From an optimization exercise on the open Yosys and OpenROAD flow, aimed at small area, a short achievable clock period and few clock cycles per item; shortcuts taken in it are not production practice.
At most, simulation tests tie the RTL to the original design; equivalence was not proved.
Not every run is shown, and edits may drop behaviour that the tests do not exercise.
Function not checked in runs 1 to 4 and 9: the RTL went through the layout flow alone.

File: flow/design.v
module multiplyer(
    clk,
    rst_n,
    A,
    B,
    result,
    start_sig,
    done_sig
);
    input   clk;
    input   rst_n;
    input   [31:0]A;
    input   [31:0]B;
    input   start_sig;
    output  [31:0]result;
    output  [3:0]done_sig;
    wire    [23:0]ma = {1'b1, A[22:0]};
    wire    [23:0]mb = {1'b1, B[22:0]};
    reg     [1:0]cnt;       
    reg     [24:0]rX;          
    reg     [24:0]rY;
    reg     rC;
    reg     [8:0]rS;           
    reg     rSign;
    wire    first = (cnt == 2'd0);
    wire    done = (cnt == 2'd3);
    always @(posedge clk or negedge rst_n)
        if (!rst_n)
            cnt <= 2'd0;
        else if (start_sig && !done)
            cnt <= cnt + 1'b1;
        else
            cnt <= 2'd0;
    reg     [7:0]dig;
    always @(*)
        case (cnt)
            2'd0: dig = mb[7:0];
            2'd1: dig = mb[15:8];
            2'd2: dig = mb[23:16];
            default: dig = 8'd0;
        endcase
    wire    [24:0]ax = first ? 25'd0 : rX;
    wire    [24:0]ay = first ? 25'd0 : rY;
    wire    ac = first ? 1'b0 : rC;
    wire pp0_0;
    wire pp0_1;
    wire pp0_2;
    wire pp0_3;
    wire pp0_4;
    wire pp0_5;
    wire pp0_6;
    wire pp0_7;
    wire pp0_8;
    wire pp0_9;
    wire pp0_10;
    wire pp0_11;
    wire pp0_12;
    wire pp0_13;
    wire pp0_14;
    wire pp0_15;
    wire pp0_16;
    wire pp0_17;
    wire pp0_18;
    wire pp0_19;
    wire pp0_20;
    wire pp0_21;
    wire pp0_22;
    wire pp1_0;
    wire pp1_1;
    wire pp1_2;
    wire pp1_3;
    wire pp1_4;
    wire pp1_5;
    wire pp1_6;
    wire pp1_7;
    wire pp1_8;
    wire pp1_9;
    wire pp1_10;
    wire pp1_11;
    wire pp1_12;
    wire pp1_13;
    wire pp1_14;
    wire pp1_15;
    wire pp1_16;
    wire pp1_17;
    wire pp1_18;
    wire pp1_19;
    wire pp1_20;
    wire pp1_21;
    wire pp1_22;
    wire pp2_0;
    wire pp2_1;
    wire pp2_2;
    wire pp2_3;
    wire pp2_4;
    wire pp2_5;
    wire pp2_6;
    wire pp2_7;
    wire pp2_8;
    wire pp2_9;
    wire pp2_10;
    wire pp2_11;
    wire pp2_12;
    wire pp2_13;
    wire pp2_14;
    wire pp2_15;
    wire pp2_16;
    wire pp2_17;
    wire pp2_18;
    wire pp2_19;
    wire pp2_20;
    wire pp2_21;
    wire pp2_22;
    wire pp3_0;
    wire pp3_1;
    wire pp3_2;
    wire pp3_3;
    wire pp3_4;
    wire pp3_5;
    wire pp3_6;
    wire pp3_7;
    wire pp3_8;
    wire pp3_9;
    wire pp3_10;
    wire pp3_11;
    wire pp3_12;
    wire pp3_13;
    wire pp3_14;
    wire pp3_15;
    wire pp3_16;
    wire pp3_17;
    wire pp3_18;
    wire pp3_19;
    wire pp3_20;
    wire pp3_21;
    wire pp3_22;
    wire pp4_0;
    wire pp4_1;
    wire pp4_2;
    wire pp4_3;
    wire pp4_4;
    wire pp4_5;
    wire pp4_6;
    wire pp4_7;
    wire pp4_8;
    wire pp4_9;
    wire pp4_10;
    wire pp4_11;
    wire pp4_12;
    wire pp4_13;
    wire pp4_14;
    wire pp4_15;
    wire pp4_16;
    wire pp4_17;
    wire pp4_18;
    wire pp4_19;
    wire pp4_20;
    wire pp4_21;
    wire pp4_22;
    wire pp5_0;
    wire pp5_1;
    wire pp5_2;
    wire pp5_3;
    wire pp5_4;
    wire pp5_5;
    wire pp5_6;
    wire pp5_7;
    wire pp5_8;
    wire pp5_9;
    wire pp5_10;
    wire pp5_11;
    wire pp5_12;
    wire pp5_13;
    wire pp5_14;
    wire pp5_15;
    wire pp5_16;
    wire pp5_17;
    wire pp5_18;
    wire pp5_19;
    wire pp5_20;
    wire pp5_21;
    wire pp5_22;
    wire pp6_0;
    wire pp6_1;
    wire pp6_2;
    wire pp6_3;
    wire pp6_4;
    wire pp6_5;
    wire pp6_6;
    wire pp6_7;
    wire pp6_8;
    wire pp6_9;
    wire pp6_10;
    wire pp6_11;
    wire pp6_12;
    wire pp6_13;
    wire pp6_14;
    wire pp6_15;
    wire pp6_16;
    wire pp6_17;
    wire pp6_18;
    wire pp6_19;
    wire pp6_20;
    wire pp6_21;
    wire pp6_22;
    wire pp7_0;
    wire pp7_1;
    wire pp7_2;
    wire pp7_3;
    wire pp7_4;
    wire pp7_5;
    wire pp7_6;
    wire pp7_7;
    wire pp7_8;
    wire pp7_9;
    wire pp7_10;
    wire pp7_11;
    wire pp7_12;
    wire pp7_13;
    wire pp7_14;
    wire pp7_15;
    wire pp7_16;
    wire pp7_17;
    wire pp7_18;
    wire pp7_19;
    wire pp7_20;
    wire pp7_21;
    wire pp7_22;
    wire s1;
    wire c2;
    wire s3;
    wire c4;
    wire s5;
    wire c6;
    wire s7;
    wire c8;
    wire s9;
    wire c10;
    wire s11;
    wire c12;
    wire s13;
    wire c14;
    wire s15;
    wire c16;
    wire s17;
    wire c18;
    wire s19;
    wire c20;
    wire s21;
    wire c22;
    wire s23;
    wire c24;
    wire s25;
    wire c26;
    wire s27;
    wire c28;
    wire s29;
    wire c30;
    wire s31;
    wire c32;
    wire s33;
    wire c34;
    wire s35;
    wire c36;
    wire s37;
    wire c38;
    wire s39;
    wire c40;
    wire s41;
    wire c42;
    wire s43;
    wire c44;
    wire s45;
    wire c46;
    wire s47;
    wire c48;
    wire s49;
    wire c50;
    wire s51;
    wire c52;
    wire s53;
    wire c54;
    wire s55;
    wire c56;
    wire s57;
    wire c58;
    wire s59;
    wire c60;
    wire s61;
    wire c62;
    wire s63;
    wire c64;
    wire s65;
    wire c66;
    wire s67;
    wire c68;
    wire s69;
    wire c70;
    wire s71;
    wire c72;
    wire s73;
    wire c74;
    wire s75;
    wire c76;
    wire s77;
    wire c78;
    wire s79;
    wire c80;
    wire s81;
    wire c82;
    wire s83;
    wire c84;
    wire s85;
    wire c86;
    wire s87;
    wire c88;
    wire s89;
    wire c90;
    wire s91;
    wire c92;
    wire s93;
    wire c94;
    wire s95;
    wire c96;
    wire s97;
    wire c98;
    wire s99;
    wire c100;
    wire s101;
    wire c102;
    wire s103;
    wire c104;
    wire s105;
    wire c106;
    wire s107;
    wire c108;
    wire s109;
    wire c110;
    wire s111;
    wire c112;
    wire s113;
    wire c114;
    wire s115;
    wire c116;
    wire s117;
    wire c118;
    wire s119;
    wire c120;
    wire s121;
    wire c122;
    wire s123;
    wire c124;
    wire s125;
    wire c126;
    wire s127;
    wire c128;
    wire s129;
    wire c130;
    wire s131;
    wire c132;
    wire s133;
    wire c134;
    wire s135;
    wire c136;
    wire s137;
    wire c138;
    wire s139;
    wire c140;
    wire s141;
    wire c142;
    wire s143;
    wire c144;
    wire s145;
    wire c146;
    wire s147;
    wire c148;
    wire s149;
    wire c150;
    wire s151;
    wire c152;
    wire s153;
    wire c154;
    wire s155;
    wire c156;
    wire s157;
    wire c158;
    wire s159;
    wire c160;
    wire s161;
    wire c162;
    wire s163;
    wire c164;
    wire s165;
    wire c166;
    wire s167;
    wire c168;
    wire s169;
    wire c170;
    wire s171;
    wire c172;
    wire s173;
    wire c174;
    wire s175;
    wire c176;
    wire s177;
    wire c178;
    wire s179;
    wire c180;
    wire s181;
    wire c182;
    wire s183;
    wire c184;
    wire s185;
    wire c186;
    wire s187;
    wire c188;
    wire s189;
    wire c190;
    wire s191;
    wire c192;
    wire s193;
    wire c194;
    wire s195;
    wire c196;
    wire s197;
    wire c198;
    wire s199;
    wire c200;
    wire s201;
    wire c202;
    wire s203;
    wire c204;
    wire s205;
    wire c206;
    wire s207;
    wire c208;
    wire s209;
    wire c210;
    wire s211;
    wire c212;
    wire s213;
    wire c214;
    wire s215;
    wire c216;
    wire s217;
    wire c218;
    wire s219;
    wire c220;
    wire s221;
    wire c222;
    wire s223;
    wire c224;
    wire s225;
    wire c226;
    wire s227;
    wire c228;
    wire s229;
    wire c230;
    wire s231;
    wire c232;
    wire s233;
    wire c234;
    wire s235;
    wire c236;
    wire s237;
    wire c238;
    wire s239;
    wire c240;
    wire s241;
    wire c242;
    wire s243;
    wire c244;
    wire s245;
    wire c246;
    wire s247;
    wire c248;
    wire s249;
    wire c250;
    wire s251;
    wire c252;
    wire s253;
    wire c254;
    wire s255;
    wire c256;
    wire s257;
    wire c258;
    wire s259;
    wire c260;
    wire s261;
    wire c262;
    wire s263;
    wire c264;
    wire s265;
    wire c266;
    wire s267;
    wire c268;
    wire s269;
    wire c270;
    wire s271;
    wire c272;
    wire s273;
    wire c274;
    wire s275;
    wire c276;
    wire s277;
    wire c278;
    wire s279;
    wire c280;
    wire s281;
    wire c282;
    wire s283;
    wire c284;
    wire s285;
    wire c286;
    wire s287;
    wire c288;
    wire s289;
    wire c290;
    wire s291;
    wire c292;
    wire s293;
    wire c294;
    wire s295;
    wire c296;
    wire s297;
    wire c298;
    wire s299;
    wire c300;
    wire s301;
    wire c302;
    wire s303;
    wire c304;
    wire s305;
    wire c306;
    wire s307;
    wire c308;
    wire s309;
    wire c310;
    wire s311;
    wire c312;
    wire s313;
    wire c314;
    wire s315;
    wire c316;
    wire s317;
    wire c318;
    wire s319;
    wire c320;
    wire s321;
    wire c322;
    wire s323;
    wire c324;
    wire s325;
    wire c326;
    wire s327;
    wire c328;
    wire s329;
    wire c330;
    wire s331;
    wire c332;
    wire s333;
    wire c334;
    wire s335;
    wire c336;
    wire s337;
    wire c338;
    wire s339;
    wire c340;
    wire s341;
    wire c342;
    wire s343;
    wire c344;
    wire s345;
    wire c346;
    wire s347;
    wire c348;
    wire s349;
    wire c350;
    wire s351;
    wire c352;
    wire s353;
    wire c354;
    wire s355;
    wire c356;
    wire s357;
    wire c358;
    wire s359;
    wire c360;
    wire s361;
    wire c362;
    wire s363;
    wire c364;
    wire s365;
    wire c366;
    wire s367;
    wire c368;
    wire s369;
    wire c370;
    wire s371;
    wire c372;
    wire s373;
    wire c374;
    wire s375;
    wire c376;
    wire s377;
    wire c378;
    wire s379;
    wire c380;
    wire s381;
    wire c382;
    wire s383;
    wire c384;
    wire s385;
    wire c386;
    assign pp0_0 = ma[0] & dig[0];
    assign pp0_1 = ma[1] & dig[0];
    assign pp0_2 = ma[2] & dig[0];
    assign pp0_3 = ma[3] & dig[0];
    assign pp0_4 = ma[4] & dig[0];
    assign pp0_5 = ma[5] & dig[0];
    assign pp0_6 = ma[6] & dig[0];
    assign pp0_7 = ma[7] & dig[0];
    assign pp0_8 = ma[8] & dig[0];
    assign pp0_9 = ma[9] & dig[0];
    assign pp0_10 = ma[10] & dig[0];
    assign pp0_11 = ma[11] & dig[0];
    assign pp0_12 = ma[12] & dig[0];
    assign pp0_13 = ma[13] & dig[0];
    assign pp0_14 = ma[14] & dig[0];
    assign pp0_15 = ma[15] & dig[0];
    assign pp0_16 = ma[16] & dig[0];
    assign pp0_17 = ma[17] & dig[0];
    assign pp0_18 = ma[18] & dig[0];
    assign pp0_19 = ma[19] & dig[0];
    assign pp0_20 = ma[20] & dig[0];
    assign pp0_21 = ma[21] & dig[0];
    assign pp0_22 = ma[22] & dig[0];
    assign pp1_0 = ma[0] & dig[1];
    assign pp1_1 = ma[1] & dig[1];
    assign pp1_2 = ma[2] & dig[1];
    assign pp1_3 = ma[3] & dig[1];
    assign pp1_4 = ma[4] & dig[1];
    assign pp1_5 = ma[5] & dig[1];
    assign pp1_6 = ma[6] & dig[1];
    assign pp1_7 = ma[7] & dig[1];
    assign pp1_8 = ma[8] & dig[1];
    assign pp1_9 = ma[9] & dig[1];
    assign pp1_10 = ma[10] & dig[1];
    assign pp1_11 = ma[11] & dig[1];
    assign pp1_12 = ma[12] & dig[1];
    assign pp1_13 = ma[13] & dig[1];
    assign pp1_14 = ma[14] & dig[1];
    assign pp1_15 = ma[15] & dig[1];
    assign pp1_16 = ma[16] & dig[1];
    assign pp1_17 = ma[17] & dig[1];
    assign pp1_18 = ma[18] & dig[1];
    assign pp1_19 = ma[19] & dig[1];
    assign pp1_20 = ma[20] & dig[1];
    assign pp1_21 = ma[21] & dig[1];
    assign pp1_22 = ma[22] & dig[1];
    assign pp2_0 = ma[0] & dig[2];
    assign pp2_1 = ma[1] & dig[2];
    assign pp2_2 = ma[2] & dig[2];
    assign pp2_3 = ma[3] & dig[2];
    assign pp2_4 = ma[4] & dig[2];
    assign pp2_5 = ma[5] & dig[2];
    assign pp2_6 = ma[6] & dig[2];
    assign pp2_7 = ma[7] & dig[2];
    assign pp2_8 = ma[8] & dig[2];
    assign pp2_9 = ma[9] & dig[2];
    assign pp2_10 = ma[10] & dig[2];
    assign pp2_11 = ma[11] & dig[2];
    assign pp2_12 = ma[12] & dig[2];
    assign pp2_13 = ma[13] & dig[2];
    assign pp2_14 = ma[14] & dig[2];
    assign pp2_15 = ma[15] & dig[2];
    assign pp2_16 = ma[16] & dig[2];
    assign pp2_17 = ma[17] & dig[2];
    assign pp2_18 = ma[18] & dig[2];
    assign pp2_19 = ma[19] & dig[2];
    assign pp2_20 = ma[20] & dig[2];
    assign pp2_21 = ma[21] & dig[2];
    assign pp2_22 = ma[22] & dig[2];
    assign pp3_0 = ma[0] & dig[3];
    assign pp3_1 = ma[1] & dig[3];
    assign pp3_2 = ma[2] & dig[3];
    assign pp3_3 = ma[3] & dig[3];
    assign pp3_4 = ma[4] & dig[3];
    assign pp3_5 = ma[5] & dig[3];
    assign pp3_6 = ma[6] & dig[3];
    assign pp3_7 = ma[7] & dig[3];
    assign pp3_8 = ma[8] & dig[3];
    assign pp3_9 = ma[9] & dig[3];
    assign pp3_10 = ma[10] & dig[3];
    assign pp3_11 = ma[11] & dig[3];
    assign pp3_12 = ma[12] & dig[3];
    assign pp3_13 = ma[13] & dig[3];
    assign pp3_14 = ma[14] & dig[3];
    assign pp3_15 = ma[15] & dig[3];
    assign pp3_16 = ma[16] & dig[3];
    assign pp3_17 = ma[17] & dig[3];
    assign pp3_18 = ma[18] & dig[3];
    assign pp3_19 = ma[19] & dig[3];
    assign pp3_20 = ma[20] & dig[3];
    assign pp3_21 = ma[21] & dig[3];
    assign pp3_22 = ma[22] & dig[3];
    assign pp4_0 = ma[0] & dig[4];
    assign pp4_1 = ma[1] & dig[4];
    assign pp4_2 = ma[2] & dig[4];
    assign pp4_3 = ma[3] & dig[4];
    assign pp4_4 = ma[4] & dig[4];
    assign pp4_5 = ma[5] & dig[4];
    assign pp4_6 = ma[6] & dig[4];
    assign pp4_7 = ma[7] & dig[4];
    assign pp4_8 = ma[8] & dig[4];
    assign pp4_9 = ma[9] & dig[4];
    assign pp4_10 = ma[10] & dig[4];
    assign pp4_11 = ma[11] & dig[4];
    assign pp4_12 = ma[12] & dig[4];
    assign pp4_13 = ma[13] & dig[4];
    assign pp4_14 = ma[14] & dig[4];
    assign pp4_15 = ma[15] & dig[4];
    assign pp4_16 = ma[16] & dig[4];
    assign pp4_17 = ma[17] & dig[4];
    assign pp4_18 = ma[18] & dig[4];
    assign pp4_19 = ma[19] & dig[4];
    assign pp4_20 = ma[20] & dig[4];
    assign pp4_21 = ma[21] & dig[4];
    assign pp4_22 = ma[22] & dig[4];
    assign pp5_0 = ma[0] & dig[5];
    assign pp5_1 = ma[1] & dig[5];
    assign pp5_2 = ma[2] & dig[5];
    assign pp5_3 = ma[3] & dig[5];
    assign pp5_4 = ma[4] & dig[5];
    assign pp5_5 = ma[5] & dig[5];
    assign pp5_6 = ma[6] & dig[5];
    assign pp5_7 = ma[7] & dig[5];
    assign pp5_8 = ma[8] & dig[5];
    assign pp5_9 = ma[9] & dig[5];
    assign pp5_10 = ma[10] & dig[5];
    assign pp5_11 = ma[11] & dig[5];
    assign pp5_12 = ma[12] & dig[5];
    assign pp5_13 = ma[13] & dig[5];
    assign pp5_14 = ma[14] & dig[5];
    assign pp5_15 = ma[15] & dig[5];
    assign pp5_16 = ma[16] & dig[5];
    assign pp5_17 = ma[17] & dig[5];
    assign pp5_18 = ma[18] & dig[5];
    assign pp5_19 = ma[19] & dig[5];
    assign pp5_20 = ma[20] & dig[5];
    assign pp5_21 = ma[21] & dig[5];
    assign pp5_22 = ma[22] & dig[5];
    assign pp6_0 = ma[0] & dig[6];
    assign pp6_1 = ma[1] & dig[6];
    assign pp6_2 = ma[2] & dig[6];
    assign pp6_3 = ma[3] & dig[6];
    assign pp6_4 = ma[4] & dig[6];
    assign pp6_5 = ma[5] & dig[6];
    assign pp6_6 = ma[6] & dig[6];
    assign pp6_7 = ma[7] & dig[6];
    assign pp6_8 = ma[8] & dig[6];
    assign pp6_9 = ma[9] & dig[6];
    assign pp6_10 = ma[10] & dig[6];
    assign pp6_11 = ma[11] & dig[6];
    assign pp6_12 = ma[12] & dig[6];
    assign pp6_13 = ma[13] & dig[6];
    assign pp6_14 = ma[14] & dig[6];
    assign pp6_15 = ma[15] & dig[6];
    assign pp6_16 = ma[16] & dig[6];
    assign pp6_17 = ma[17] & dig[6];
    assign pp6_18 = ma[18] & dig[6];
    assign pp6_19 = ma[19] & dig[6];
    assign pp6_20 = ma[20] & dig[6];
    assign pp6_21 = ma[21] & dig[6];
    assign pp6_22 = ma[22] & dig[6];
    assign pp7_0 = ma[0] & dig[7];
    assign pp7_1 = ma[1] & dig[7];
    assign pp7_2 = ma[2] & dig[7];
    assign pp7_3 = ma[3] & dig[7];
    assign pp7_4 = ma[4] & dig[7];
    assign pp7_5 = ma[5] & dig[7];
    assign pp7_6 = ma[6] & dig[7];
    assign pp7_7 = ma[7] & dig[7];
    assign pp7_8 = ma[8] & dig[7];
    assign pp7_9 = ma[9] & dig[7];
    assign pp7_10 = ma[10] & dig[7];
    assign pp7_11 = ma[11] & dig[7];
    assign pp7_12 = ma[12] & dig[7];
    assign pp7_13 = ma[13] & dig[7];
    assign pp7_14 = ma[14] & dig[7];
    assign pp7_15 = ma[15] & dig[7];
    assign pp7_16 = ma[16] & dig[7];
    assign pp7_17 = ma[17] & dig[7];
    assign pp7_18 = ma[18] & dig[7];
    assign pp7_19 = ma[19] & dig[7];
    assign pp7_20 = ma[20] & dig[7];
    assign pp7_21 = ma[21] & dig[7];
    assign pp7_22 = ma[22] & dig[7];
    assign s1 = ax[8] ^ ay[8];
    assign c2 = ax[8] & ay[8];
    assign s3 = ax[9] ^ ay[9] ^ pp0_8;
    assign c4 = (ax[9] & ay[9]) | (ax[9] & pp0_8) | (ay[9] & pp0_8);
    assign s5 = ax[10] ^ ay[10] ^ pp0_9;
    assign c6 = (ax[10] & ay[10]) | (ax[10] & pp0_9) | (ay[10] & pp0_9);
    assign s7 = ax[11] ^ ay[11] ^ pp0_10;
    assign c8 = (ax[11] & ay[11]) | (ax[11] & pp0_10) | (ay[11] & pp0_10);
    assign s9 = ax[12] ^ ay[12] ^ pp0_11;
    assign c10 = (ax[12] & ay[12]) | (ax[12] & pp0_11) | (ay[12] & pp0_11);
    assign s11 = ax[13] ^ ay[13] ^ pp0_12;
    assign c12 = (ax[13] & ay[13]) | (ax[13] & pp0_12) | (ay[13] & pp0_12);
    assign s13 = ax[14] ^ ay[14] ^ pp0_13;
    assign c14 = (ax[14] & ay[14]) | (ax[14] & pp0_13) | (ay[14] & pp0_13);
    assign s15 = ax[15] ^ ay[15] ^ pp0_14;
    assign c16 = (ax[15] & ay[15]) | (ax[15] & pp0_14) | (ay[15] & pp0_14);
    assign s17 = ax[16] ^ ay[16] ^ pp0_15;
    assign c18 = (ax[16] & ay[16]) | (ax[16] & pp0_15) | (ay[16] & pp0_15);
    assign s19 = ax[17] ^ ay[17] ^ pp0_16;
    assign c20 = (ax[17] & ay[17]) | (ax[17] & pp0_16) | (ay[17] & pp0_16);
    assign s21 = ax[18] ^ ay[18] ^ pp0_17;
    assign c22 = (ax[18] & ay[18]) | (ax[18] & pp0_17) | (ay[18] & pp0_17);
    assign s23 = ax[19] ^ ay[19] ^ pp0_18;
    assign c24 = (ax[19] & ay[19]) | (ax[19] & pp0_18) | (ay[19] & pp0_18);
    assign s25 = ax[20] ^ ay[20] ^ pp0_19;
    assign c26 = (ax[20] & ay[20]) | (ax[20] & pp0_19) | (ay[20] & pp0_19);
    assign s27 = ax[21] ^ ay[21] ^ pp0_20;
    assign c28 = (ax[21] & ay[21]) | (ax[21] & pp0_20) | (ay[21] & pp0_20);
    assign s29 = ax[22] ^ ay[22] ^ pp0_21;
    assign c30 = (ax[22] & ay[22]) | (ax[22] & pp0_21) | (ay[22] & pp0_21);
    assign s31 = ax[23] ^ ay[23] ^ pp0_22;
    assign c32 = (ax[23] & ay[23]) | (ax[23] & pp0_22) | (ay[23] & pp0_22);
    assign s33 = ax[24] ^ ay[24] ^ dig[0];
    assign c34 = (ax[24] & ay[24]) | (ax[24] & dig[0]) | (ay[24] & dig[0]);
    assign s35 = ax[5] ^ ay[5];
    assign c36 = ax[5] & ay[5];
    assign s37 = ax[6] ^ ay[6] ^ pp0_5;
    assign c38 = (ax[6] & ay[6]) | (ax[6] & pp0_5) | (ay[6] & pp0_5);
    assign s39 = pp1_4 ^ pp2_3;
    assign c40 = pp1_4 & pp2_3;
    assign s41 = ax[7] ^ ay[7] ^ pp0_6;
    assign c42 = (ax[7] & ay[7]) | (ax[7] & pp0_6) | (ay[7] & pp0_6);
    assign s43 = pp1_5 ^ pp2_4 ^ pp3_3;
    assign c44 = (pp1_5 & pp2_4) | (pp1_5 & pp3_3) | (pp2_4 & pp3_3);
    assign s45 = pp4_2 ^ pp5_1;
    assign c46 = pp4_2 & pp5_1;
    assign s47 = s1 ^ pp0_7 ^ pp1_6;
    assign c48 = (s1 & pp0_7) | (s1 & pp1_6) | (pp0_7 & pp1_6);
    assign s49 = pp2_5 ^ pp3_4 ^ pp4_3;
    assign c50 = (pp2_5 & pp3_4) | (pp2_5 & pp4_3) | (pp3_4 & pp4_3);
    assign s51 = pp5_2 ^ pp6_1 ^ pp7_0;
    assign c52 = (pp5_2 & pp6_1) | (pp5_2 & pp7_0) | (pp6_1 & pp7_0);
    assign s53 = c2 ^ pp1_7 ^ pp2_6;
    assign c54 = (c2 & pp1_7) | (c2 & pp2_6) | (pp1_7 & pp2_6);
    assign s55 = pp3_5 ^ pp4_4 ^ pp5_3;
    assign c56 = (pp3_5 & pp4_4) | (pp3_5 & pp5_3) | (pp4_4 & pp5_3);
    assign s57 = pp6_2 ^ pp7_1 ^ s3;
    assign c58 = (pp6_2 & pp7_1) | (pp6_2 & s3) | (pp7_1 & s3);
    assign s59 = pp1_8 ^ pp2_7 ^ pp3_6;
    assign c60 = (pp1_8 & pp2_7) | (pp1_8 & pp3_6) | (pp2_7 & pp3_6);
    assign s61 = pp4_5 ^ pp5_4 ^ pp6_3;
    assign c62 = (pp4_5 & pp5_4) | (pp4_5 & pp6_3) | (pp5_4 & pp6_3);
    assign s63 = pp7_2 ^ c4 ^ s5;
    assign c64 = (pp7_2 & c4) | (pp7_2 & s5) | (c4 & s5);
    assign s65 = pp1_9 ^ pp2_8 ^ pp3_7;
    assign c66 = (pp1_9 & pp2_8) | (pp1_9 & pp3_7) | (pp2_8 & pp3_7);
    assign s67 = pp4_6 ^ pp5_5 ^ pp6_4;
    assign c68 = (pp4_6 & pp5_5) | (pp4_6 & pp6_4) | (pp5_5 & pp6_4);
    assign s69 = pp7_3 ^ c6 ^ s7;
    assign c70 = (pp7_3 & c6) | (pp7_3 & s7) | (c6 & s7);
    assign s71 = pp1_10 ^ pp2_9 ^ pp3_8;
    assign c72 = (pp1_10 & pp2_9) | (pp1_10 & pp3_8) | (pp2_9 & pp3_8);
    assign s73 = pp4_7 ^ pp5_6 ^ pp6_5;
    assign c74 = (pp4_7 & pp5_6) | (pp4_7 & pp6_5) | (pp5_6 & pp6_5);
    assign s75 = pp7_4 ^ c8 ^ s9;
    assign c76 = (pp7_4 & c8) | (pp7_4 & s9) | (c8 & s9);
    assign s77 = pp1_11 ^ pp2_10 ^ pp3_9;
    assign c78 = (pp1_11 & pp2_10) | (pp1_11 & pp3_9) | (pp2_10 & pp3_9);
    assign s79 = pp4_8 ^ pp5_7 ^ pp6_6;
    assign c80 = (pp4_8 & pp5_7) | (pp4_8 & pp6_6) | (pp5_7 & pp6_6);
    assign s81 = pp7_5 ^ c10 ^ s11;
    assign c82 = (pp7_5 & c10) | (pp7_5 & s11) | (c10 & s11);
    assign s83 = pp1_12 ^ pp2_11 ^ pp3_10;
    assign c84 = (pp1_12 & pp2_11) | (pp1_12 & pp3_10) | (pp2_11 & pp3_10);
    assign s85 = pp4_9 ^ pp5_8 ^ pp6_7;
    assign c86 = (pp4_9 & pp5_8) | (pp4_9 & pp6_7) | (pp5_8 & pp6_7);
    assign s87 = pp7_6 ^ c12 ^ s13;
    assign c88 = (pp7_6 & c12) | (pp7_6 & s13) | (c12 & s13);
    assign s89 = pp1_13 ^ pp2_12 ^ pp3_11;
    assign c90 = (pp1_13 & pp2_12) | (pp1_13 & pp3_11) | (pp2_12 & pp3_11);
    assign s91 = pp4_10 ^ pp5_9 ^ pp6_8;
    assign c92 = (pp4_10 & pp5_9) | (pp4_10 & pp6_8) | (pp5_9 & pp6_8);
    assign s93 = pp7_7 ^ c14 ^ s15;
    assign c94 = (pp7_7 & c14) | (pp7_7 & s15) | (c14 & s15);
    assign s95 = pp1_14 ^ pp2_13 ^ pp3_12;
    assign c96 = (pp1_14 & pp2_13) | (pp1_14 & pp3_12) | (pp2_13 & pp3_12);
    assign s97 = pp4_11 ^ pp5_10 ^ pp6_9;
    assign c98 = (pp4_11 & pp5_10) | (pp4_11 & pp6_9) | (pp5_10 & pp6_9);
    assign s99 = pp7_8 ^ c16 ^ s17;
    assign c100 = (pp7_8 & c16) | (pp7_8 & s17) | (c16 & s17);
    assign s101 = pp1_15 ^ pp2_14 ^ pp3_13;
    assign c102 = (pp1_15 & pp2_14) | (pp1_15 & pp3_13) | (pp2_14 & pp3_13);
    assign s103 = pp4_12 ^ pp5_11 ^ pp6_10;
    assign c104 = (pp4_12 & pp5_11) | (pp4_12 & pp6_10) | (pp5_11 & pp6_10);
    assign s105 = pp7_9 ^ c18 ^ s19;
    assign c106 = (pp7_9 & c18) | (pp7_9 & s19) | (c18 & s19);
    assign s107 = pp1_16 ^ pp2_15 ^ pp3_14;
    assign c108 = (pp1_16 & pp2_15) | (pp1_16 & pp3_14) | (pp2_15 & pp3_14);
    assign s109 = pp4_13 ^ pp5_12 ^ pp6_11;
    assign c110 = (pp4_13 & pp5_12) | (pp4_13 & pp6_11) | (pp5_12 & pp6_11);
    assign s111 = pp7_10 ^ c20 ^ s21;
    assign c112 = (pp7_10 & c20) | (pp7_10 & s21) | (c20 & s21);
    assign s113 = pp1_17 ^ pp2_16 ^ pp3_15;
    assign c114 = (pp1_17 & pp2_16) | (pp1_17 & pp3_15) | (pp2_16 & pp3_15);
    assign s115 = pp4_14 ^ pp5_13 ^ pp6_12;
    assign c116 = (pp4_14 & pp5_13) | (pp4_14 & pp6_12) | (pp5_13 & pp6_12);
    assign s117 = pp7_11 ^ c22 ^ s23;
    assign c118 = (pp7_11 & c22) | (pp7_11 & s23) | (c22 & s23);
    assign s119 = pp1_18 ^ pp2_17 ^ pp3_16;
    assign c120 = (pp1_18 & pp2_17) | (pp1_18 & pp3_16) | (pp2_17 & pp3_16);
    assign s121 = pp4_15 ^ pp5_14 ^ pp6_13;
    assign c122 = (pp4_15 & pp5_14) | (pp4_15 & pp6_13) | (pp5_14 & pp6_13);
    assign s123 = pp7_12 ^ c24 ^ s25;
    assign c124 = (pp7_12 & c24) | (pp7_12 & s25) | (c24 & s25);
    assign s125 = pp1_19 ^ pp2_18 ^ pp3_17;
    assign c126 = (pp1_19 & pp2_18) | (pp1_19 & pp3_17) | (pp2_18 & pp3_17);
    assign s127 = pp4_16 ^ pp5_15 ^ pp6_14;
    assign c128 = (pp4_16 & pp5_15) | (pp4_16 & pp6_14) | (pp5_15 & pp6_14);
    assign s129 = pp7_13 ^ c26 ^ s27;
    assign c130 = (pp7_13 & c26) | (pp7_13 & s27) | (c26 & s27);
    assign s131 = pp1_20 ^ pp2_19 ^ pp3_18;
    assign c132 = (pp1_20 & pp2_19) | (pp1_20 & pp3_18) | (pp2_19 & pp3_18);
    assign s133 = pp4_17 ^ pp5_16 ^ pp6_15;
    assign c134 = (pp4_17 & pp5_16) | (pp4_17 & pp6_15) | (pp5_16 & pp6_15);
    assign s135 = pp7_14 ^ c28 ^ s29;
    assign c136 = (pp7_14 & c28) | (pp7_14 & s29) | (c28 & s29);
    assign s137 = pp1_21 ^ pp2_20 ^ pp3_19;
    assign c138 = (pp1_21 & pp2_20) | (pp1_21 & pp3_19) | (pp2_20 & pp3_19);
    assign s139 = pp4_18 ^ pp5_17 ^ pp6_16;
    assign c140 = (pp4_18 & pp5_17) | (pp4_18 & pp6_16) | (pp5_17 & pp6_16);
    assign s141 = pp7_15 ^ c30 ^ s31;
    assign c142 = (pp7_15 & c30) | (pp7_15 & s31) | (c30 & s31);
    assign s143 = pp1_22 ^ pp2_21 ^ pp3_20;
    assign c144 = (pp1_22 & pp2_21) | (pp1_22 & pp3_20) | (pp2_21 & pp3_20);
    assign s145 = pp4_19 ^ pp5_18 ^ pp6_17;
    assign c146 = (pp4_19 & pp5_18) | (pp4_19 & pp6_17) | (pp5_18 & pp6_17);
    assign s147 = pp7_16 ^ s33 ^ c32;
    assign c148 = (pp7_16 & s33) | (pp7_16 & c32) | (s33 & c32);
    assign s149 = dig[1] ^ pp2_22 ^ pp3_21;
    assign c150 = (dig[1] & pp2_22) | (dig[1] & pp3_21) | (pp2_22 & pp3_21);
    assign s151 = pp4_20 ^ pp5_19 ^ pp6_18;
    assign c152 = (pp4_20 & pp5_19) | (pp4_20 & pp6_18) | (pp5_19 & pp6_18);
    assign s153 = pp7_17 ^ c34;
    assign c154 = pp7_17 & c34;
    assign s155 = dig[2] ^ pp3_22 ^ pp4_21;
    assign c156 = (dig[2] & pp3_22) | (dig[2] & pp4_21) | (pp3_22 & pp4_21);
    assign s157 = pp5_20 ^ pp6_19;
    assign c158 = pp5_20 & pp6_19;
    assign s159 = dig[3] ^ pp4_22;
    assign c160 = dig[3] & pp4_22;
    assign s161 = ax[3] ^ ay[3];
    assign c162 = ax[3] & ay[3];
    assign s163 = ax[4] ^ ay[4] ^ pp0_3;
    assign c164 = (ax[4] & ay[4]) | (ax[4] & pp0_3) | (ay[4] & pp0_3);
    assign s165 = pp1_2 ^ pp2_1;
    assign c166 = pp1_2 & pp2_1;
    assign s167 = s35 ^ pp0_4 ^ pp1_3;
    assign c168 = (s35 & pp0_4) | (s35 & pp1_3) | (pp0_4 & pp1_3);
    assign s169 = pp2_2 ^ pp3_1 ^ pp4_0;
    assign c170 = (pp2_2 & pp3_1) | (pp2_2 & pp4_0) | (pp3_1 & pp4_0);
    assign s171 = c36 ^ pp3_2 ^ pp4_1;
    assign c172 = (c36 & pp3_2) | (c36 & pp4_1) | (pp3_2 & pp4_1);
    assign s173 = pp5_0 ^ s39 ^ s37;
    assign c174 = (pp5_0 & s39) | (pp5_0 & s37) | (s39 & s37);
    assign s175 = pp6_0 ^ c40 ^ s45;
    assign c176 = (pp6_0 & c40) | (pp6_0 & s45) | (c40 & s45);
    assign s177 = c38 ^ s41 ^ s43;
    assign c178 = (c38 & s41) | (c38 & s43) | (s41 & s43);
    assign s179 = c46 ^ c42 ^ c44;
    assign c180 = (c46 & c42) | (c46 & c44) | (c42 & c44);
    assign s181 = s47 ^ s49 ^ s51;
    assign c182 = (s47 & s49) | (s47 & s51) | (s49 & s51);
    assign s183 = c48 ^ c50 ^ c52;
    assign c184 = (c48 & c50) | (c48 & c52) | (c50 & c52);
    assign s185 = s53 ^ s55 ^ s57;
    assign c186 = (s53 & s55) | (s53 & s57) | (s55 & s57);
    assign s187 = c54 ^ c56 ^ s59;
    assign c188 = (c54 & c56) | (c54 & s59) | (c56 & s59);
    assign s189 = s61 ^ c58 ^ s63;
    assign c190 = (s61 & c58) | (s61 & s63) | (c58 & s63);
    assign s191 = c60 ^ c62 ^ s65;
    assign c192 = (c60 & c62) | (c60 & s65) | (c62 & s65);
    assign s193 = s67 ^ c64 ^ s69;
    assign c194 = (s67 & c64) | (s67 & s69) | (c64 & s69);
    assign s195 = c66 ^ c68 ^ s71;
    assign c196 = (c66 & c68) | (c66 & s71) | (c68 & s71);
    assign s197 = s73 ^ c70 ^ s75;
    assign c198 = (s73 & c70) | (s73 & s75) | (c70 & s75);
    assign s199 = c72 ^ c74 ^ s77;
    assign c200 = (c72 & c74) | (c72 & s77) | (c74 & s77);
    assign s201 = s79 ^ c76 ^ s81;
    assign c202 = (s79 & c76) | (s79 & s81) | (c76 & s81);
    assign s203 = c78 ^ c80 ^ s83;
    assign c204 = (c78 & c80) | (c78 & s83) | (c80 & s83);
    assign s205 = s85 ^ c82 ^ s87;
    assign c206 = (s85 & c82) | (s85 & s87) | (c82 & s87);
    assign s207 = c84 ^ c86 ^ s89;
    assign c208 = (c84 & c86) | (c84 & s89) | (c86 & s89);
    assign s209 = s91 ^ c88 ^ s93;
    assign c210 = (s91 & c88) | (s91 & s93) | (c88 & s93);
    assign s211 = c90 ^ c92 ^ s95;
    assign c212 = (c90 & c92) | (c90 & s95) | (c92 & s95);
    assign s213 = s97 ^ c94 ^ s99;
    assign c214 = (s97 & c94) | (s97 & s99) | (c94 & s99);
    assign s215 = c96 ^ c98 ^ s101;
    assign c216 = (c96 & c98) | (c96 & s101) | (c98 & s101);
    assign s217 = s103 ^ c100 ^ s105;
    assign c218 = (s103 & c100) | (s103 & s105) | (c100 & s105);
    assign s219 = c102 ^ c104 ^ s107;
    assign c220 = (c102 & c104) | (c102 & s107) | (c104 & s107);
    assign s221 = s109 ^ c106 ^ s111;
    assign c222 = (s109 & c106) | (s109 & s111) | (c106 & s111);
    assign s223 = c108 ^ c110 ^ s113;
    assign c224 = (c108 & c110) | (c108 & s113) | (c110 & s113);
    assign s225 = s115 ^ c112 ^ s117;
    assign c226 = (s115 & c112) | (s115 & s117) | (c112 & s117);
    assign s227 = c114 ^ c116 ^ s119;
    assign c228 = (c114 & c116) | (c114 & s119) | (c116 & s119);
    assign s229 = s121 ^ c118 ^ s123;
    assign c230 = (s121 & c118) | (s121 & s123) | (c118 & s123);
    assign s231 = c120 ^ c122 ^ s125;
    assign c232 = (c120 & c122) | (c120 & s125) | (c122 & s125);
    assign s233 = s127 ^ c124 ^ s129;
    assign c234 = (s127 & c124) | (s127 & s129) | (c124 & s129);
    assign s235 = c126 ^ c128 ^ s131;
    assign c236 = (c126 & c128) | (c126 & s131) | (c128 & s131);
    assign s237 = s133 ^ c130 ^ s135;
    assign c238 = (s133 & c130) | (s133 & s135) | (c130 & s135);
    assign s239 = c132 ^ c134 ^ s137;
    assign c240 = (c132 & c134) | (c132 & s137) | (c134 & s137);
    assign s241 = s139 ^ c136 ^ s141;
    assign c242 = (s139 & c136) | (s139 & s141) | (c136 & s141);
    assign s243 = c138 ^ c140 ^ s143;
    assign c244 = (c138 & c140) | (c138 & s143) | (c140 & s143);
    assign s245 = s145 ^ c142 ^ s147;
    assign c246 = (s145 & c142) | (s145 & s147) | (c142 & s147);
    assign s247 = c144 ^ c146 ^ s149;
    assign c248 = (c144 & c146) | (c144 & s149) | (c146 & s149);
    assign s249 = s151 ^ s153 ^ c148;
    assign c250 = (s151 & s153) | (s151 & c148) | (s153 & c148);
    assign s251 = pp7_18 ^ s157 ^ c150;
    assign c252 = (pp7_18 & s157) | (pp7_18 & c150) | (s157 & c150);
    assign s253 = c152 ^ c154 ^ s155;
    assign c254 = (c152 & c154) | (c152 & s155) | (c154 & s155);
    assign s255 = pp5_21 ^ pp6_20 ^ pp7_19;
    assign c256 = (pp5_21 & pp6_20) | (pp5_21 & pp7_19) | (pp6_20 & pp7_19);
    assign s257 = c158 ^ s159 ^ c156;
    assign c258 = (c158 & s159) | (c158 & c156) | (s159 & c156);
    assign s259 = dig[4] ^ pp5_22 ^ pp6_21;
    assign c260 = (dig[4] & pp5_22) | (dig[4] & pp6_21) | (pp5_22 & pp6_21);
    assign s261 = pp7_20 ^ c160;
    assign c262 = pp7_20 & c160;
    assign s263 = dig[5] ^ pp6_22;
    assign c264 = dig[5] & pp6_22;
    assign s265 = ax[2] ^ ay[2];
    assign c266 = ax[2] & ay[2];
    assign s267 = s161 ^ pp0_2 ^ pp1_1;
    assign c268 = (s161 & pp0_2) | (s161 & pp1_1) | (pp0_2 & pp1_1);
    assign s269 = c162 ^ pp3_0 ^ s165;
    assign c270 = (c162 & pp3_0) | (c162 & s165) | (pp3_0 & s165);
    assign s271 = c166 ^ c164 ^ s167;
    assign c272 = (c166 & c164) | (c166 & s167) | (c164 & s167);
    assign s273 = c168 ^ c170 ^ s171;
    assign c274 = (c168 & c170) | (c168 & s171) | (c170 & s171);
    assign s275 = c172 ^ s175 ^ c174;
    assign c276 = (c172 & s175) | (c172 & c174) | (s175 & c174);
    assign s277 = c176 ^ c178 ^ s179;
    assign c278 = (c176 & c178) | (c176 & s179) | (c178 & s179);
    assign s279 = c180 ^ c182 ^ s183;
    assign c280 = (c180 & c182) | (c180 & s183) | (c182 & s183);
    assign s281 = c184 ^ s187 ^ c186;
    assign c282 = (c184 & s187) | (c184 & c186) | (s187 & c186);
    assign s283 = c188 ^ s191 ^ c190;
    assign c284 = (c188 & s191) | (c188 & c190) | (s191 & c190);
    assign s285 = c192 ^ s195 ^ c194;
    assign c286 = (c192 & s195) | (c192 & c194) | (s195 & c194);
    assign s287 = c196 ^ s199 ^ c198;
    assign c288 = (c196 & s199) | (c196 & c198) | (s199 & c198);
    assign s289 = c200 ^ s203 ^ c202;
    assign c290 = (c200 & s203) | (c200 & c202) | (s203 & c202);
    assign s291 = c204 ^ s207 ^ c206;
    assign c292 = (c204 & s207) | (c204 & c206) | (s207 & c206);
    assign s293 = c208 ^ s211 ^ c210;
    assign c294 = (c208 & s211) | (c208 & c210) | (s211 & c210);
    assign s295 = c212 ^ s215 ^ c214;
    assign c296 = (c212 & s215) | (c212 & c214) | (s215 & c214);
    assign s297 = c216 ^ s219 ^ c218;
    assign c298 = (c216 & s219) | (c216 & c218) | (s219 & c218);
    assign s299 = c220 ^ s223 ^ c222;
    assign c300 = (c220 & s223) | (c220 & c222) | (s223 & c222);
    assign s301 = c224 ^ s227 ^ c226;
    assign c302 = (c224 & s227) | (c224 & c226) | (s227 & c226);
    assign s303 = c228 ^ s231 ^ c230;
    assign c304 = (c228 & s231) | (c228 & c230) | (s231 & c230);
    assign s305 = c232 ^ s235 ^ c234;
    assign c306 = (c232 & s235) | (c232 & c234) | (s235 & c234);
    assign s307 = c236 ^ s239 ^ c238;
    assign c308 = (c236 & s239) | (c236 & c238) | (s239 & c238);
    assign s309 = c240 ^ s243 ^ c242;
    assign c310 = (c240 & s243) | (c240 & c242) | (s243 & c242);
    assign s311 = c244 ^ s247 ^ c246;
    assign c312 = (c244 & s247) | (c244 & c246) | (s247 & c246);
    assign s313 = c248 ^ s251 ^ s253;
    assign c314 = (c248 & s251) | (c248 & s253) | (s251 & s253);
    assign s315 = s255 ^ c252 ^ c254;
    assign c316 = (s255 & c252) | (s255 & c254) | (c252 & c254);
    assign s317 = c256 ^ s259 ^ s261;
    assign c318 = (c256 & s259) | (c256 & s261) | (s259 & s261);
    assign s319 = pp7_21 ^ s263 ^ c260;
    assign c320 = (pp7_21 & s263) | (pp7_21 & c260) | (s263 & c260);
    assign s321 = dig[6] ^ pp7_22;
    assign c322 = dig[6] & pp7_22;
    assign s323 = ac ^ ax[0];
    assign c324 = ac & ax[0];
    assign s325 = ax[1] ^ ay[1] ^ pp0_0;
    assign c326 = (ax[1] & ay[1]) | (ax[1] & pp0_0) | (ay[1] & pp0_0);
    assign s327 = s265 ^ pp0_1 ^ pp1_0;
    assign c328 = (s265 & pp0_1) | (s265 & pp1_0) | (pp0_1 & pp1_0);
    assign s329 = c266 ^ pp2_0 ^ s267;
    assign c330 = (c266 & pp2_0) | (c266 & s267) | (pp2_0 & s267);
    assign s331 = c268 ^ s163 ^ s269;
    assign c332 = (c268 & s163) | (c268 & s269) | (s163 & s269);
    assign s333 = s169 ^ c270 ^ s271;
    assign c334 = (s169 & c270) | (s169 & s271) | (c270 & s271);
    assign s335 = c272 ^ s173 ^ s273;
    assign c336 = (c272 & s173) | (c272 & s273) | (s173 & s273);
    assign s337 = c274 ^ s177 ^ s275;
    assign c338 = (c274 & s177) | (c274 & s275) | (s177 & s275);
    assign s339 = s181 ^ c276 ^ s277;
    assign c340 = (s181 & c276) | (s181 & s277) | (c276 & s277);
    assign s341 = c278 ^ s279 ^ s185;
    assign c342 = (c278 & s279) | (c278 & s185) | (s279 & s185);
    assign s343 = c280 ^ s189 ^ s281;
    assign c344 = (c280 & s189) | (c280 & s281) | (s189 & s281);
    assign s345 = s193 ^ c282 ^ s283;
    assign c346 = (s193 & c282) | (s193 & s283) | (c282 & s283);
    assign s347 = s197 ^ c284 ^ s285;
    assign c348 = (s197 & c284) | (s197 & s285) | (c284 & s285);
    assign s349 = s201 ^ c286 ^ s287;
    assign c350 = (s201 & c286) | (s201 & s287) | (c286 & s287);
    assign s351 = s205 ^ c288 ^ s289;
    assign c352 = (s205 & c288) | (s205 & s289) | (c288 & s289);
    assign s353 = s209 ^ c290 ^ s291;
    assign c354 = (s209 & c290) | (s209 & s291) | (c290 & s291);
    assign s355 = s213 ^ c292 ^ s293;
    assign c356 = (s213 & c292) | (s213 & s293) | (c292 & s293);
    assign s357 = s217 ^ c294 ^ s295;
    assign c358 = (s217 & c294) | (s217 & s295) | (c294 & s295);
    assign s359 = s221 ^ c296 ^ s297;
    assign c360 = (s221 & c296) | (s221 & s297) | (c296 & s297);
    assign s361 = s225 ^ c298 ^ s299;
    assign c362 = (s225 & c298) | (s225 & s299) | (c298 & s299);
    assign s363 = s229 ^ c300 ^ s301;
    assign c364 = (s229 & c300) | (s229 & s301) | (c300 & s301);
    assign s365 = s233 ^ c302 ^ s303;
    assign c366 = (s233 & c302) | (s233 & s303) | (c302 & s303);
    assign s367 = s237 ^ c304 ^ s305;
    assign c368 = (s237 & c304) | (s237 & s305) | (c304 & s305);
    assign s369 = s241 ^ c306 ^ s307;
    assign c370 = (s241 & c306) | (s241 & s307) | (c306 & s307);
    assign s371 = s245 ^ c308 ^ s309;
    assign c372 = (s245 & c308) | (s245 & s309) | (c308 & s309);
    assign s373 = s249 ^ c310 ^ s311;
    assign c374 = (s249 & c310) | (s249 & s311) | (c310 & s311);
    assign s375 = c250 ^ s313 ^ c312;
    assign c376 = (c250 & s313) | (c250 & c312) | (s313 & c312);
    assign s377 = s257 ^ c314 ^ s315;
    assign c378 = (s257 & c314) | (s257 & s315) | (c314 & s315);
    assign s379 = c258 ^ s317 ^ c316;
    assign c380 = (c258 & s317) | (c258 & c316) | (s317 & c316);
    assign s381 = c262 ^ s319 ^ c318;
    assign c382 = (c262 & s319) | (c262 & c318) | (s319 & c318);
    assign s383 = c264 ^ s321 ^ c320;
    assign c384 = (c264 & s321) | (c264 & c320) | (s321 & c320);
    assign s385 = dig[7] ^ c322;
    assign c386 = dig[7] & c322;
    wire    [32:0]zx = {c386, s385, s383, s381, c378, s377, c374, c372, c370, c368, c366, c364, c362, c360, c358, c356, c354, c352, c350, c348, c346, c344, c342, c340, c338, c336, c334, c332, c330, c328, c326, c324, ay[0]};
    wire    [32:0]zy = {1'b0, c384, c382, c380, s379, c376, s375, s373, s371, s369, s367, s365, s363, s361, s359, s357, s355, s353, s351, s349, s347, s345, s343, s341, s339, s337, s335, s333, s331, s329, s327, s325, s323};
    wire    [8:0]zl = {1'b0, zx[7:0]} + {1'b0, zy[7:0]};
    always @(posedge clk) begin
        rX <= zx[32:8];
        rY <= zy[32:8];
        rC <= zl[8];
        rS <= {1'b0, A[30:23]} + {1'b0, B[30:23]};
        rSign <= A[31] ^ B[31];
    end
    wire    [24:0]P = rX + rY + rC;
    wire    p47 = P[24];
    wire    [22:0]M = p47 ? P[23:1] : P[22:0];
    wire    [9:0]E0 = {1'b0, rS} - 10'd127;
    wire    [9:0]E1 = {1'b0, rS} - 10'd126;
    wire    ov0 = (E0[9:8] == 2'b01);
    wire    un0 = (E0[9:8] == 2'b11);
    wire    ov1 = (E1[9:8] == 2'b01);
    wire    un1 = (E1[9:8] == 2'b11);
    wire    isOver = p47 ? ov1 : ov0;
    wire    isUnder = p47 ? un1 : un0;
    wire    ovf = p47 ? (ov1 | un1) : (ov0 | un0);
    wire    [7:0]Ex = p47 ? E1[7:0] : E0[7:0];
    assign  result = ovf ? 32'h3F800000 : {rSign, Ex, M};
    assign  done_sig = {isOver, isUnder, 1'b0, done};
endmodule
File: flow/run.sh
#!/bin/bash
# synth_recipe.tcl (not shown) runs the flow's synth.tcl, then flattens the netlist and writes it again
# the make line also repeats each setting of config.mk as NAME=value (left out here)
make -C /OpenROAD-flow-scripts/flow DESIGN_CONFIG=/design/flow/config.mk WORK_HOME=/design/flow/orfs CLKGATE_MAP_FILE= SYNTH_SCRIPT=/design/flow/synth_recipe.tcl finish
File: flow/config.mk
export PLATFORM = sky130hd
export DESIGN_NAME = multiplyer
export DESIGN_NICKNAME = multiplyer
export VERILOG_FILES = /design/flow/design.v
export SDC_FILE = /design/flow/constraint.sdc
export NUM_CORES = 4
export LEC_CHECK = 0
export CAP_MARGIN = 20
export CORE_MARGIN = 2
export CORE_UTILIZATION = 40
export SETUP_SLACK_MARGIN = 3.6
export SLEW_MARGIN = 20
File: flow/constraint.sdc
create_clock -name core_clock -period 8.0 [get_ports {clk}]
set_input_delay 1.6000 -clock core_clock [delete_from_list [all_inputs] [get_ports {clk}]]
set_output_delay 1.6000 -clock core_clock [all_outputs]
set_load 0.01 [all_outputs]
### M1 wires, run 1

Cells faint in the background.
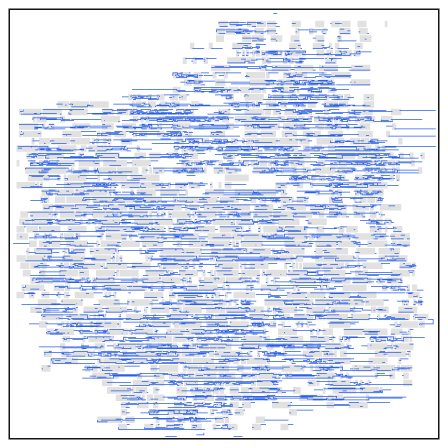
main direction = horizontal
wire length on this layer = 11700 µm
longest straight run = 46.9 µm
share of all routed wire = 41%

### The metal 2 layer, run 1

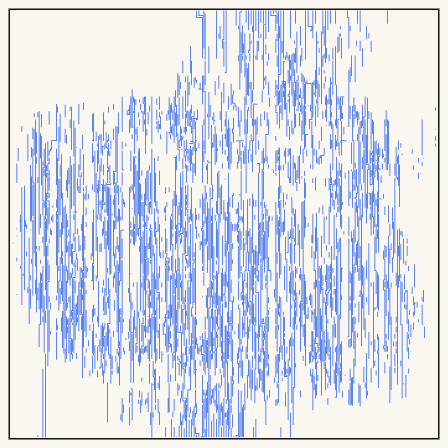
longest straight run = 57.5 µm
main direction = vertical

==> flow_metrics.py, run 1 <==
metrics = {
    "outcome": {
        "outcome": "no timing/DRC/antenna violations",
    },
    "drt": {
        "dr_wl_met2_um": 14730,
        "drt_iter0_drc": 400,
        "top_layer": "met4",
        "firstDrtPassIters": 6,
        "drc": 0,
        "ant_nets": 0,
        "wl_um": 28280,
        "dr_wl_met3_um": 1191,
        "wl_met1_um": 11650,
        "vias": 7981,
    },
    "logic_synthesis": {
        "yosysMostFrequentCell": "inv_1",
        "syn_area_mm2": 0.009594,
        "yosysTopAreaCell": "fa_1",
        "yosys_warnings": 1,
        "synth_top_area_frac": 0.3756,
        "synth-xor-area-share": 0.03182,
        "synth_area_leaders": "fa_1 (38%), dfxtp_1 (13%), inv_1 (8.4%)",
        "synthAdderAreaFrac": 0.4538,
        "ys_types": 73,
        "synth_compound_area_frac": 0.1047,
        "synth_edf_count": 0,
        "synth_simple_gate_area_frac": 0.1737,
        "syn_inst": 1074,
        "synthMuxAreaShare": 0,
        "avgSynthCellArea_um2": 8.933,
        "async_reset_ff_frac": 0.03226,
        "yosys-top-cells-count": "inv_1 (214), fa_1 (180), nand2_1 (163)",
    },
    "final_layout": {
        "drive_gt1_frac": 0.3336,
        "area_growth_pct": 32.33,
        "inverters": 214,
        "largest_class": "multi-input gates",
        "fill_cells": 2160,
        "multi_input_area_share": 0.6304,
        "buffers": 207,
        "clockBufferCount": 10,
        "top_register": "rX",
        "most-common-layout-cells": "inv_1 (151), nand2_1 (127), fa_1 (112), fa_2 (68)",
        "seq_cell_count": 62,
        "seq_area_mm2": 0.001255,
        "largest_register_ffs": 25,
        "multiInputGateArea_mm2": 0.008004,
        "seq_share": 0.09885,
        "largest_registers": "rX x25, rY x24, rS x9",
        "layout.nonclk_buf_frac": 0.1513,
        "post-route-util": 0.5393,
        "final-clk-cell-share": 0.02424,
        "n_antenna_cell": 0,
    },
    "sta": {
        "fin_worst_skew_ns": 0.006643,
        "relSlewSlack": 0.4460,
        "max_freq_mhz": 208.4,
        "fin_hold_ws_ns": 0.5042,
        "period_share": 0.5999,
        "worst_pin_slew_ns": 0.8302,
        "finalHoldViolCount": 0,
        "fin_crit_ns": 4.799,
        "drv_slew": 0,
        "fin_setup_tns_ns": 0,
        "setup_slack_ns": 3.201,
    },
    "critical_path": {
        "crit_family": "compound AO/OA/AOI/OAI gates",
        "r2r_end": "rY[7]",
        "max_stage_delay_ns": 0.36,
        "critPathLaunchType": "register",
        "crit_cells": 15,
        "endpoint_kind": "primary output",
        "worstPathMaxFanout": 7,
        "startpoint": "rC",
        "reg2reg_depth": 17,
        "crit_arrival_ns": 3.20,
        "worst-path-buf-inv": 6,
        "path_class": "register to primary output",
        "rrSetupSlack_ns": 3.68,
    },
    "clocking": {
        "cts-root-buf": "clkbuf_16",
        "clock_path_buffers": 2,
        "htree_levels": 3,
        "numCtsBuffers": 9,
        "clk_latency_ns": 0.34,
        "cts.sinks": 62,
        "cts_setup_buffers": 70,
        "hold_buffers": 0,
        "cts_tree": "built",
    },
    "die": {
        "nWellTaps": 319,
        "fp.dieArea_mm2": 0.02524,
        "die_w_um": 158.9,
        "die_h_um": 158.9,
        "start_util": 0.4075,
        "core-area_mm2": 0.02354,
        "rows": 56,
    },
    "global_route": {
        "grt-ovfl-total": 0,
        "globalRouteMet3Util": 0.03788,
        "grtUsageTotal": 0.2306,
        "busiest_layer": "met2",
        "grt_max_degree": 34,
        "grt_pass1_vias": 8562,
        "gr-usage-met1": 0.2805,
        "use_met2": 0.4204,
        "grt_pass1_wl_um": 45400,
        "antenna_found_initial": 0,
    },
    "run": {
        "drv_cap": 0,
    },
    "placement": {
        "place_area_mm2": 0.01089,
        "pre_cts_ws_ns": 2.572,
        "port_buffers": 101,
        "gp_congestion": 0.8355,
        "dpl.hpwl_um": 19910,
    },
    "worst_hold_path": {
        "hold_path_end": "cnt[0]",
        "hp-start": "cnt[0]",
    },
}
### Metal 3, run 1

The bar under the picture is 50 µm long. Cells faint in the background.
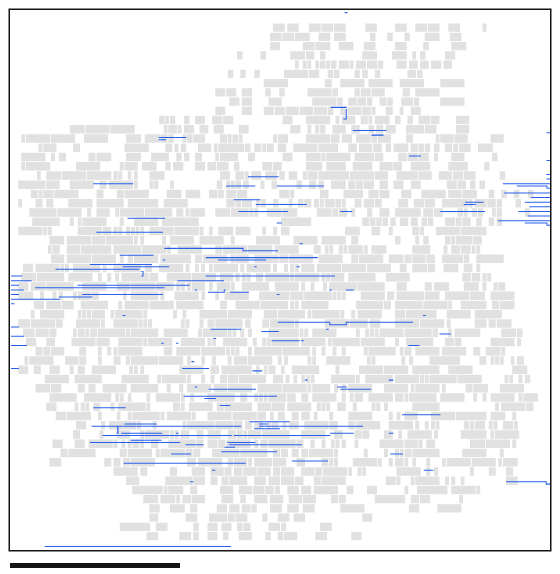
main direction = horizontal
longest straight run = 54.5 µm
share of all routed wire = 4.2%

### Finished layout with every layer on, run 1

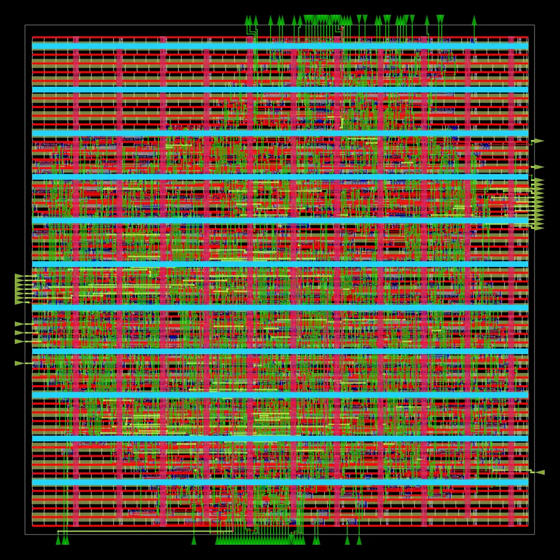

==> run 1 -> run 2 <==
--- a/flow/config.mk
+++ b/flow/config.mk
@@ -8,5 +8,5 @@
 export CAP_MARGIN = 20
 export CORE_MARGIN = 2
 export CORE_UTILIZATION = 40
-export SETUP_SLACK_MARGIN = 3.6
+export SETUP_SLACK_MARGIN = 3.0
 export SLEW_MARGIN = 20
### Finished layout with every layer on, run 2

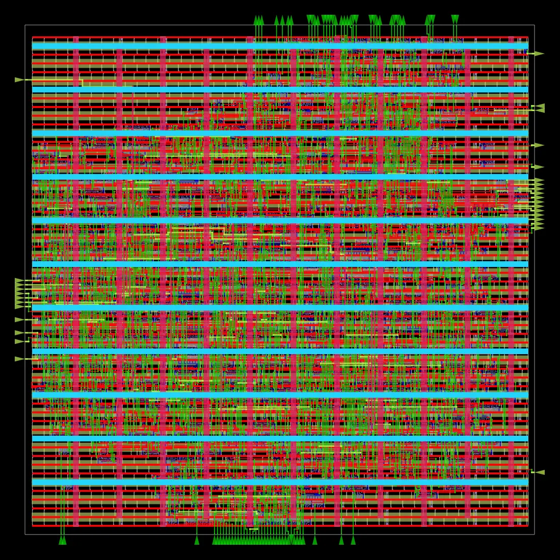
Core Util, Final: 0.4960
num ports: 103
chip width: 158.9 µm

### Routing congestion map, run 2

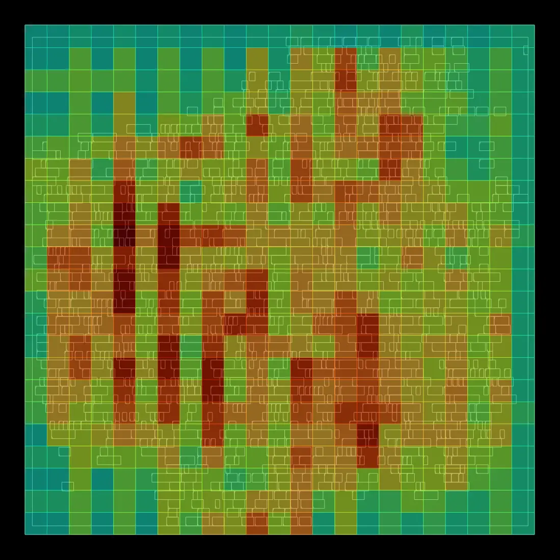
gr usage total: 0.2040
met1 Use GR: 0.2423
gr busiest metal: met2
drt wl/cell: 17.07 µm

### The metal 2 layer, run 2

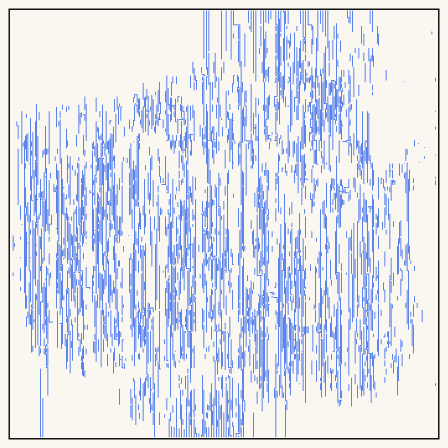
main direction = vertical
wire length on this layer = 13600 µm
nets with wire on the layer = 1330
share of all routed wire = 52%
longest straight run = 56.4 µm

==> run 2 against run 1 <==
Compared with the run above:
- non-clock buffer count fell by 55
- worst hold slack got worse by 0.0043 ns
- final area fell by 8.0%
- highest routed layer unchanged
- synthesized area did not move
- utilization fell by 4.3 points
- clock skew fell by 0.0014 ns
==> flow_metrics.py, run 2 <==
metrics = {
    "global_route": {
        "globalRouteMet3Util": 0.02821,
        "grt_max_degree": 34,
        "grt_pass1_vias": 8058,
        "grt_pass1_wl_um": 40850,
        "antenna_found_initial": 0,
    },
    "logic_synthesis": {
        "syn_area_mm2": 0.009594,
        "yosysMostFrequentCell": "inv_1",
        "yosys-top-cells-count": "inv_1 (214), fa_1 (180), nand2_1 (163)",
        "synth_area_leaders": "fa_1 (38%), dfxtp_1 (13%), inv_1 (8.4%)",
        "synth_compound_area_frac": 0.1047,
        "syn_inst": 1074,
        "ys_types": 73,
        "synth-xor-area-share": 0.03182,
        "avgSynthCellArea_um2": 8.933,
        "synthAdderAreaFrac": 0.4538,
        "synth_top_area_frac": 0.3756,
        "synth_seq_cells": 62,
        "yosysTopAreaCell": "fa_1",
        "synth_edf_count": 0,
        "async_reset_ff_frac": 0.03226,
        "synth_simple_gate_area_frac": 0.1737,
        "synthMuxAreaShare": 0,
    },
    "drt": {
        "wl_um": 25970,
        "ant_nets": 0,
        "vias": 7653,
        "dr_wl_met3_um": 876,
        "top_layer": "met4",
        "dr_wl_met2_um": 13610,
        "firstDrtPassIters": 5,
        "drc": 0,
    },
    "final_layout": {
        "largest_registers": "rX x25, rY x24, rS x9",
        "largest_class": "multi-input gates",
        "seq_share": 0.1075,
        "largest_register_ffs": 25,
        "clockBufferCount": 12,
        "seq_area_mm2": 0.001255,
        "area_growth_pct": 21.70,
        "multi_input_area_share": 0.6422,
        "most-common-layout-cells": "inv_1 (210), fa_1 (176), nand2_1 (161), and2_1 (75), clkdlybuf4s50_1 (69)",
        "multiInputGateArea_mm2": 0.007498,
        "inverters": 214,
        "drive_gt1_frac": 0.1140,
        "seq_cell_count": 62,
        "buffers": 152,
        "n_antenna_cell": 0,
        "final-clk-cell-share": 0.02432,
        "layout.nonclk_buf_frac": 0.1230,
        "fill_cells": 2291,
    },
    "placement": {
        "port_buffers": 101,
        "dpl.hpwl_um": 19970,
        "place_area_mm2": 0.01087,
        "pre_cts_ws_ns": 2.250,
        "gp_congestion": 0.8938,
    },
    "run": {
        "drv_cap": 0,
    },
    "critical_path": {
        "endpoint_kind": "primary output",
        "crit_cells": 11,
        "critPathLaunchType": "register",
        "worst-path-buf-inv": 3,
        "rrSetupSlack_ns": 3.75,
        "worstPathMaxFanout": 14,
        "path_cells": "ha_1, nand2_1, nor4_2, nand3_1, o21a_4, a21oi_4, buf_4, nor3_4, buf_6, a22o_1, clkdlybuf4s50_1",
        "path_class": "register to primary output",
        "crit_arrival_ns": 3.47,
        "startpoint": "rX[19]",
    },
    "sta": {
        "fin_hold_ws_ns": 0.4999,
        "finalHoldViolCount": 0,
        "period_share": 0.6340,
        "fin_setup_tns_ns": 0,
        "setup_slack_ns": 2.928,
        "drv_slew": 0,
        "fin_worst_skew_ns": 0.005200,
        "max_freq_mhz": 197.2,
        "setup_viol": 0,
        "relSlewSlack": 0.3549,
    },
    "clocking": {
        "cts-root-buf": "clkbuf_16",
        "cts_tree": "built",
        "cts_setup_buffers": 15,
        "hold_buffers": 0,
        "numCtsBuffers": 9,
        "cts.sinks": 62,
        "clock_path_buffers": 2,
        "htree_levels": 3,
    },
    "worst_hold_path": {
        "hp-class": "register to register",
    },
    "outcome": {
        "outcome": "no timing/DRC/antenna violations",
    },
    "die": {
        "core-area_mm2": 0.02354,
        "fp.dieArea_mm2": 0.02524,
        "rows": 56,
        "nWellTaps": 319,
        "start_util": 0.4075,
    },
}
### Metal 3, run 2

The bar under the picture is 50 µm long. Cells faint in the background.
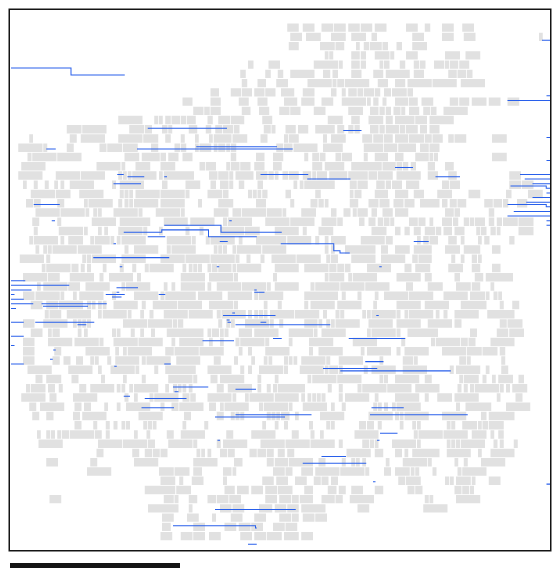

==> run 2 -> run 3 <==
==> flow/flow/run.sh (new file) <==
#!/bin/bash
export BUFFER_PORTS_ARGS="-buffer_cell sky130_fd_sc_hd__buf_2"
bash standard.sh > standard.log 2>&1
==> flow/standard.sh (new file) <==
#!/bin/bash
# synth_recipe.tcl (not shown) runs the flow's synth.tcl, then flattens the netlist and writes it again
# the make line also repeats each setting of config.mk as NAME=value (left out here)
make -C /OpenROAD-flow-scripts/flow DESIGN_CONFIG=/design/flow/config.mk WORK_HOME=/design/flow/orfs CLKGATE_MAP_FILE= SYNTH_SCRIPT=/design/flow/synth_recipe.tcl "${@:-finish}"
removed: flow/run.sh
### Metal 3, run 3

The bar under the picture is 50 µm long. Cells faint in the background.
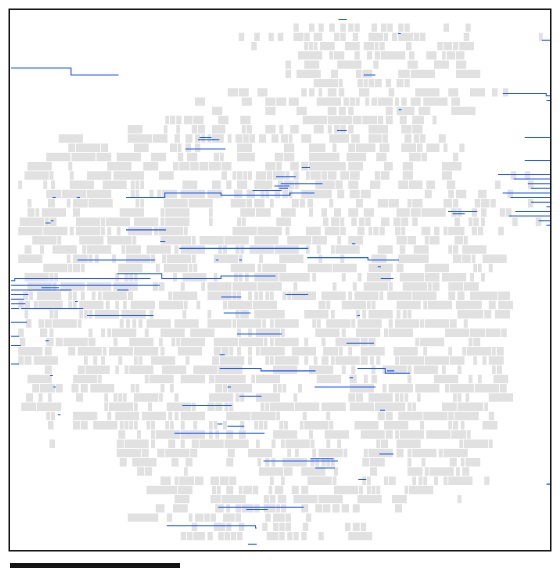
wire length on this layer = 883 µm
nets with wire on the layer = 71
final wirelength: 24000 µm
routed via count: 7394

### Routing congestion map, run 3

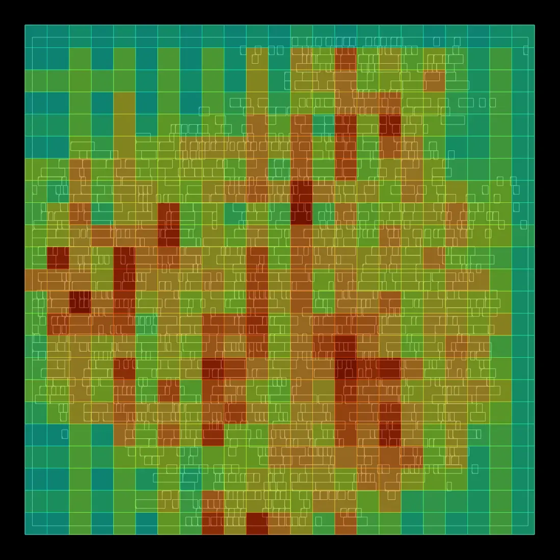
GR Util met2: 0.3585
drt wl/cell: 16.18 µm
Core Util, Final: 0.4586

==> run 3 against run 2 <==
Compared with the run above:
- utilization decreased by 3.7 points
- die area unchanged
- critical path depth unchanged
- cell count decreased by 2.4%
- worst setup slack improved by 0.21 ns
- non-clock buffer count decreased by 36
- synthesized area unchanged
- fmax increased by 4.3%
- highest routed layer is now met5
- largest cell class unchanged
- count of clock-buffer cells in the layout decreased by 1
==> flow_metrics.py, run 3 <==
metrics = {
    "final_layout": {
        "nets": 1466,
        "seq_share": 0.1162,
        "largest_class": "multi-input gates",
        "inverters": 214,
        "final-clk-cell-share": 0.02689,
        "fin_cells": 1484,
        "final_common_cell": "inv_1",
        "seq_area_mm2": 0.001255,
        "most-common-layout-cells": "inv_1 (214), fa_1 (179), nand2_1 (163), buf_2 (101), and2_1 (75)",
        "clockBufferCount": 11,
        "layout.nonclk_buf_frac": 0.05957,
        "multi_input_area_share": 0.6855,
        "multi_input_gates": 756,
        "drive_gt1_frac": 0.1410,
        "seq_cell_count": 62,
        "multiInputGateArea_mm2": 0.007401,
        "area_growth_pct": 12.53,
        "design_area_mm2": 0.01080,
        "fill_cells": 2366,
        "largest_register_ffs": 25,
        "n_antenna_cell": 2,
        "largest_registers": "rX x25, rY x24, rS x9",
        "buffers": 116,
        "top_register": "rX",
    },
    "clocking": {
        "clock_path_buffers": 2,
        "clk_latency_ns": 0.35,
        "ctsResizeCount": 2,
        "htree_levels": 3,
        "cts.sinks": 62,
        "cts-root-buf": "clkbuf_16",
        "clk_pin_slew_ns": 0.06,
        "cts_tree": "built",
        "cts_setup_buffers": 0,
        "numCtsBuffers": 9,
        "hold_buffers": 0,
    },
    "logic_synthesis": {
        "ys_types": 73,
        "synthAdderAreaFrac": 0.4538,
        "synth_area_leaders": "fa_1 (38%), dfxtp_1 (13%), inv_1 (8.4%)",
        "synthMuxAreaShare": 0,
        "yosysSeqAreaShare": 0.1304,
        "synth_top_family_by_area": "adder cells",
        "synth_simple_gate_area_frac": 0.1737,
        "synth-xor-area-share": 0.03182,
        "yosys-top-cells-count": "inv_1 (214), fa_1 (180), nand2_1 (163)",
        "syn_area_mm2": 0.009594,
        "yosysTopAreaCell": "fa_1",
        "mappedNetlistNets": 1381,
        "synth_seq_cells": 62,
        "synth_compound_area_frac": 0.1047,
        "async_reset_ff_frac": 0.03226,
        "synth_top_area_frac": 0.3756,
        "yosys_warnings": 1,
        "avgSynthCellArea_um2": 8.933,
        "syn_inst": 1074,
        "yosysMostFrequentCell": "inv_1",
        "synth_flop_cell": "dfxtp_1",
        "synth_edf_count": 0,
    },
    "worst_hold_path": {
        "hp-start": "cnt[0]",
        "hp-class": "register to register",
        "min_path_cells": 1,
        "hold_path_end": "cnt[0]",
    },
    "critical_path": {
        "crit_slowest_cell": "ha_1",
        "endpoint_kind": "primary output",
        "crit_cells": 11,
        "crit_arrival_ns": 3.26,
        "critPathLaunchType": "register",
        "startpoint": "rX[14]",
        "rrSetupSlack_ns": 3.56,
        "reg2reg_depth": 13,
        "path_class": "register to primary output",
        "cp.required_ns": 6.40,
        "worstReg2RegStart": "cnt[0]",
        "worstPathMaxFanout": 8,
        "crit_family": "compound AO/OA/AOI/OAI gates",
        "max_stage_delay_ns": 0.44,
        "path_cells": "ha_1, a21oi_2, o21ai_1, o21ai_0, o21a_1, a21oi_4, buf_12, or3b_1, and3_1, a211oi_2, buf_2",
        "endpoint": "result[27]",
        "r2r_end": "rY[12]",
        "worst-path-buf-inv": 2,
    },
    "die": {
        "nWellTaps": 319,
        "rows": 56,
        "core-area_mm2": 0.02354,
        "fp.dieArea_mm2": 0.02524,
        "die_w_um": 158.9,
        "ios": 103,
        "start_util": 0.4075,
        "die_h_um": 158.9,
    },
    "sta": {
        "fin_worst_skew_ns": 0.006441,
        "drv_slew": 0,
        "fin_crit_ns": 4.864,
        "fin_hold_ws_ns": 0.5052,
        "rsz0062_at_grt": "no",
        "relSlewSlack": 0.3297,
        "finalHoldViolCount": 0,
        "period_share": 0.6080,
        "max_freq_mhz": 205.6,
        "setup_viol": 0,
        "setup_slack_ns": 3.136,
        "worst_pin_slew_ns": 0.9983,
        "fin_setup_tns_ns": 0,
    },
    "global_route": {
        "gr-usage-met1": 0.2375,
        "grt_pass1_vias": 7731,
        "globalRouteMet3Util": 0.03448,
        "busiest_layer": "met2",
        "grt_pass1_wl_um": 39480,
        "antenna_found_initial": 3,
        "grt_max_degree": 34,
        "grtUsageTotal": 0.1971,
        "grt-ovfl-total": 0,
    },
    "drt": {
        "wl_met1_um": 9984,
        "ant_nets": 0,
        "drt_iter0_drc": 313,
        "firstDrtPassIters": 4,
        "viasPerCell": 4.982,
        "top_layer": "met5",
        "dr_wl_met2_um": 12440,
        "dr_wl_met3_um": 882,
        "drc": 0,
    },
    "placement": {
        "pre_cts_ws_ns": 2.860,
        "gp_congestion": 0.8515,
        "port_buffers": 101,
        "placedCellCount": 1461,
        "place_area_mm2": 0.01036,
        "dpl.hpwl_um": 19560,
    },
    "run": {
        "drv_cap": 0,
    },
    "outcome": {
        "outcome": "no timing/DRC/antenna violations",
    },
}
### Met4 routing, run 3

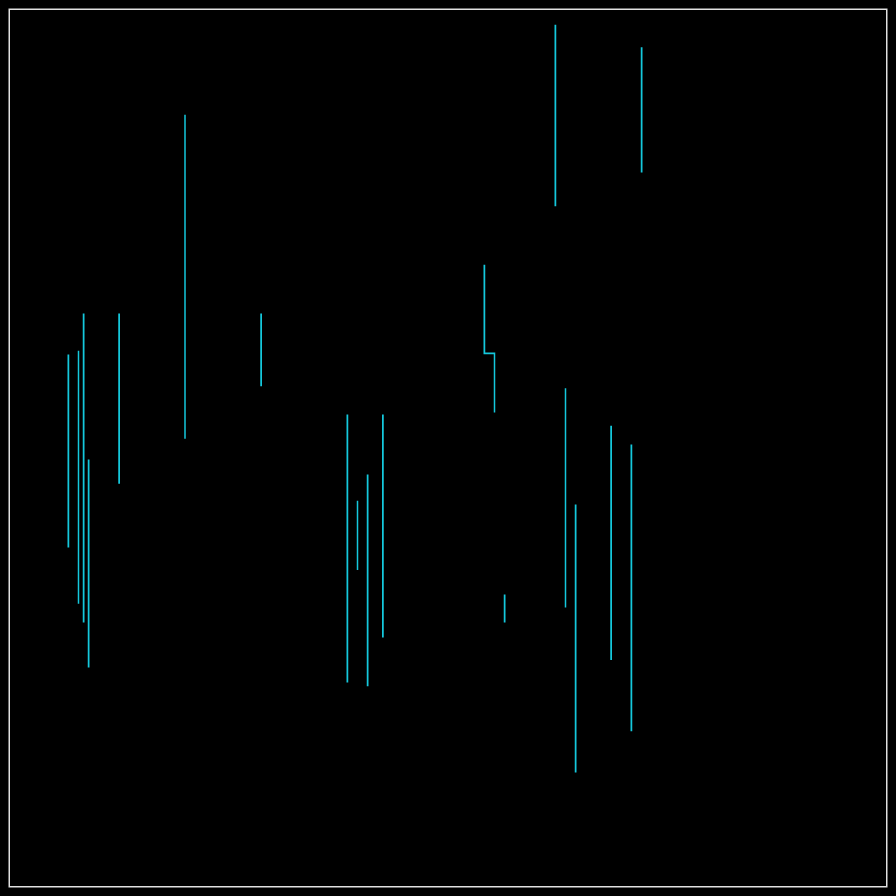
main direction = vertical
wire length on this layer = 684 µm

### Finished layout with every layer on, run 3

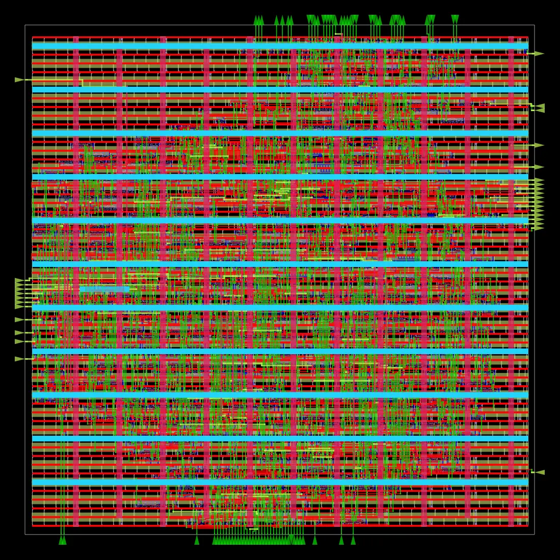

==> run 3 -> run 4 <==
--- a/flow/config.mk
+++ b/flow/config.mk
@@ -8,5 +8,5 @@
 export CAP_MARGIN = 20
 export CORE_MARGIN = 2
 export CORE_UTILIZATION = 40
-export SETUP_SLACK_MARGIN = 3.0
+export SETUP_SLACK_MARGIN = 3.4
 export SLEW_MARGIN = 20
### Finished layout with every layer on, run 4

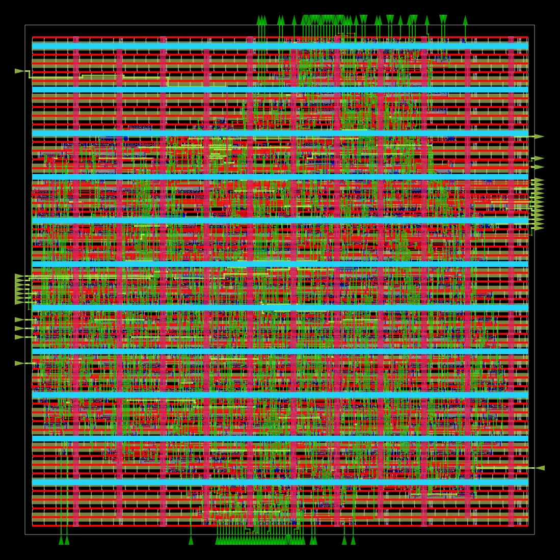
final wirelength: 24950 µm
Row Count: 56
Final Cell Area: 0.01134 mm²
Core Util, Final: 0.4817
die height: 158.9 µm

### The metal 2 layer, run 4

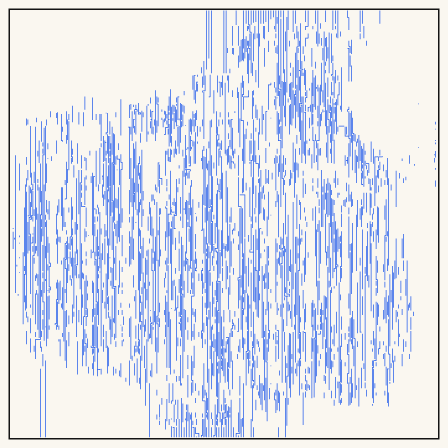
wire length on this layer = 13000 µm
share of all routed wire = 52%
nets with wire on the layer = 1311
longest straight run = 55.8 µm
routed via count: 7574
GR Util met2: 0.3751

==> run 4 against run 3 <==
Compared with the run above:
- wire length increased by 4.0%
- critical path depth increased by 4
- synthesized area unchanged
- worst setup slack improved by 0.089 ns
- register-to-register slack got worse by 0.04 ns
- clock skew decreased by 0.00099 ns
- final area increased by 5.0%
- flip-flop and latch count unchanged
- cell count increased by 1.6%
- critical path type unchanged
- critical endpoint is now result[9]
- highest routed layer is now met4
==> flow_metrics.py, run 4 <==
metrics = {
    "outcome": {
        "outcome": "no timing/DRC/antenna violations",
    },
    "final_layout": {
        "final-clk-cell-share": 0.02427,
        "fill_cells": 2329,
        "clockBufferCount": 9,
        "seq_cell_count": 62,
        "multi_input_gates": 757,
        "n_antenna_cell": 1,
        "multiInputGateArea_mm2": 0.007675,
        "layout.nonclk_buf_frac": 0.08198,
        "largest_class": "multi-input gates",
        "inverters": 214,
        "drive_gt1_frac": 0.2348,
        "nets": 1490,
        "fin_cells": 1508,
        "largest_registers": "rX x25, rY x24, rS x9",
        "area_growth_pct": 18.19,
        "final_common_cell": "inv_1",
        "multi_input_area_share": 0.6768,
        "largest_register_ffs": 25,
        "buffers": 139,
        "top_register": "rX",
        "seq_share": 0.1107,
        "seq_area_mm2": 0.001255,
        "most-common-layout-cells": "inv_1 (188), fa_1 (155), nand2_1 (147), buf_2 (98), and2_1 (74)",
    },
    "placement": {
        "port_buffers": 101,
        "placedCellCount": 1461,
        "place_area_mm2": 0.01038,
        "dpl.hpwl_um": 19410,
        "gp_congestion": 0.8381,
        "pre_cts_ws_ns": 2.953,
    },
    "global_route": {
        "busiest_layer": "met2",
        "grt_max_degree": 34,
        "gr-usage-met1": 0.2523,
        "grtUsageTotal": 0.2076,
        "grt_pass1_wl_um": 41630,
        "antenna_found_initial": 0,
        "grt_pass1_vias": 8142,
        "grt-ovfl-total": 0,
    },
    "drt": {
        "top_layer": "met4",
        "dr_wl_met3_um": 854,
        "drc": 0,
        "viasPerCell": 5.023,
        "ant_nets": 0,
        "dr_wl_met2_um": 13010,
        "wl_per_cell_um": 16.55,
        "drt_iter0_drc": 324,
        "wl_met1_um": 10430,
        "firstDrtPassIters": 5,
    },
    "logic_synthesis": {
        "synth_seq_cells": 62,
        "syn_inst": 1074,
        "yosys-top-cells-count": "inv_1 (214), fa_1 (180), nand2_1 (163)",
        "synth_area_leaders": "fa_1 (38%), dfxtp_1 (13%), inv_1 (8.4%)",
        "synth_flop_cell": "dfxtp_1",
        "synthMuxAreaShare": 0,
        "yosys_warnings": 1,
        "synthAdderAreaFrac": 0.4538,
        "synth_edf_count": 0,
        "yosysSeqAreaShare": 0.1304,
        "mappedNetlistNets": 1381,
        "ys_types": 73,
        "synth-xor-area-share": 0.03182,
        "yosysMostFrequentCell": "inv_1",
        "synth_top_area_frac": 0.3756,
        "syn_area_mm2": 0.009594,
        "avgSynthCellArea_um2": 8.933,
        "async_reset_ff_frac": 0.03226,
        "synth_top_family_by_area": "adder cells",
        "synth_simple_gate_area_frac": 0.1737,
        "yosysTopAreaCell": "fa_1",
        "synth_compound_area_frac": 0.1047,
    },
    "clocking": {
        "ctsResizeCount": 51,
        "cts.sinks": 62,
        "hold_buffers": 0,
        "cts_setup_buffers": 19,
        "cts-root-buf": "clkbuf_16",
        "htree_levels": 3,
        "numCtsBuffers": 9,
        "clk_latency_ns": 0.34,
        "clock_path_buffers": 2,
        "cts_tree": "built",
        "clk_pin_slew_ns": 0.06,
    },
    "critical_path": {
        "endpoint": "result[9]",
        "max_stage_delay_ns": 0.35,
        "worstPathMaxFanout": 14,
        "cp.required_ns": 6.40,
        "critPathLaunchType": "register",
        "worstReg2RegStart": "cnt[0]",
        "crit_cells": 15,
        "path_class": "register to primary output",
        "crit_family": "compound AO/OA/AOI/OAI gates",
        "crit_slowest_cell": "dfxtp_2",
        "path_cells": "fa_2, inv_2, fa_2, nand2b_4, a211oi_4, nor2_2, o21a_2, a21oi_4, buf_12, buf_4, nor2_4, nor2_4, buf_12, a22o_1, buf_2",
        "crit_arrival_ns": 3.18,
        "reg2reg_depth": 13,
        "endpoint_kind": "primary output",
        "worst-path-buf-inv": 5,
        "startpoint": "rY[0]",
        "rrSetupSlack_ns": 3.52,
        "r2r_end": "rY[6]",
    },
    "sta": {
        "setup_slack_ns": 3.225,
        "relSlewSlack": 0.3142,
        "fin_worst_skew_ns": 0.005448,
        "finalHoldViolCount": 0,
        "fin_crit_ns": 4.775,
        "period_share": 0.5969,
        "worst_pin_slew_ns": 1.027,
        "rsz0062_at_grt": "yes",
        "fin_hold_ws_ns": 0.4981,
        "setup_viol": 0,
        "drv_slew": 0,
        "fin_setup_tns_ns": 0,
        "max_freq_mhz": 209.4,
    },
    "worst_hold_path": {
        "min_path_cells": 1,
        "hp-start": "cnt[0]",
        "hp-class": "register to register",
        "hold_path_end": "cnt[0]",
    },
    "die": {
        "fp.dieArea_mm2": 0.02524,
        "nWellTaps": 319,
        "die_w_um": 158.9,
        "core-area_mm2": 0.02354,
        "ios": 103,
        "start_util": 0.4075,
    },
    "run": {
        "drv_cap": 0,
    },
}
### Metal 3, run 4

The bar under the picture is 50 µm long. Cells faint in the background.
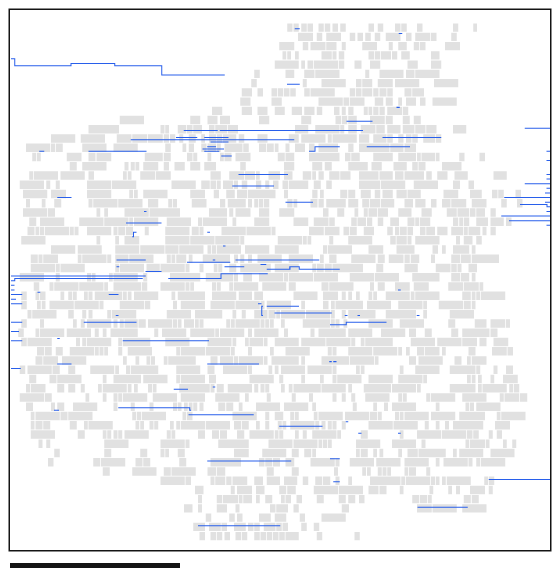
main direction = horizontal
nets with wire on the layer = 73
met3 usage: 0.03187

### Routing congestion map, run 4

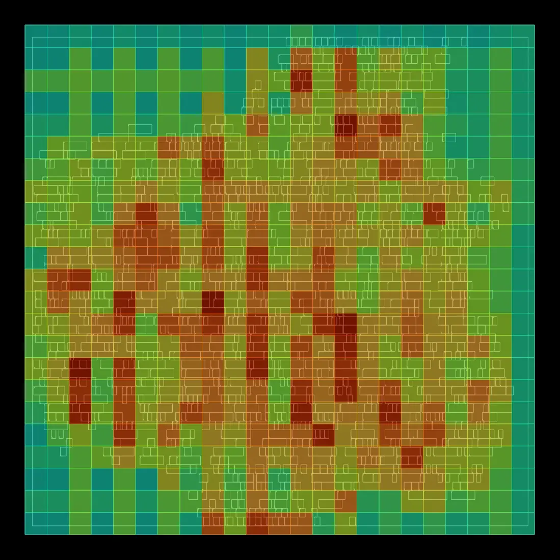

==> run 4 -> run 5 <==
--- a/flow/design.v
+++ b/flow/design.v
@@ -1194,17 +1194,18 @@
     end
     wire    [24:0]P = rX + rY + rC;
     wire    p47 = P[24];
-    wire    [22:0]M = p47 ? P[23:1] : P[22:0];
     wire    [9:0]E0 = {1'b0, rS} - 10'd127;
     wire    [9:0]E1 = {1'b0, rS} - 10'd126;
     wire    ov0 = (E0[9:8] == 2'b01);
     wire    un0 = (E0[9:8] == 2'b11);
     wire    ov1 = (E1[9:8] == 2'b01);
     wire    un1 = (E1[9:8] == 2'b11);
-    wire    isOver = p47 ? ov1 : ov0;
-    wire    isUnder = p47 ? un1 : un0;
-    wire    ovf = p47 ? (ov1 | un1) : (ov0 | un0);
-    wire    [7:0]Ex = p47 ? E1[7:0] : E0[7:0];
-    assign  result = ovf ? 32'h3F800000 : {rSign, Ex, M};
-    assign  done_sig = {isOver, isUnder, 1'b0, done};
+    wire    ok0 = ~(ov0 | un0);
+    wire    ok1 = ~(ov1 | un1);
+    wire    [8:0]R0 = ok0 ? {rSign, E0[7:0]} : 9'h07F;
+    wire    [8:0]R1 = ok1 ? {rSign, E1[7:0]} : 9'h07F;
+    wire    [22:0]M0 = P[22:0] & {23{ok0}};
+    wire    [22:0]M1 = P[23:1] & {23{ok1}};
+    assign  result = p47 ? {R1, M1} : {R0, M0};
+    assign  done_sig = {p47 ? ov1 : ov0, p47 ? un1 : un0, 1'b0, done};
 endmodule
--- a/flow/config.mk
+++ b/flow/config.mk
@@ -8,5 +8,5 @@
 export CAP_MARGIN = 20
 export CORE_MARGIN = 2
 export CORE_UTILIZATION = 40
-export SETUP_SLACK_MARGIN = 3.4
+export SETUP_SLACK_MARGIN = 3.0
 export SLEW_MARGIN = 20
### Routing congestion map, run 5

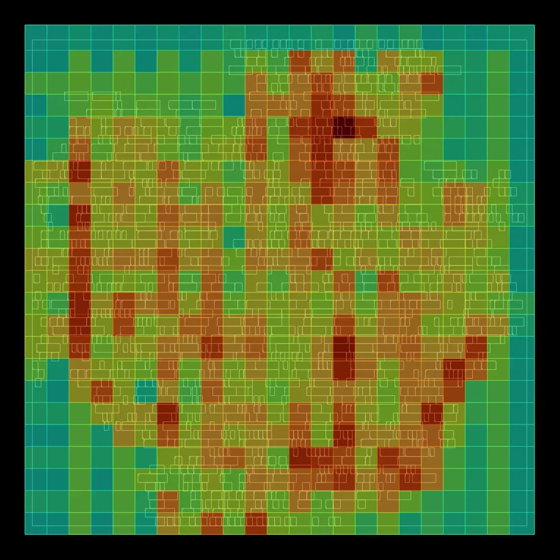
met1 Use GR: 0.2620
GR Util met2: 0.3467
gr usage total: 0.1997
drt wl/cell: 16.22 µm

### Metal 3, run 5

The bar under the picture is 50 µm long. Cells faint in the background.
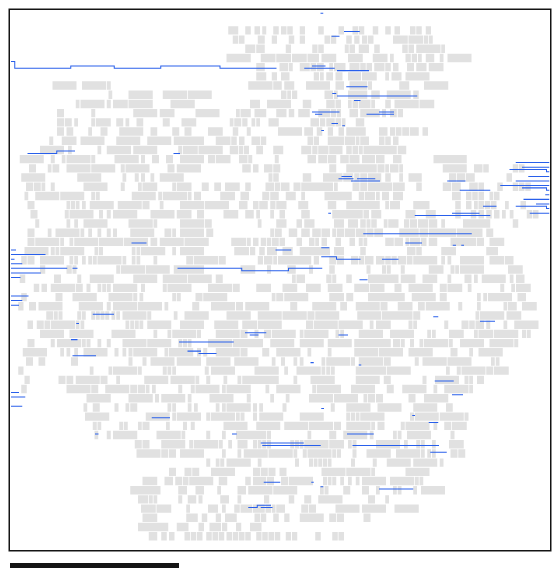
share of all routed wire = 2.8%
nets with wire on the layer = 73

==> run 5 against run 4 <==
Compared with the run above:
- still clean on timing, DRC and antenna
- worst setup slack worse by 0.14 ns
- wire length shrank 1.3%
- non-clock buffer count down 9
- utilization fell by 0.73 points
- critical endpoint is now result[1]
- highest routed layer unchanged
==> flow_metrics.py, run 5 <==
metrics = {
    "final_layout": {
        "seq_cell_count": 62,
        "final_common_cell": "inv_1",
        "n_antenna_cell": 0,
        "inverters": 216,
        "seq_area_mm2": 0.001254,
        "area_growth_pct": 15.51,
        "multi_input_area_share": 0.6808,
        "layout.nonclk_buf_frac": 0.06813,
        "largest_registers": "rX x25, rY x24, rS x9",
        "largest_register_ffs": 25,
        "buffers": 130,
        "drive_gt1_frac": 0.1410,
        "seq_share": 0.1119,
        "fin_cells": 1518,
        "multi_input_gates": 775,
        "fill_cells": 2288,
        "top_register": "rX",
        "most-common-layout-cells": "inv_1 (215), fa_1 (178), nand2_1 (138), buf_2 (101), and2_1 (74)",
        "nets": 1501,
        "clockBufferCount": 11,
        "design_area_mm2": 0.01120,
        "multiInputGateArea_mm2": 0.007626,
        "largest_class": "multi-input gates",
    },
    "die": {
        "core-area_mm2": 0.02361,
        "nWellTaps": 319,
        "fp.dieArea_mm2": 0.02551,
        "start_util": 0.4107,
        "die_w_um": 159.7,
        "rows": 56,
        "ios": 103,
    },
    "critical_path": {
        "worst-path-buf-inv": 4,
        "cp.required_ns": 6.40,
        "endpoint": "result[1]",
        "critPathLaunchType": "register",
        "worstPathMaxFanout": 6,
        "path_class": "register to primary output",
        "crit_arrival_ns": 3.31,
        "max_stage_delay_ns": 0.41,
        "path_cells": "fa_2, inv_2, fa_2, nand2b_4, a21oi_4, o21ai_2, o21ai_2, a311oi_4, buf_6, xnor2_4, buf_6, or3_1, o31ai_1, buf_2",
        "crit_family": "compound AO/OA/AOI/OAI gates",
        "worstReg2RegStart": "cnt[0]",
        "rrSetupSlack_ns": 3.60,
        "crit_cells": 14,
        "crit_slowest_cell": "fa_2",
        "startpoint": "rX[0]",
    },
    "global_route": {
        "grt_pass1_vias": 7940,
        "antenna_found_initial": 0,
        "globalRouteMet3Util": 0.02234,
        "busiest_layer": "met2",
        "grt-ovfl-total": 0,
        "grt_max_degree": 59,
    },
    "clocking": {
        "cts-root-buf": "clkbuf_16",
        "numCtsBuffers": 9,
        "htree_levels": 3,
        "clk_latency_ns": 0.34,
        "ctsResizeCount": 9,
        "clk_pin_slew_ns": 0.06,
        "clock_path_buffers": 2,
        "cts_setup_buffers": 10,
        "cts.sinks": 62,
        "cts_tree": "built",
        "hold_buffers": 0,
    },
    "drt": {
        "viasPerCell": 5.042,
        "ant_nets": 0,
        "firstDrtPassIters": 7,
        "dr_wl_met3_um": 684,
        "drc": 0,
        "wl_um": 24630,
        "dr_wl_met2_um": 12460,
        "vias": 7653,
        "wl_met1_um": 10920,
        "top_layer": "met4",
    },
    "placement": {
        "gp_congestion": 0.8094,
        "placedCellCount": 1482,
        "place_area_mm2": 0.01051,
    },
    "sta": {
        "relSlewSlack": 0.2633,
        "drv_slew": 0,
        "fin_crit_ns": 4.915,
        "period_share": 0.6143,
        "rsz0062_at_grt": "yes",
        "fin_worst_skew_ns": 0.01366,
        "setup_viol": 0,
        "fin_hold_ws_ns": 0.4981,
        "max_freq_mhz": 203.5,
        "finalHoldViolCount": 0,
        "fin_setup_tns_ns": 0,
    },
    "logic_synthesis": {
        "yosys-top-cells-count": "inv_1 (216), fa_1 (180), nand2_1 (138)",
        "synth_top_area_frac": 0.3716,
        "synth_area_leaders": "fa_1 (37%), dfxtp_1 (12%), inv_1 (8.4%)",
        "yosysSeqAreaShare": 0.1290,
        "async_reset_ff_frac": 0.03226,
        "avgSynthCellArea_um2": 8.881,
        "ys_types": 62,
        "yosysTopAreaCell": "fa_1",
        "synthMuxAreaShare": 0.004645,
        "yosys_warnings": 1,
        "synthAdderAreaFrac": 0.4490,
        "syn_area_mm2": 0.009698,
        "mappedNetlistNets": 1399,
        "synth_compound_area_frac": 0.1031,
        "synth_simple_gate_area_frac": 0.1826,
        "synth_seq_cells": 62,
        "synth_top_family_by_area": "adder cells",
        "syn_inst": 1092,
        "yosysMostFrequentCell": "inv_1",
    },
    "worst_hold_path": {
        "hold_path_end": "cnt[0]",
        "hp-start": "cnt[0]",
        "min_path_cells": 1,
    },
    "outcome": {
        "outcome": "no timing/DRC/antenna violations",
    },
    "run": {
        "drv_cap": 0,
    },
}
Testbench counts for the RTL of run 5, summed over its fixed seeds: cycles 6,400, items 1,600.
### Finished layout with every layer on, run 5

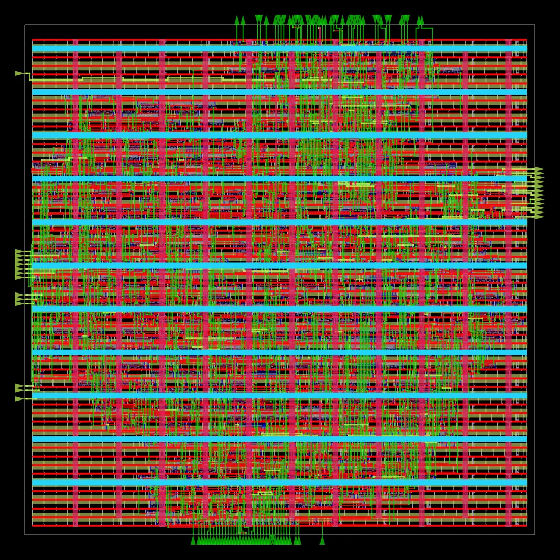
die height: 159.7 µm
Core Util, Final: 0.4744

### M1 wires, run 5

Cells faint in the background.
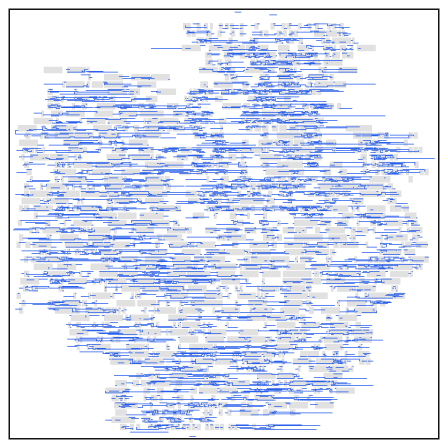

==> run 5 -> run 6 <==
==> flow/flow/run.sh (replaced) <==
#!/bin/bash
set -uo pipefail
export BUFFER_PORTS_ARGS="-buffer_cell sky130_fd_sc_hd__buf_2"
bash standard.sh synth > synth.log 2>&1 || exit 1
R=$(sed -n 's/.*WORK_HOME=\([^ ]*\).*/\1/p' standard.sh | head -1)/results/$FLOW_PLATFORM/multiplyer/base
cp $R/1_2_yosys.v yosys_orig.v
python3 flow/polopt.py yosys_orig.v yosys_pol.v > polopt.log 2>&1
cat > equiv.ys <<EOS
read_liberty -ignore_miss_func $FLOW_HOME/platforms/$FLOW_PLATFORM/lib/sky130_fd_sc_hd__tt_025C_1v80.lib
read_verilog yosys_orig.v
rename $FLOW_TOP gold
read_verilog yosys_pol.v
rename $FLOW_TOP gate
rename -hide gold/w:* gold/x:* %d
rename -hide gate/w:* gate/x:* %d
rename -hide gold/c:_* gate/c:_*
equiv_make gold gate eq
hierarchy -top eq
flatten
async2sync
equiv_simple
equiv_status -assert
EOS
if yosys -s equiv.ys > equiv.log 2>&1; then
  cp yosys_pol.v $R/1_2_yosys.v
  rm -f $R/1_synth.odb
  echo "polarity rewrite used" >> polopt.log
else
  echo "equivalence failed; keeping synthesized netlist" >> polopt.log
fi
bash standard.sh > standard.log 2>&1
==> flow/flow/polopt.py (new file) <==
#!/usr/bin/env python3
"""Inverter minimisation on a mapped sky130 netlist by full-adder polarity.

A full adder is self-dual: FA(~a, ~b, ~c) = (~sum, ~cout).  Yosys's
extract_fa leaves many inverters between full adders; this pass chooses for
every fa_* cell whether it computes the true or the complemented signals so
that as few signals as possible need an inverter, then rewires the netlist
with at most one inverter per signal.  Flip-flops, ports and all other cells
are left as they are.

usage: polopt.py in.v out.v
"""
import re
import sys
import random
from collections import defaultdict

OUTPINS = {"X", "Y", "SUM", "COUT", "Q", "Q_N", "HI", "LO"}

src = open(sys.argv[1]).read()
cell_re = re.compile(r"^(\s*)(sky130_fd_sc_hd__\w+)\s+(\S+)\s*\((.*?)\);\n", re.S | re.M)
pin_re = re.compile(r"\.(\w+)\(([^()]*)\)")

cells = []   # dict(type, name, pins: list[(pin, net)], span)
for m in cell_re.finditer(src):
    pins = [(p, n.strip()) for p, n in pin_re.findall(m.group(4))]
    cells.append(dict(type=m.group(2), name=m.group(3), pins=pins, span=m.span()))

# ports
outports = set()
for m in re.finditer(r"^\s*output\s+(\[(\d+):(\d+)\]\s*)?(\S+?)\s*;", src, re.M):
    if m.group(1):
        hi, lo = int(m.group(2)), int(m.group(3))
        for i in range(min(hi, lo), max(hi, lo) + 1):
            outports.add(f"{m.group(4)}[{i}]")
    else:
        outports.add(m.group(4))

driver = {}
for ci, c in enumerate(cells):
    for p, n in c["pins"]:
        if p in OUTPINS:
            driver[n] = (ci, p)

is_inv = lambda c: re.match(r"sky130_fd_sc_hd__inv_\d+$", c["type"]) is not None
is_fa = lambda c: re.match(r"sky130_fd_sc_hd__fa_\d+$", c["type"]) is not None

removable = set()
for ci, c in enumerate(cells):
    if is_inv(c):
        y = dict(c["pins"])["Y"]
        if y not in outports:
            removable.add(ci)


def base(n):
    pol = 0
    seen = 0
    while n in driver and driver[n][0] in removable:
        ci = driver[n][0]
        n = dict(cells[ci]["pins"])["A"]
        pol ^= 1
        seen += 1
        if seen > 100:
            raise Exception("inverter loop")
    return n, pol


# consumers: (cell index, pin index, base, pol)
cons = defaultdict(list)   # base -> list of (ci, pi, pol)
for ci, c in enumerate(cells):
    if ci in removable:
        continue
    for pi, (p, n) in enumerate(c["pins"]):
        if p in OUTPINS:
            continue
        if n.startswith("1'") or n == "":
            continue
        b, pol = base(n)
        cons[b].append((ci, pi, pol))

fa_cells = [ci for ci, c in enumerate(cells) if is_fa(c)]
flip = defaultdict(int)

# the base nets driven by each FA and the bases each FA reads
fa_out = {ci: [n for p, n in cells[ci]["pins"] if p in OUTPINS] for ci in fa_cells}
fa_in_bases = defaultdict(set)
for b, lst in cons.items():
    for ci, pi, pol in lst:
        if ci in flip or is_fa(cells[ci]):
            fa_in_bases[ci].add(b)


def phys(b):
    d = driver.get(b)
    if d and is_fa(cells[d[0]]):
        return flip[d[0]]
    return 0


def cost(b):
    ph = phys(b)
    for ci, pi, pol in cons.get(b, ()):
        req = pol ^ (flip[ci] if is_fa(cells[ci]) else 0)
        if req != ph:
            return 1
    return 0


def affected(ci):
    return set(fa_out[ci]) | fa_in_bases[ci]


total = sum(cost(b) for b in list(cons.keys()))
sys.stderr.write(f"removable inverters {len(removable)}, full adders {len(fa_cells)}, "
                 f"inverted signals before {total}\n")
improved = True
rounds = 0
while improved and rounds < 50:
    improved = False
    rounds += 1
    order = fa_cells[:]
    random.Random(rounds).shuffle(order)
    for ci in order:
        aff = affected(ci)
        before = sum(cost(b) for b in aff)
        flip[ci] ^= 1
        after = sum(cost(b) for b in aff)
        if after < before:
            improved = True
            total += after - before
        else:
            flip[ci] ^= 1
sys.stderr.write(f"inverted signals after {total} ({sum(flip[c] for c in fa_cells)} adders flipped)\n")

# rewrite
newpins = {ci: list(c["pins"]) for ci, c in enumerate(cells)}
newcells = []
newwires = []
k = 0
for b, lst in cons.items():
    ph = phys(b)
    invnet = None
    for ci, pi, pol in lst:
        req = pol ^ (flip[ci] if is_fa(cells[ci]) else 0)
        p, _ = newpins[ci][pi]
        if req == ph:
            newpins[ci][pi] = (p, b)
        else:
            if invnet is None:
                k += 1
                invnet = f"_polinv{k}_"
                newwires.append(invnet)
                newcells.append(f"  sky130_fd_sc_hd__inv_1 _polinvc{k}_ (\n    .A({b} ),\n    .Y({invnet} )\n  );\n")
            newpins[ci][pi] = (p, invnet)

out = []
pos = 0
for ci, c in enumerate(cells):
    s, e = c["span"]
    out.append(src[pos:s])
    pos = e
    if ci in removable:
        continue
    m = cell_re.match(src, s)
    ind = m.group(1)
    body = ",\n".join(f"    .{p}({n} )" for p, n in newpins[ci])
    out.append(f"{ind}{c['type']} {c['name']} (\n{body}\n  );\n")
tail = src[pos:]
i = tail.rfind("endmodule")
out.append(tail[:i] + "".join(newcells) + tail[i:])
text = "".join(out)
# declare the new wires after the module header
decl = "".join(f"  wire {w};\n" for w in newwires)
j = text.index(");", text.index("module")) + 3
text = text[:j] + decl + text[j:]
open(sys.argv[2], "w").write(text)
### M1 wires, run 6

Cells faint in the background.
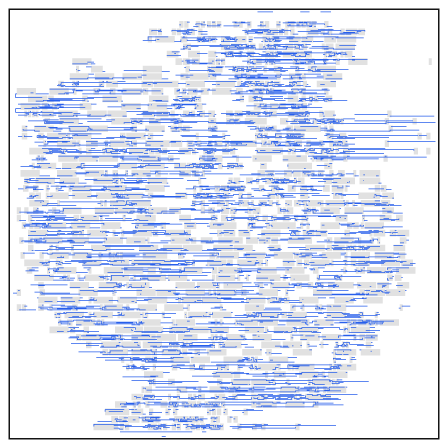
main direction = horizontal
wire length on this layer = 10500 µm
share of all routed wire = 44%
final wirelength: 23650 µm
met1 Use GR: 0.2743
routed via count: 7124

### Routing congestion map, run 6

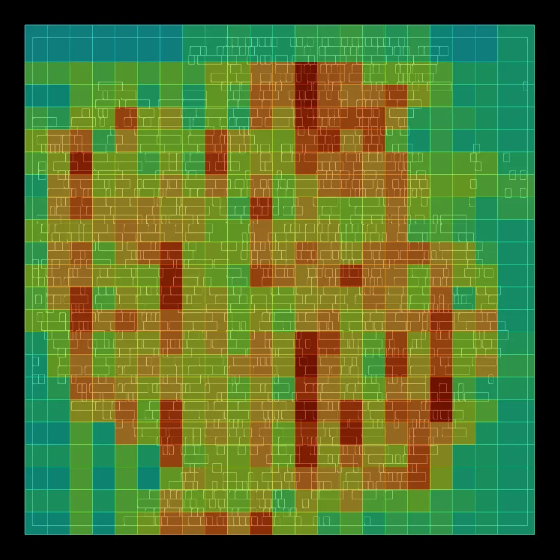
GR Util met2: 0.3656
drt wl/cell: 17.35 µm
met3 usage: 0.02056

==> run 6 against run 5 <==
Compared with the run above:
- fmax is 0.36% higher
- synthesized area down 4.5%
- clock skew is 0.0041 ns lower
- critical path type unchanged
- still clean
- largest cell class unchanged
==> flow_metrics.py, run 6 <==
metrics = {
    "outcome": {
        "outcome": "no timing/DRC/antenna violations",
    },
    "clocking": {
        "htree_levels": 3,
        "cts_setup_buffers": 7,
        "cts.sinks": 62,
        "hold_buffers": 0,
        "clk_latency_ns": 0.34,
        "clock_path_buffers": 2,
        "cts-root-buf": "clkbuf_16",
        "numCtsBuffers": 9,
    },
    "worst_hold_path": {
        "hold_path_end": "cnt[0]",
        "min_path_cells": 1,
    },
    "sta": {
        "relSlewSlack": 0.2269,
        "fin_setup_tns_ns": 0,
        "rsz0062_at_grt": "yes",
        "setup_viol": 0,
        "fin_worst_skew_ns": 0.009572,
        "fin_crit_ns": 4.897,
        "max_freq_mhz": 204.2,
    },
    "die": {
        "nWellTaps": 285,
        "start_util": 0.4080,
        "die_h_um": 156.2,
        "die_w_um": 156.2,
        "ios": 103,
        "rows": 55,
    },
    "critical_path": {
        "cp.required_ns": 6.40,
        "path_cells": "fa_2, inv_2, fa_2, nand2b_4, a21oi_4, o21ai_2, o21ai_2, a311oi_4, buf_12, xor2_4, buf_6, or3_4, a211oi_2, buf_2",
        "endpoint": "done_sig[2]",
        "worstPathMaxFanout": 4,
        "worstReg2RegStart": "cnt[0]",
        "crit_cells": 14,
        "max_stage_delay_ns": 0.41,
        "startpoint": "rY[0]",
        "crit_family": "compound AO/OA/AOI/OAI gates",
        "critPathLaunchType": "register",
        "path_class": "register to primary output",
        "crit_slowest_cell": "fa_2",
        "worst-path-buf-inv": 4,
    },
    "global_route": {
        "antenna_found_initial": 0,
        "grtUsageTotal": 0.2075,
        "busiest_layer": "met2",
        "grt-ovfl-total": 0,
    },
    "drt": {
        "viasPerCell": 5.227,
        "top_layer": "met4",
        "drc": 0,
        "ant_nets": 0,
    },
    "final_layout": {
        "n_antenna_cell": 0,
        "area_growth_pct": 14.10,
        "layout.nonclk_buf_frac": 0.06888,
        "nets": 1380,
        "final_common_cell": "fa_1",
        "largest_registers": "rX x25, rY x24, rS x9",
        "design_area_mm2": 0.01057,
        "inverters": 101,
        "fin_cells": 1363,
        "post-route-util": 0.4656,
        "clockBufferCount": 9,
        "multiInputGateArea_mm2": 0.007574,
        "largest_class": "multi-input gates",
        "top_register": "rX",
        "seq_share": 0.1186,
        "multi_input_gates": 773,
        "buffers": 126,
    },
    "run": {
        "drv_cap": 0,
    },
    "logic_synthesis": {
        "syn_area_mm2": 0.009266,
        "syn_inst": 977,
        "avgSynthCellArea_um2": 9.485,
    },
    "placement": {
        "place_area_mm2": 0.01005,
        "gp_congestion": 0.8514,
        "placedCellCount": 1334,
    },
}
### The metal 2 layer, run 6

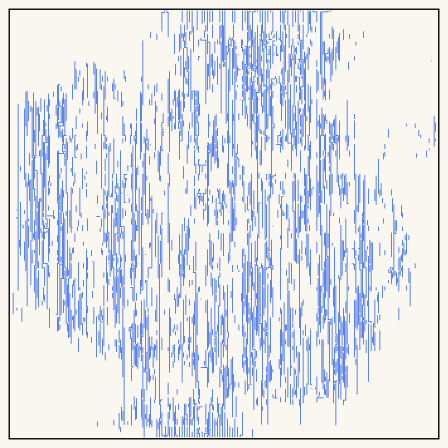
main direction = vertical
nets with wire on the layer = 1176

### Metal 3, run 6

The bar under the picture is 50 µm long. Cells faint in the background.
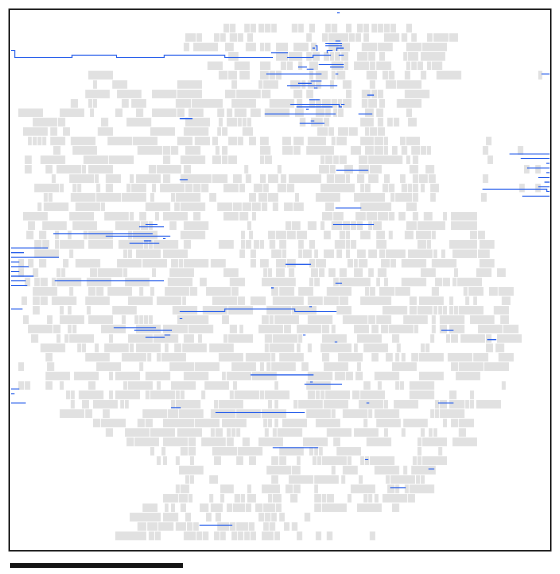

==> run 6 -> run 7 <==
--- a/flow/config.mk
+++ b/flow/config.mk
@@ -8,5 +8,5 @@
 export CAP_MARGIN = 20
 export CORE_MARGIN = 2
 export CORE_UTILIZATION = 40
-export SETUP_SLACK_MARGIN = 3.0
+export SETUP_SLACK_MARGIN = 2.5
 export SLEW_MARGIN = 20
### Metal 3, run 7

The bar under the picture is 50 µm long. Cells faint in the background.
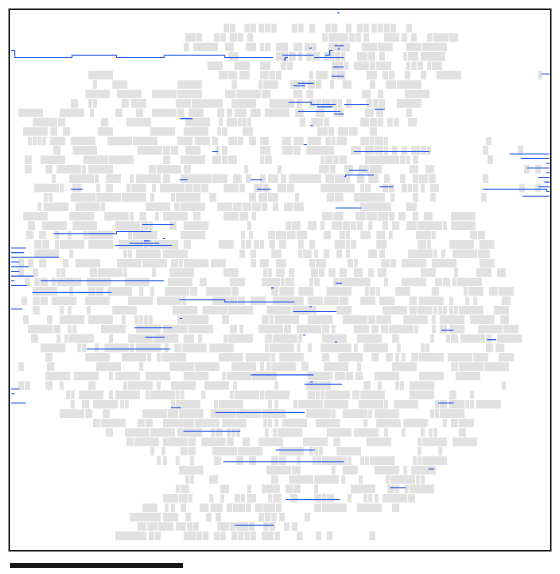
nets with wire on the layer = 69
main direction = horizontal
longest straight run = 35.4 µm

### M1 wires, run 7

Cells faint in the background.
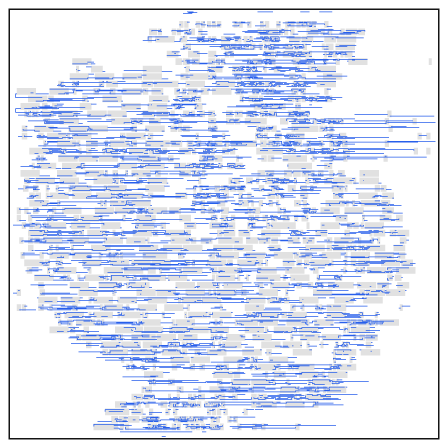
main direction = horizontal
share of all routed wire = 45%
nets with wire on the layer = 1208
wire length on this layer = 10500 µm
routed via count: 7054
final wirelength: 23500 µm
met1 Use GR: 0.2725

### Routing congestion map, run 7

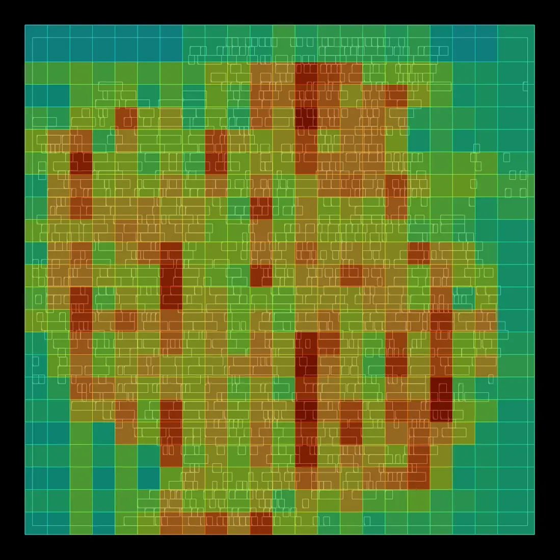
met3 usage: 0.01944
GR Util met2: 0.3654
Core Util, Final: 0.4582
gr usage total: 0.2060

==> run 7 against run 6 <==
Compared with the run above:
- still clean on timing, DRC and antenna
- final area shrank 1.6%
- clock skew shrank 0.0012 ns
- cell count shrank 0.66%
- sequential share of layout area grew 0.17 points
- first-iteration DRC count shrank 12%
- critical endpoint unchanged
- largest cell class unchanged
==> flow_metrics.py, run 7 <==
metrics = {
    "outcome": {
        "outcome": "no timing/DRC/antenna violations",
    },
    "worst_hold_path": {
        "min_path_cells": 1,
        "hold_path_end": "cnt[0]",
        "hp-class": "register to register",
    },
    "final_layout": {
        "buffers": 117,
        "design_area_mm2": 0.01041,
        "final_common_cell": "fa_1",
        "largest_class": "multi-input gates",
        "seq_cell_count": 62,
        "drive_gt1_frac": 0.1347,
        "multiInputGateArea_mm2": 0.007505,
        "nets": 1371,
        "fin_cells": 1354,
        "layout.nonclk_buf_frac": 0.06084,
        "n_antenna_cell": 0,
        "seq_share": 0.1202,
        "area_growth_pct": 12.30,
        "clockBufferCount": 9,
        "inverters": 101,
        "multi_input_gates": 773,
        "top_register": "rX",
        "largest_registers": "rX x25, rY x24, rS x9",
    },
    "critical_path": {
        "crit_family": "compound AO/OA/AOI/OAI gates",
        "critPathLaunchType": "register",
        "worstPathMaxFanout": 15,
        "startpoint": "rY[0]",
        "crit_slowest_cell": "fa_1",
        "path_cells": "fa_1, inv_1, fa_1, nand2b_1, a21oi_1, o21ai_2, o21ai_2, a311oi_4, xor2_4, buf_4, or3_1, a211oi_1, buf_2",
        "worst-path-buf-inv": 3,
        "path_class": "register to primary output",
        "crit_arrival_ns": 3.63,
        "endpoint": "done_sig[2]",
        "max_stage_delay_ns": 0.39,
        "reg2reg_depth": 16,
        "crit_cells": 13,
        "cp.required_ns": 6.40,
        "worstReg2RegStart": "cnt[0]",
    },
    "clocking": {
        "numCtsBuffers": 9,
        "cts.sinks": 62,
        "cts-root-buf": "clkbuf_16",
        "clock_path_buffers": 2,
        "clk_latency_ns": 0.34,
        "cts_setup_buffers": 2,
        "htree_levels": 3,
        "hold_buffers": 0,
    },
    "sta": {
        "worst_pin_slew_ns": 1.198,
        "setup_viol": 0,
        "fin_worst_skew_ns": 0.008404,
        "fin_crit_ns": 5.231,
        "max_freq_mhz": 191.2,
        "finalHoldViolCount": 0,
        "drv_slew": 0,
        "period_share": 0.6539,
        "relSlewSlack": 0.1983,
        "rsz0062_at_grt": "no",
        "fin_setup_tns_ns": 0,
    },
    "die": {
        "fp.dieArea_mm2": 0.02440,
        "die_h_um": 156.2,
        "rows": 55,
        "die_w_um": 156.2,
        "ios": 103,
        "start_util": 0.4080,
        "nWellTaps": 285,
        "core-area_mm2": 0.02271,
    },
    "global_route": {
        "grt-ovfl-total": 0,
        "antenna_found_initial": 0,
        "grt_pass1_vias": 7557,
        "grt_pass1_wl_um": 39230,
        "busiest_layer": "met2",
    },
    "drt": {
        "wl_met1_um": 10470,
        "wl_per_cell_um": 17.36,
        "viasPerCell": 5.210,
        "top_layer": "met4",
        "drc": 0,
        "ant_nets": 0,
    },
    "placement": {
        "dpl.hpwl_um": 19210,
        "place_area_mm2": 0.01005,
        "placedCellCount": 1334,
        "gp_congestion": 0.8514,
        "port_buffers": 101,
        "pre_cts_ws_ns": 2.716,
    },
    "logic_synthesis": {
        "avgSynthCellArea_um2": 9.485,
        "syn_area_mm2": 0.009266,
        "syn_inst": 977,
    },
    "run": {
        "drv_cap": 0,
    },
}
### The metal 2 layer, run 7

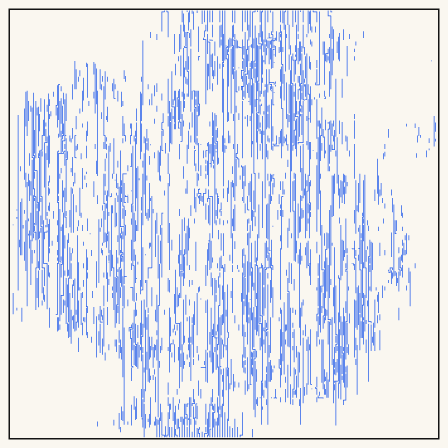

==> run 7 -> run 8 <==
--- a/flow/flow/run.sh
+++ b/flow/flow/run.sh
@@ -3,10 +3,11 @@
 export BUFFER_PORTS_ARGS="-buffer_cell sky130_fd_sc_hd__buf_2"
 bash standard.sh synth > synth.log 2>&1 || exit 1
 R=$(sed -n 's/.*WORK_HOME=\([^ ]*\).*/\1/p' standard.sh | head -1)/results/$FLOW_PLATFORM/multiplyer/base
+LIB=$FLOW_HOME/platforms/$FLOW_PLATFORM/lib/sky130_fd_sc_hd__tt_025C_1v80.lib
 cp $R/1_2_yosys.v yosys_orig.v
-python3 flow/polopt.py yosys_orig.v yosys_pol.v > polopt.log 2>&1
+python3 flow/polopt2.py $LIB yosys_orig.v yosys_pol.v > polopt.log 2>&1
 cat > equiv.ys <<EOS
-read_liberty -ignore_miss_func $FLOW_HOME/platforms/$FLOW_PLATFORM/lib/sky130_fd_sc_hd__tt_025C_1v80.lib
+read_liberty -ignore_miss_func $LIB
 read_verilog yosys_orig.v
 rename $FLOW_TOP gold
 read_verilog yosys_pol.v
@@ -21,7 +22,7 @@
 equiv_simple
 equiv_status -assert
 EOS
-if yosys -s equiv.ys > equiv.log 2>&1; then
+if [ -s yosys_pol.v ] && yosys -s equiv.ys > equiv.log 2>&1; then
   cp yosys_pol.v $R/1_2_yosys.v
   rm -f $R/1_synth.odb
   echo "polarity rewrite used" >> polopt.log
==> flow/flow/polopt2.py (new file) <==
#!/usr/bin/env python3
"""Inverter minimisation on a mapped sky130 netlist by output polarity.

Every full adder is self-dual (FA(~a,~b,~c) = (~sum,~cout)), and many
single-output gates have a complementary cell with the same inputs
(and2/nand2, a21o/a21oi, xor2/xnor2, ...).  This pass chooses for each full
adder and each such gate whether it produces its signal true or
complemented, so that the inverters between cells plus the gates' area are
as small as possible, and rewires the netlist with at most one inverter per
signal.  Flip-flops, half adders, ports and other cells keep their
function; the result is logically equivalent (checked by the flow with Yosys).

usage: polopt2.py liberty in.v out.v
"""
import re
import sys
import random
import itertools
from collections import defaultdict

libf, inf, outf = sys.argv[1:4]
OUTPINS = {"X", "Y", "SUM", "COUT", "Q", "Q_N", "HI", "LO"}
INV_AREA = 3.7536

# ---- liberty: area, single-output function truth tables, complements ----
lib = open(libf).read()
libcells = {}
for m in re.finditer(r'cell \("(sky130_fd_sc_hd__\w+)"\) \{', lib):
    name = m.group(1)
    start = m.end()
    nxt = lib.find('\n    cell (', start)
    blk = lib[start:nxt if nxt > 0 else len(lib)]
    am = re.search(r'area : ([\d.]+)', blk)
    if not am or 'ff (' in blk or 'latch (' in blk or 'statetable' in blk:
        continue
    funcs = re.findall(r'pin \("(\w+)"\) \{(?:(?!pin \().)*?direction : "output";(?:(?!pin \().)*?function : "([^"]*)"', blk, re.S)
    ins = re.findall(r'pin \("(\w+)"\) \{\s*(?:[^{}]*?)direction : "input"', blk)
    libcells[name] = (float(am.group(1)), funcs, tuple(sorted(ins)))


def truth(func, ins):
    expr = func.replace('!', '~')
    tt = 0
    for i, vals in enumerate(itertools.product((0, 1), repeat=len(ins))):
        env = dict(zip(ins, vals))
        if eval(expr, {}, env) & 1:
            tt |= 1 << i
    return tt


bad = re.compile(r'lpflow|probe|clk|dly|buf_|bufinv|bufbuf|einv|ebuf|conb|diode|tap|fill|decap|mux2i|lsbuf')
sig = {}
for name, (area, funcs, ins) in libcells.items():
    if len(funcs) != 1 or bad.search(name) or not ins:
        continue
    sig[name] = (ins, truth(funcs[0][1], ins), funcs[0][0], area)
bykey = defaultdict(list)
for name, (ins, tt, op, area) in sig.items():
    bykey[(ins, tt)].append((area, name))
comp = {}
for name, (ins, tt, op, area) in sig.items():
    full = (1 << (1 << len(ins))) - 1
    c = bykey.get((ins, tt ^ full))
    if c:
        comp[name] = min(c)[1]

# ---- netlist ----
src = open(inf).read()
cell_re = re.compile(r"^(\s*)(sky130_fd_sc_hd__\w+)\s+(\S+)\s*\((.*?)\);\n", re.S | re.M)
pin_re = re.compile(r"\.(\w+)\(([^()]*)\)")
cells = []
for m in cell_re.finditer(src):
    pins = [(p, n.strip()) for p, n in pin_re.findall(m.group(4))]
    cells.append(dict(type=m.group(2), name=m.group(3), pins=pins, span=m.span(), ind=m.group(1)))

outports = set()
for m in re.finditer(r"^\s*output\s+(\[(\d+):(\d+)\]\s*)?(\S+?)\s*;", src, re.M):
    if m.group(1):
        hi, lo = int(m.group(2)), int(m.group(3))
        for i in range(min(hi, lo), max(hi, lo) + 1):
            outports.add(f"{m.group(4)}[{i}]")
    else:
        outports.add(m.group(4))

driver = {}
for ci, c in enumerate(cells):
    for p, n in c["pins"]:
        if p in OUTPINS:
            driver[n] = (ci, p)

is_inv = lambda t: re.match(r"sky130_fd_sc_hd__inv_\d+$", t) is not None
is_fa = lambda t: re.match(r"sky130_fd_sc_hd__fa_\d+$", t) is not None

removable = set()
for ci, c in enumerate(cells):
    if is_inv(c["type"]) and dict(c["pins"])["Y"] not in outports:
        removable.add(ci)

# gates that may swap to their complement: not driving a port directly
swappable = set()
for ci, c in enumerate(cells):
    if ci in removable or c["type"] not in comp:
        continue
    outs = [n for p, n in c["pins"] if p in OUTPINS]
    if len(outs) == 1 and outs[0] not in outports:
        swappable.add(ci)
fas = set(ci for ci, c in enumerate(cells) if is_fa(c["type"]))


def base(n):
    pol = 0
    for _ in range(1000):
        if n in driver and driver[n][0] in removable:
            n = dict(cells[driver[n][0]]["pins"])["A"]
            pol ^= 1
        else:
            return n, pol
    raise Exception("inverter loop")


cons = defaultdict(list)   # base -> [(ci, pi, pol)]
reads = defaultdict(set)   # ci -> bases it reads
for ci, c in enumerate(cells):
    if ci in removable:
        continue
    for pi, (p, n) in enumerate(c["pins"]):
        if p in OUTPINS or n.startswith("1'") or n == "":
            continue
        b, pol = base(n)
        cons[b].append((ci, pi, pol))
        reads[ci].add(b)
outs_of = {ci: [n for p, n in cells[ci]["pins"] if p in OUTPINS] for ci in range(len(cells))}

flip = defaultdict(int)


def phys(b):
    d = driver.get(b)
    if d and (d[0] in fas or d[0] in swappable):
        return flip[d[0]]
    return 0


def inv_needed(b):
    ph = phys(b)
    for ci, pi, pol in cons.get(b, ()):
        if (pol ^ (flip[ci] if ci in fas else 0)) != ph:
            return 1
    return 0


def gate_area(ci):
    t = cells[ci]["type"]
    return sig[comp[t]][3] if flip[ci] else sig[t][3]


def local(ci):
    bs = set(outs_of[ci])
    if ci in fas:
        bs |= reads[ci]
    a = sum(inv_needed(b) for b in bs) * INV_AREA
    if ci in swappable:
        a += gate_area(ci)
    return a


allbases = list(cons.keys())
before_inv = sum(inv_needed(b) for b in allbases)
vars_ = sorted(fas | swappable)
import math
rng = random.Random(1)
cur = sum(inv_needed(b) for b in allbases) * INV_AREA + sum(gate_area(c) for c in swappable)
best = cur
bestflip = dict(flip)
T0, T1, steps = 4.0, 0.05, 200000
for st in range(steps):
    T = T0 * (T1 / T0) ** (st / steps)
    ci = vars_[rng.randrange(len(vars_))]
    a0 = local(ci)
    flip[ci] ^= 1
    a1 = local(ci)
    d = a1 - a0
    if d <= 0 or rng.random() < math.exp(-d / T):
        cur += d
        if cur < best - 1e-9:
            best = cur
            bestflip = dict(flip)
    else:
        flip[ci] ^= 1
flip = defaultdict(int, bestflip)
after_inv = sum(inv_needed(b) for b in allbases)
sys.stderr.write(f"removable inverters {len(removable)} -> signals needing an inverter "
                 f"{before_inv} -> {after_inv}; adders flipped {sum(flip[c] for c in fas)}, "
                 f"gates swapped {sum(flip[c] for c in swappable)} of {len(swappable)}\n")

# ---- rewrite ----
newpins = {ci: list(c["pins"]) for ci, c in enumerate(cells)}
newtype = {ci: c["type"] for ci, c in enumerate(cells)}
for ci in swappable:
    if flip[ci]:
        t = cells[ci]["type"]
        nt = comp[t]
        op_old = sig[t][2]
        op_new = sig[nt][2]
        newtype[ci] = nt
        newpins[ci] = [(op_new if p == op_old else p, n) for p, n in newpins[ci]]
newcells = []
newwires = []
k = 0
for b, lst in cons.items():
    ph = phys(b)
    invnet = None
    for ci, pi, pol in lst:
        req = pol ^ (flip[ci] if ci in fas else 0)
        p, _ = newpins[ci][pi]
        if req == ph:
            newpins[ci][pi] = (p, b)
        else:
            if invnet is None:
                k += 1
                invnet = f"_polinv{k}_"
                newwires.append(invnet)
                newcells.append(f"  sky130_fd_sc_hd__inv_1 _polinvc{k}_ (\n    .A({b} ),\n    .Y({invnet} )\n  );\n")
            newpins[ci][pi] = (p, invnet)

out = []
pos = 0
for ci, c in enumerate(cells):
    s, e = c["span"]
    out.append(src[pos:s])
    pos = e
    if ci in removable:
        continue
    body = ",\n".join(f"    .{p}({n} )" for p, n in newpins[ci])
    out.append(f"{c['ind']}{newtype[ci]} {c['name']} (\n{body}\n  );\n")
tail = src[pos:]
i = tail.rfind("endmodule")
out.append(tail[:i] + "".join(newcells) + tail[i:])
text = "".join(out)
decl = "".join(f"  wire {w};\n" for w in newwires)
j = text.index(");", text.index("module")) + 3
text = text[:j] + decl + text[j:]
open(outf, "w").write(text)
--- a/flow/config.mk
+++ b/flow/config.mk
@@ -8,5 +8,5 @@
 export CAP_MARGIN = 20
 export CORE_MARGIN = 2
 export CORE_UTILIZATION = 40
-export SETUP_SLACK_MARGIN = 2.5
+export SETUP_SLACK_MARGIN = 3.0
 export SLEW_MARGIN = 20
removed: flow/flow/polopt.py
### The metal 2 layer, run 8

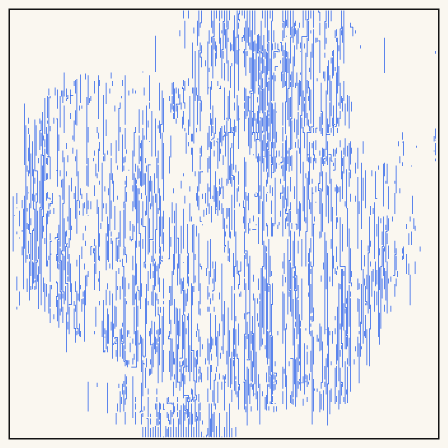
main direction = vertical
wire length on this layer = 11900 µm
longest straight run = 49.6 µm

### M1 wires, run 8

Cells faint in the background.
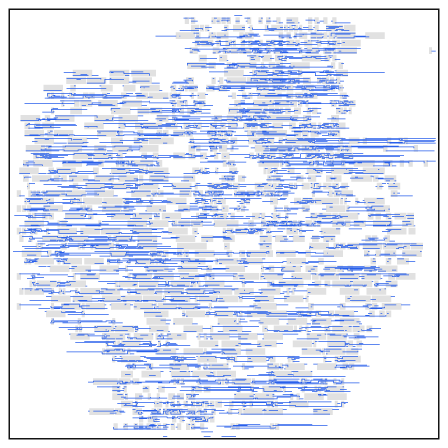
longest straight run = 34.5 µm
main direction = horizontal

==> run 8 against run 7 <==
Compared with the run above:
- still clean on timing, DRC and antenna
- global-route usage increased by 0.19 points
- utilization up 0.94 points
- register-to-register slack about the same
- critical path depth is 1 higher
- synthesized area fell by 1.9%
- final area rose by 1.1%
- cell count decreased by 1.6%
- largest cell class unchanged
==> flow_metrics.py, run 8 <==
metrics = {
    "outcome": {
        "outcome": "no timing/DRC/antenna violations",
    },
    "drt": {
        "wl_met1_um": 10370,
        "viasPerCell": 5.323,
        "ant_nets": 0,
        "wl_per_cell_um": 17.43,
        "vias": 7095,
        "drc": 0,
        "top_layer": "met4",
        "wl_um": 23240,
    },
    "worst_hold_path": {
        "min_path_cells": 1,
        "hold_path_end": "cnt[0]",
        "hp-class": "register to register",
    },
    "sta": {
        "period_share": 0.6300,
        "rsz0062_at_grt": "yes",
        "fin_crit_ns": 5.040,
        "fin_setup_tns_ns": 0,
        "finalHoldViolCount": 0,
        "setup_viol": 0,
        "max_freq_mhz": 198.4,
        "worst_pin_slew_ns": 1.291,
        "drv_slew": 0,
        "relSlewSlack": 0.1366,
        "fin_worst_skew_ns": 0.01134,
    },
    "critical_path": {
        "endpoint_kind": "primary output",
        "reg2reg_depth": 14,
        "crit_arrival_ns": 3.44,
        "worst-path-buf-inv": 4,
        "endpoint": "done_sig[2]",
        "critPathLaunchType": "register",
        "startpoint": "rC",
        "r2r_end": "rC",
        "crit_family": "compound AO/OA/AOI/OAI gates",
        "worstReg2RegStart": "cnt[0]",
        "crit_cells": 14,
        "worstPathMaxFanout": 3,
        "cp.required_ns": 6.40,
        "crit_slowest_cell": "or3_4",
        "max_stage_delay_ns": 0.39,
        "path_cells": "fa_2, inv_2, fa_2, nand2b_4, a21oi_4, o21ai_2, o21ai_2, a311o_1, clkinvlp_4, xnor2_4, clkinvlp_4, or3_4, a211oi_2, buf_2",
    },
    "final_layout": {
        "seq_share": 0.1193,
        "inverters": 67,
        "drive_gt1_frac": 0.1689,
        "final_common_cell": "fa_1",
        "design_area_mm2": 0.01052,
        "fin_cells": 1333,
        "largest_registers": "rX x25, rY x24, rS x9",
        "buffers": 131,
        "n_antenna_cell": 0,
        "clockBufferCount": 9,
        "multi_input_gates": 773,
        "top_register": "rX",
        "nets": 1351,
        "post-route-util": 0.4676,
        "layout.nonclk_buf_frac": 0.07182,
        "area_growth_pct": 15.73,
        "multiInputGateArea_mm2": 0.007576,
        "largest_class": "multi-input gates",
        "seq_cell_count": 62,
    },
    "die": {
        "die_h_um": 154.8,
        "core-area_mm2": 0.02250,
        "die_w_um": 154.8,
        "start_util": 0.4041,
        "fp.dieArea_mm2": 0.02395,
        "ios": 103,
        "nWellTaps": 285,
        "rows": 55,
    },
    "global_route": {
        "grt_pass1_wl_um": 39560,
        "grt_pass1_vias": 7667,
        "grtUsageTotal": 0.2079,
        "antenna_found_initial": 0,
        "globalRouteMet3Util": 0.02382,
        "gr-usage-met1": 0.2758,
        "grt-ovfl-total": 0,
        "busiest_layer": "met2",
    },
    "logic_synthesis": {
        "syn_inst": 941,
        "syn_area_mm2": 0.009092,
        "avgSynthCellArea_um2": 9.663,
    },
    "clocking": {
        "hold_buffers": 0,
        "cts-root-buf": "clkbuf_16",
        "clk_latency_ns": 0.35,
        "cts_setup_buffers": 9,
        "cts.sinks": 62,
        "htree_levels": 3,
        "clock_path_buffers": 2,
        "numCtsBuffers": 9,
    },
    "placement": {
        "dpl.hpwl_um": 18360,
        "placedCellCount": 1298,
        "port_buffers": 101,
        "place_area_mm2": 0.009869,
        "gp_congestion": 0.8457,
    },
    "run": {
        "drv_cap": 0,
    },
}
### Metal 3, run 8

The bar under the picture is 50 µm long. Cells faint in the background.
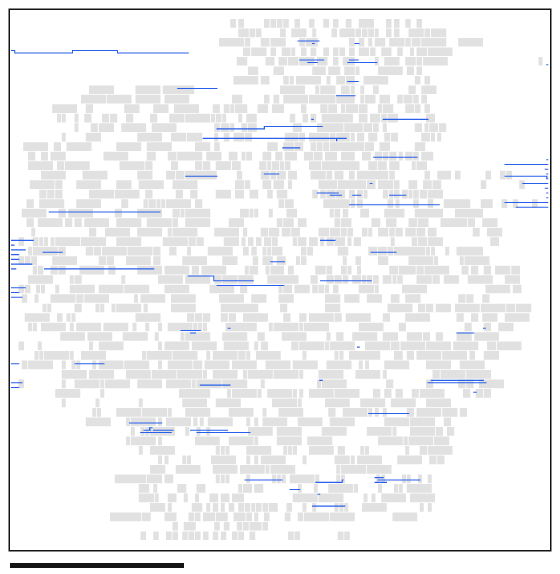
wire length on this layer = 664 µm
share of all routed wire = 2.9%
nets with wire on the layer = 61

### Routing congestion map, run 8

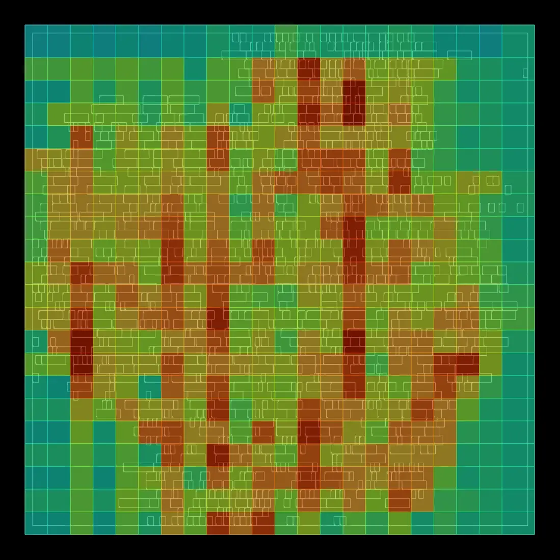

## Run 9: files that changed since run 8, shown whole
==> flow/design.v <==
module multiplyer(
    clk,
    rst_n,
    A,
    B,
    result,
    start_sig,
    done_sig
);
    input   clk;
    input   rst_n;
    input   [31:0]A;
    input   [31:0]B;
    input   start_sig;
    output  [31:0]result;
    output  [3:0]done_sig;
    wire    [23:0]ma = {1'b1, A[22:0]};
    wire    [23:0]mb = {1'b1, B[22:0]};
    reg     [1:0]cnt;       
    reg     [26:0]rX;          
    reg     [26:0]rY;
    reg     rC;
    reg     [8:0]rS;           
    reg     rSign;
    wire    first = (cnt == 2'd0);
    wire    done = (cnt == 2'd2);
    always @(posedge clk or negedge rst_n)
        if (!rst_n)
            cnt <= 2'd0;
        else if (start_sig && !done)
            cnt <= cnt + 1'b1;
        else
            cnt <= 2'd0;
    reg     [12:0]dig;
    reg     [11:0]mx;
    always @(*)
        case (cnt)
            2'd0: begin dig = {mb[11:0], 1'b0}; mx = ma[11:0]; end
            2'd1: begin dig = {mb[23:12], mb[11]}; mx = ma[23:12]; end
            default: begin dig = 13'd0; mx = 12'd0; end
        endcase
    wire    last = (cnt == 2'd1);
    wire    [26:0]ax = first ? 27'd0 : rX;
    wire    [26:0]ay = first ? 27'd0 : rY;
    wire    ac = first ? 1'b0 : rC;
    wire one0, two0, neg0, nneg0;
    wire pp0_0;
    wire pp0_1;
    wire pp0_2;
    wire pp0_3;
    wire pp0_4;
    wire pp0_5;
    wire pp0_6;
    wire pp0_7;
    wire pp0_8;
    wire pp0_9;
    wire pp0_10;
    wire pp0_11;
    wire pp0_12;
    wire pp0_13;
    wire pp0_14;
    wire pp0_15;
    wire pp0_16;
    wire pp0_17;
    wire pp0_18;
    wire pp0_19;
    wire pp0_20;
    wire pp0_21;
    wire pp0_22;
    wire pp0_23;
    wire pp0_24;
    wire one1, two1, neg1, nneg1;
    wire pp1_0;
    wire pp1_1;
    wire pp1_2;
    wire pp1_3;
    wire pp1_4;
    wire pp1_5;
    wire pp1_6;
    wire pp1_7;
    wire pp1_8;
    wire pp1_9;
    wire pp1_10;
    wire pp1_11;
    wire pp1_12;
    wire pp1_13;
    wire pp1_14;
    wire pp1_15;
    wire pp1_16;
    wire pp1_17;
    wire pp1_18;
    wire pp1_19;
    wire pp1_20;
    wire pp1_21;
    wire pp1_22;
    wire pp1_23;
    wire pp1_24;
    wire one2, two2, neg2, nneg2;
    wire pp2_0;
    wire pp2_1;
    wire pp2_2;
    wire pp2_3;
    wire pp2_4;
    wire pp2_5;
    wire pp2_6;
    wire pp2_7;
    wire pp2_8;
    wire pp2_9;
    wire pp2_10;
    wire pp2_11;
    wire pp2_12;
    wire pp2_13;
    wire pp2_14;
    wire pp2_15;
    wire pp2_16;
    wire pp2_17;
    wire pp2_18;
    wire pp2_19;
    wire pp2_20;
    wire pp2_21;
    wire pp2_22;
    wire pp2_23;
    wire pp2_24;
    wire one3, two3, neg3, nneg3;
    wire pp3_0;
    wire pp3_1;
    wire pp3_2;
    wire pp3_3;
    wire pp3_4;
    wire pp3_5;
    wire pp3_6;
    wire pp3_7;
    wire pp3_8;
    wire pp3_9;
    wire pp3_10;
    wire pp3_11;
    wire pp3_12;
    wire pp3_13;
    wire pp3_14;
    wire pp3_15;
    wire pp3_16;
    wire pp3_17;
    wire pp3_18;
    wire pp3_19;
    wire pp3_20;
    wire pp3_21;
    wire pp3_22;
    wire pp3_23;
    wire pp3_24;
    wire one4, two4, neg4, nneg4;
    wire pp4_0;
    wire pp4_1;
    wire pp4_2;
    wire pp4_3;
    wire pp4_4;
    wire pp4_5;
    wire pp4_6;
    wire pp4_7;
    wire pp4_8;
    wire pp4_9;
    wire pp4_10;
    wire pp4_11;
    wire pp4_12;
    wire pp4_13;
    wire pp4_14;
    wire pp4_15;
    wire pp4_16;
    wire pp4_17;
    wire pp4_18;
    wire pp4_19;
    wire pp4_20;
    wire pp4_21;
    wire pp4_22;
    wire pp4_23;
    wire pp4_24;
    wire one5, two5, neg5, nneg5;
    wire pp5_0;
    wire pp5_1;
    wire pp5_2;
    wire pp5_3;
    wire pp5_4;
    wire pp5_5;
    wire pp5_6;
    wire pp5_7;
    wire pp5_8;
    wire pp5_9;
    wire pp5_10;
    wire pp5_11;
    wire pp5_12;
    wire pp5_13;
    wire pp5_14;
    wire pp5_15;
    wire pp5_16;
    wire pp5_17;
    wire pp5_18;
    wire pp5_19;
    wire pp5_20;
    wire pp5_21;
    wire pp5_22;
    wire pp5_23;
    wire pp5_24;
    wire s1;
    wire c2;
    wire s3;
    wire c4;
    wire s5;
    wire c6;
    wire s7;
    wire c8;
    wire s9;
    wire c10;
    wire s11;
    wire c12;
    wire s13;
    wire c14;
    wire s15;
    wire c16;
    wire s17;
    wire c18;
    wire s19;
    wire c20;
    wire s21;
    wire c22;
    wire s23;
    wire c24;
    wire s25;
    wire c26;
    wire s27;
    wire c28;
    wire s29;
    wire c30;
    wire s31;
    wire c32;
    wire s33;
    wire c34;
    wire s35;
    wire c36;
    wire s37;
    wire c38;
    wire s39;
    wire c40;
    wire s41;
    wire c42;
    wire s43;
    wire c44;
    wire s45;
    wire c46;
    wire s47;
    wire c48;
    wire s49;
    wire c50;
    wire s51;
    wire c52;
    wire s53;
    wire c54;
    wire s55;
    wire c56;
    wire s57;
    wire c58;
    wire s59;
    wire c60;
    wire s61;
    wire c62;
    wire s63;
    wire c64;
    wire s65;
    wire c66;
    wire s67;
    wire c68;
    wire s69;
    wire c70;
    wire s71;
    wire c72;
    wire s73;
    wire c74;
    wire s75;
    wire c76;
    wire s77;
    wire c78;
    wire s79;
    wire c80;
    wire s81;
    wire c82;
    wire s83;
    wire c84;
    wire s85;
    wire c86;
    wire s87;
    wire c88;
    wire s89;
    wire c90;
    wire s91;
    wire c92;
    wire s93;
    wire c94;
    wire s95;
    wire c96;
    wire s97;
    wire c98;
    wire s99;
    wire c100;
    wire s101;
    wire c102;
    wire s103;
    wire c104;
    wire s105;
    wire c106;
    wire s107;
    wire c108;
    wire s109;
    wire c110;
    wire s111;
    wire c112;
    wire s113;
    wire c114;
    wire s115;
    wire c116;
    wire s117;
    wire c118;
    wire s119;
    wire c120;
    wire s121;
    wire c122;
    wire s123;
    wire c124;
    wire s125;
    wire c126;
    wire s127;
    wire c128;
    wire s129;
    wire c130;
    wire s131;
    wire c132;
    wire s133;
    wire c134;
    wire s135;
    wire c136;
    wire s137;
    wire c138;
    wire s139;
    wire c140;
    wire s141;
    wire c142;
    wire s143;
    wire c144;
    wire s145;
    wire c146;
    wire s147;
    wire c148;
    wire s149;
    wire c150;
    wire s151;
    wire c152;
    wire s153;
    wire c154;
    wire s155;
    wire c156;
    wire s157;
    wire c158;
    wire s159;
    wire c160;
    wire s161;
    wire c162;
    wire s163;
    wire c164;
    wire s165;
    wire c166;
    wire s167;
    wire c168;
    wire s169;
    wire c170;
    wire s171;
    wire c172;
    wire s173;
    wire c174;
    wire s175;
    wire c176;
    wire s177;
    wire c178;
    wire s179;
    wire c180;
    wire s181;
    wire c182;
    wire s183;
    wire c184;
    wire s185;
    wire c186;
    wire s187;
    wire c188;
    wire s189;
    wire c190;
    wire s191;
    wire c192;
    wire s193;
    wire c194;
    wire s195;
    wire c196;
    wire s197;
    wire c198;
    wire s199;
    wire c200;
    wire s201;
    wire c202;
    wire s203;
    wire c204;
    wire s205;
    wire c206;
    wire s207;
    wire c208;
    wire s209;
    wire c210;
    wire s211;
    wire c212;
    wire s213;
    wire c214;
    wire s215;
    wire c216;
    wire s217;
    wire c218;
    wire s219;
    wire c220;
    wire s221;
    wire c222;
    wire s223;
    wire c224;
    wire s225;
    wire c226;
    wire s227;
    wire c228;
    wire s229;
    wire c230;
    wire s231;
    wire c232;
    wire s233;
    wire c234;
    wire s235;
    wire c236;
    wire s237;
    wire c238;
    wire s239;
    wire c240;
    wire s241;
    wire c242;
    wire s243;
    wire c244;
    wire s245;
    wire c246;
    wire s247;
    wire c248;
    wire s249;
    wire c250;
    wire s251;
    wire c252;
    wire s253;
    wire c254;
    wire s255;
    wire c256;
    wire s257;
    wire c258;
    wire s259;
    wire c260;
    wire s261;
    wire c262;
    wire s263;
    wire c264;
    wire s265;
    wire c266;
    wire s267;
    wire c268;
    wire s269;
    wire c270;
    wire s271;
    wire c272;
    wire s273;
    wire c274;
    wire s275;
    wire c276;
    wire s277;
    wire c278;
    wire s279;
    wire c280;
    wire s281;
    wire c282;
    wire s283;
    wire c284;
    wire s285;
    wire c286;
    wire s287;
    wire c288;
    wire s289;
    wire c290;
    wire s291;
    wire c292;
    wire s293;
    wire c294;
    wire s295;
    wire c296;
    wire s297;
    wire c298;
    wire s299;
    wire c300;
    wire s301;
    wire c302;
    wire s303;
    wire c304;
    wire s305;
    wire c306;
    wire s307;
    wire c308;
    wire s309;
    wire c310;
    wire s311;
    wire c312;
    wire s313;
    wire c314;
    wire s315;
    wire c316;
    wire s317;
    wire c318;
    wire s319;
    wire c320;
    wire s321;
    wire c322;
    wire s323;
    wire c324;
    wire s325;
    wire c326;
    wire s327;
    wire c328;
    wire s329;
    wire c330;
    wire s331;
    wire c332;
    wire s333;
    wire c334;
    wire s335;
    wire c336;
    wire s337;
    wire c338;
    wire s339;
    wire c340;
    wire s341;
    wire c342;
    wire s343;
    wire c344;
    wire s345;
    wire c346;
    wire s347;
    wire c348;
    wire s349;
    wire c350;
    wire s351;
    wire c352;
    wire s353;
    wire c354;
    wire s355;
    wire c356;
    wire s357;
    wire c358;
    wire s359;
    wire c360;
    wire s361;
    wire c362;
    wire s363;
    wire c364;
    wire s365;
    wire c366;
    wire s367;
    wire c368;
    wire s369;
    wire c370;
    wire s371;
    wire c372;
    wire s373;
    wire c374;
    wire s375;
    wire c376;
    wire s377;
    wire c378;
    wire s379;
    wire c380;
    wire s381;
    wire c382;
    wire s383;
    wire c384;
    assign one0 = dig[1] ^ dig[0];
    assign two0 = (dig[2] & ~dig[1] & ~dig[0]) | (~dig[2] & dig[1] & dig[0]);
    assign neg0 = dig[2] & ~(dig[1] & dig[0]);
    assign nneg0 = ~neg0;
    assign pp0_0 = ((one0 & ma[0]) | (two0 & 1'b0)) ^ neg0;
    assign pp0_1 = ((one0 & ma[1]) | (two0 & ma[0])) ^ neg0;
    assign pp0_2 = ((one0 & ma[2]) | (two0 & ma[1])) ^ neg0;
    assign pp0_3 = ((one0 & ma[3]) | (two0 & ma[2])) ^ neg0;
    assign pp0_4 = ((one0 & ma[4]) | (two0 & ma[3])) ^ neg0;
    assign pp0_5 = ((one0 & ma[5]) | (two0 & ma[4])) ^ neg0;
    assign pp0_6 = ((one0 & ma[6]) | (two0 & ma[5])) ^ neg0;
    assign pp0_7 = ((one0 & ma[7]) | (two0 & ma[6])) ^ neg0;
    assign pp0_8 = ((one0 & ma[8]) | (two0 & ma[7])) ^ neg0;
    assign pp0_9 = ((one0 & ma[9]) | (two0 & ma[8])) ^ neg0;
    assign pp0_10 = ((one0 & ma[10]) | (two0 & ma[9])) ^ neg0;
    assign pp0_11 = ((one0 & ma[11]) | (two0 & ma[10])) ^ neg0;
    assign pp0_12 = ((one0 & ma[12]) | (two0 & ma[11])) ^ neg0;
    assign pp0_13 = ((one0 & ma[13]) | (two0 & ma[12])) ^ neg0;
    assign pp0_14 = ((one0 & ma[14]) | (two0 & ma[13])) ^ neg0;
    assign pp0_15 = ((one0 & ma[15]) | (two0 & ma[14])) ^ neg0;
    assign pp0_16 = ((one0 & ma[16]) | (two0 & ma[15])) ^ neg0;
    assign pp0_17 = ((one0 & ma[17]) | (two0 & ma[16])) ^ neg0;
    assign pp0_18 = ((one0 & ma[18]) | (two0 & ma[17])) ^ neg0;
    assign pp0_19 = ((one0 & ma[19]) | (two0 & ma[18])) ^ neg0;
    assign pp0_20 = ((one0 & ma[20]) | (two0 & ma[19])) ^ neg0;
    assign pp0_21 = ((one0 & ma[21]) | (two0 & ma[20])) ^ neg0;
    assign pp0_22 = ((one0 & ma[22]) | (two0 & ma[21])) ^ neg0;
    assign pp0_23 = ((one0 & ma[23]) | (two0 & ma[22])) ^ neg0;
    assign pp0_24 = ((one0 & 1'b0) | (two0 & ma[23])) ^ neg0;
    assign one1 = dig[3] ^ dig[2];
    assign two1 = (dig[4] & ~dig[3] & ~dig[2]) | (~dig[4] & dig[3] & dig[2]);
    assign neg1 = dig[4] & ~(dig[3] & dig[2]);
    assign nneg1 = ~neg1;
    assign pp1_0 = ((one1 & ma[0]) | (two1 & 1'b0)) ^ neg1;
    assign pp1_1 = ((one1 & ma[1]) | (two1 & ma[0])) ^ neg1;
    assign pp1_2 = ((one1 & ma[2]) | (two1 & ma[1])) ^ neg1;
    assign pp1_3 = ((one1 & ma[3]) | (two1 & ma[2])) ^ neg1;
    assign pp1_4 = ((one1 & ma[4]) | (two1 & ma[3])) ^ neg1;
    assign pp1_5 = ((one1 & ma[5]) | (two1 & ma[4])) ^ neg1;
    assign pp1_6 = ((one1 & ma[6]) | (two1 & ma[5])) ^ neg1;
    assign pp1_7 = ((one1 & ma[7]) | (two1 & ma[6])) ^ neg1;
    assign pp1_8 = ((one1 & ma[8]) | (two1 & ma[7])) ^ neg1;
    assign pp1_9 = ((one1 & ma[9]) | (two1 & ma[8])) ^ neg1;
    assign pp1_10 = ((one1 & ma[10]) | (two1 & ma[9])) ^ neg1;
    assign pp1_11 = ((one1 & ma[11]) | (two1 & ma[10])) ^ neg1;
    assign pp1_12 = ((one1 & ma[12]) | (two1 & ma[11])) ^ neg1;
    assign pp1_13 = ((one1 & ma[13]) | (two1 & ma[12])) ^ neg1;
    assign pp1_14 = ((one1 & ma[14]) | (two1 & ma[13])) ^ neg1;
    assign pp1_15 = ((one1 & ma[15]) | (two1 & ma[14])) ^ neg1;
    assign pp1_16 = ((one1 & ma[16]) | (two1 & ma[15])) ^ neg1;
    assign pp1_17 = ((one1 & ma[17]) | (two1 & ma[16])) ^ neg1;
    assign pp1_18 = ((one1 & ma[18]) | (two1 & ma[17])) ^ neg1;
    assign pp1_19 = ((one1 & ma[19]) | (two1 & ma[18])) ^ neg1;
    assign pp1_20 = ((one1 & ma[20]) | (two1 & ma[19])) ^ neg1;
    assign pp1_21 = ((one1 & ma[21]) | (two1 & ma[20])) ^ neg1;
    assign pp1_22 = ((one1 & ma[22]) | (two1 & ma[21])) ^ neg1;
    assign pp1_23 = ((one1 & ma[23]) | (two1 & ma[22])) ^ neg1;
    assign pp1_24 = ((one1 & 1'b0) | (two1 & ma[23])) ^ neg1;
    assign one2 = dig[5] ^ dig[4];
    assign two2 = (dig[6] & ~dig[5] & ~dig[4]) | (~dig[6] & dig[5] & dig[4]);
    assign neg2 = dig[6] & ~(dig[5] & dig[4]);
    assign nneg2 = ~neg2;
    assign pp2_0 = ((one2 & ma[0]) | (two2 & 1'b0)) ^ neg2;
    assign pp2_1 = ((one2 & ma[1]) | (two2 & ma[0])) ^ neg2;
    assign pp2_2 = ((one2 & ma[2]) | (two2 & ma[1])) ^ neg2;
    assign pp2_3 = ((one2 & ma[3]) | (two2 & ma[2])) ^ neg2;
    assign pp2_4 = ((one2 & ma[4]) | (two2 & ma[3])) ^ neg2;
    assign pp2_5 = ((one2 & ma[5]) | (two2 & ma[4])) ^ neg2;
    assign pp2_6 = ((one2 & ma[6]) | (two2 & ma[5])) ^ neg2;
    assign pp2_7 = ((one2 & ma[7]) | (two2 & ma[6])) ^ neg2;
    assign pp2_8 = ((one2 & ma[8]) | (two2 & ma[7])) ^ neg2;
    assign pp2_9 = ((one2 & ma[9]) | (two2 & ma[8])) ^ neg2;
    assign pp2_10 = ((one2 & ma[10]) | (two2 & ma[9])) ^ neg2;
    assign pp2_11 = ((one2 & ma[11]) | (two2 & ma[10])) ^ neg2;
    assign pp2_12 = ((one2 & ma[12]) | (two2 & ma[11])) ^ neg2;
    assign pp2_13 = ((one2 & ma[13]) | (two2 & ma[12])) ^ neg2;
    assign pp2_14 = ((one2 & ma[14]) | (two2 & ma[13])) ^ neg2;
    assign pp2_15 = ((one2 & ma[15]) | (two2 & ma[14])) ^ neg2;
    assign pp2_16 = ((one2 & ma[16]) | (two2 & ma[15])) ^ neg2;
    assign pp2_17 = ((one2 & ma[17]) | (two2 & ma[16])) ^ neg2;
    assign pp2_18 = ((one2 & ma[18]) | (two2 & ma[17])) ^ neg2;
    assign pp2_19 = ((one2 & ma[19]) | (two2 & ma[18])) ^ neg2;
    assign pp2_20 = ((one2 & ma[20]) | (two2 & ma[19])) ^ neg2;
    assign pp2_21 = ((one2 & ma[21]) | (two2 & ma[20])) ^ neg2;
    assign pp2_22 = ((one2 & ma[22]) | (two2 & ma[21])) ^ neg2;
    assign pp2_23 = ((one2 & ma[23]) | (two2 & ma[22])) ^ neg2;
    assign pp2_24 = ((one2 & 1'b0) | (two2 & ma[23])) ^ neg2;
    assign one3 = dig[7] ^ dig[6];
    assign two3 = (dig[8] & ~dig[7] & ~dig[6]) | (~dig[8] & dig[7] & dig[6]);
    assign neg3 = dig[8] & ~(dig[7] & dig[6]);
    assign nneg3 = ~neg3;
    assign pp3_0 = ((one3 & ma[0]) | (two3 & 1'b0)) ^ neg3;
    assign pp3_1 = ((one3 & ma[1]) | (two3 & ma[0])) ^ neg3;
    assign pp3_2 = ((one3 & ma[2]) | (two3 & ma[1])) ^ neg3;
    assign pp3_3 = ((one3 & ma[3]) | (two3 & ma[2])) ^ neg3;
    assign pp3_4 = ((one3 & ma[4]) | (two3 & ma[3])) ^ neg3;
    assign pp3_5 = ((one3 & ma[5]) | (two3 & ma[4])) ^ neg3;
    assign pp3_6 = ((one3 & ma[6]) | (two3 & ma[5])) ^ neg3;
    assign pp3_7 = ((one3 & ma[7]) | (two3 & ma[6])) ^ neg3;
    assign pp3_8 = ((one3 & ma[8]) | (two3 & ma[7])) ^ neg3;
    assign pp3_9 = ((one3 & ma[9]) | (two3 & ma[8])) ^ neg3;
    assign pp3_10 = ((one3 & ma[10]) | (two3 & ma[9])) ^ neg3;
    assign pp3_11 = ((one3 & ma[11]) | (two3 & ma[10])) ^ neg3;
    assign pp3_12 = ((one3 & ma[12]) | (two3 & ma[11])) ^ neg3;
    assign pp3_13 = ((one3 & ma[13]) | (two3 & ma[12])) ^ neg3;
    assign pp3_14 = ((one3 & ma[14]) | (two3 & ma[13])) ^ neg3;
    assign pp3_15 = ((one3 & ma[15]) | (two3 & ma[14])) ^ neg3;
    assign pp3_16 = ((one3 & ma[16]) | (two3 & ma[15])) ^ neg3;
    assign pp3_17 = ((one3 & ma[17]) | (two3 & ma[16])) ^ neg3;
    assign pp3_18 = ((one3 & ma[18]) | (two3 & ma[17])) ^ neg3;
    assign pp3_19 = ((one3 & ma[19]) | (two3 & ma[18])) ^ neg3;
    assign pp3_20 = ((one3 & ma[20]) | (two3 & ma[19])) ^ neg3;
    assign pp3_21 = ((one3 & ma[21]) | (two3 & ma[20])) ^ neg3;
    assign pp3_22 = ((one3 & ma[22]) | (two3 & ma[21])) ^ neg3;
    assign pp3_23 = ((one3 & ma[23]) | (two3 & ma[22])) ^ neg3;
    assign pp3_24 = ((one3 & 1'b0) | (two3 & ma[23])) ^ neg3;
    assign one4 = dig[9] ^ dig[8];
    assign two4 = (dig[10] & ~dig[9] & ~dig[8]) | (~dig[10] & dig[9] & dig[8]);
    assign neg4 = dig[10] & ~(dig[9] & dig[8]);
    assign nneg4 = ~neg4;
    assign pp4_0 = ((one4 & ma[0]) | (two4 & 1'b0)) ^ neg4;
    assign pp4_1 = ((one4 & ma[1]) | (two4 & ma[0])) ^ neg4;
    assign pp4_2 = ((one4 & ma[2]) | (two4 & ma[1])) ^ neg4;
    assign pp4_3 = ((one4 & ma[3]) | (two4 & ma[2])) ^ neg4;
    assign pp4_4 = ((one4 & ma[4]) | (two4 & ma[3])) ^ neg4;
    assign pp4_5 = ((one4 & ma[5]) | (two4 & ma[4])) ^ neg4;
    assign pp4_6 = ((one4 & ma[6]) | (two4 & ma[5])) ^ neg4;
    assign pp4_7 = ((one4 & ma[7]) | (two4 & ma[6])) ^ neg4;
    assign pp4_8 = ((one4 & ma[8]) | (two4 & ma[7])) ^ neg4;
    assign pp4_9 = ((one4 & ma[9]) | (two4 & ma[8])) ^ neg4;
    assign pp4_10 = ((one4 & ma[10]) | (two4 & ma[9])) ^ neg4;
    assign pp4_11 = ((one4 & ma[11]) | (two4 & ma[10])) ^ neg4;
    assign pp4_12 = ((one4 & ma[12]) | (two4 & ma[11])) ^ neg4;
    assign pp4_13 = ((one4 & ma[13]) | (two4 & ma[12])) ^ neg4;
    assign pp4_14 = ((one4 & ma[14]) | (two4 & ma[13])) ^ neg4;
    assign pp4_15 = ((one4 & ma[15]) | (two4 & ma[14])) ^ neg4;
    assign pp4_16 = ((one4 & ma[16]) | (two4 & ma[15])) ^ neg4;
    assign pp4_17 = ((one4 & ma[17]) | (two4 & ma[16])) ^ neg4;
    assign pp4_18 = ((one4 & ma[18]) | (two4 & ma[17])) ^ neg4;
    assign pp4_19 = ((one4 & ma[19]) | (two4 & ma[18])) ^ neg4;
    assign pp4_20 = ((one4 & ma[20]) | (two4 & ma[19])) ^ neg4;
    assign pp4_21 = ((one4 & ma[21]) | (two4 & ma[20])) ^ neg4;
    assign pp4_22 = ((one4 & ma[22]) | (two4 & ma[21])) ^ neg4;
    assign pp4_23 = ((one4 & ma[23]) | (two4 & ma[22])) ^ neg4;
    assign pp4_24 = ((one4 & 1'b0) | (two4 & ma[23])) ^ neg4;
    assign one5 = dig[11] ^ dig[10];
    assign two5 = (dig[12] & ~dig[11] & ~dig[10]) | (~dig[12] & dig[11] & dig[10]);
    assign neg5 = dig[12] & ~(dig[11] & dig[10]);
    assign nneg5 = ~neg5;
    assign pp5_0 = ((one5 & ma[0]) | (two5 & 1'b0)) ^ neg5;
    assign pp5_1 = ((one5 & ma[1]) | (two5 & ma[0])) ^ neg5;
    assign pp5_2 = ((one5 & ma[2]) | (two5 & ma[1])) ^ neg5;
    assign pp5_3 = ((one5 & ma[3]) | (two5 & ma[2])) ^ neg5;
    assign pp5_4 = ((one5 & ma[4]) | (two5 & ma[3])) ^ neg5;
    assign pp5_5 = ((one5 & ma[5]) | (two5 & ma[4])) ^ neg5;
    assign pp5_6 = ((one5 & ma[6]) | (two5 & ma[5])) ^ neg5;
    assign pp5_7 = ((one5 & ma[7]) | (two5 & ma[6])) ^ neg5;
    assign pp5_8 = ((one5 & ma[8]) | (two5 & ma[7])) ^ neg5;
    assign pp5_9 = ((one5 & ma[9]) | (two5 & ma[8])) ^ neg5;
    assign pp5_10 = ((one5 & ma[10]) | (two5 & ma[9])) ^ neg5;
    assign pp5_11 = ((one5 & ma[11]) | (two5 & ma[10])) ^ neg5;
    assign pp5_12 = ((one5 & ma[12]) | (two5 & ma[11])) ^ neg5;
    assign pp5_13 = ((one5 & ma[13]) | (two5 & ma[12])) ^ neg5;
    assign pp5_14 = ((one5 & ma[14]) | (two5 & ma[13])) ^ neg5;
    assign pp5_15 = ((one5 & ma[15]) | (two5 & ma[14])) ^ neg5;
    assign pp5_16 = ((one5 & ma[16]) | (two5 & ma[15])) ^ neg5;
    assign pp5_17 = ((one5 & ma[17]) | (two5 & ma[16])) ^ neg5;
    assign pp5_18 = ((one5 & ma[18]) | (two5 & ma[17])) ^ neg5;
    assign pp5_19 = ((one5 & ma[19]) | (two5 & ma[18])) ^ neg5;
    assign pp5_20 = ((one5 & ma[20]) | (two5 & ma[19])) ^ neg5;
    assign pp5_21 = ((one5 & ma[21]) | (two5 & ma[20])) ^ neg5;
    assign pp5_22 = ((one5 & ma[22]) | (two5 & ma[21])) ^ neg5;
    assign pp5_23 = ((one5 & ma[23]) | (two5 & ma[22])) ^ neg5;
    assign pp5_24 = ((one5 & 1'b0) | (two5 & ma[23])) ^ neg5;
    assign s1 = ax[25] ^ ay[25];
    assign c2 = ax[25] & ay[25];
    assign s3 = ax[26] ^ ay[26];
    assign c4 = ax[26] & ay[26];
    assign s5 = ax[7] ^ ay[7];
    assign c6 = ax[7] & ay[7];
    assign s7 = ax[8] ^ ay[8];
    assign c8 = ax[8] & ay[8];
    assign s9 = ax[9] ^ ay[9] ^ neg4;
    assign c10 = (ax[9] & ay[9]) | (ax[9] & neg4) | (ay[9] & neg4);
    assign s11 = pp0_8 ^ pp1_6;
    assign c12 = pp0_8 & pp1_6;
    assign s13 = ax[10] ^ ay[10] ^ pp0_9;
    assign c14 = (ax[10] & ay[10]) | (ax[10] & pp0_9) | (ay[10] & pp0_9);
    assign s15 = pp1_7 ^ pp2_5;
    assign c16 = pp1_7 & pp2_5;
    assign s17 = ax[11] ^ ay[11] ^ neg5;
    assign c18 = (ax[11] & ay[11]) | (ax[11] & neg5) | (ay[11] & neg5);
    assign s19 = pp0_10 ^ pp1_8 ^ pp2_6;
    assign c20 = (pp0_10 & pp1_8) | (pp0_10 & pp2_6) | (pp1_8 & pp2_6);
    assign s21 = pp3_4 ^ pp4_2;
    assign c22 = pp3_4 & pp4_2;
    assign s23 = ax[12] ^ ay[12] ^ pp0_11;
    assign c24 = (ax[12] & ay[12]) | (ax[12] & pp0_11) | (ay[12] & pp0_11);
    assign s25 = pp1_9 ^ pp2_7 ^ pp3_5;
    assign c26 = (pp1_9 & pp2_7) | (pp1_9 & pp3_5) | (pp2_7 & pp3_5);
    assign s27 = pp4_3 ^ pp5_1;
    assign c28 = pp4_3 & pp5_1;
    assign s29 = ax[13] ^ ay[13] ^ pp0_12;
    assign c30 = (ax[13] & ay[13]) | (ax[13] & pp0_12) | (ay[13] & pp0_12);
    assign s31 = pp1_10 ^ pp2_8 ^ pp3_6;
    assign c32 = (pp1_10 & pp2_8) | (pp1_10 & pp3_6) | (pp2_8 & pp3_6);
    assign s33 = pp4_4 ^ pp5_2;
    assign c34 = pp4_4 & pp5_2;
    assign s35 = ax[14] ^ ay[14] ^ last;
    assign c36 = (ax[14] & ay[14]) | (ax[14] & last) | (ay[14] & last);
    assign s37 = pp0_13 ^ pp1_11 ^ pp2_9;
    assign c38 = (pp0_13 & pp1_11) | (pp0_13 & pp2_9) | (pp1_11 & pp2_9);
    assign s39 = pp3_7 ^ pp4_5 ^ pp5_3;
    assign c40 = (pp3_7 & pp4_5) | (pp3_7 & pp5_3) | (pp4_5 & pp5_3);
    assign s41 = ax[15] ^ ay[15] ^ last;
    assign c42 = (ax[15] & ay[15]) | (ax[15] & last) | (ay[15] & last);
    assign s43 = pp0_14 ^ pp1_12 ^ pp2_10;
    assign c44 = (pp0_14 & pp1_12) | (pp0_14 & pp2_10) | (pp1_12 & pp2_10);
    assign s45 = pp3_8 ^ pp4_6 ^ pp5_4;
    assign c46 = (pp3_8 & pp4_6) | (pp3_8 & pp5_4) | (pp4_6 & pp5_4);
    assign s47 = ax[16] ^ ay[16] ^ pp0_15;
    assign c48 = (ax[16] & ay[16]) | (ax[16] & pp0_15) | (ay[16] & pp0_15);
    assign s49 = pp1_13 ^ pp2_11 ^ pp3_9;
    assign c50 = (pp1_13 & pp2_11) | (pp1_13 & pp3_9) | (pp2_11 & pp3_9);
    assign s51 = pp4_7 ^ pp5_5;
    assign c52 = pp4_7 & pp5_5;
    assign s53 = ax[17] ^ ay[17] ^ last;
    assign c54 = (ax[17] & ay[17]) | (ax[17] & last) | (ay[17] & last);
    assign s55 = pp0_16 ^ pp1_14 ^ pp2_12;
    assign c56 = (pp0_16 & pp1_14) | (pp0_16 & pp2_12) | (pp1_14 & pp2_12);
    assign s57 = pp3_10 ^ pp4_8 ^ pp5_6;
    assign c58 = (pp3_10 & pp4_8) | (pp3_10 & pp5_6) | (pp4_8 & pp5_6);
    assign s59 = ax[18] ^ ay[18] ^ pp0_17;
    assign c60 = (ax[18] & ay[18]) | (ax[18] & pp0_17) | (ay[18] & pp0_17);
    assign s61 = pp1_15 ^ pp2_13 ^ pp3_11;
    assign c62 = (pp1_15 & pp2_13) | (pp1_15 & pp3_11) | (pp2_13 & pp3_11);
    assign s63 = pp4_9 ^ pp5_7;
    assign c64 = pp4_9 & pp5_7;
    assign s65 = ax[19] ^ ay[19] ^ last;
    assign c66 = (ax[19] & ay[19]) | (ax[19] & last) | (ay[19] & last);
    assign s67 = pp0_18 ^ pp1_16 ^ pp2_14;
    assign c68 = (pp0_18 & pp1_16) | (pp0_18 & pp2_14) | (pp1_16 & pp2_14);
    assign s69 = pp3_12 ^ pp4_10 ^ pp5_8;
    assign c70 = (pp3_12 & pp4_10) | (pp3_12 & pp5_8) | (pp4_10 & pp5_8);
    assign s71 = ax[20] ^ ay[20] ^ pp0_19;
    assign c72 = (ax[20] & ay[20]) | (ax[20] & pp0_19) | (ay[20] & pp0_19);
    assign s73 = pp1_17 ^ pp2_15 ^ pp3_13;
    assign c74 = (pp1_17 & pp2_15) | (pp1_17 & pp3_13) | (pp2_15 & pp3_13);
    assign s75 = pp4_11 ^ pp5_9;
    assign c76 = pp4_11 & pp5_9;
    assign s77 = ax[21] ^ ay[21] ^ last;
    assign c78 = (ax[21] & ay[21]) | (ax[21] & last) | (ay[21] & last);
    assign s79 = pp0_20 ^ pp1_18 ^ pp2_16;
    assign c80 = (pp0_20 & pp1_18) | (pp0_20 & pp2_16) | (pp1_18 & pp2_16);
    assign s81 = pp3_14 ^ pp4_12 ^ pp5_10;
    assign c82 = (pp3_14 & pp4_12) | (pp3_14 & pp5_10) | (pp4_12 & pp5_10);
    assign s83 = ax[22] ^ ay[22] ^ pp0_21;
    assign c84 = (ax[22] & ay[22]) | (ax[22] & pp0_21) | (ay[22] & pp0_21);
    assign s85 = pp1_19 ^ pp2_17 ^ pp3_15;
    assign c86 = (pp1_19 & pp2_17) | (pp1_19 & pp3_15) | (pp2_17 & pp3_15);
    assign s87 = pp4_13 ^ pp5_11;
    assign c88 = pp4_13 & pp5_11;
    assign s89 = ax[23] ^ ay[23] ^ last;
    assign c90 = (ax[23] & ay[23]) | (ax[23] & last) | (ay[23] & last);
    assign s91 = pp0_22 ^ pp1_20 ^ pp2_18;
    assign c92 = (pp0_22 & pp1_20) | (pp0_22 & pp2_18) | (pp1_20 & pp2_18);
    assign s93 = pp3_16 ^ pp4_14 ^ pp5_12;
    assign c94 = (pp3_16 & pp4_14) | (pp3_16 & pp5_12) | (pp4_14 & pp5_12);
    assign s95 = ax[24] ^ ay[24] ^ pp0_23;
    assign c96 = (ax[24] & ay[24]) | (ax[24] & pp0_23) | (ay[24] & pp0_23);
    assign s97 = pp1_21 ^ pp2_19 ^ pp3_17;
    assign c98 = (pp1_21 & pp2_19) | (pp1_21 & pp3_17) | (pp2_19 & pp3_17);
    assign s99 = pp4_15 ^ pp5_13;
    assign c100 = pp4_15 & pp5_13;
    assign s101 = last ^ s1 ^ mx[0];
    assign c102 = (last & s1) | (last & mx[0]) | (s1 & mx[0]);
    assign s103 = pp0_24 ^ pp1_22 ^ pp2_20;
    assign c104 = (pp0_24 & pp1_22) | (pp0_24 & pp2_20) | (pp1_22 & pp2_20);
    assign s105 = pp3_18 ^ pp4_16 ^ pp5_14;
    assign c106 = (pp3_18 & pp4_16) | (pp3_18 & pp5_14) | (pp4_16 & pp5_14);
    assign s107 = c2 ^ s3 ^ mx[1];
    assign c108 = (c2 & s3) | (c2 & mx[1]) | (s3 & mx[1]);
    assign s109 = nneg0 ^ pp1_23 ^ pp2_21;
    assign c110 = (nneg0 & pp1_23) | (nneg0 & pp2_21) | (pp1_23 & pp2_21);
    assign s111 = pp3_19 ^ pp4_17 ^ pp5_15;
    assign c112 = (pp3_19 & pp4_17) | (pp3_19 & pp5_15) | (pp4_17 & pp5_15);
    assign s113 = last ^ c4 ^ mx[2];
    assign c114 = (last & c4) | (last & mx[2]) | (c4 & mx[2]);
    assign s115 = pp1_24 ^ pp2_22 ^ pp3_20;
    assign c116 = (pp1_24 & pp2_22) | (pp1_24 & pp3_20) | (pp2_22 & pp3_20);
    assign s117 = pp4_18 ^ pp5_16;
    assign c118 = pp4_18 & pp5_16;
    assign s119 = mx[3] ^ nneg1 ^ pp2_23;
    assign c120 = (mx[3] & nneg1) | (mx[3] & pp2_23) | (nneg1 & pp2_23);
    assign s121 = pp3_21 ^ pp4_19;
    assign c122 = pp3_21 & pp4_19;
    assign s123 = last ^ mx[4] ^ pp2_24;
    assign c124 = (last & mx[4]) | (last & pp2_24) | (mx[4] & pp2_24);
    assign s125 = ax[3] ^ ay[3];
    assign c126 = ax[3] & ay[3];
    assign s127 = ax[4] ^ ay[4];
    assign c128 = ax[4] & ay[4];
    assign s129 = ax[5] ^ ay[5] ^ neg2;
    assign c130 = (ax[5] & ay[5]) | (ax[5] & neg2) | (ay[5] & neg2);
    assign s131 = pp0_4 ^ pp1_2;
    assign c132 = pp0_4 & pp1_2;
    assign s133 = ax[6] ^ ay[6] ^ pp0_5;
    assign c134 = (ax[6] & ay[6]) | (ax[6] & pp0_5) | (ay[6] & pp0_5);
    assign s135 = pp1_3 ^ pp2_1;
    assign c136 = pp1_3 & pp2_1;
    assign s137 = s5 ^ neg3 ^ pp0_6;
    assign c138 = (s5 & neg3) | (s5 & pp0_6) | (neg3 & pp0_6);
    assign s139 = pp1_4 ^ pp2_2 ^ pp3_0;
    assign c140 = (pp1_4 & pp2_2) | (pp1_4 & pp3_0) | (pp2_2 & pp3_0);
    assign s141 = c6 ^ s7 ^ pp0_7;
    assign c142 = (c6 & s7) | (c6 & pp0_7) | (s7 & pp0_7);
    assign s143 = pp1_5 ^ pp2_3 ^ pp3_1;
    assign c144 = (pp1_5 & pp2_3) | (pp1_5 & pp3_1) | (pp2_3 & pp3_1);
    assign s145 = c8 ^ pp2_4 ^ pp3_2;
    assign c146 = (c8 & pp2_4) | (c8 & pp3_2) | (pp2_4 & pp3_2);
    assign s147 = pp4_0 ^ s9 ^ s11;
    assign c148 = (pp4_0 & s9) | (pp4_0 & s11) | (s9 & s11);
    assign s149 = pp3_3 ^ pp4_1 ^ c10;
    assign c150 = (pp3_3 & pp4_1) | (pp3_3 & c10) | (pp4_1 & c10);
    assign s151 = c12 ^ s15 ^ s13;
    assign c152 = (c12 & s15) | (c12 & s13) | (s15 & s13);
    assign s153 = pp5_0 ^ s17 ^ c16;
    assign c154 = (pp5_0 & s17) | (pp5_0 & c16) | (s17 & c16);
    assign s155 = s21 ^ c14 ^ s19;
    assign c156 = (s21 & c14) | (s21 & s19) | (c14 & s19);
    assign s157 = c18 ^ c22 ^ s27;
    assign c158 = (c18 & c22) | (c18 & s27) | (c22 & s27);
    assign s159 = c20 ^ s23 ^ s25;
    assign c160 = (c20 & s23) | (c20 & s25) | (s23 & s25);
    assign s161 = c28 ^ s33 ^ c24;
    assign c162 = (c28 & s33) | (c28 & c24) | (s33 & c24);
    assign s163 = c26 ^ s29 ^ s31;
    assign c164 = (c26 & s29) | (c26 & s31) | (s29 & s31);
    assign s165 = s35 ^ c34 ^ c30;
    assign c166 = (s35 & c34) | (s35 & c30) | (c34 & c30);
    assign s167 = c32 ^ s37 ^ s39;
    assign c168 = (c32 & s37) | (c32 & s39) | (s37 & s39);
    assign s169 = c36 ^ s41 ^ c38;
    assign c170 = (c36 & s41) | (c36 & c38) | (s41 & c38);
    assign s171 = c40 ^ s43 ^ s45;
    assign c172 = (c40 & s43) | (c40 & s45) | (s43 & s45);
    assign s173 = c42 ^ s51 ^ c44;
    assign c174 = (c42 & s51) | (c42 & c44) | (s51 & c44);
    assign s175 = c46 ^ s47 ^ s49;
    assign c176 = (c46 & s47) | (c46 & s49) | (s47 & s49);
    assign s177 = s53 ^ c52 ^ c48;
    assign c178 = (s53 & c52) | (s53 & c48) | (c52 & c48);
    assign s179 = c50 ^ s55 ^ s57;
    assign c180 = (c50 & s55) | (c50 & s57) | (s55 & s57);
    assign s181 = c54 ^ s63 ^ c56;
    assign c182 = (c54 & s63) | (c54 & c56) | (s63 & c56);
    assign s183 = c58 ^ s59 ^ s61;
    assign c184 = (c58 & s59) | (c58 & s61) | (s59 & s61);
    assign s185 = s65 ^ c64 ^ c60;
    assign c186 = (s65 & c64) | (s65 & c60) | (c64 & c60);
    assign s187 = c62 ^ s67 ^ s69;
    assign c188 = (c62 & s67) | (c62 & s69) | (s67 & s69);
    assign s189 = c66 ^ s75 ^ c68;
    assign c190 = (c66 & s75) | (c66 & c68) | (s75 & c68);
    assign s191 = c70 ^ s71 ^ s73;
    assign c192 = (c70 & s71) | (c70 & s73) | (s71 & s73);
    assign s193 = s77 ^ c76 ^ c72;
    assign c194 = (s77 & c76) | (s77 & c72) | (c76 & c72);
    assign s195 = c74 ^ s79 ^ s81;
    assign c196 = (c74 & s79) | (c74 & s81) | (s79 & s81);
    assign s197 = c78 ^ s87 ^ c80;
    assign c198 = (c78 & s87) | (c78 & c80) | (s87 & c80);
    assign s199 = c82 ^ s83 ^ s85;
    assign c200 = (c82 & s83) | (c82 & s85) | (s83 & s85);
    assign s201 = s89 ^ c88 ^ c84;
    assign c202 = (s89 & c88) | (s89 & c84) | (c88 & c84);
    assign s203 = c86 ^ s91 ^ s93;
    assign c204 = (c86 & s91) | (c86 & s93) | (s91 & s93);
    assign s205 = c90 ^ s99 ^ c92;
    assign c206 = (c90 & s99) | (c90 & c92) | (s99 & c92);
    assign s207 = c94 ^ s95 ^ s97;
    assign c208 = (c94 & s95) | (c94 & s97) | (s95 & s97);
    assign s209 = s101 ^ c100 ^ c96;
    assign c210 = (s101 & c100) | (s101 & c96) | (c100 & c96);
    assign s211 = c98 ^ s103 ^ s105;
    assign c212 = (c98 & s103) | (c98 & s105) | (s103 & s105);
    assign s213 = c102 ^ s107 ^ c104;
    assign c214 = (c102 & s107) | (c102 & c104) | (s107 & c104);
    assign s215 = c106 ^ s109 ^ s111;
    assign c216 = (c106 & s109) | (c106 & s111) | (s109 & s111);
    assign s217 = c108 ^ s113 ^ s117;
    assign c218 = (c108 & s113) | (c108 & s117) | (s113 & s117);
    assign s219 = c110 ^ c112 ^ s115;
    assign c220 = (c110 & c112) | (c110 & s115) | (c112 & s115);
    assign s221 = c114 ^ pp5_17 ^ c118;
    assign c222 = (c114 & pp5_17) | (c114 & c118) | (pp5_17 & c118);
    assign s223 = s121 ^ c116 ^ s119;
    assign c224 = (s121 & c116) | (s121 & s119) | (c116 & s119);
    assign s225 = pp3_22 ^ pp4_20 ^ pp5_18;
    assign c226 = (pp3_22 & pp4_20) | (pp3_22 & pp5_18) | (pp4_20 & pp5_18);
    assign s227 = c122 ^ c120 ^ s123;
    assign c228 = (c122 & c120) | (c122 & s123) | (c120 & s123);
    assign s229 = mx[5] ^ nneg2 ^ pp3_23;
    assign c230 = (mx[5] & nneg2) | (mx[5] & pp3_23) | (nneg2 & pp3_23);
    assign s231 = pp4_21 ^ pp5_19 ^ c124;
    assign c232 = (pp4_21 & pp5_19) | (pp4_21 & c124) | (pp5_19 & c124);
    assign s233 = last ^ mx[6] ^ pp3_24;
    assign c234 = (last & mx[6]) | (last & pp3_24) | (mx[6] & pp3_24);
    assign s235 = pp4_22 ^ pp5_20;
    assign c236 = pp4_22 & pp5_20;
    assign s237 = mx[7] ^ nneg3 ^ pp4_23;
    assign c238 = (mx[7] & nneg3) | (mx[7] & pp4_23) | (nneg3 & pp4_23);
    assign s239 = last ^ mx[8];
    assign c240 = last & mx[8];
    assign s241 = ax[1] ^ ay[1];
    assign c242 = ax[1] & ay[1];
    assign s243 = ax[2] ^ ay[2];
    assign c244 = ax[2] & ay[2];
    assign s245 = s125 ^ neg1 ^ pp0_2;
    assign c246 = (s125 & neg1) | (s125 & pp0_2) | (neg1 & pp0_2);
    assign s247 = c126 ^ s127 ^ pp0_3;
    assign c248 = (c126 & s127) | (c126 & pp0_3) | (s127 & pp0_3);
    assign s249 = c128 ^ pp2_0 ^ s129;
    assign c250 = (c128 & pp2_0) | (c128 & s129) | (pp2_0 & s129);
    assign s251 = c130 ^ c132 ^ s135;
    assign c252 = (c130 & c132) | (c130 & s135) | (c132 & s135);
    assign s253 = c136 ^ c134 ^ s137;
    assign c254 = (c136 & c134) | (c136 & s137) | (c134 & s137);
    assign s255 = c138 ^ c140 ^ s141;
    assign c256 = (c138 & c140) | (c138 & s141) | (c140 & s141);
    assign s257 = c142 ^ c144 ^ s145;
    assign c258 = (c142 & c144) | (c142 & s145) | (c144 & s145);
    assign s259 = c146 ^ s149 ^ c148;
    assign c260 = (c146 & s149) | (c146 & c148) | (s149 & c148);
    assign s261 = c150 ^ s153 ^ c152;
    assign c262 = (c150 & s153) | (c150 & c152) | (s153 & c152);
    assign s263 = c154 ^ s157 ^ c156;
    assign c264 = (c154 & s157) | (c154 & c156) | (s157 & c156);
    assign s265 = c158 ^ c160 ^ s161;
    assign c266 = (c158 & c160) | (c158 & s161) | (c160 & s161);
    assign s267 = c162 ^ c164 ^ s165;
    assign c268 = (c162 & c164) | (c162 & s165) | (c164 & s165);
    assign s269 = c166 ^ c168 ^ s169;
    assign c270 = (c166 & c168) | (c166 & s169) | (c168 & s169);
    assign s271 = c170 ^ c172 ^ s173;
    assign c272 = (c170 & c172) | (c170 & s173) | (c172 & s173);
    assign s273 = c174 ^ c176 ^ s177;
    assign c274 = (c174 & c176) | (c174 & s177) | (c176 & s177);
    assign s275 = c178 ^ c180 ^ s181;
    assign c276 = (c178 & c180) | (c178 & s181) | (c180 & s181);
    assign s277 = c182 ^ c184 ^ s185;
    assign c278 = (c182 & c184) | (c182 & s185) | (c184 & s185);
    assign s279 = c186 ^ c188 ^ s189;
    assign c280 = (c186 & c188) | (c186 & s189) | (c188 & s189);
    assign s281 = c190 ^ c192 ^ s193;
    assign c282 = (c190 & c192) | (c190 & s193) | (c192 & s193);
    assign s283 = c194 ^ c196 ^ s197;
    assign c284 = (c194 & c196) | (c194 & s197) | (c196 & s197);
    assign s285 = c198 ^ c200 ^ s201;
    assign c286 = (c198 & c200) | (c198 & s201) | (c200 & s201);
    assign s287 = c202 ^ c204 ^ s205;
    assign c288 = (c202 & c204) | (c202 & s205) | (c204 & s205);
    assign s289 = c206 ^ c208 ^ s209;
    assign c290 = (c206 & c208) | (c206 & s209) | (c208 & s209);
    assign s291 = c210 ^ c212 ^ s213;
    assign c292 = (c210 & c212) | (c210 & s213) | (c212 & s213);
    assign s293 = s217 ^ c214 ^ c216;
    assign c294 = (s217 & c214) | (s217 & c216) | (c214 & c216);
    assign s295 = c218 ^ s221 ^ c220;
    assign c296 = (c218 & s221) | (c218 & c220) | (s221 & c220);
    assign s297 = s225 ^ c222 ^ c224;
    assign c298 = (s225 & c222) | (s225 & c224) | (c222 & c224);
    assign s299 = c226 ^ s229 ^ c228;
    assign c300 = (c226 & s229) | (c226 & c228) | (s229 & c228);
    assign s301 = s235 ^ c230 ^ s233;
    assign c302 = (s235 & c230) | (s235 & s233) | (c230 & s233);
    assign s303 = pp5_21 ^ c236 ^ c234;
    assign c304 = (pp5_21 & c236) | (pp5_21 & c234) | (c236 & c234);
    assign s305 = s239 ^ pp4_24 ^ pp5_22;
    assign c306 = (s239 & pp4_24) | (s239 & pp5_22) | (pp4_24 & pp5_22);
    assign s307 = mx[9] ^ c240 ^ nneg4;
    assign c308 = (mx[9] & c240) | (mx[9] & nneg4) | (c240 & nneg4);
    assign s309 = last ^ mx[10];
    assign c310 = last & mx[10];
    assign s311 = ac ^ ax[0];
    assign c312 = ac & ax[0];
    assign s313 = s241 ^ neg0 ^ pp0_0;
    assign c314 = (s241 & neg0) | (s241 & pp0_0) | (neg0 & pp0_0);
    assign s315 = c242 ^ s243 ^ pp0_1;
    assign c316 = (c242 & s243) | (c242 & pp0_1) | (s243 & pp0_1);
    assign s317 = c244 ^ pp1_0 ^ s245;
    assign c318 = (c244 & pp1_0) | (c244 & s245) | (pp1_0 & s245);
    assign s319 = pp1_1 ^ c246 ^ s247;
    assign c320 = (pp1_1 & c246) | (pp1_1 & s247) | (c246 & s247);
    assign s321 = s131 ^ c248 ^ s249;
    assign c322 = (s131 & c248) | (s131 & s249) | (c248 & s249);
    assign s323 = s133 ^ c250 ^ s251;
    assign c324 = (s133 & c250) | (s133 & s251) | (c250 & s251);
    assign s325 = s139 ^ c252 ^ s253;
    assign c326 = (s139 & c252) | (s139 & s253) | (c252 & s253);
    assign s327 = s143 ^ c254 ^ s255;
    assign c328 = (s143 & c254) | (s143 & s255) | (c254 & s255);
    assign s329 = s147 ^ c256 ^ s257;
    assign c330 = (s147 & c256) | (s147 & s257) | (c256 & s257);
    assign s331 = c258 ^ s151 ^ s259;
    assign c332 = (c258 & s151) | (c258 & s259) | (s151 & s259);
    assign s333 = s155 ^ c260 ^ s261;
    assign c334 = (s155 & c260) | (s155 & s261) | (c260 & s261);
    assign s335 = s159 ^ c262 ^ s263;
    assign c336 = (s159 & c262) | (s159 & s263) | (c262 & s263);
    assign s337 = s163 ^ c264 ^ s265;
    assign c338 = (s163 & c264) | (s163 & s265) | (c264 & s265);
    assign s339 = s167 ^ c266 ^ s267;
    assign c340 = (s167 & c266) | (s167 & s267) | (c266 & s267);
    assign s341 = s171 ^ c268 ^ s269;
    assign c342 = (s171 & c268) | (s171 & s269) | (c268 & s269);
    assign s343 = s175 ^ c270 ^ s271;
    assign c344 = (s175 & c270) | (s175 & s271) | (c270 & s271);
    assign s345 = s179 ^ c272 ^ s273;
    assign c346 = (s179 & c272) | (s179 & s273) | (c272 & s273);
    assign s347 = s183 ^ c274 ^ s275;
    assign c348 = (s183 & c274) | (s183 & s275) | (c274 & s275);
    assign s349 = s187 ^ c276 ^ s277;
    assign c350 = (s187 & c276) | (s187 & s277) | (c276 & s277);
    assign s351 = s191 ^ c278 ^ s279;
    assign c352 = (s191 & c278) | (s191 & s279) | (c278 & s279);
    assign s353 = s195 ^ c280 ^ s281;
    assign c354 = (s195 & c280) | (s195 & s281) | (c280 & s281);
    assign s355 = s199 ^ c282 ^ s283;
    assign c356 = (s199 & c282) | (s199 & s283) | (c282 & s283);
    assign s357 = s203 ^ c284 ^ s285;
    assign c358 = (s203 & c284) | (s203 & s285) | (c284 & s285);
    assign s359 = s207 ^ c286 ^ s287;
    assign c360 = (s207 & c286) | (s207 & s287) | (c286 & s287);
    assign s361 = s211 ^ c288 ^ s289;
    assign c362 = (s211 & c288) | (s211 & s289) | (c288 & s289);
    assign s363 = s215 ^ c290 ^ s291;
    assign c364 = (s215 & c290) | (s215 & s291) | (c290 & s291);
    assign s365 = s219 ^ c292 ^ s293;
    assign c366 = (s219 & c292) | (s219 & s293) | (c292 & s293);
    assign s367 = s223 ^ c294 ^ s295;
    assign c368 = (s223 & c294) | (s223 & s295) | (c294 & s295);
    assign s369 = s227 ^ c296 ^ s297;
    assign c370 = (s227 & c296) | (s227 & s297) | (c296 & s297);
    assign s371 = s231 ^ c298 ^ s299;
    assign c372 = (s231 & c298) | (s231 & s299) | (c298 & s299);
    assign s373 = c232 ^ s301 ^ c300;
    assign c374 = (c232 & s301) | (c232 & c300) | (s301 & c300);
    assign s375 = s237 ^ c302 ^ s303;
    assign c376 = (s237 & c302) | (s237 & s303) | (c302 & s303);
    assign s377 = c238 ^ s305 ^ c304;
    assign c378 = (c238 & s305) | (c238 & c304) | (s305 & c304);
    assign s379 = pp5_23 ^ s307 ^ c306;
    assign c380 = (pp5_23 & s307) | (pp5_23 & c306) | (s307 & c306);
    assign s381 = s309 ^ pp5_24 ^ c308;
    assign c382 = (s309 & pp5_24) | (s309 & c308) | (pp5_24 & c308);
    assign s383 = mx[11] ^ c310 ^ nneg5;
    assign c384 = (mx[11] & c310) | (mx[11] & nneg5) | (c310 & nneg5);
    wire    [38:0]zx = {1'b0, c384, s383, s381, s379, c376, s375, c372, c370, c368, c366, c364, c362, c360, c358, c356, c354, c352, c350, c348, c346, c344, c342, c340, c338, c336, c334, c332, c330, c328, c326, c324, c322, c320, c318, c316, c314, c312, ay[0]};
    wire    [38:0]zy = {1'b0, 1'b0, c382, c380, c378, s377, c374, s373, s371, s369, s367, s365, s363, s361, s359, s357, s355, s353, s351, s349, s347, s345, s343, s341, s339, s337, s335, s333, s331, s329, s327, s325, s323, s321, s319, s317, s315, s313, s311};
    wire    [12:0]zl = {1'b0, zx[11:0]} + {1'b0, zy[11:0]};
    always @(posedge clk) begin
        rX <= zx[38:12];
        rY <= zy[38:12];
        rC <= zl[12];
        rS <= {1'b0, A[30:23]} + {1'b0, B[30:23]};
        rSign <= A[31] ^ B[31];
    end
    wire    [25:0]Pc = {rX[24:0], rC} + {rY[24:0], 1'b1};
    wire    [24:0]P = Pc[25:1];
    wire    p47 = P[24];
    wire    [9:0]E0 = {1'b0, rS} - 10'd127;
    wire    [9:0]E1 = {1'b0, rS} - 10'd126;
    wire    ov0 = (E0[9:8] == 2'b01);
    wire    un0 = (E0[9:8] == 2'b11);
    wire    ov1 = (E1[9:8] == 2'b01);
    wire    un1 = (E1[9:8] == 2'b11);
    wire    ok0 = ~(ov0 | un0);
    wire    ok1 = ~(ov1 | un1);
    wire    [8:0]R0 = ok0 ? {rSign, E0[7:0]} : 9'h07F;
    wire    [8:0]R1 = ok1 ? {rSign, E1[7:0]} : 9'h07F;
    wire    [22:0]M0 = P[22:0] & {23{ok0}};
    wire    [22:0]M1 = P[23:1] & {23{ok1}};
    assign  result = p47 ? {R1, M1} : {R0, M0};
    assign  done_sig = {p47 ? ov1 : ov0, p47 ? un1 : un0, 1'b0, done};
endmodule
==> flow/flow/run.sh <==
#!/bin/bash
set -uo pipefail
export BUFFER_PORTS_ARGS="-buffer_cell sky130_fd_sc_hd__buf_2"
bash standard.sh synth > synth.log 2>&1 || exit 1
R=$(sed -n 's/.*WORK_HOME=\([^ ]*\).*/\1/p' standard.sh | head -1)/results/$FLOW_PLATFORM/multiplyer/base
LIB=$FLOW_HOME/platforms/$FLOW_PLATFORM/lib/sky130_fd_sc_hd__tt_025C_1v80.lib
cp $R/1_2_yosys.v yosys_orig.v
python3 flow/polopt2.py $LIB yosys_orig.v yosys_pol.v > polopt.log 2>&1
python3 flow/cutff.py yosys_orig.v orig_comb.v
python3 flow/cutff.py yosys_pol.v pol_comb.v
cat > equiv.ys <<EOS
read_liberty -ignore_miss_func $LIB
read_verilog orig_comb.v
rename $FLOW_TOP gold
read_verilog pol_comb.v
rename $FLOW_TOP gate
flatten
miter -equiv -flatten gold gate miter
hierarchy -top miter
techmap
opt -fast
aigmap
write_aiger -zinit miter.aig
EOS
ABC=$(dirname $(command -v yosys))/yosys-abc
if [ -s yosys_pol.v ] && yosys -s equiv.ys > equiv.log 2>&1 && \
   $ABC -c "read miter.aig; print_stats; iprove" > cec.log 2>&1 && \
   grep -q "^UNSATISFIABLE" cec.log; then
  cp yosys_pol.v $R/1_2_yosys.v
  rm -f $R/1_synth.odb
  echo "polarity rewrite used" >> polopt.log
else
  echo "equivalence not proven; keeping synthesized netlist" >> polopt.log
fi
bash standard.sh > standard.log 2>&1
==> flow/flow/cutff.py <==
#!/usr/bin/env python3
"""Make a combinational copy of a mapped netlist for equivalence checking:
every flip-flop instance is removed, its Q net becomes input port
q_<n> and each of its inputs (D, RESET_B, ...) output port d_<n>_<pin>,
where <n> is the instance's position among the flip-flops sorted by name.

usage: cutff.py in.v out.v"""
import re, sys
src = open(sys.argv[1]).read()
cell_re = re.compile(r"^(\s*)(sky130_fd_sc_hd__\w+)\s+(\S+)\s*\((.*?)\);\n", re.S | re.M)
pin_re = re.compile(r"\.(\w+)\(([^()]*)\)")
ffs = []
for m in cell_re.finditer(src):
    if re.search(r"__(df|sdf|edf|dl)", m.group(2)):
        ffs.append((m.group(3), m.span(), [(p, n.strip()) for p, n in pin_re.findall(m.group(4))]))
ffs.sort()
ports, assigns, decls = [], [], []
spans = set()
for i, (name, span, pins) in enumerate(ffs):
    spans.add(span)
    for p, n in pins:
        if p in ("Q",):
            ports.append(f"q_{i}_{p}")
            decls.append(f"  input q_{i}_{p};\n")
            assigns.append(f"  assign {n} = q_{i}_{p};\n")
        elif p in ("Q_N",):
            ports.append(f"q_{i}_{p}")
            decls.append(f"  input q_{i}_{p};\n")
            assigns.append(f"  assign {n} = q_{i}_{p};\n")
        elif p not in ("CLK", "CLK_N", "GATE"):
            ports.append(f"d_{i}_{p}")
            decls.append(f"  output d_{i}_{p};\n")
            assigns.append(f"  assign d_{i}_{p} = {n} ;\n")
out = []
pos = 0
for m in cell_re.finditer(src):
    if m.span() in spans:
        out.append(src[pos:m.start()])
        pos = m.end()
out.append(src[pos:])
text = "".join(out)
i = text.index(");", text.index("module"))
text = text[:i] + "".join(", " + p for p in ports) + text[i:]
j = text.index(";", i) + 1
text = text[:j] + "\n" + "".join(decls) + text[j:]
k = text.rfind("endmodule")
text = text[:k] + "".join(assigns) + text[k:]
open(sys.argv[2], "w").write(text)
==> flow/config.mk <==
export PLATFORM = sky130hd
export DESIGN_NAME = multiplyer
export DESIGN_NICKNAME = multiplyer
export VERILOG_FILES = /design/flow/design.v
export SDC_FILE = /design/flow/constraint.sdc
export NUM_CORES = 4
export LEC_CHECK = 0
export CAP_MARGIN = 20
export CORE_MARGIN = 2
export CORE_UTILIZATION = 40
export SETUP_SLACK_MARGIN = 2.8
export SLEW_MARGIN = 20
### Routing congestion map, run 9

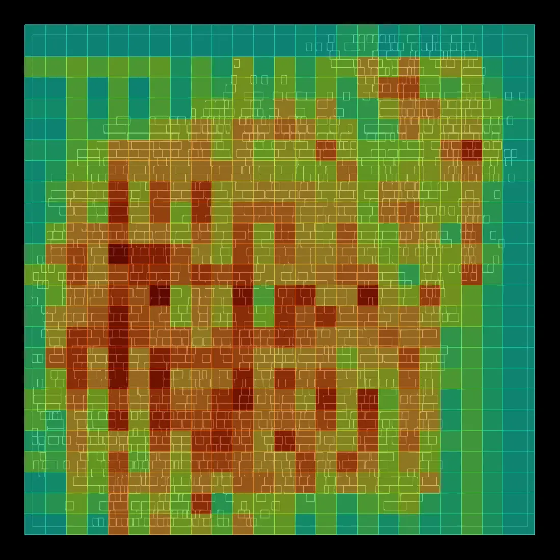
met3 usage: 0.04618
Core Util, Final: 0.4702
GR Util met2: 0.3791

### M1 wires, run 9

Cells faint in the background.
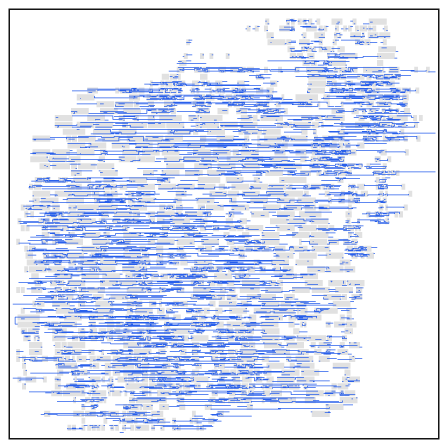
main direction = horizontal
nets with wire on the layer = 1286
share of all routed wire = 42%
met1 Use GR: 0.3041
final wirelength: 32900 µm

### Finished layout with every layer on, run 9

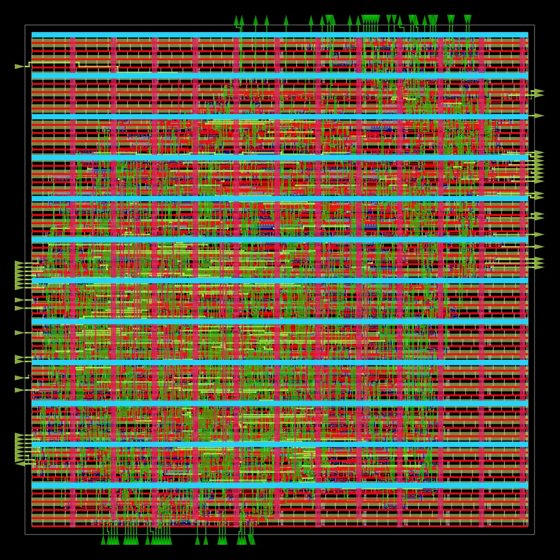
Final Cell Area: 0.01264 mm²
chip width: 169.2 µm
Post-Layout Cell Count: 1539
Row Count: 60

==> run 9 against run 8 <==
Compared with the run above:
- count of clock-buffer cells in the layout rose by 3
- die area rose by 19%
- flip-flop and latch count increased by 2
- utilization rose by 0.25 points
- cell count is 15% higher
- synthesized area is 20% higher
- worst setup slack lost 0.066 ns
- final area grew 20%
- register-to-register slack got worse by 0.54 ns
- critical path depth fell by 1
- highest routed layer unchanged
==> flow_metrics.py, run 9 <==
metrics = {
    "outcome": {
        "outcome": "no timing/DRC/antenna violations",
    },
    "final_layout": {
        "largest_register_ffs": 26,
        "multiInputGateArea_mm2": 0.009437,
        "buffers": 166,
        "most-common-layout-cells": "fa_1 (162), a22oi_1 (131), xnor2_1 (109), buf_2 (102), xor2_1 (78)",
        "final-clk-cell-share": 0.02376,
        "layout.nonclk_buf_frac": 0.08278,
        "clockBufferCount": 12,
        "seq_area_mm2": 0.001291,
        "seq_cell_count": 64,
        "top_register": "rX",
        "drive_gt1_frac": 0.1962,
        "nets": 1504,
        "multi_input_area_share": 0.7468,
        "n_antenna_cell": 0,
        "seq_share": 0.1022,
        "multi_input_gates": 920,
        "final_common_cell": "fa_1",
        "largest_registers": "rX x26, rY x25, rS x9",
        "area_growth_pct": 15.80,
        "fill_cells": 2613,
        "inverters": 32,
        "largest_class": "multi-input gates",
    },
    "sta": {
        "fin_crit_ns": 5.106,
        "fin_worst_skew_ns": 0.01358,
        "max_freq_mhz": 195.8,
        "setup_slack_ns": 2.894,
        "drv_slew": 0,
        "worst_pin_slew_ns": 1.011,
        "setup_viol": 0,
        "finalHoldViolCount": 0,
        "period_share": 0.6383,
        "rsz0062_at_grt": "yes",
        "relSlewSlack": 0.3212,
        "fin_hold_ws_ns": 0.4714,
        "fin_setup_tns_ns": 0,
    },
    "critical_path": {
        "crit_family": "adder cells",
        "worst-path-buf-inv": 1,
        "path_cells": "buf_2, a22o_4, nand2b_4, o21ai_4, a22oi_2, xor2_1, fa_1, fa_2, fa_1, fa_1, ha_4, a2111oi_4, o221ai_1",
        "path_class": "primary input to register",
        "cp.required_ns": 8.20,
        "worstPathMaxFanout": 6,
        "crit_top_cell": "fa_1",
        "endpoint": "rC",
        "r2r_end": "rC",
        "max_stage_delay_ns": 0.55,
        "startpoint": "B[12]",
        "endpoint_kind": "register",
        "worstReg2RegStart": "cnt[1]",
        "reg2reg_depth": 15,
        "crit_arrival_ns": 5.31,
        "crit_slowest_cell": "fa_1",
        "critPathLaunchType": "primary input",
        "rrSetupSlack_ns": 3.09,
        "crit_cells": 13,
    },
    "global_route": {
        "grt_pass1_wl_um": 51340,
        "grt_max_degree": 65,
        "grt-ovfl-total": 0,
        "grt_pass1_vias": 9124,
        "busiest_layer": "met2",
        "grtUsageTotal": 0.2322,
        "antenna_found_initial": 0,
    },
    "worst_hold_path": {
        "hp-start": "cnt[0]",
        "min_path_cells": 1,
        "hp-class": "register to register",
        "hold_path_end": "cnt[0]",
    },
    "drt": {
        "vias": 8920,
        "viasPerCell": 5.796,
        "drt_iter0_drc": 721,
        "wl_per_cell_um": 21.37,
        "dr_wl_met2_um": 15500,
        "ant_nets": 0,
        "dr_wl_met3_um": 2360,
        "top_layer": "met4",
        "wl_met1_um": 13670,
        "drc": 0,
        "firstDrtPassIters": 5,
    },
    "logic_synthesis": {
        "yosys_warnings": 1,
        "syn_area_mm2": 0.01091,
        "mappedNetlistNets": 1408,
        "syn_inst": 1097,
        "avgSynthCellArea_um2": 9.947,
    },
    "die": {
        "nWellTaps": 341,
        "start_util": 0.4060,
        "ios": 103,
        "fp.dieArea_mm2": 0.02862,
        "core-area_mm2": 0.02688,
    },
    "placement": {
        "place_area_mm2": 0.01176,
        "port_buffers": 101,
        "pre_cts_ws_ns": 1.878,
        "placedCellCount": 1469,
        "dpl.hpwl_um": 25070,
        "gp_congestion": 0.9028,
    },
    "clocking": {
        "cts-root-buf": "clkbuf_16",
        "clock_path_buffers": 2,
        "clk_pin_slew_ns": 0.06,
        "numCtsBuffers": 9,
        "htree_levels": 3,
        "ctsResizeCount": 9,
        "cts_setup_buffers": 27,
        "clk_latency_ns": 0.34,
        "cts.sinks": 64,
        "cts_tree": "built",
        "hold_buffers": 0,
    },
    "run": {
        "drv_cap": 0,
    },
}
### Met4 routing, run 9

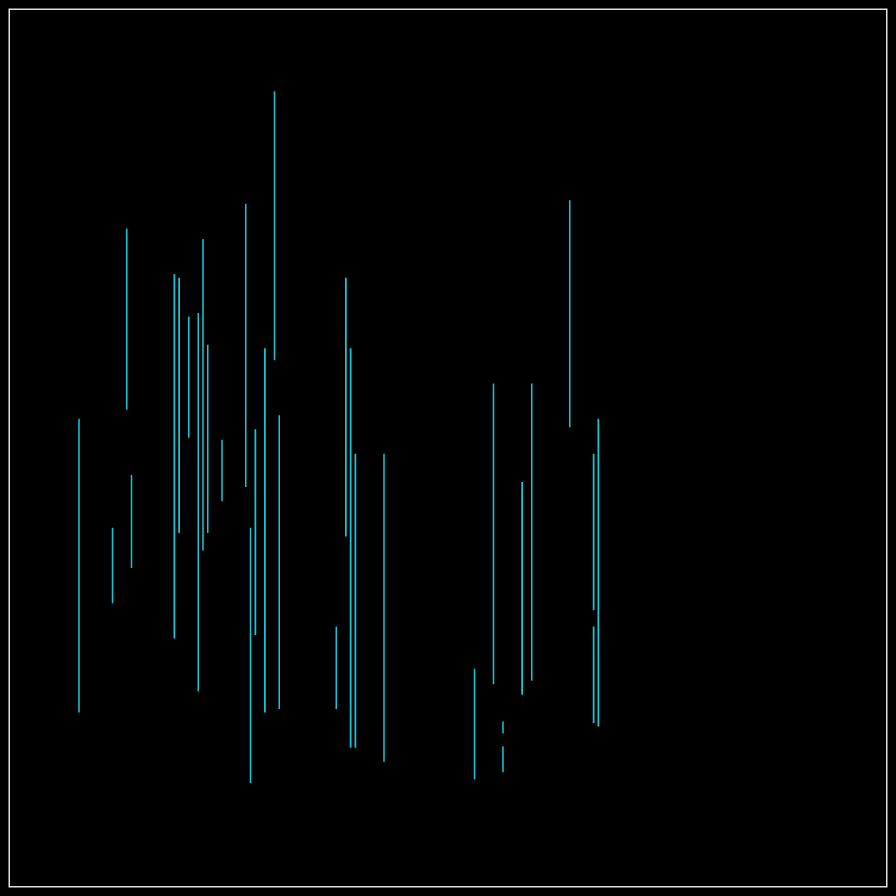

==> run 9 -> run 10 <==
--- a/flow/design.v
+++ b/flow/design.v
@@ -20,6 +20,8 @@
     reg     [26:0]rX;          
     reg     [26:0]rY;
     reg     rC;
+    reg     [2:0]rDX;        
+    reg     [2:0]rDY;
     reg     [8:0]rS;           
     reg     rSign;
     wire    first = (cnt == 2'd0);
@@ -42,7 +44,9 @@
     wire    last = (cnt == 2'd1);
     wire    [26:0]ax = first ? 27'd0 : rX;
     wire    [26:0]ay = first ? 27'd0 : rY;
-    wire    ac = first ? 1'b0 : rC;
+    wire    [3:0]dl = {1'b0, rDX} + {1'b0, rDY} + rC;
+    wire    cin = dl[3];
+    wire    ac = first ? 1'b0 : cin;
     wire one0, two0, neg0, nneg0;
     wire pp0_0;
     wire pp0_1;
@@ -1143,15 +1147,17 @@
     assign c384 = (mx[11] & c310) | (mx[11] & nneg5) | (c310 & nneg5);
     wire    [38:0]zx = {1'b0, c384, s383, s381, s379, c376, s375, c372, c370, c368, c366, c364, c362, c360, c358, c356, c354, c352, c350, c348, c346, c344, c342, c340, c338, c336, c334, c332, c330, c328, c326, c324, c322, c320, c318, c316, c314, c312, ay[0]};
     wire    [38:0]zy = {1'b0, 1'b0, c382, c380, c378, s377, c374, s373, s371, s369, s367, s365, s363, s361, s359, s357, s355, s353, s351, s349, s347, s345, s343, s341, s339, s337, s335, s333, s331, s329, s327, s325, s323, s321, s319, s317, s315, s313, s311};
-    wire    [12:0]zl = {1'b0, zx[11:0]} + {1'b0, zy[11:0]};
+    wire    [9:0]zl = {1'b0, zx[8:0]} + {1'b0, zy[8:0]};
     always @(posedge clk) begin
         rX <= zx[38:12];
         rY <= zy[38:12];
-        rC <= zl[12];
+        rC <= zl[9];
+        rDX <= zx[11:9];
+        rDY <= zy[11:9];
         rS <= {1'b0, A[30:23]} + {1'b0, B[30:23]};
         rSign <= A[31] ^ B[31];
     end
-    wire    [25:0]Pc = {rX[24:0], rC} + {rY[24:0], 1'b1};
+    wire    [25:0]Pc = {rX[24:0], cin} + {rY[24:0], 1'b1};
     wire    [24:0]P = Pc[25:1];
     wire    p47 = P[24];
     wire    [9:0]E0 = {1'b0, rS} - 10'd127;
--- a/flow/config.mk
+++ b/flow/config.mk
@@ -8,5 +8,7 @@
 export CAP_MARGIN = 20
 export CORE_MARGIN = 2
 export CORE_UTILIZATION = 40
-export SETUP_SLACK_MARGIN = 2.8
+export CTS_BUF_LIST = sky130_fd_sc_hd__clkbuf_4 sky130_fd_sc_hd__clkbuf_8
+export CTS_CLUSTER_SIZE = 30
+export SETUP_SLACK_MARGIN = 3.1
 export SLEW_MARGIN = 20
### Met4 routing, run 10

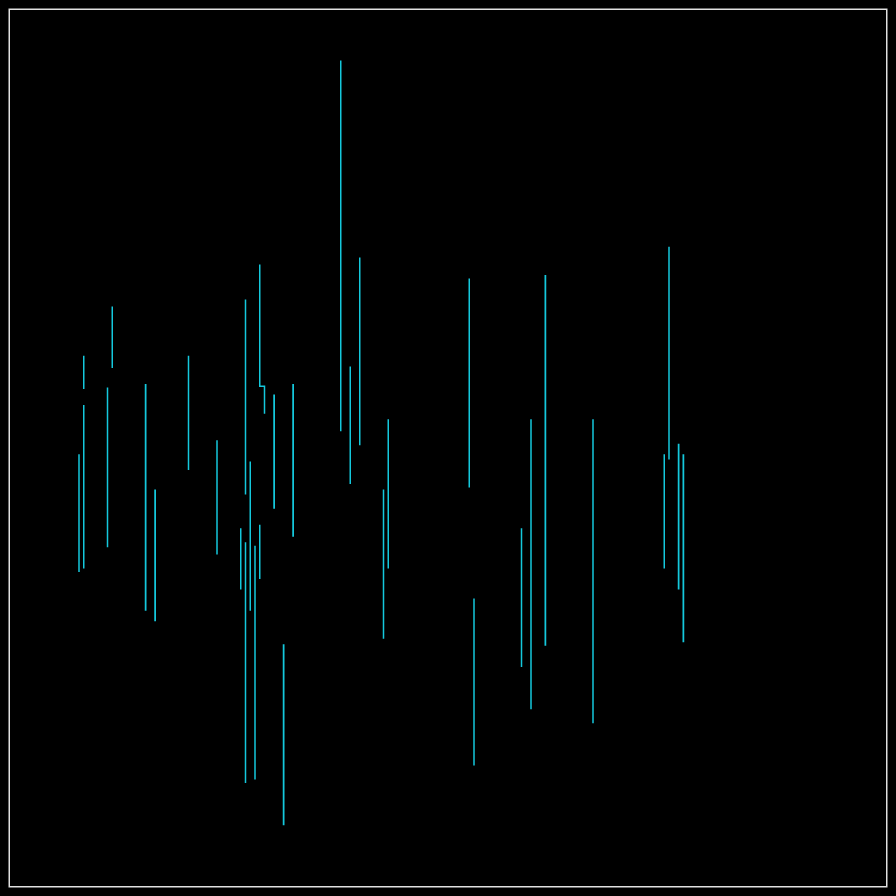
main direction = vertical
share of all routed wire = 3.3%
wire length on this layer = 1110 µm

### Metal 3, run 10

The bar under the picture is 50 µm long. Cells faint in the background.
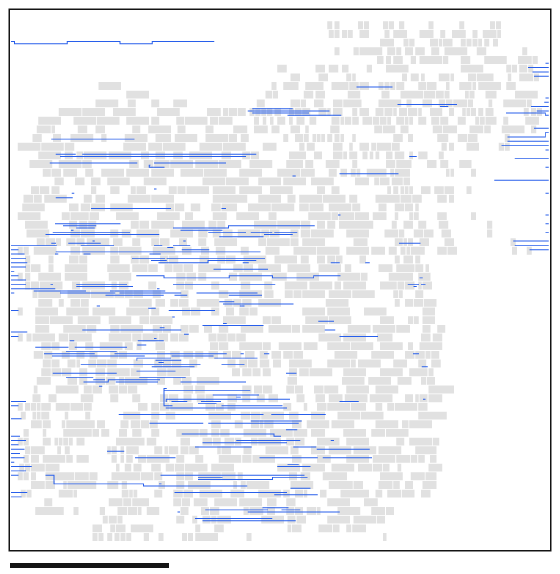
longest straight run = 63.9 µm
nets with wire on the layer = 154
final wirelength: 33710 µm
routed via count: 8777
met3 usage: 0.04221

==> run 10 against run 9 <==
Compared with the run above:
- non-clock buffer count down 15
- largest cell class unchanged
- wire length up 2.5%
- flip-flop and latch count up 6
- highest routed layer unchanged
- synthesized area up 0.23%
- worst hold slack better by 0.017 ns
- global-route usage up 0.45 points
- via count down 1.6%
- cell count down 1.4%
==> flow_metrics.py, run 10 <==
metrics = {
    "global_route": {
        "grt_pass1_wl_um": 51840,
        "gr-usage-met1": 0.3191,
        "antenna_found_initial": 0,
        "grtUsageTotal": 0.2367,
        "busiest_layer": "met2",
        "grt-ovfl-total": 0,
        "use_met2": 0.3858,
        "grt_pass1_vias": 8947,
    },
    "final_layout": {
        "seq_cell_count": 70,
        "final-clk-cell-share": 0.01846,
        "nets": 1482,
        "layout.nonclk_buf_frac": 0.07404,
        "buffers": 151,
        "seq_share": 0.1121,
        "largest_class": "multi-input gates",
        "fill_cells": 2562,
        "n_antenna_cell": 1,
        "drive_gt1_frac": 0.1998,
        "top_register": "rX",
        "final_common_cell": "fa_1",
        "most-common-layout-cells": "fa_1 (163), a22oi_1 (134), xnor2_1 (125), buf_2 (100), ha_1 (69)",
        "multi_input_gates": 904,
        "seq_area_mm2": 0.001414,
        "multiInputGateArea_mm2": 0.009453,
        "clockBufferCount": 11,
        "largest_registers": "rX x26, rY x25, rS x9",
        "largest_register_ffs": 26,
    },
    "clocking": {
        "ctsResizeCount": 43,
        "cts-root-buf": "clkbuf_8",
        "clk_pin_slew_ns": 0.10,
        "hold_buffers": 0,
        "cts_tree": "built",
        "cts.sinks": 70,
        "clk_latency_ns": 0.40,
        "cts_setup_buffers": 22,
        "clock_path_buffers": 2,
    },
    "sta": {
        "setup_viol": 0,
        "fin_crit_ns": 4.914,
        "fin_worst_skew_ns": 0.02508,
        "relSlewSlack": 0.6096,
        "fin_setup_tns_ns": 0,
        "fin_hold_ws_ns": 0.4889,
        "worst_pin_slew_ns": 0.5856,
        "max_freq_mhz": 203.5,
        "finalHoldViolCount": 0,
        "rsz0062_at_grt": "yes",
    },
    "logic_synthesis": {
        "mappedNetlistNets": 1396,
        "yosys_warnings": 1,
        "avgSynthCellArea_um2": 10.08,
        "syn_inst": 1085,
        "syn_area_mm2": 0.01094,
    },
    "critical_path": {
        "crit_family": "compound AO/OA/AOI/OAI gates",
        "r2r_end": "rY[11]",
        "worstReg2RegStart": "cnt[1]",
        "path_class": "register to primary output",
        "critPathLaunchType": "register",
        "endpoint_kind": "primary output",
        "startpoint": "rDY[0]",
        "worstPathMaxFanout": 6,
        "crit_arrival_ns": 3.31,
        "worst-path-buf-inv": 8,
        "endpoint": "result[28]",
        "crit_top_cell": "inv_2",
        "crit_slowest_cell": "dfxtp_2",
        "rrSetupSlack_ns": 3.37,
        "reg2reg_depth": 16,
        "cp.required_ns": 6.40,
    },
    "die": {
        "ios": 103,
        "core-area_mm2": 0.02688,
        "start_util": 0.4069,
        "rows": 60,
        "nWellTaps": 341,
    },
    "placement": {
        "gp_congestion": 0.8813,
        "dpl.hpwl_um": 24860,
        "port_buffers": 101,
        "place_area_mm2": 0.01167,
    },
    "drt": {
        "dr_wl_met3_um": 2631,
        "ant_nets": 0,
        "wl_per_cell_um": 22.21,
        "drt_iter0_drc": 801,
        "firstDrtPassIters": 6,
        "drc": 0,
        "wl_met1_um": 14300,
        "viasPerCell": 5.782,
    },
    "worst_hold_path": {
        "min_path_cells": 1,
        "hold_path_end": "cnt[0]",
        "hp-start": "cnt[0]",
    },
    "outcome": {
        "outcome": "no timing/DRC/antenna violations",
    },
    "run": {
        "drv_cap": 0,
    },
}
Testbench counts for the RTL of run 10, summed over its fixed seeds: cycles 4,800, items 1,600.
### Finished layout with every layer on, run 10

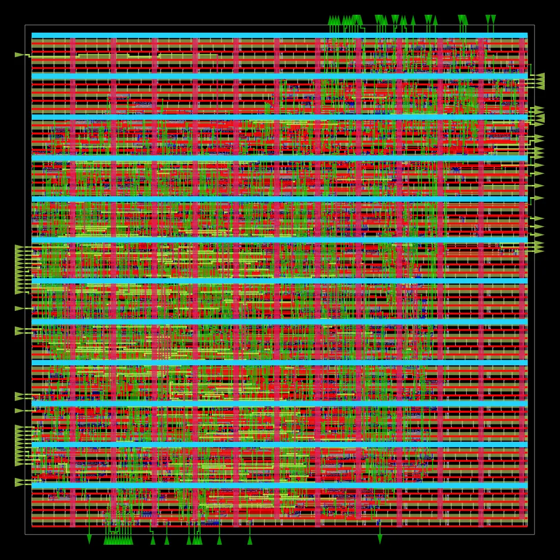
chip width: 169.4 µm
die area: 0.02868 mm²
Post-Layout Cell Count: 1518
Final Cell Area: 0.01261 mm²

### Routing congestion map, run 10

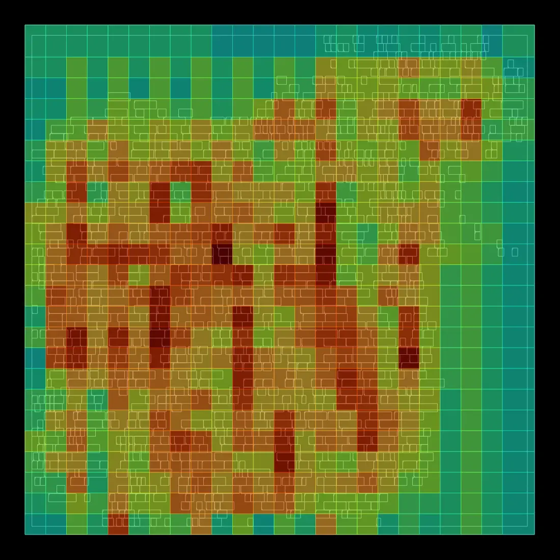

==> run 10 -> run 11 <==
--- a/flow/config.mk
+++ b/flow/config.mk
@@ -10,5 +10,5 @@
 export CORE_UTILIZATION = 40
 export CTS_BUF_LIST = sky130_fd_sc_hd__clkbuf_4 sky130_fd_sc_hd__clkbuf_8
 export CTS_CLUSTER_SIZE = 30
-export SETUP_SLACK_MARGIN = 3.1
+export SETUP_SLACK_MARGIN = 2.8
 export SLEW_MARGIN = 20
### Routing congestion map, run 11

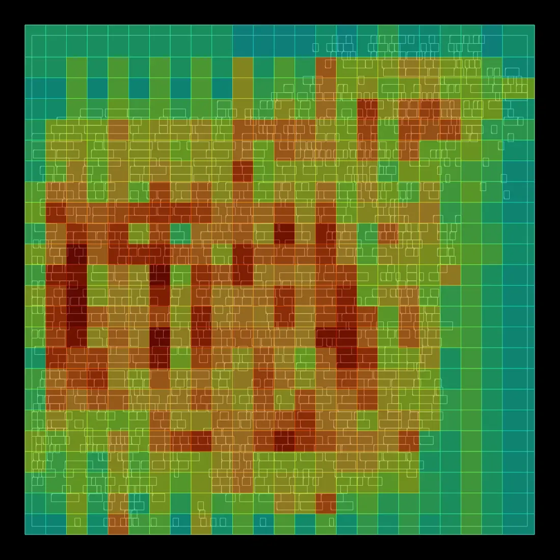
Core Util, Final: 0.4480
gr usage total: 0.2270
met1 Use GR: 0.3017
met3 usage: 0.04618

### Finished layout with every layer on, run 11

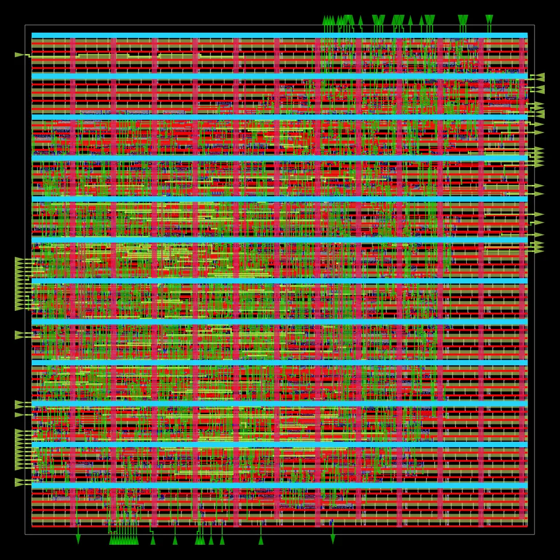
die height: 169.4 µm
Final Cell Area: 0.01204 mm²
Post-Layout Cell Count: 1487
final wirelength: 32330 µm

### The metal 2 layer, run 11

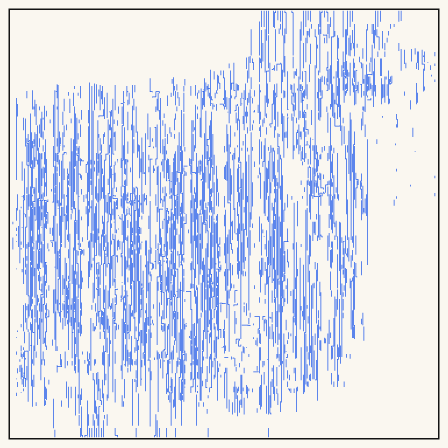
longest straight run = 61.5 µm
wire length on this layer = 15300 µm
nets with wire on the layer = 1220
main direction = vertical
share of all routed wire = 47%

==> run 11 against run 10 <==
Compared with the run above:
- still clean on timing, DRC and antenna
- clock skew down 0.013 ns
- global-route usage fell by 0.97 points
- fmax down 2.5%
- via count fell by 2.8%
- count of clock-buffer cells in the layout is the same
- die area stayed put
- worst setup slack worse by 0.13 ns
- worst hold slack worse by 0.012 ns
- utilization shrank 2.1 points
- cell count is 2.0% lower
- critical path type is now primary input to register
- largest cell class unchanged
==> flow_metrics.py, run 11 <==
metrics = {
    "final_layout": {
        "largest_class": "multi-input gates",
        "nets": 1452,
        "multi_input_gates": 904,
        "most-common-layout-cells": "fa_1 (163), a22oi_1 (138), xnor2_1 (128), buf_2 (101), ha_1 (74)",
        "inverters": 35,
        "multiInputGateArea_mm2": 0.009174,
        "largest_registers": "rX x26, rY x25, rS x9",
        "seq_share": 0.1172,
        "drive_gt1_frac": 0.1501,
        "buffers": 121,
        "seq_area_mm2": 0.001411,
        "multi_input_area_share": 0.7620,
        "largest_register_ffs": 26,
        "fill_cells": 2638,
        "final_common_cell": "fa_1",
        "seq_cell_count": 70,
        "final-clk-cell-share": 0.01725,
        "clockBufferCount": 11,
        "layout.nonclk_buf_frac": 0.05654,
        "area_growth_pct": 10.08,
        "top_register": "rX",
        "n_antenna_cell": 0,
    },
    "sta": {
        "max_freq_mhz": 198.3,
        "worst_pin_slew_ns": 0.9152,
        "setup_slack_ns": 2.958,
        "setup_viol": 0,
        "fin_crit_ns": 5.042,
        "fin_worst_skew_ns": 0.01172,
        "fin_hold_ws_ns": 0.4773,
        "relSlewSlack": 0.3899,
        "period_share": 0.6303,
        "fin_setup_tns_ns": 0,
        "finalHoldViolCount": 0,
        "drv_slew": 0,
        "rsz0062_at_grt": "no",
    },
    "clocking": {
        "numCtsBuffers": 9,
        "ctsResizeCount": 10,
        "clk_pin_slew_ns": 0.08,
        "clock_path_buffers": 2,
        "hold_buffers": 0,
        "cts_setup_buffers": 4,
        "cts_tree": "built",
        "cts.sinks": 70,
        "clk_latency_ns": 0.38,
        "htree_levels": 3,
        "cts-root-buf": "clkbuf_8",
    },
    "drt": {
        "dr_wl_met3_um": 2531,
        "drt_iter0_drc": 769,
        "drc": 0,
        "firstDrtPassIters": 6,
        "vias": 8528,
        "wl_met1_um": 13690,
        "top_layer": "met4",
        "viasPerCell": 5.735,
        "wl_per_cell_um": 21.74,
        "dr_wl_met2_um": 15280,
        "ant_nets": 0,
    },
    "logic_synthesis": {
        "avgSynthCellArea_um2": 10.08,
        "syn_inst": 1085,
        "syn_area_mm2": 0.01094,
        "mappedNetlistNets": 1396,
        "yosys_warnings": 1,
    },
    "global_route": {
        "grt_pass1_wl_um": 49820,
        "grt_max_degree": 74,
        "use_met2": 0.3705,
        "antenna_found_initial": 0,
        "busiest_layer": "met2",
        "grt_pass1_vias": 8781,
        "grt-ovfl-total": 0,
    },
    "worst_hold_path": {
        "hp-class": "register to register",
        "hp-start": "cnt[0]",
        "min_path_cells": 1,
        "hold_path_end": "cnt[0]",
    },
    "die": {
        "fp.dieArea_mm2": 0.02868,
        "core-area_mm2": 0.02688,
        "rows": 60,
        "start_util": 0.4069,
        "nWellTaps": 341,
        "ios": 103,
        "die_w_um": 169.4,
    },
    "critical_path": {
        "critPathLaunchType": "primary input",
        "crit_arrival_ns": 5.29,
        "r2r_end": "rY[8]",
        "startpoint": "B[5]",
        "worst-path-buf-inv": 2,
        "crit_cells": 10,
        "endpoint": "rY[8]",
        "path_cells": "buf_2, a22oi_1, inv_1, ha_2, a22oi_1, xnor2_1, fa_1, fa_1, fa_1, fa_1",
        "reg2reg_depth": 12,
        "endpoint_kind": "register",
        "path_class": "primary input to register",
        "cp.required_ns": 8.25,
        "crit_top_cell": "fa_1",
        "max_stage_delay_ns": 0.72,
        "worstReg2RegStart": "cnt[0]",
        "worstPathMaxFanout": 24,
        "crit_slowest_cell": "ha_2",
        "rrSetupSlack_ns": 3.17,
        "crit_family": "adder cells",
    },
    "placement": {
        "place_area_mm2": 0.01164,
        "port_buffers": 101,
        "gp_congestion": 0.8901,
        "pre_cts_ws_ns": 2.133,
        "placedCellCount": 1460,
        "dpl.hpwl_um": 24570,
    },
    "outcome": {
        "outcome": "no timing/DRC/antenna violations",
    },
    "run": {
        "drv_cap": 0,
    },
}
### Metal 3, run 11

The bar under the picture is 50 µm long. Cells faint in the background.
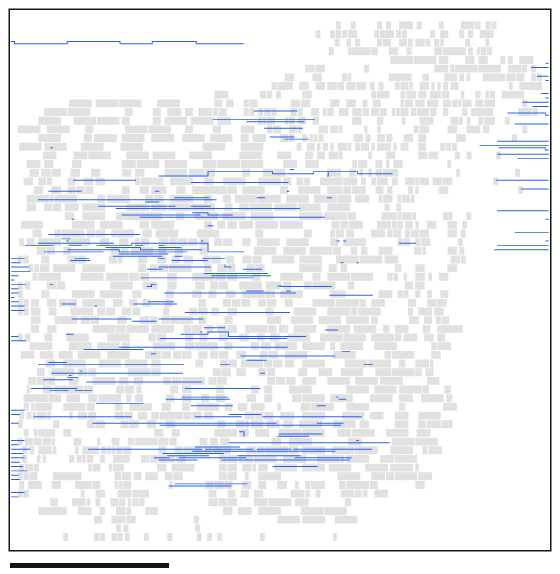

==> run 11 -> run 12 <==
--- a/flow/config.mk
+++ b/flow/config.mk
@@ -7,8 +7,9 @@
 export LEC_CHECK = 0
 export CAP_MARGIN = 20
 export CORE_MARGIN = 2
-export CORE_UTILIZATION = 40
+export CORE_UTILIZATION = 60
 export CTS_BUF_LIST = sky130_fd_sc_hd__clkbuf_4 sky130_fd_sc_hd__clkbuf_8
 export CTS_CLUSTER_SIZE = 30
+export PLACE_DENSITY = 0.75
 export SETUP_SLACK_MARGIN = 2.8
 export SLEW_MARGIN = 20
### Metal 3, run 12

The bar under the picture is 50 µm long. Cells faint in the background.
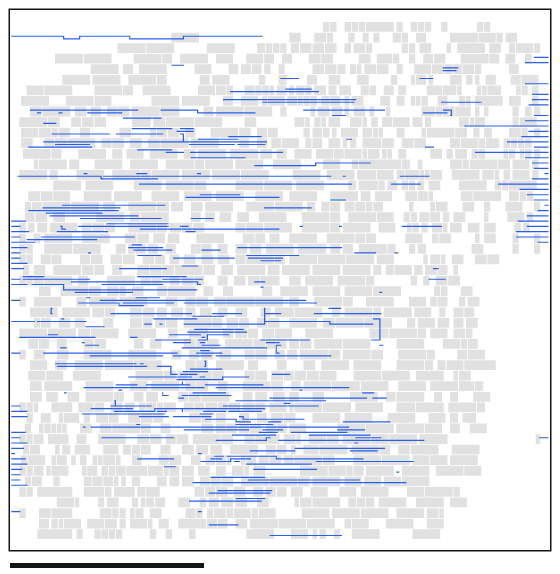
longest straight run = 66.2 µm
wire length on this layer = 3170 µm
nets with wire on the layer = 191
share of all routed wire = 10%

### The metal 2 layer, run 12

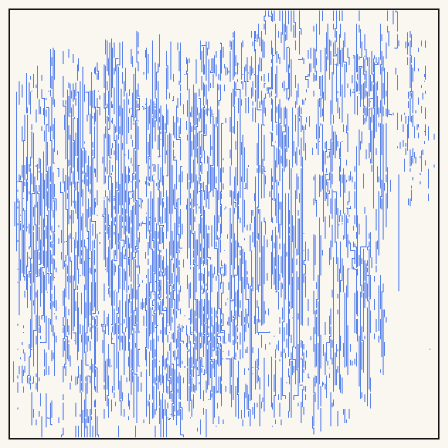
nets with wire on the layer = 1240
longest straight run = 59.2 µm
share of all routed wire = 47%
main direction = vertical
wire length on this layer = 14300 µm
GR Util met2: 0.5175
final wirelength: 30460 µm
routed via count: 8814

==> run 12 against run 11 <==
Compared with the run above:
- cell count is 7.6% lower
- synthesized cell count unchanged
- worst setup slack improved by 0.018 ns
- clock skew up 0.013 ns
- critical endpoint is now rY[3]
==> flow_metrics.py, run 12 <==
metrics = {
    "sta": {
        "period_share": 0.6280,
        "fin_worst_skew_ns": 0.02450,
        "relSlewSlack": 0.4502,
        "setup_slack_ns": 2.976,
        "finalHoldViolCount": 0,
        "rsz0062_at_grt": "no",
        "setup_viol": 0,
        "fin_hold_ws_ns": 0.4643,
        "worst_pin_slew_ns": 0.8248,
    },
    "placement": {
        "pre_cts_ws_ns": 2.165,
        "port_buffers": 101,
        "placedCellCount": 1348,
        "dpl.hpwl_um": 22860,
        "gp_congestion": 0.9290,
    },
    "final_layout": {
        "clockBufferCount": 12,
        "area_growth_pct": 8.443,
        "buffers": 121,
        "multi_input_gates": 903,
        "largest_class": "multi-input gates",
        "drive_gt1_frac": 0.1502,
        "inverters": 35,
        "nets": 1451,
        "largest_register_ffs": 26,
        "final_common_cell": "fa_1",
        "most-common-layout-cells": "fa_1 (163), a22oi_1 (138), xnor2_1 (128), buf_2 (101), ha_1 (74)",
        "final-clk-cell-share": 0.01751,
        "fill_cells": 1466,
        "post-route-util": 0.6625,
        "top_register": "rX",
    },
    "critical_path": {
        "endpoint": "rY[3]",
        "rrSetupSlack_ns": 3.21,
        "crit_slowest_cell": "ha_2",
        "cp.required_ns": 8.25,
        "startpoint": "B[5]",
        "path_cells": "buf_2, a22oi_1, inv_1, ha_2, a22oi_1, xnor2_1, fa_1, fa_1, fa_1, fa_1",
        "crit_cells": 10,
        "reg2reg_depth": 14,
        "worstPathMaxFanout": 24,
        "worst-path-buf-inv": 2,
    },
    "outcome": {
        "outcome": "no timing/DRC/antenna violations",
    },
    "global_route": {
        "busiest_layer": "met2",
        "globalRouteMet3Util": 0.07320,
        "grt_pass1_vias": 8891,
        "gr-usage-met1": 0.4335,
        "grt_pass1_wl_um": 48660,
        "grt-ovfl-total": 0,
        "grt_max_degree": 67,
    },
    "clocking": {
        "clock_path_buffers": 2,
        "clk_latency_ns": 0.38,
        "hold_buffers": 0,
        "clk_pin_slew_ns": 0.09,
        "cts-root-buf": "clkbuf_8",
        "cts_setup_buffers": 6,
        "cts.sinks": 70,
    },
    "logic_synthesis": {
        "avgSynthCellArea_um2": 10.08,
        "mappedNetlistNets": 1396,
        "syn_area_mm2": 0.01094,
        "yosys_warnings": 1,
    },
    "drt": {
        "dr_wl_met2_um": 14300,
        "firstDrtPassIters": 6,
        "wl_met1_um": 12060,
        "ant_nets": 0,
        "top_layer": "met4",
        "drc": 0,
        "viasPerCell": 6.415,
    },
    "die": {
        "nWellTaps": 229,
        "die_w_um": 139.0,
        "ios": 103,
        "core-area_mm2": 0.01790,
        "start_util": 0.6109,
    },
    "worst_hold_path": {
        "hold_path_end": "cnt[0]",
        "min_path_cells": 1,
    },
}
### Finished layout with every layer on, run 12

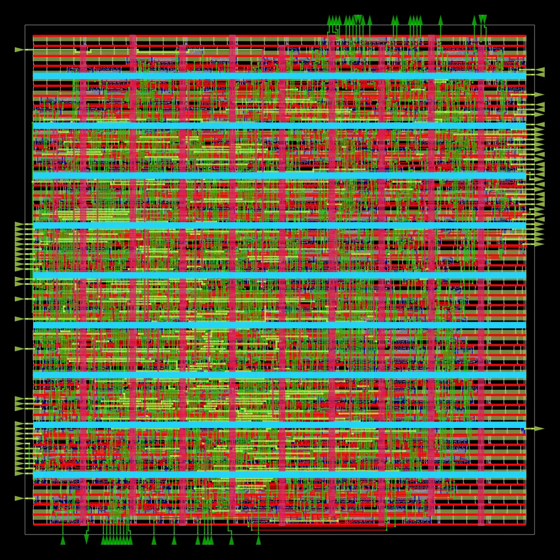
die height: 139.0 µm
Row Count: 49
die area: 0.01932 mm²
Post-Layout Cell Count: 1374

### Met4 routing, run 12

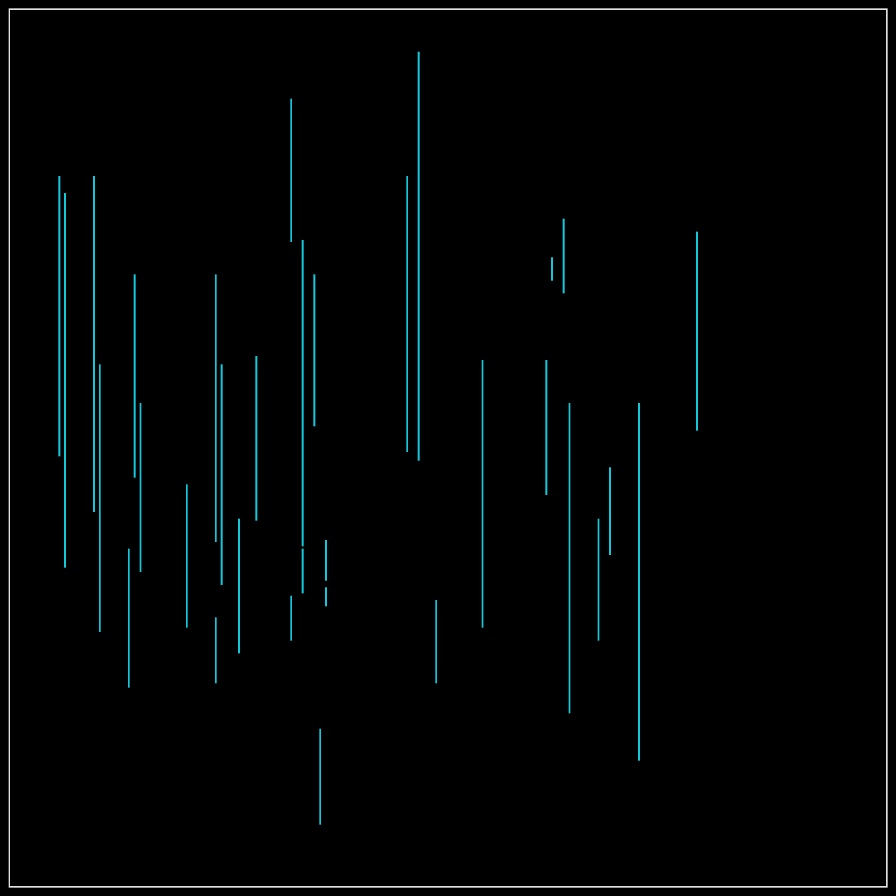

==> run 12 -> run 13 <==
--- a/flow/config.mk
+++ b/flow/config.mk
@@ -5,6 +5,7 @@
 export SDC_FILE = /design/flow/constraint.sdc
 export NUM_CORES = 4
 export LEC_CHECK = 0
+export ABC_AREA = 1
 export CAP_MARGIN = 20
 export CORE_MARGIN = 2
 export CORE_UTILIZATION = 60
### Met4 routing, run 13

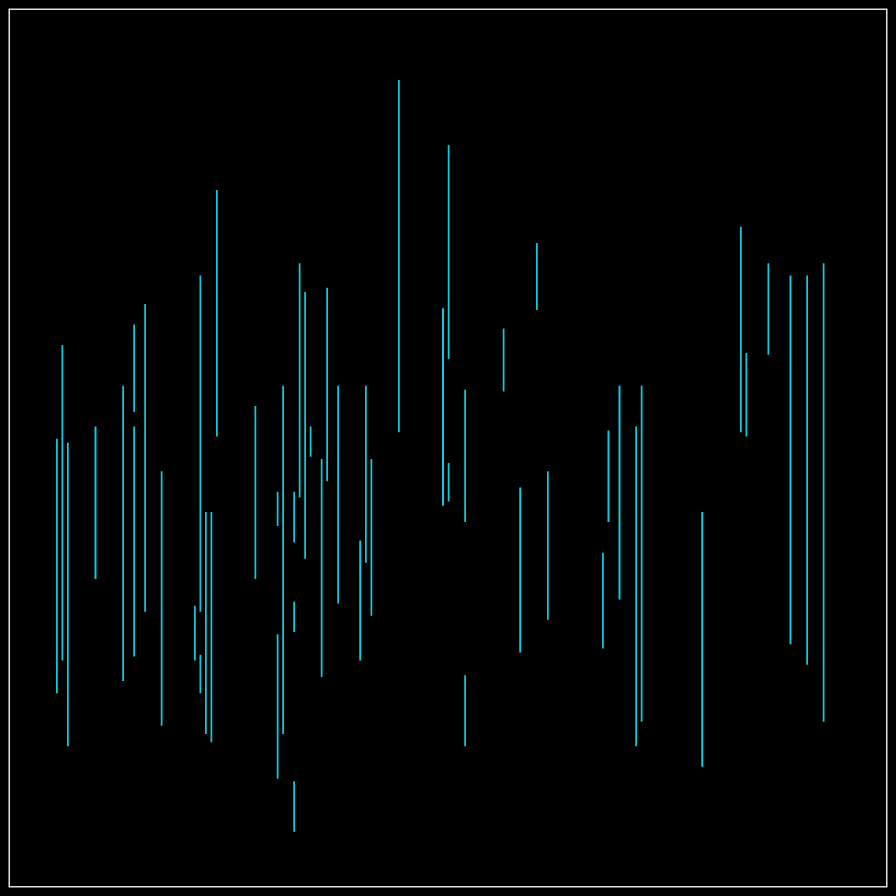
share of all routed wire = 4.9%
nets with wire on the layer = 49
wire length on this layer = 1670 µm
routed via count: 10680
final wirelength: 34410 µm

### Finished layout with every layer on, run 13

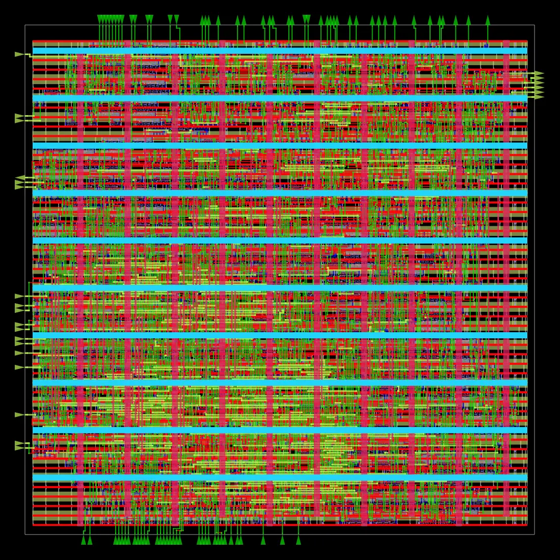
Final Cell Area: 0.01293 mm²
Core Util, Final: 0.6581

==> run 13 against run 12 <==
Compared with the run above:
- flip-flop and latch count unchanged
- largest cell class unchanged
- still clean
- die area up 10%
- clock skew down 0.0072 ns
- highest routed layer unchanged
==> flow_metrics.py, run 13 <==
metrics = {
    "run": {
        "drv_cap": 0,
    },
    "clocking": {
        "cts-root-buf": "clkbuf_8",
        "hold_buffers": 0,
        "htree_levels": 3,
        "cts_tree": "built",
        "numCtsBuffers": 9,
        "cts.sinks": 70,
        "clk_latency_ns": 0.38,
        "clock_path_buffers": 2,
        "clk_pin_slew_ns": 0.08,
        "ctsResizeCount": 4,
        "cts_setup_buffers": 5,
    },
    "critical_path": {
        "crit_family": "adder cells",
        "path_cells": "buf_2, inv_1, o22a_1, inv_1, ha_1, inv_1, o22ai_1, xor2_1, fa_1, fa_1, fa_1, fa_1",
        "worstReg2RegStart": "cnt[0]",
        "crit_arrival_ns": 5.36,
        "critPathLaunchType": "primary input",
        "worstPathMaxFanout": 23,
        "path_class": "primary input to register",
        "endpoint_kind": "register",
        "r2r_end": "rY[11]",
        "startpoint": "B[19]",
        "rrSetupSlack_ns": 2.95,
        "worst-path-buf-inv": 4,
        "max_stage_delay_ns": 0.62,
        "crit_cells": 12,
        "cp.required_ns": 8.25,
        "endpoint": "rY[11]",
        "crit_top_cell": "fa_1",
        "crit_slowest_cell": "inv_1",
        "reg2reg_depth": 14,
    },
    "final_layout": {
        "largest_register_ffs": 26,
        "multiInputGateArea_mm2": 0.009494,
        "final_common_cell": "nand2_1",
        "area_growth_pct": 6.743,
        "fin_cells": 1854,
        "final-clk-cell-share": 0.01451,
        "seq_area_mm2": 0.001411,
        "most-common-layout-cells": "nand2_1 (314), inv_1 (209), fa_1 (164), o22ai_1 (114)",
        "top_register": "rX",
        "fill_cells": 1733,
        "clockBufferCount": 9,
        "buffers": 116,
        "largest_class": "multi-input gates",
        "layout.nonclk_buf_frac": 0.04876,
        "nets": 1895,
        "drive_gt1_frac": 0.1108,
        "multi_input_area_share": 0.7341,
        "seq_cell_count": 70,
        "seq_share": 0.1091,
        "inverters": 222,
        "multi_input_gates": 1165,
        "n_antenna_cell": 0,
        "largest_registers": "rX x26, rY x25, rS x9",
    },
    "outcome": {
        "outcome": "no timing/DRC/antenna violations",
    },
    "sta": {
        "worst_pin_slew_ns": 0.8649,
        "setup_viol": 0,
        "fin_crit_ns": 5.108,
        "fin_hold_ws_ns": 0.4715,
        "finalHoldViolCount": 0,
        "fin_worst_skew_ns": 0.01733,
        "relSlewSlack": 0.4228,
        "fin_setup_tns_ns": 0,
        "drv_slew": 0,
        "period_share": 0.6385,
        "setup_slack_ns": 2.892,
        "max_freq_mhz": 195.8,
        "rsz0062_at_grt": "yes",
    },
    "drt": {
        "wl_per_cell_um": 18.56,
        "dr_wl_met3_um": 3522,
        "firstDrtPassIters": 6,
        "dr_wl_met2_um": 15600,
        "wl_met1_um": 13610,
        "viasPerCell": 5.762,
        "ant_nets": 0,
        "drt_iter0_drc": 1019,
        "top_layer": "met4",
        "drc": 0,
    },
    "die": {
        "die_w_um": 146.1,
        "rows": 51,
        "nWellTaps": 265,
        "core-area_mm2": 0.01965,
        "ios": 103,
        "start_util": 0.6165,
        "fp.dieArea_mm2": 0.02135,
        "die_h_um": 146.1,
    },
    "logic_synthesis": {
        "avgSynthCellArea_um2": 7.894,
        "yosys_warnings": 1,
        "mappedNetlistNets": 1846,
        "syn_inst": 1535,
        "syn_area_mm2": 0.01212,
    },
    "global_route": {
        "grtUsageTotal": 0.3255,
        "globalRouteMet3Util": 0.06719,
        "grt_pass1_wl_um": 54740,
        "gr-usage-met1": 0.4263,
        "antenna_found_initial": 0,
        "grt_max_degree": 43,
        "busiest_layer": "met2",
        "grt_pass1_vias": 10570,
        "grt-ovfl-total": 0,
        "use_met2": 0.5208,
    },
    "placement": {
        "placedCellCount": 1829,
        "dpl.hpwl_um": 27080,
        "port_buffers": 101,
        "place_area_mm2": 0.01261,
        "pre_cts_ws_ns": 2.271,
        "gp_congestion": 0.9257,
    },
    "worst_hold_path": {
        "hp-start": "cnt[0]",
        "hp-class": "register to register",
        "hold_path_end": "cnt[0]",
        "min_path_cells": 1,
    },
}
### M1 wires, run 13

Cells faint in the background.
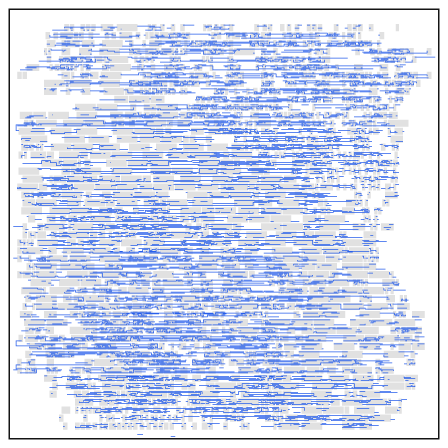
main direction = horizontal
wire length on this layer = 13600 µm
share of all routed wire = 40%
nets with wire on the layer = 1722
longest straight run = 42.3 µm

### The metal 2 layer, run 13

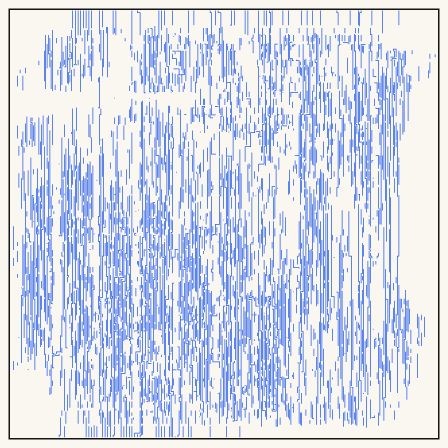

==> run 13 -> run 14 <==
--- a/flow/flow/polopt2.py
+++ b/flow/flow/polopt2.py
@@ -96,6 +96,7 @@
     if is_inv(c["type"]) and dict(c["pins"])["Y"] not in outports:
         removable.add(ci)
 
+fas = set(ci for ci, c in enumerate(cells) if is_fa(c["type"]))
 # gates that may swap to their complement: not driving a port directly
 swappable = set()
 for ci, c in enumerate(cells):
@@ -104,7 +105,6 @@
     outs = [n for p, n in c["pins"] if p in OUTPINS]
     if len(outs) == 1 and outs[0] not in outports:
         swappable.add(ci)
-fas = set(ci for ci, c in enumerate(cells) if is_fa(c["type"]))
 
 
 def base(n):
@@ -130,6 +130,8 @@
         cons[b].append((ci, pi, pol))
         reads[ci].add(b)
 outs_of = {ci: [n for p, n in cells[ci]["pins"] if p in OUTPINS] for ci in range(len(cells))}
+swappable = set(ci for ci in swappable
+                if cons.get(outs_of[ci][0]) and all(x[0] in fas for x in cons[outs_of[ci][0]]))
 
 flip = defaultdict(int)
 
--- a/flow/config.mk
+++ b/flow/config.mk
@@ -5,7 +5,6 @@
 export SDC_FILE = /design/flow/constraint.sdc
 export NUM_CORES = 4
 export LEC_CHECK = 0
-export ABC_AREA = 1
 export CAP_MARGIN = 20
 export CORE_MARGIN = 2
 export CORE_UTILIZATION = 60
### The metal 2 layer, run 14

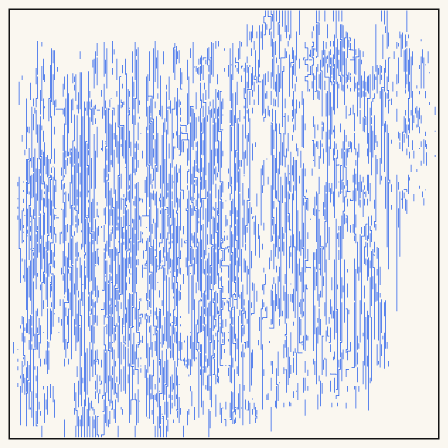
share of all routed wire = 47%
main direction = vertical
longest straight run = 61.5 µm
GR Util met2: 0.5038
routed via count: 8793
final wirelength: 30550 µm

### Routing congestion map, run 14

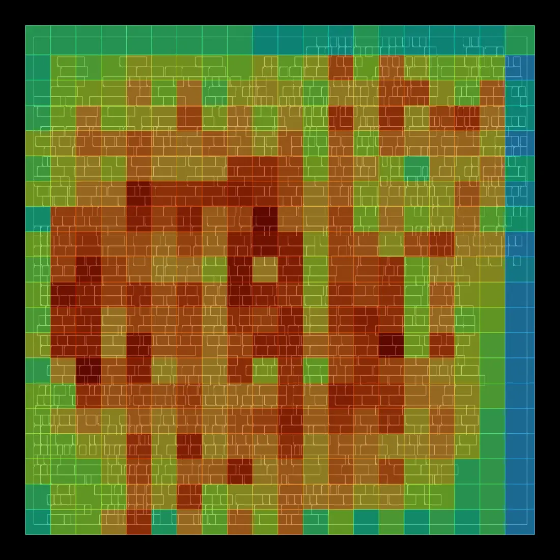
drt wl/cell: 22.37 µm
met1 Use GR: 0.4288
met3 usage: 0.07804
gr usage total: 0.3192

### Metal 3, run 14

The bar under the picture is 50 µm long. Cells faint in the background.
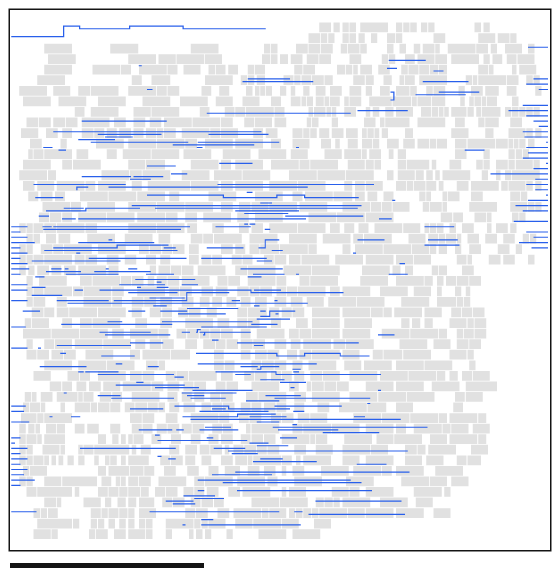
main direction = horizontal
wire length on this layer = 3080 µm
nets with wire on the layer = 177
longest straight run = 61.6 µm

==> run 14 against run 13 <==
Compared with the run above:
- via count shrank 18%
- cell count down 26%
- critical endpoint is now rY[15]
- largest cell class unchanged
- highest routed layer unchanged
==> flow_metrics.py, run 14 <==
metrics = {
    "clocking": {
        "clk_pin_slew_ns": 0.08,
        "cts-root-buf": "clkbuf_8",
        "cts_setup_buffers": 4,
        "numCtsBuffers": 9,
        "hold_buffers": 0,
        "ctsResizeCount": 9,
        "clock_path_buffers": 2,
        "clk_latency_ns": 0.38,
    },
    "placement": {
        "dpl.hpwl_um": 22960,
        "port_buffers": 101,
        "placedCellCount": 1341,
        "pre_cts_ws_ns": 2.303,
        "place_area_mm2": 0.01153,
        "gp_congestion": 0.9344,
    },
    "critical_path": {
        "max_stage_delay_ns": 0.52,
        "crit_arrival_ns": 5.32,
        "reg2reg_depth": 14,
        "crit_top_cell": "fa_1",
        "startpoint": "B[5]",
        "rrSetupSlack_ns": 3.19,
        "endpoint": "rY[15]",
        "worstPathMaxFanout": 21,
        "r2r_end": "rY[15]",
        "path_class": "primary input to register",
        "crit_family": "adder cells",
        "path_cells": "buf_2, a22oi_1, inv_1, ha_4, nor2_2, buf_4, clkinvlp_4, xor2_1, fa_1, fa_1, fa_1, fa_1",
        "crit_slowest_cell": "fa_1",
        "worst-path-buf-inv": 4,
        "cp.required_ns": 8.27,
    },
    "sta": {
        "max_freq_mhz": 197.7,
        "relSlewSlack": 0.5033,
        "setup_slack_ns": 2.942,
        "rsz0062_at_grt": "yes",
        "fin_hold_ws_ns": 0.4714,
        "worst_pin_slew_ns": 0.7450,
        "setup_viol": 0,
        "fin_worst_skew_ns": 0.01313,
        "fin_crit_ns": 5.058,
    },
    "final_layout": {
        "clockBufferCount": 10,
        "layout.nonclk_buf_frac": 0.05747,
        "final_common_cell": "fa_1",
        "fin_cells": 1366,
        "multiInputGateArea_mm2": 0.009196,
        "multi_input_gates": 902,
        "top_register": "rX",
        "design_area_mm2": 0.01189,
        "largest_registers": "rX x26, rY x25, rS x9",
        "drive_gt1_frac": 0.1583,
        "fill_cells": 1434,
        "inverters": 27,
        "final-clk-cell-share": 0.01621,
        "seq_area_mm2": 0.001411,
    },
    "logic_synthesis": {
        "mappedNetlistNets": 1388,
        "avgSynthCellArea_um2": 10.17,
        "syn_area_mm2": 0.01096,
        "syn_inst": 1077,
    },
    "global_route": {
        "grt-ovfl-total": 0,
        "busiest_layer": "met2",
        "grt_pass1_vias": 8818,
        "grt_pass1_wl_um": 48180,
        "grt_max_degree": 48,
        "antenna_found_initial": 0,
    },
    "die": {
        "fp.dieArea_mm2": 0.01936,
        "start_util": 0.6100,
        "ios": 103,
        "die_w_um": 139.1,
        "nWellTaps": 229,
        "die_h_um": 139.1,
        "rows": 49,
    },
    "drt": {
        "drc": 0,
        "dr_wl_met2_um": 14250,
        "ant_nets": 0,
        "viasPerCell": 6.437,
        "drt_iter0_drc": 900,
        "dr_wl_met3_um": 3077,
        "top_layer": "met4",
        "wl_met1_um": 12120,
    },
    "outcome": {
        "outcome": "no timing/DRC/antenna violations",
    },
}
### Met4 routing, run 14

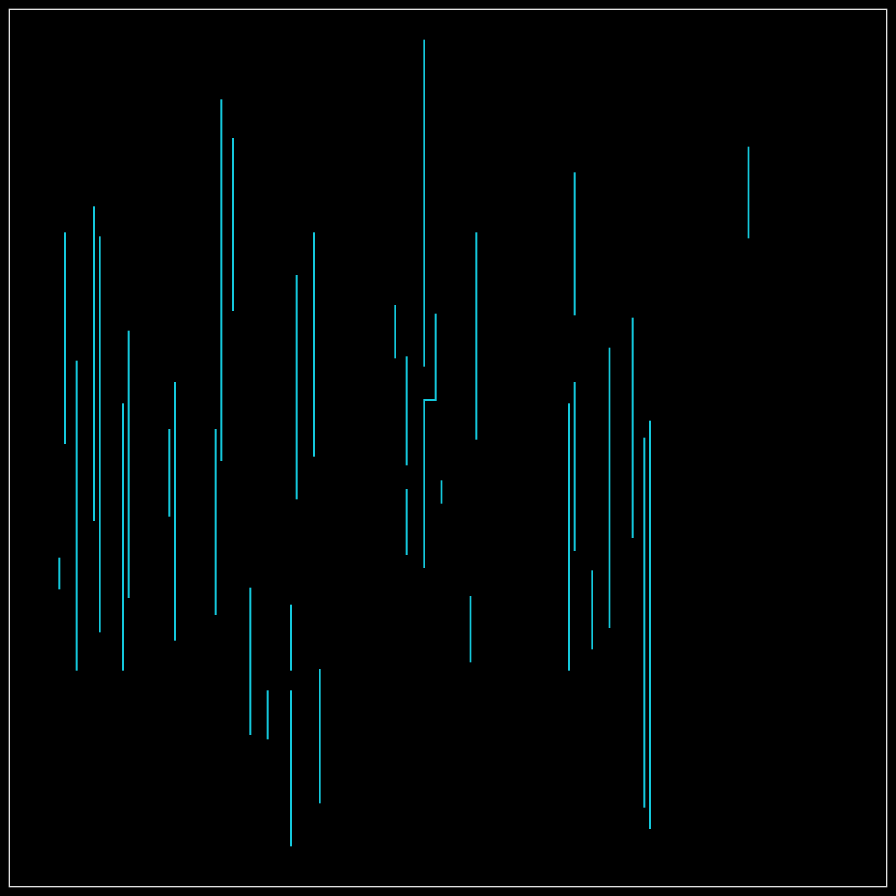

==> run 14 -> run 15 <==
--- a/flow/config.mk
+++ b/flow/config.mk
@@ -11,5 +11,5 @@
 export CTS_BUF_LIST = sky130_fd_sc_hd__clkbuf_4 sky130_fd_sc_hd__clkbuf_8
 export CTS_CLUSTER_SIZE = 30
 export PLACE_DENSITY = 0.75
-export SETUP_SLACK_MARGIN = 2.8
+export SETUP_SLACK_MARGIN = 2.5
 export SLEW_MARGIN = 20
### Met4 routing, run 15

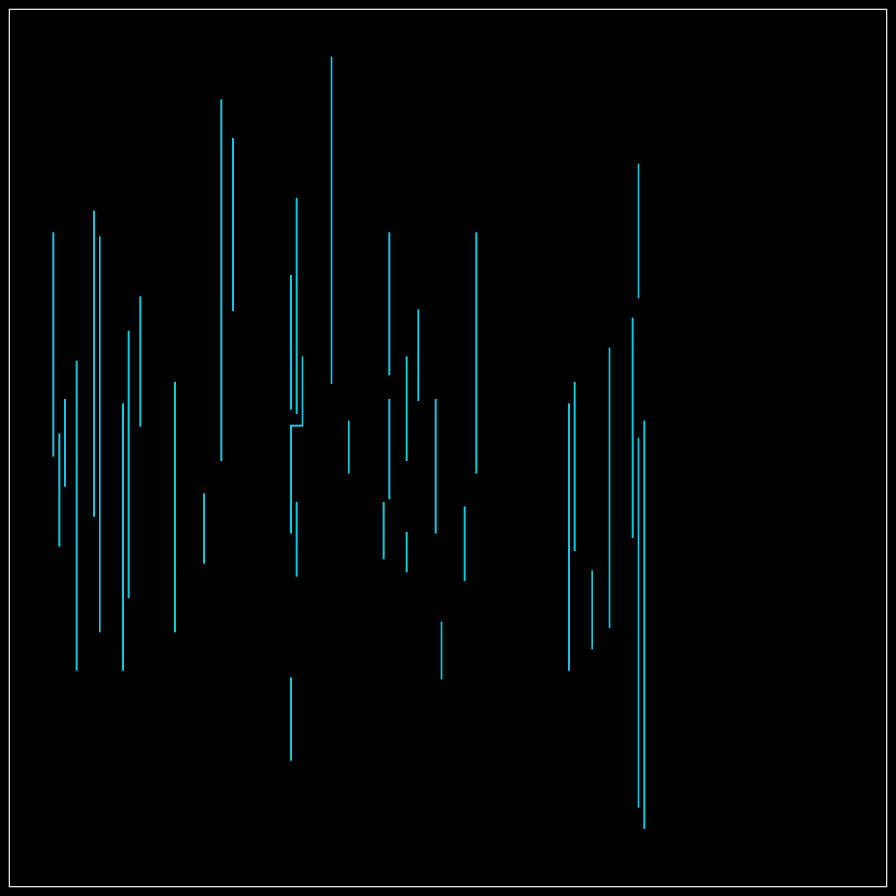
nets with wire on the layer = 31
wire length on this layer = 1100 µm
main direction = vertical
final wirelength: 30220 µm
routed via count: 8719

### M1 wires, run 15

Cells faint in the background.
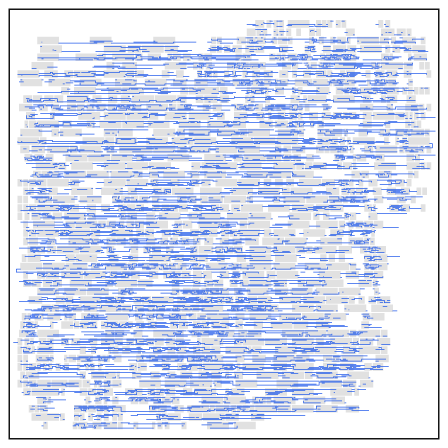
longest straight run = 43.3 µm
share of all routed wire = 40%

### Routing congestion map, run 15

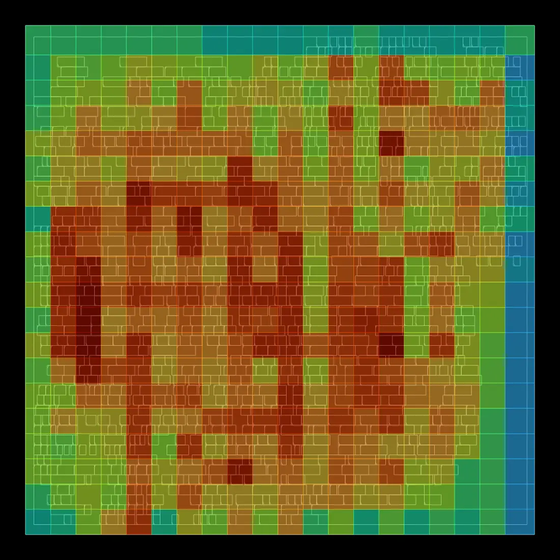
met1 Use GR: 0.4261
met3 usage: 0.07700
gr usage total: 0.3171
GR Util met2: 0.5030
drt wl/cell: 22.21 µm

==> run 15 against run 14 <==
Compared with the run above:
- still clean
- utilization is 0.63 points lower
- clock skew is 0.0033 ns higher
- final area is 0.95% lower
- critical path type is now register to primary output
==> flow_metrics.py, run 15 <==
metrics = {
    "final_layout": {
        "multi_input_gates": 902,
        "inverters": 27,
        "fill_cells": 1436,
        "seq_share": 0.1199,
        "buffers": 118,
        "multiInputGateArea_mm2": 0.009145,
        "final-clk-cell-share": 0.01637,
        "post-route-util": 0.6554,
        "drive_gt1_frac": 0.1440,
        "seq_cell_count": 70,
        "n_antenna_cell": 0,
        "seq_area_mm2": 0.001411,
        "layout.nonclk_buf_frac": 0.05377,
        "final_common_cell": "fa_1",
        "most-common-layout-cells": "fa_1 (164), a22oi_1 (139), xnor2_1 (128), buf_2 (101), ha_1 (77)",
        "largest_class": "multi-input gates",
        "clockBufferCount": 10,
        "fin_cells": 1361,
        "nets": 1439,
        "largest_registers": "rX x26, rY x25, rS x9",
        "area_growth_pct": 7.445,
        "multi_input_area_share": 0.7767,
        "largest_register_ffs": 26,
        "top_register": "rX",
        "design_area_mm2": 0.01177,
    },
    "placement": {
        "place_area_mm2": 0.01153,
        "gp_congestion": 0.9344,
        "port_buffers": 101,
        "pre_cts_ws_ns": 2.303,
        "dpl.hpwl_um": 22960,
        "placedCellCount": 1341,
    },
    "critical_path": {
        "critPathLaunchType": "register",
        "worst-path-buf-inv": 1,
        "crit_slowest_cell": "fa_1",
        "max_stage_delay_ns": 0.45,
        "crit_family": "compound AO/OA/AOI/OAI gates",
        "cp.required_ns": 6.40,
        "endpoint": "result[20]",
        "reg2reg_depth": 14,
        "r2r_end": "rY[15]",
        "crit_arrival_ns": 3.61,
        "path_class": "register to primary output",
        "endpoint_kind": "primary output",
        "path_cells": "ha_1, a211oi_2, o21bai_1, fa_1, a211oi_1, o21ai_0, nand3_1, a31oi_1, o21ai_1, a21oi_1, xor2_1, a22o_1, buf_2",
        "startpoint": "rDX[0]",
        "crit_cells": 13,
        "rrSetupSlack_ns": 2.90,
        "worstPathMaxFanout": 3,
        "worstReg2RegStart": "cnt[0]",
    },
    "drt": {
        "drt_iter0_drc": 863,
        "wl_met1_um": 12190,
        "drc": 0,
        "ant_nets": 0,
        "top_layer": "met4",
        "dr_wl_met3_um": 3031,
        "viasPerCell": 6.406,
        "dr_wl_met2_um": 13900,
        "firstDrtPassIters": 9,
    },
    "logic_synthesis": {
        "syn_area_mm2": 0.01096,
        "mappedNetlistNets": 1388,
        "syn_inst": 1077,
        "yosys_warnings": 1,
        "avgSynthCellArea_um2": 10.17,
    },
    "die": {
        "die_h_um": 139.1,
        "ios": 103,
        "core-area_mm2": 0.01796,
        "start_util": 0.6100,
        "nWellTaps": 229,
        "die_w_um": 139.1,
        "fp.dieArea_mm2": 0.01936,
        "rows": 49,
    },
    "sta": {
        "rsz0062_at_grt": "no",
        "fin_setup_tns_ns": 0,
        "finalHoldViolCount": 0,
        "setup_viol": 0,
        "fin_crit_ns": 5.206,
        "fin_hold_ws_ns": 0.4791,
        "period_share": 0.6507,
        "drv_slew": 0,
        "fin_worst_skew_ns": 0.01638,
        "worst_pin_slew_ns": 0.9592,
        "setup_slack_ns": 2.794,
        "relSlewSlack": 0.3605,
        "max_freq_mhz": 192.1,
    },
    "clocking": {
        "clk_pin_slew_ns": 0.09,
        "cts.sinks": 70,
        "cts_tree": "built",
        "numCtsBuffers": 9,
        "clk_latency_ns": 0.38,
        "cts-root-buf": "clkbuf_8",
        "clock_path_buffers": 2,
        "cts_setup_buffers": 0,
        "htree_levels": 3,
        "ctsResizeCount": 0,
        "hold_buffers": 0,
    },
    "global_route": {
        "antenna_found_initial": 0,
        "grt_pass1_vias": 8774,
        "grt-ovfl-total": 0,
        "grt_pass1_wl_um": 47880,
        "busiest_layer": "met2",
        "grt_max_degree": 48,
    },
    "outcome": {
        "outcome": "no timing/DRC/antenna violations",
    },
    "run": {
        "drv_cap": 0,
    },
    "worst_hold_path": {
        "hp-start": "cnt[0]",
        "hold_path_end": "cnt[0]",
        "hp-class": "register to register",
        "min_path_cells": 1,
    },
}

==> gallery <==
The metal 2 layer.
image #1
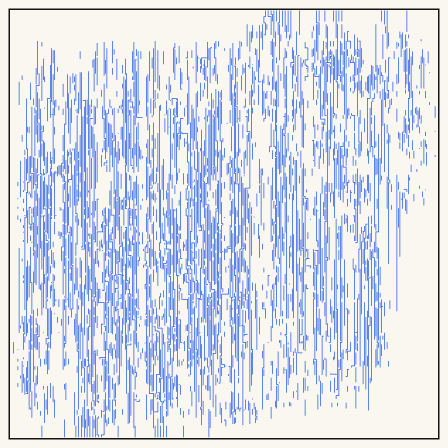
image #2
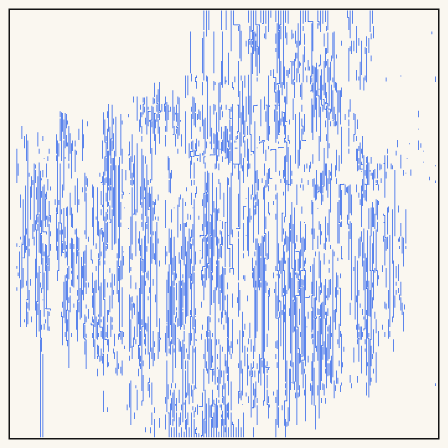
run 3: image #2
run 15: image #1


## Gallery

The metal 2 layer.
Plate I
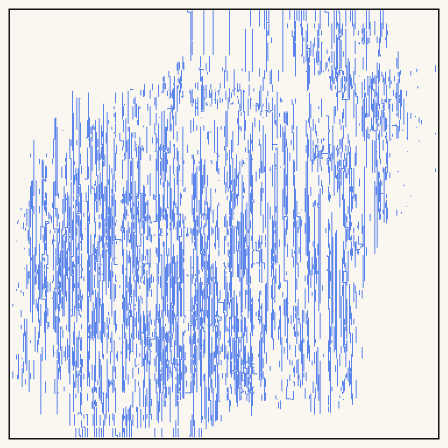
Plate II
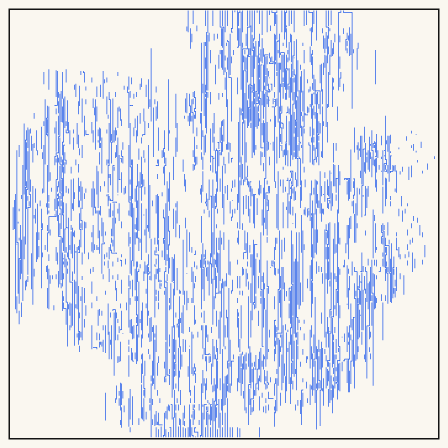
Plate I comes from run 9.
Plate II comes from run 5.

Key to Plate I:
wire length on this layer = 15500 µm
longest straight run = 67.3 µm
main direction = vertical

==> re-timing with driven ports <==
The results above use ideal ports. As a check the final layouts listed here were re-extracted and re-timed, cells and wires unchanged. Step 1 assumes that a clkbuf_16 drives the clock port and a buf_2 every other input. Step 2 times the ports against the registers' clock, not the clock port: input delays grow and output delays shrink by t, the midpoint of the rising clock arrivals with the driver on. a / b / c = no drivers / after step 1 / after step 2; a / b = the first two.
| run | t (ns) | slack for setup (ns) | clock arrival spread, ns | worst slew at a driven data input, ns | pins driven straight from the clock port |
|---|---|---|---|---|---|
| run 1 | 0.382 | 3.201 / 3.155 / 2.889 | 0.007 / 0.007 | 0.06 | 1 |
| run 2 | 0.381 | 2.928 / 2.884 / 2.769 | 0.006 / 0.006 | 0.05 | 1 |
| run 3 | 0.389 | 3.136 / 3.090 / 2.858 | 0.007 / 0.007 | 0.06 | 1 |
| run 4 | 0.383 | 3.225 / 3.183 / 2.959 | 0.006 / 0.006 | 0.07 | 1 |
| run 5 | 0.383 | 3.085 / 3.041 / 2.963 | 0.017 / 0.017 | 0.04 | 1 |
| run 6 | 0.382 | 3.103 / 3.056 / 2.879 | 0.009 / 0.010 | 0.04 | 1 |
| run 7 | 0.382 | 2.769 / 2.722 / 2.830 | 0.009 / 0.009 | 0.04 | 1 |
| run 8 | 0.390 | 2.960 / 2.915 / 2.894 | 0.012 / 0.013 | 0.04 | 1 |
| run 9 | 0.376 | 2.894 / 2.910 / 2.534 | 0.014 / 0.014 | 0.03 | 1 |
| run 10 | 0.425 | 3.086 / 3.044 / 2.805 | 0.025 / 0.025 | 0.04 | 1 |
| run 11 | 0.414 | 2.958 / 2.982 / 2.568 | 0.014 / 0.014 | 0.03 | 1 |
| run 12 | 0.407 | 2.976 / 2.997 / 2.590 | 0.025 / 0.025 | 0.03 | 1 |
| run 13 | 0.408 | 2.892 / 2.913 / 2.505 | 0.018 / 0.018 | 0.04 | 1 |
| run 14 | 0.413 | 2.942 / 2.948 / 2.547 | 0.016 / 0.016 | 0.03 | 1 |
| run 15 | 0.411 | 2.794 / 2.758 / 2.404 | 0.016 / 0.017 | 0.03 | 1 |
After both steps setup and hold are still met in every run listed. For run 14, which loses most, drivers alone change the setup slack by +0.006 ns; drivers and shift together by -0.395 ns.
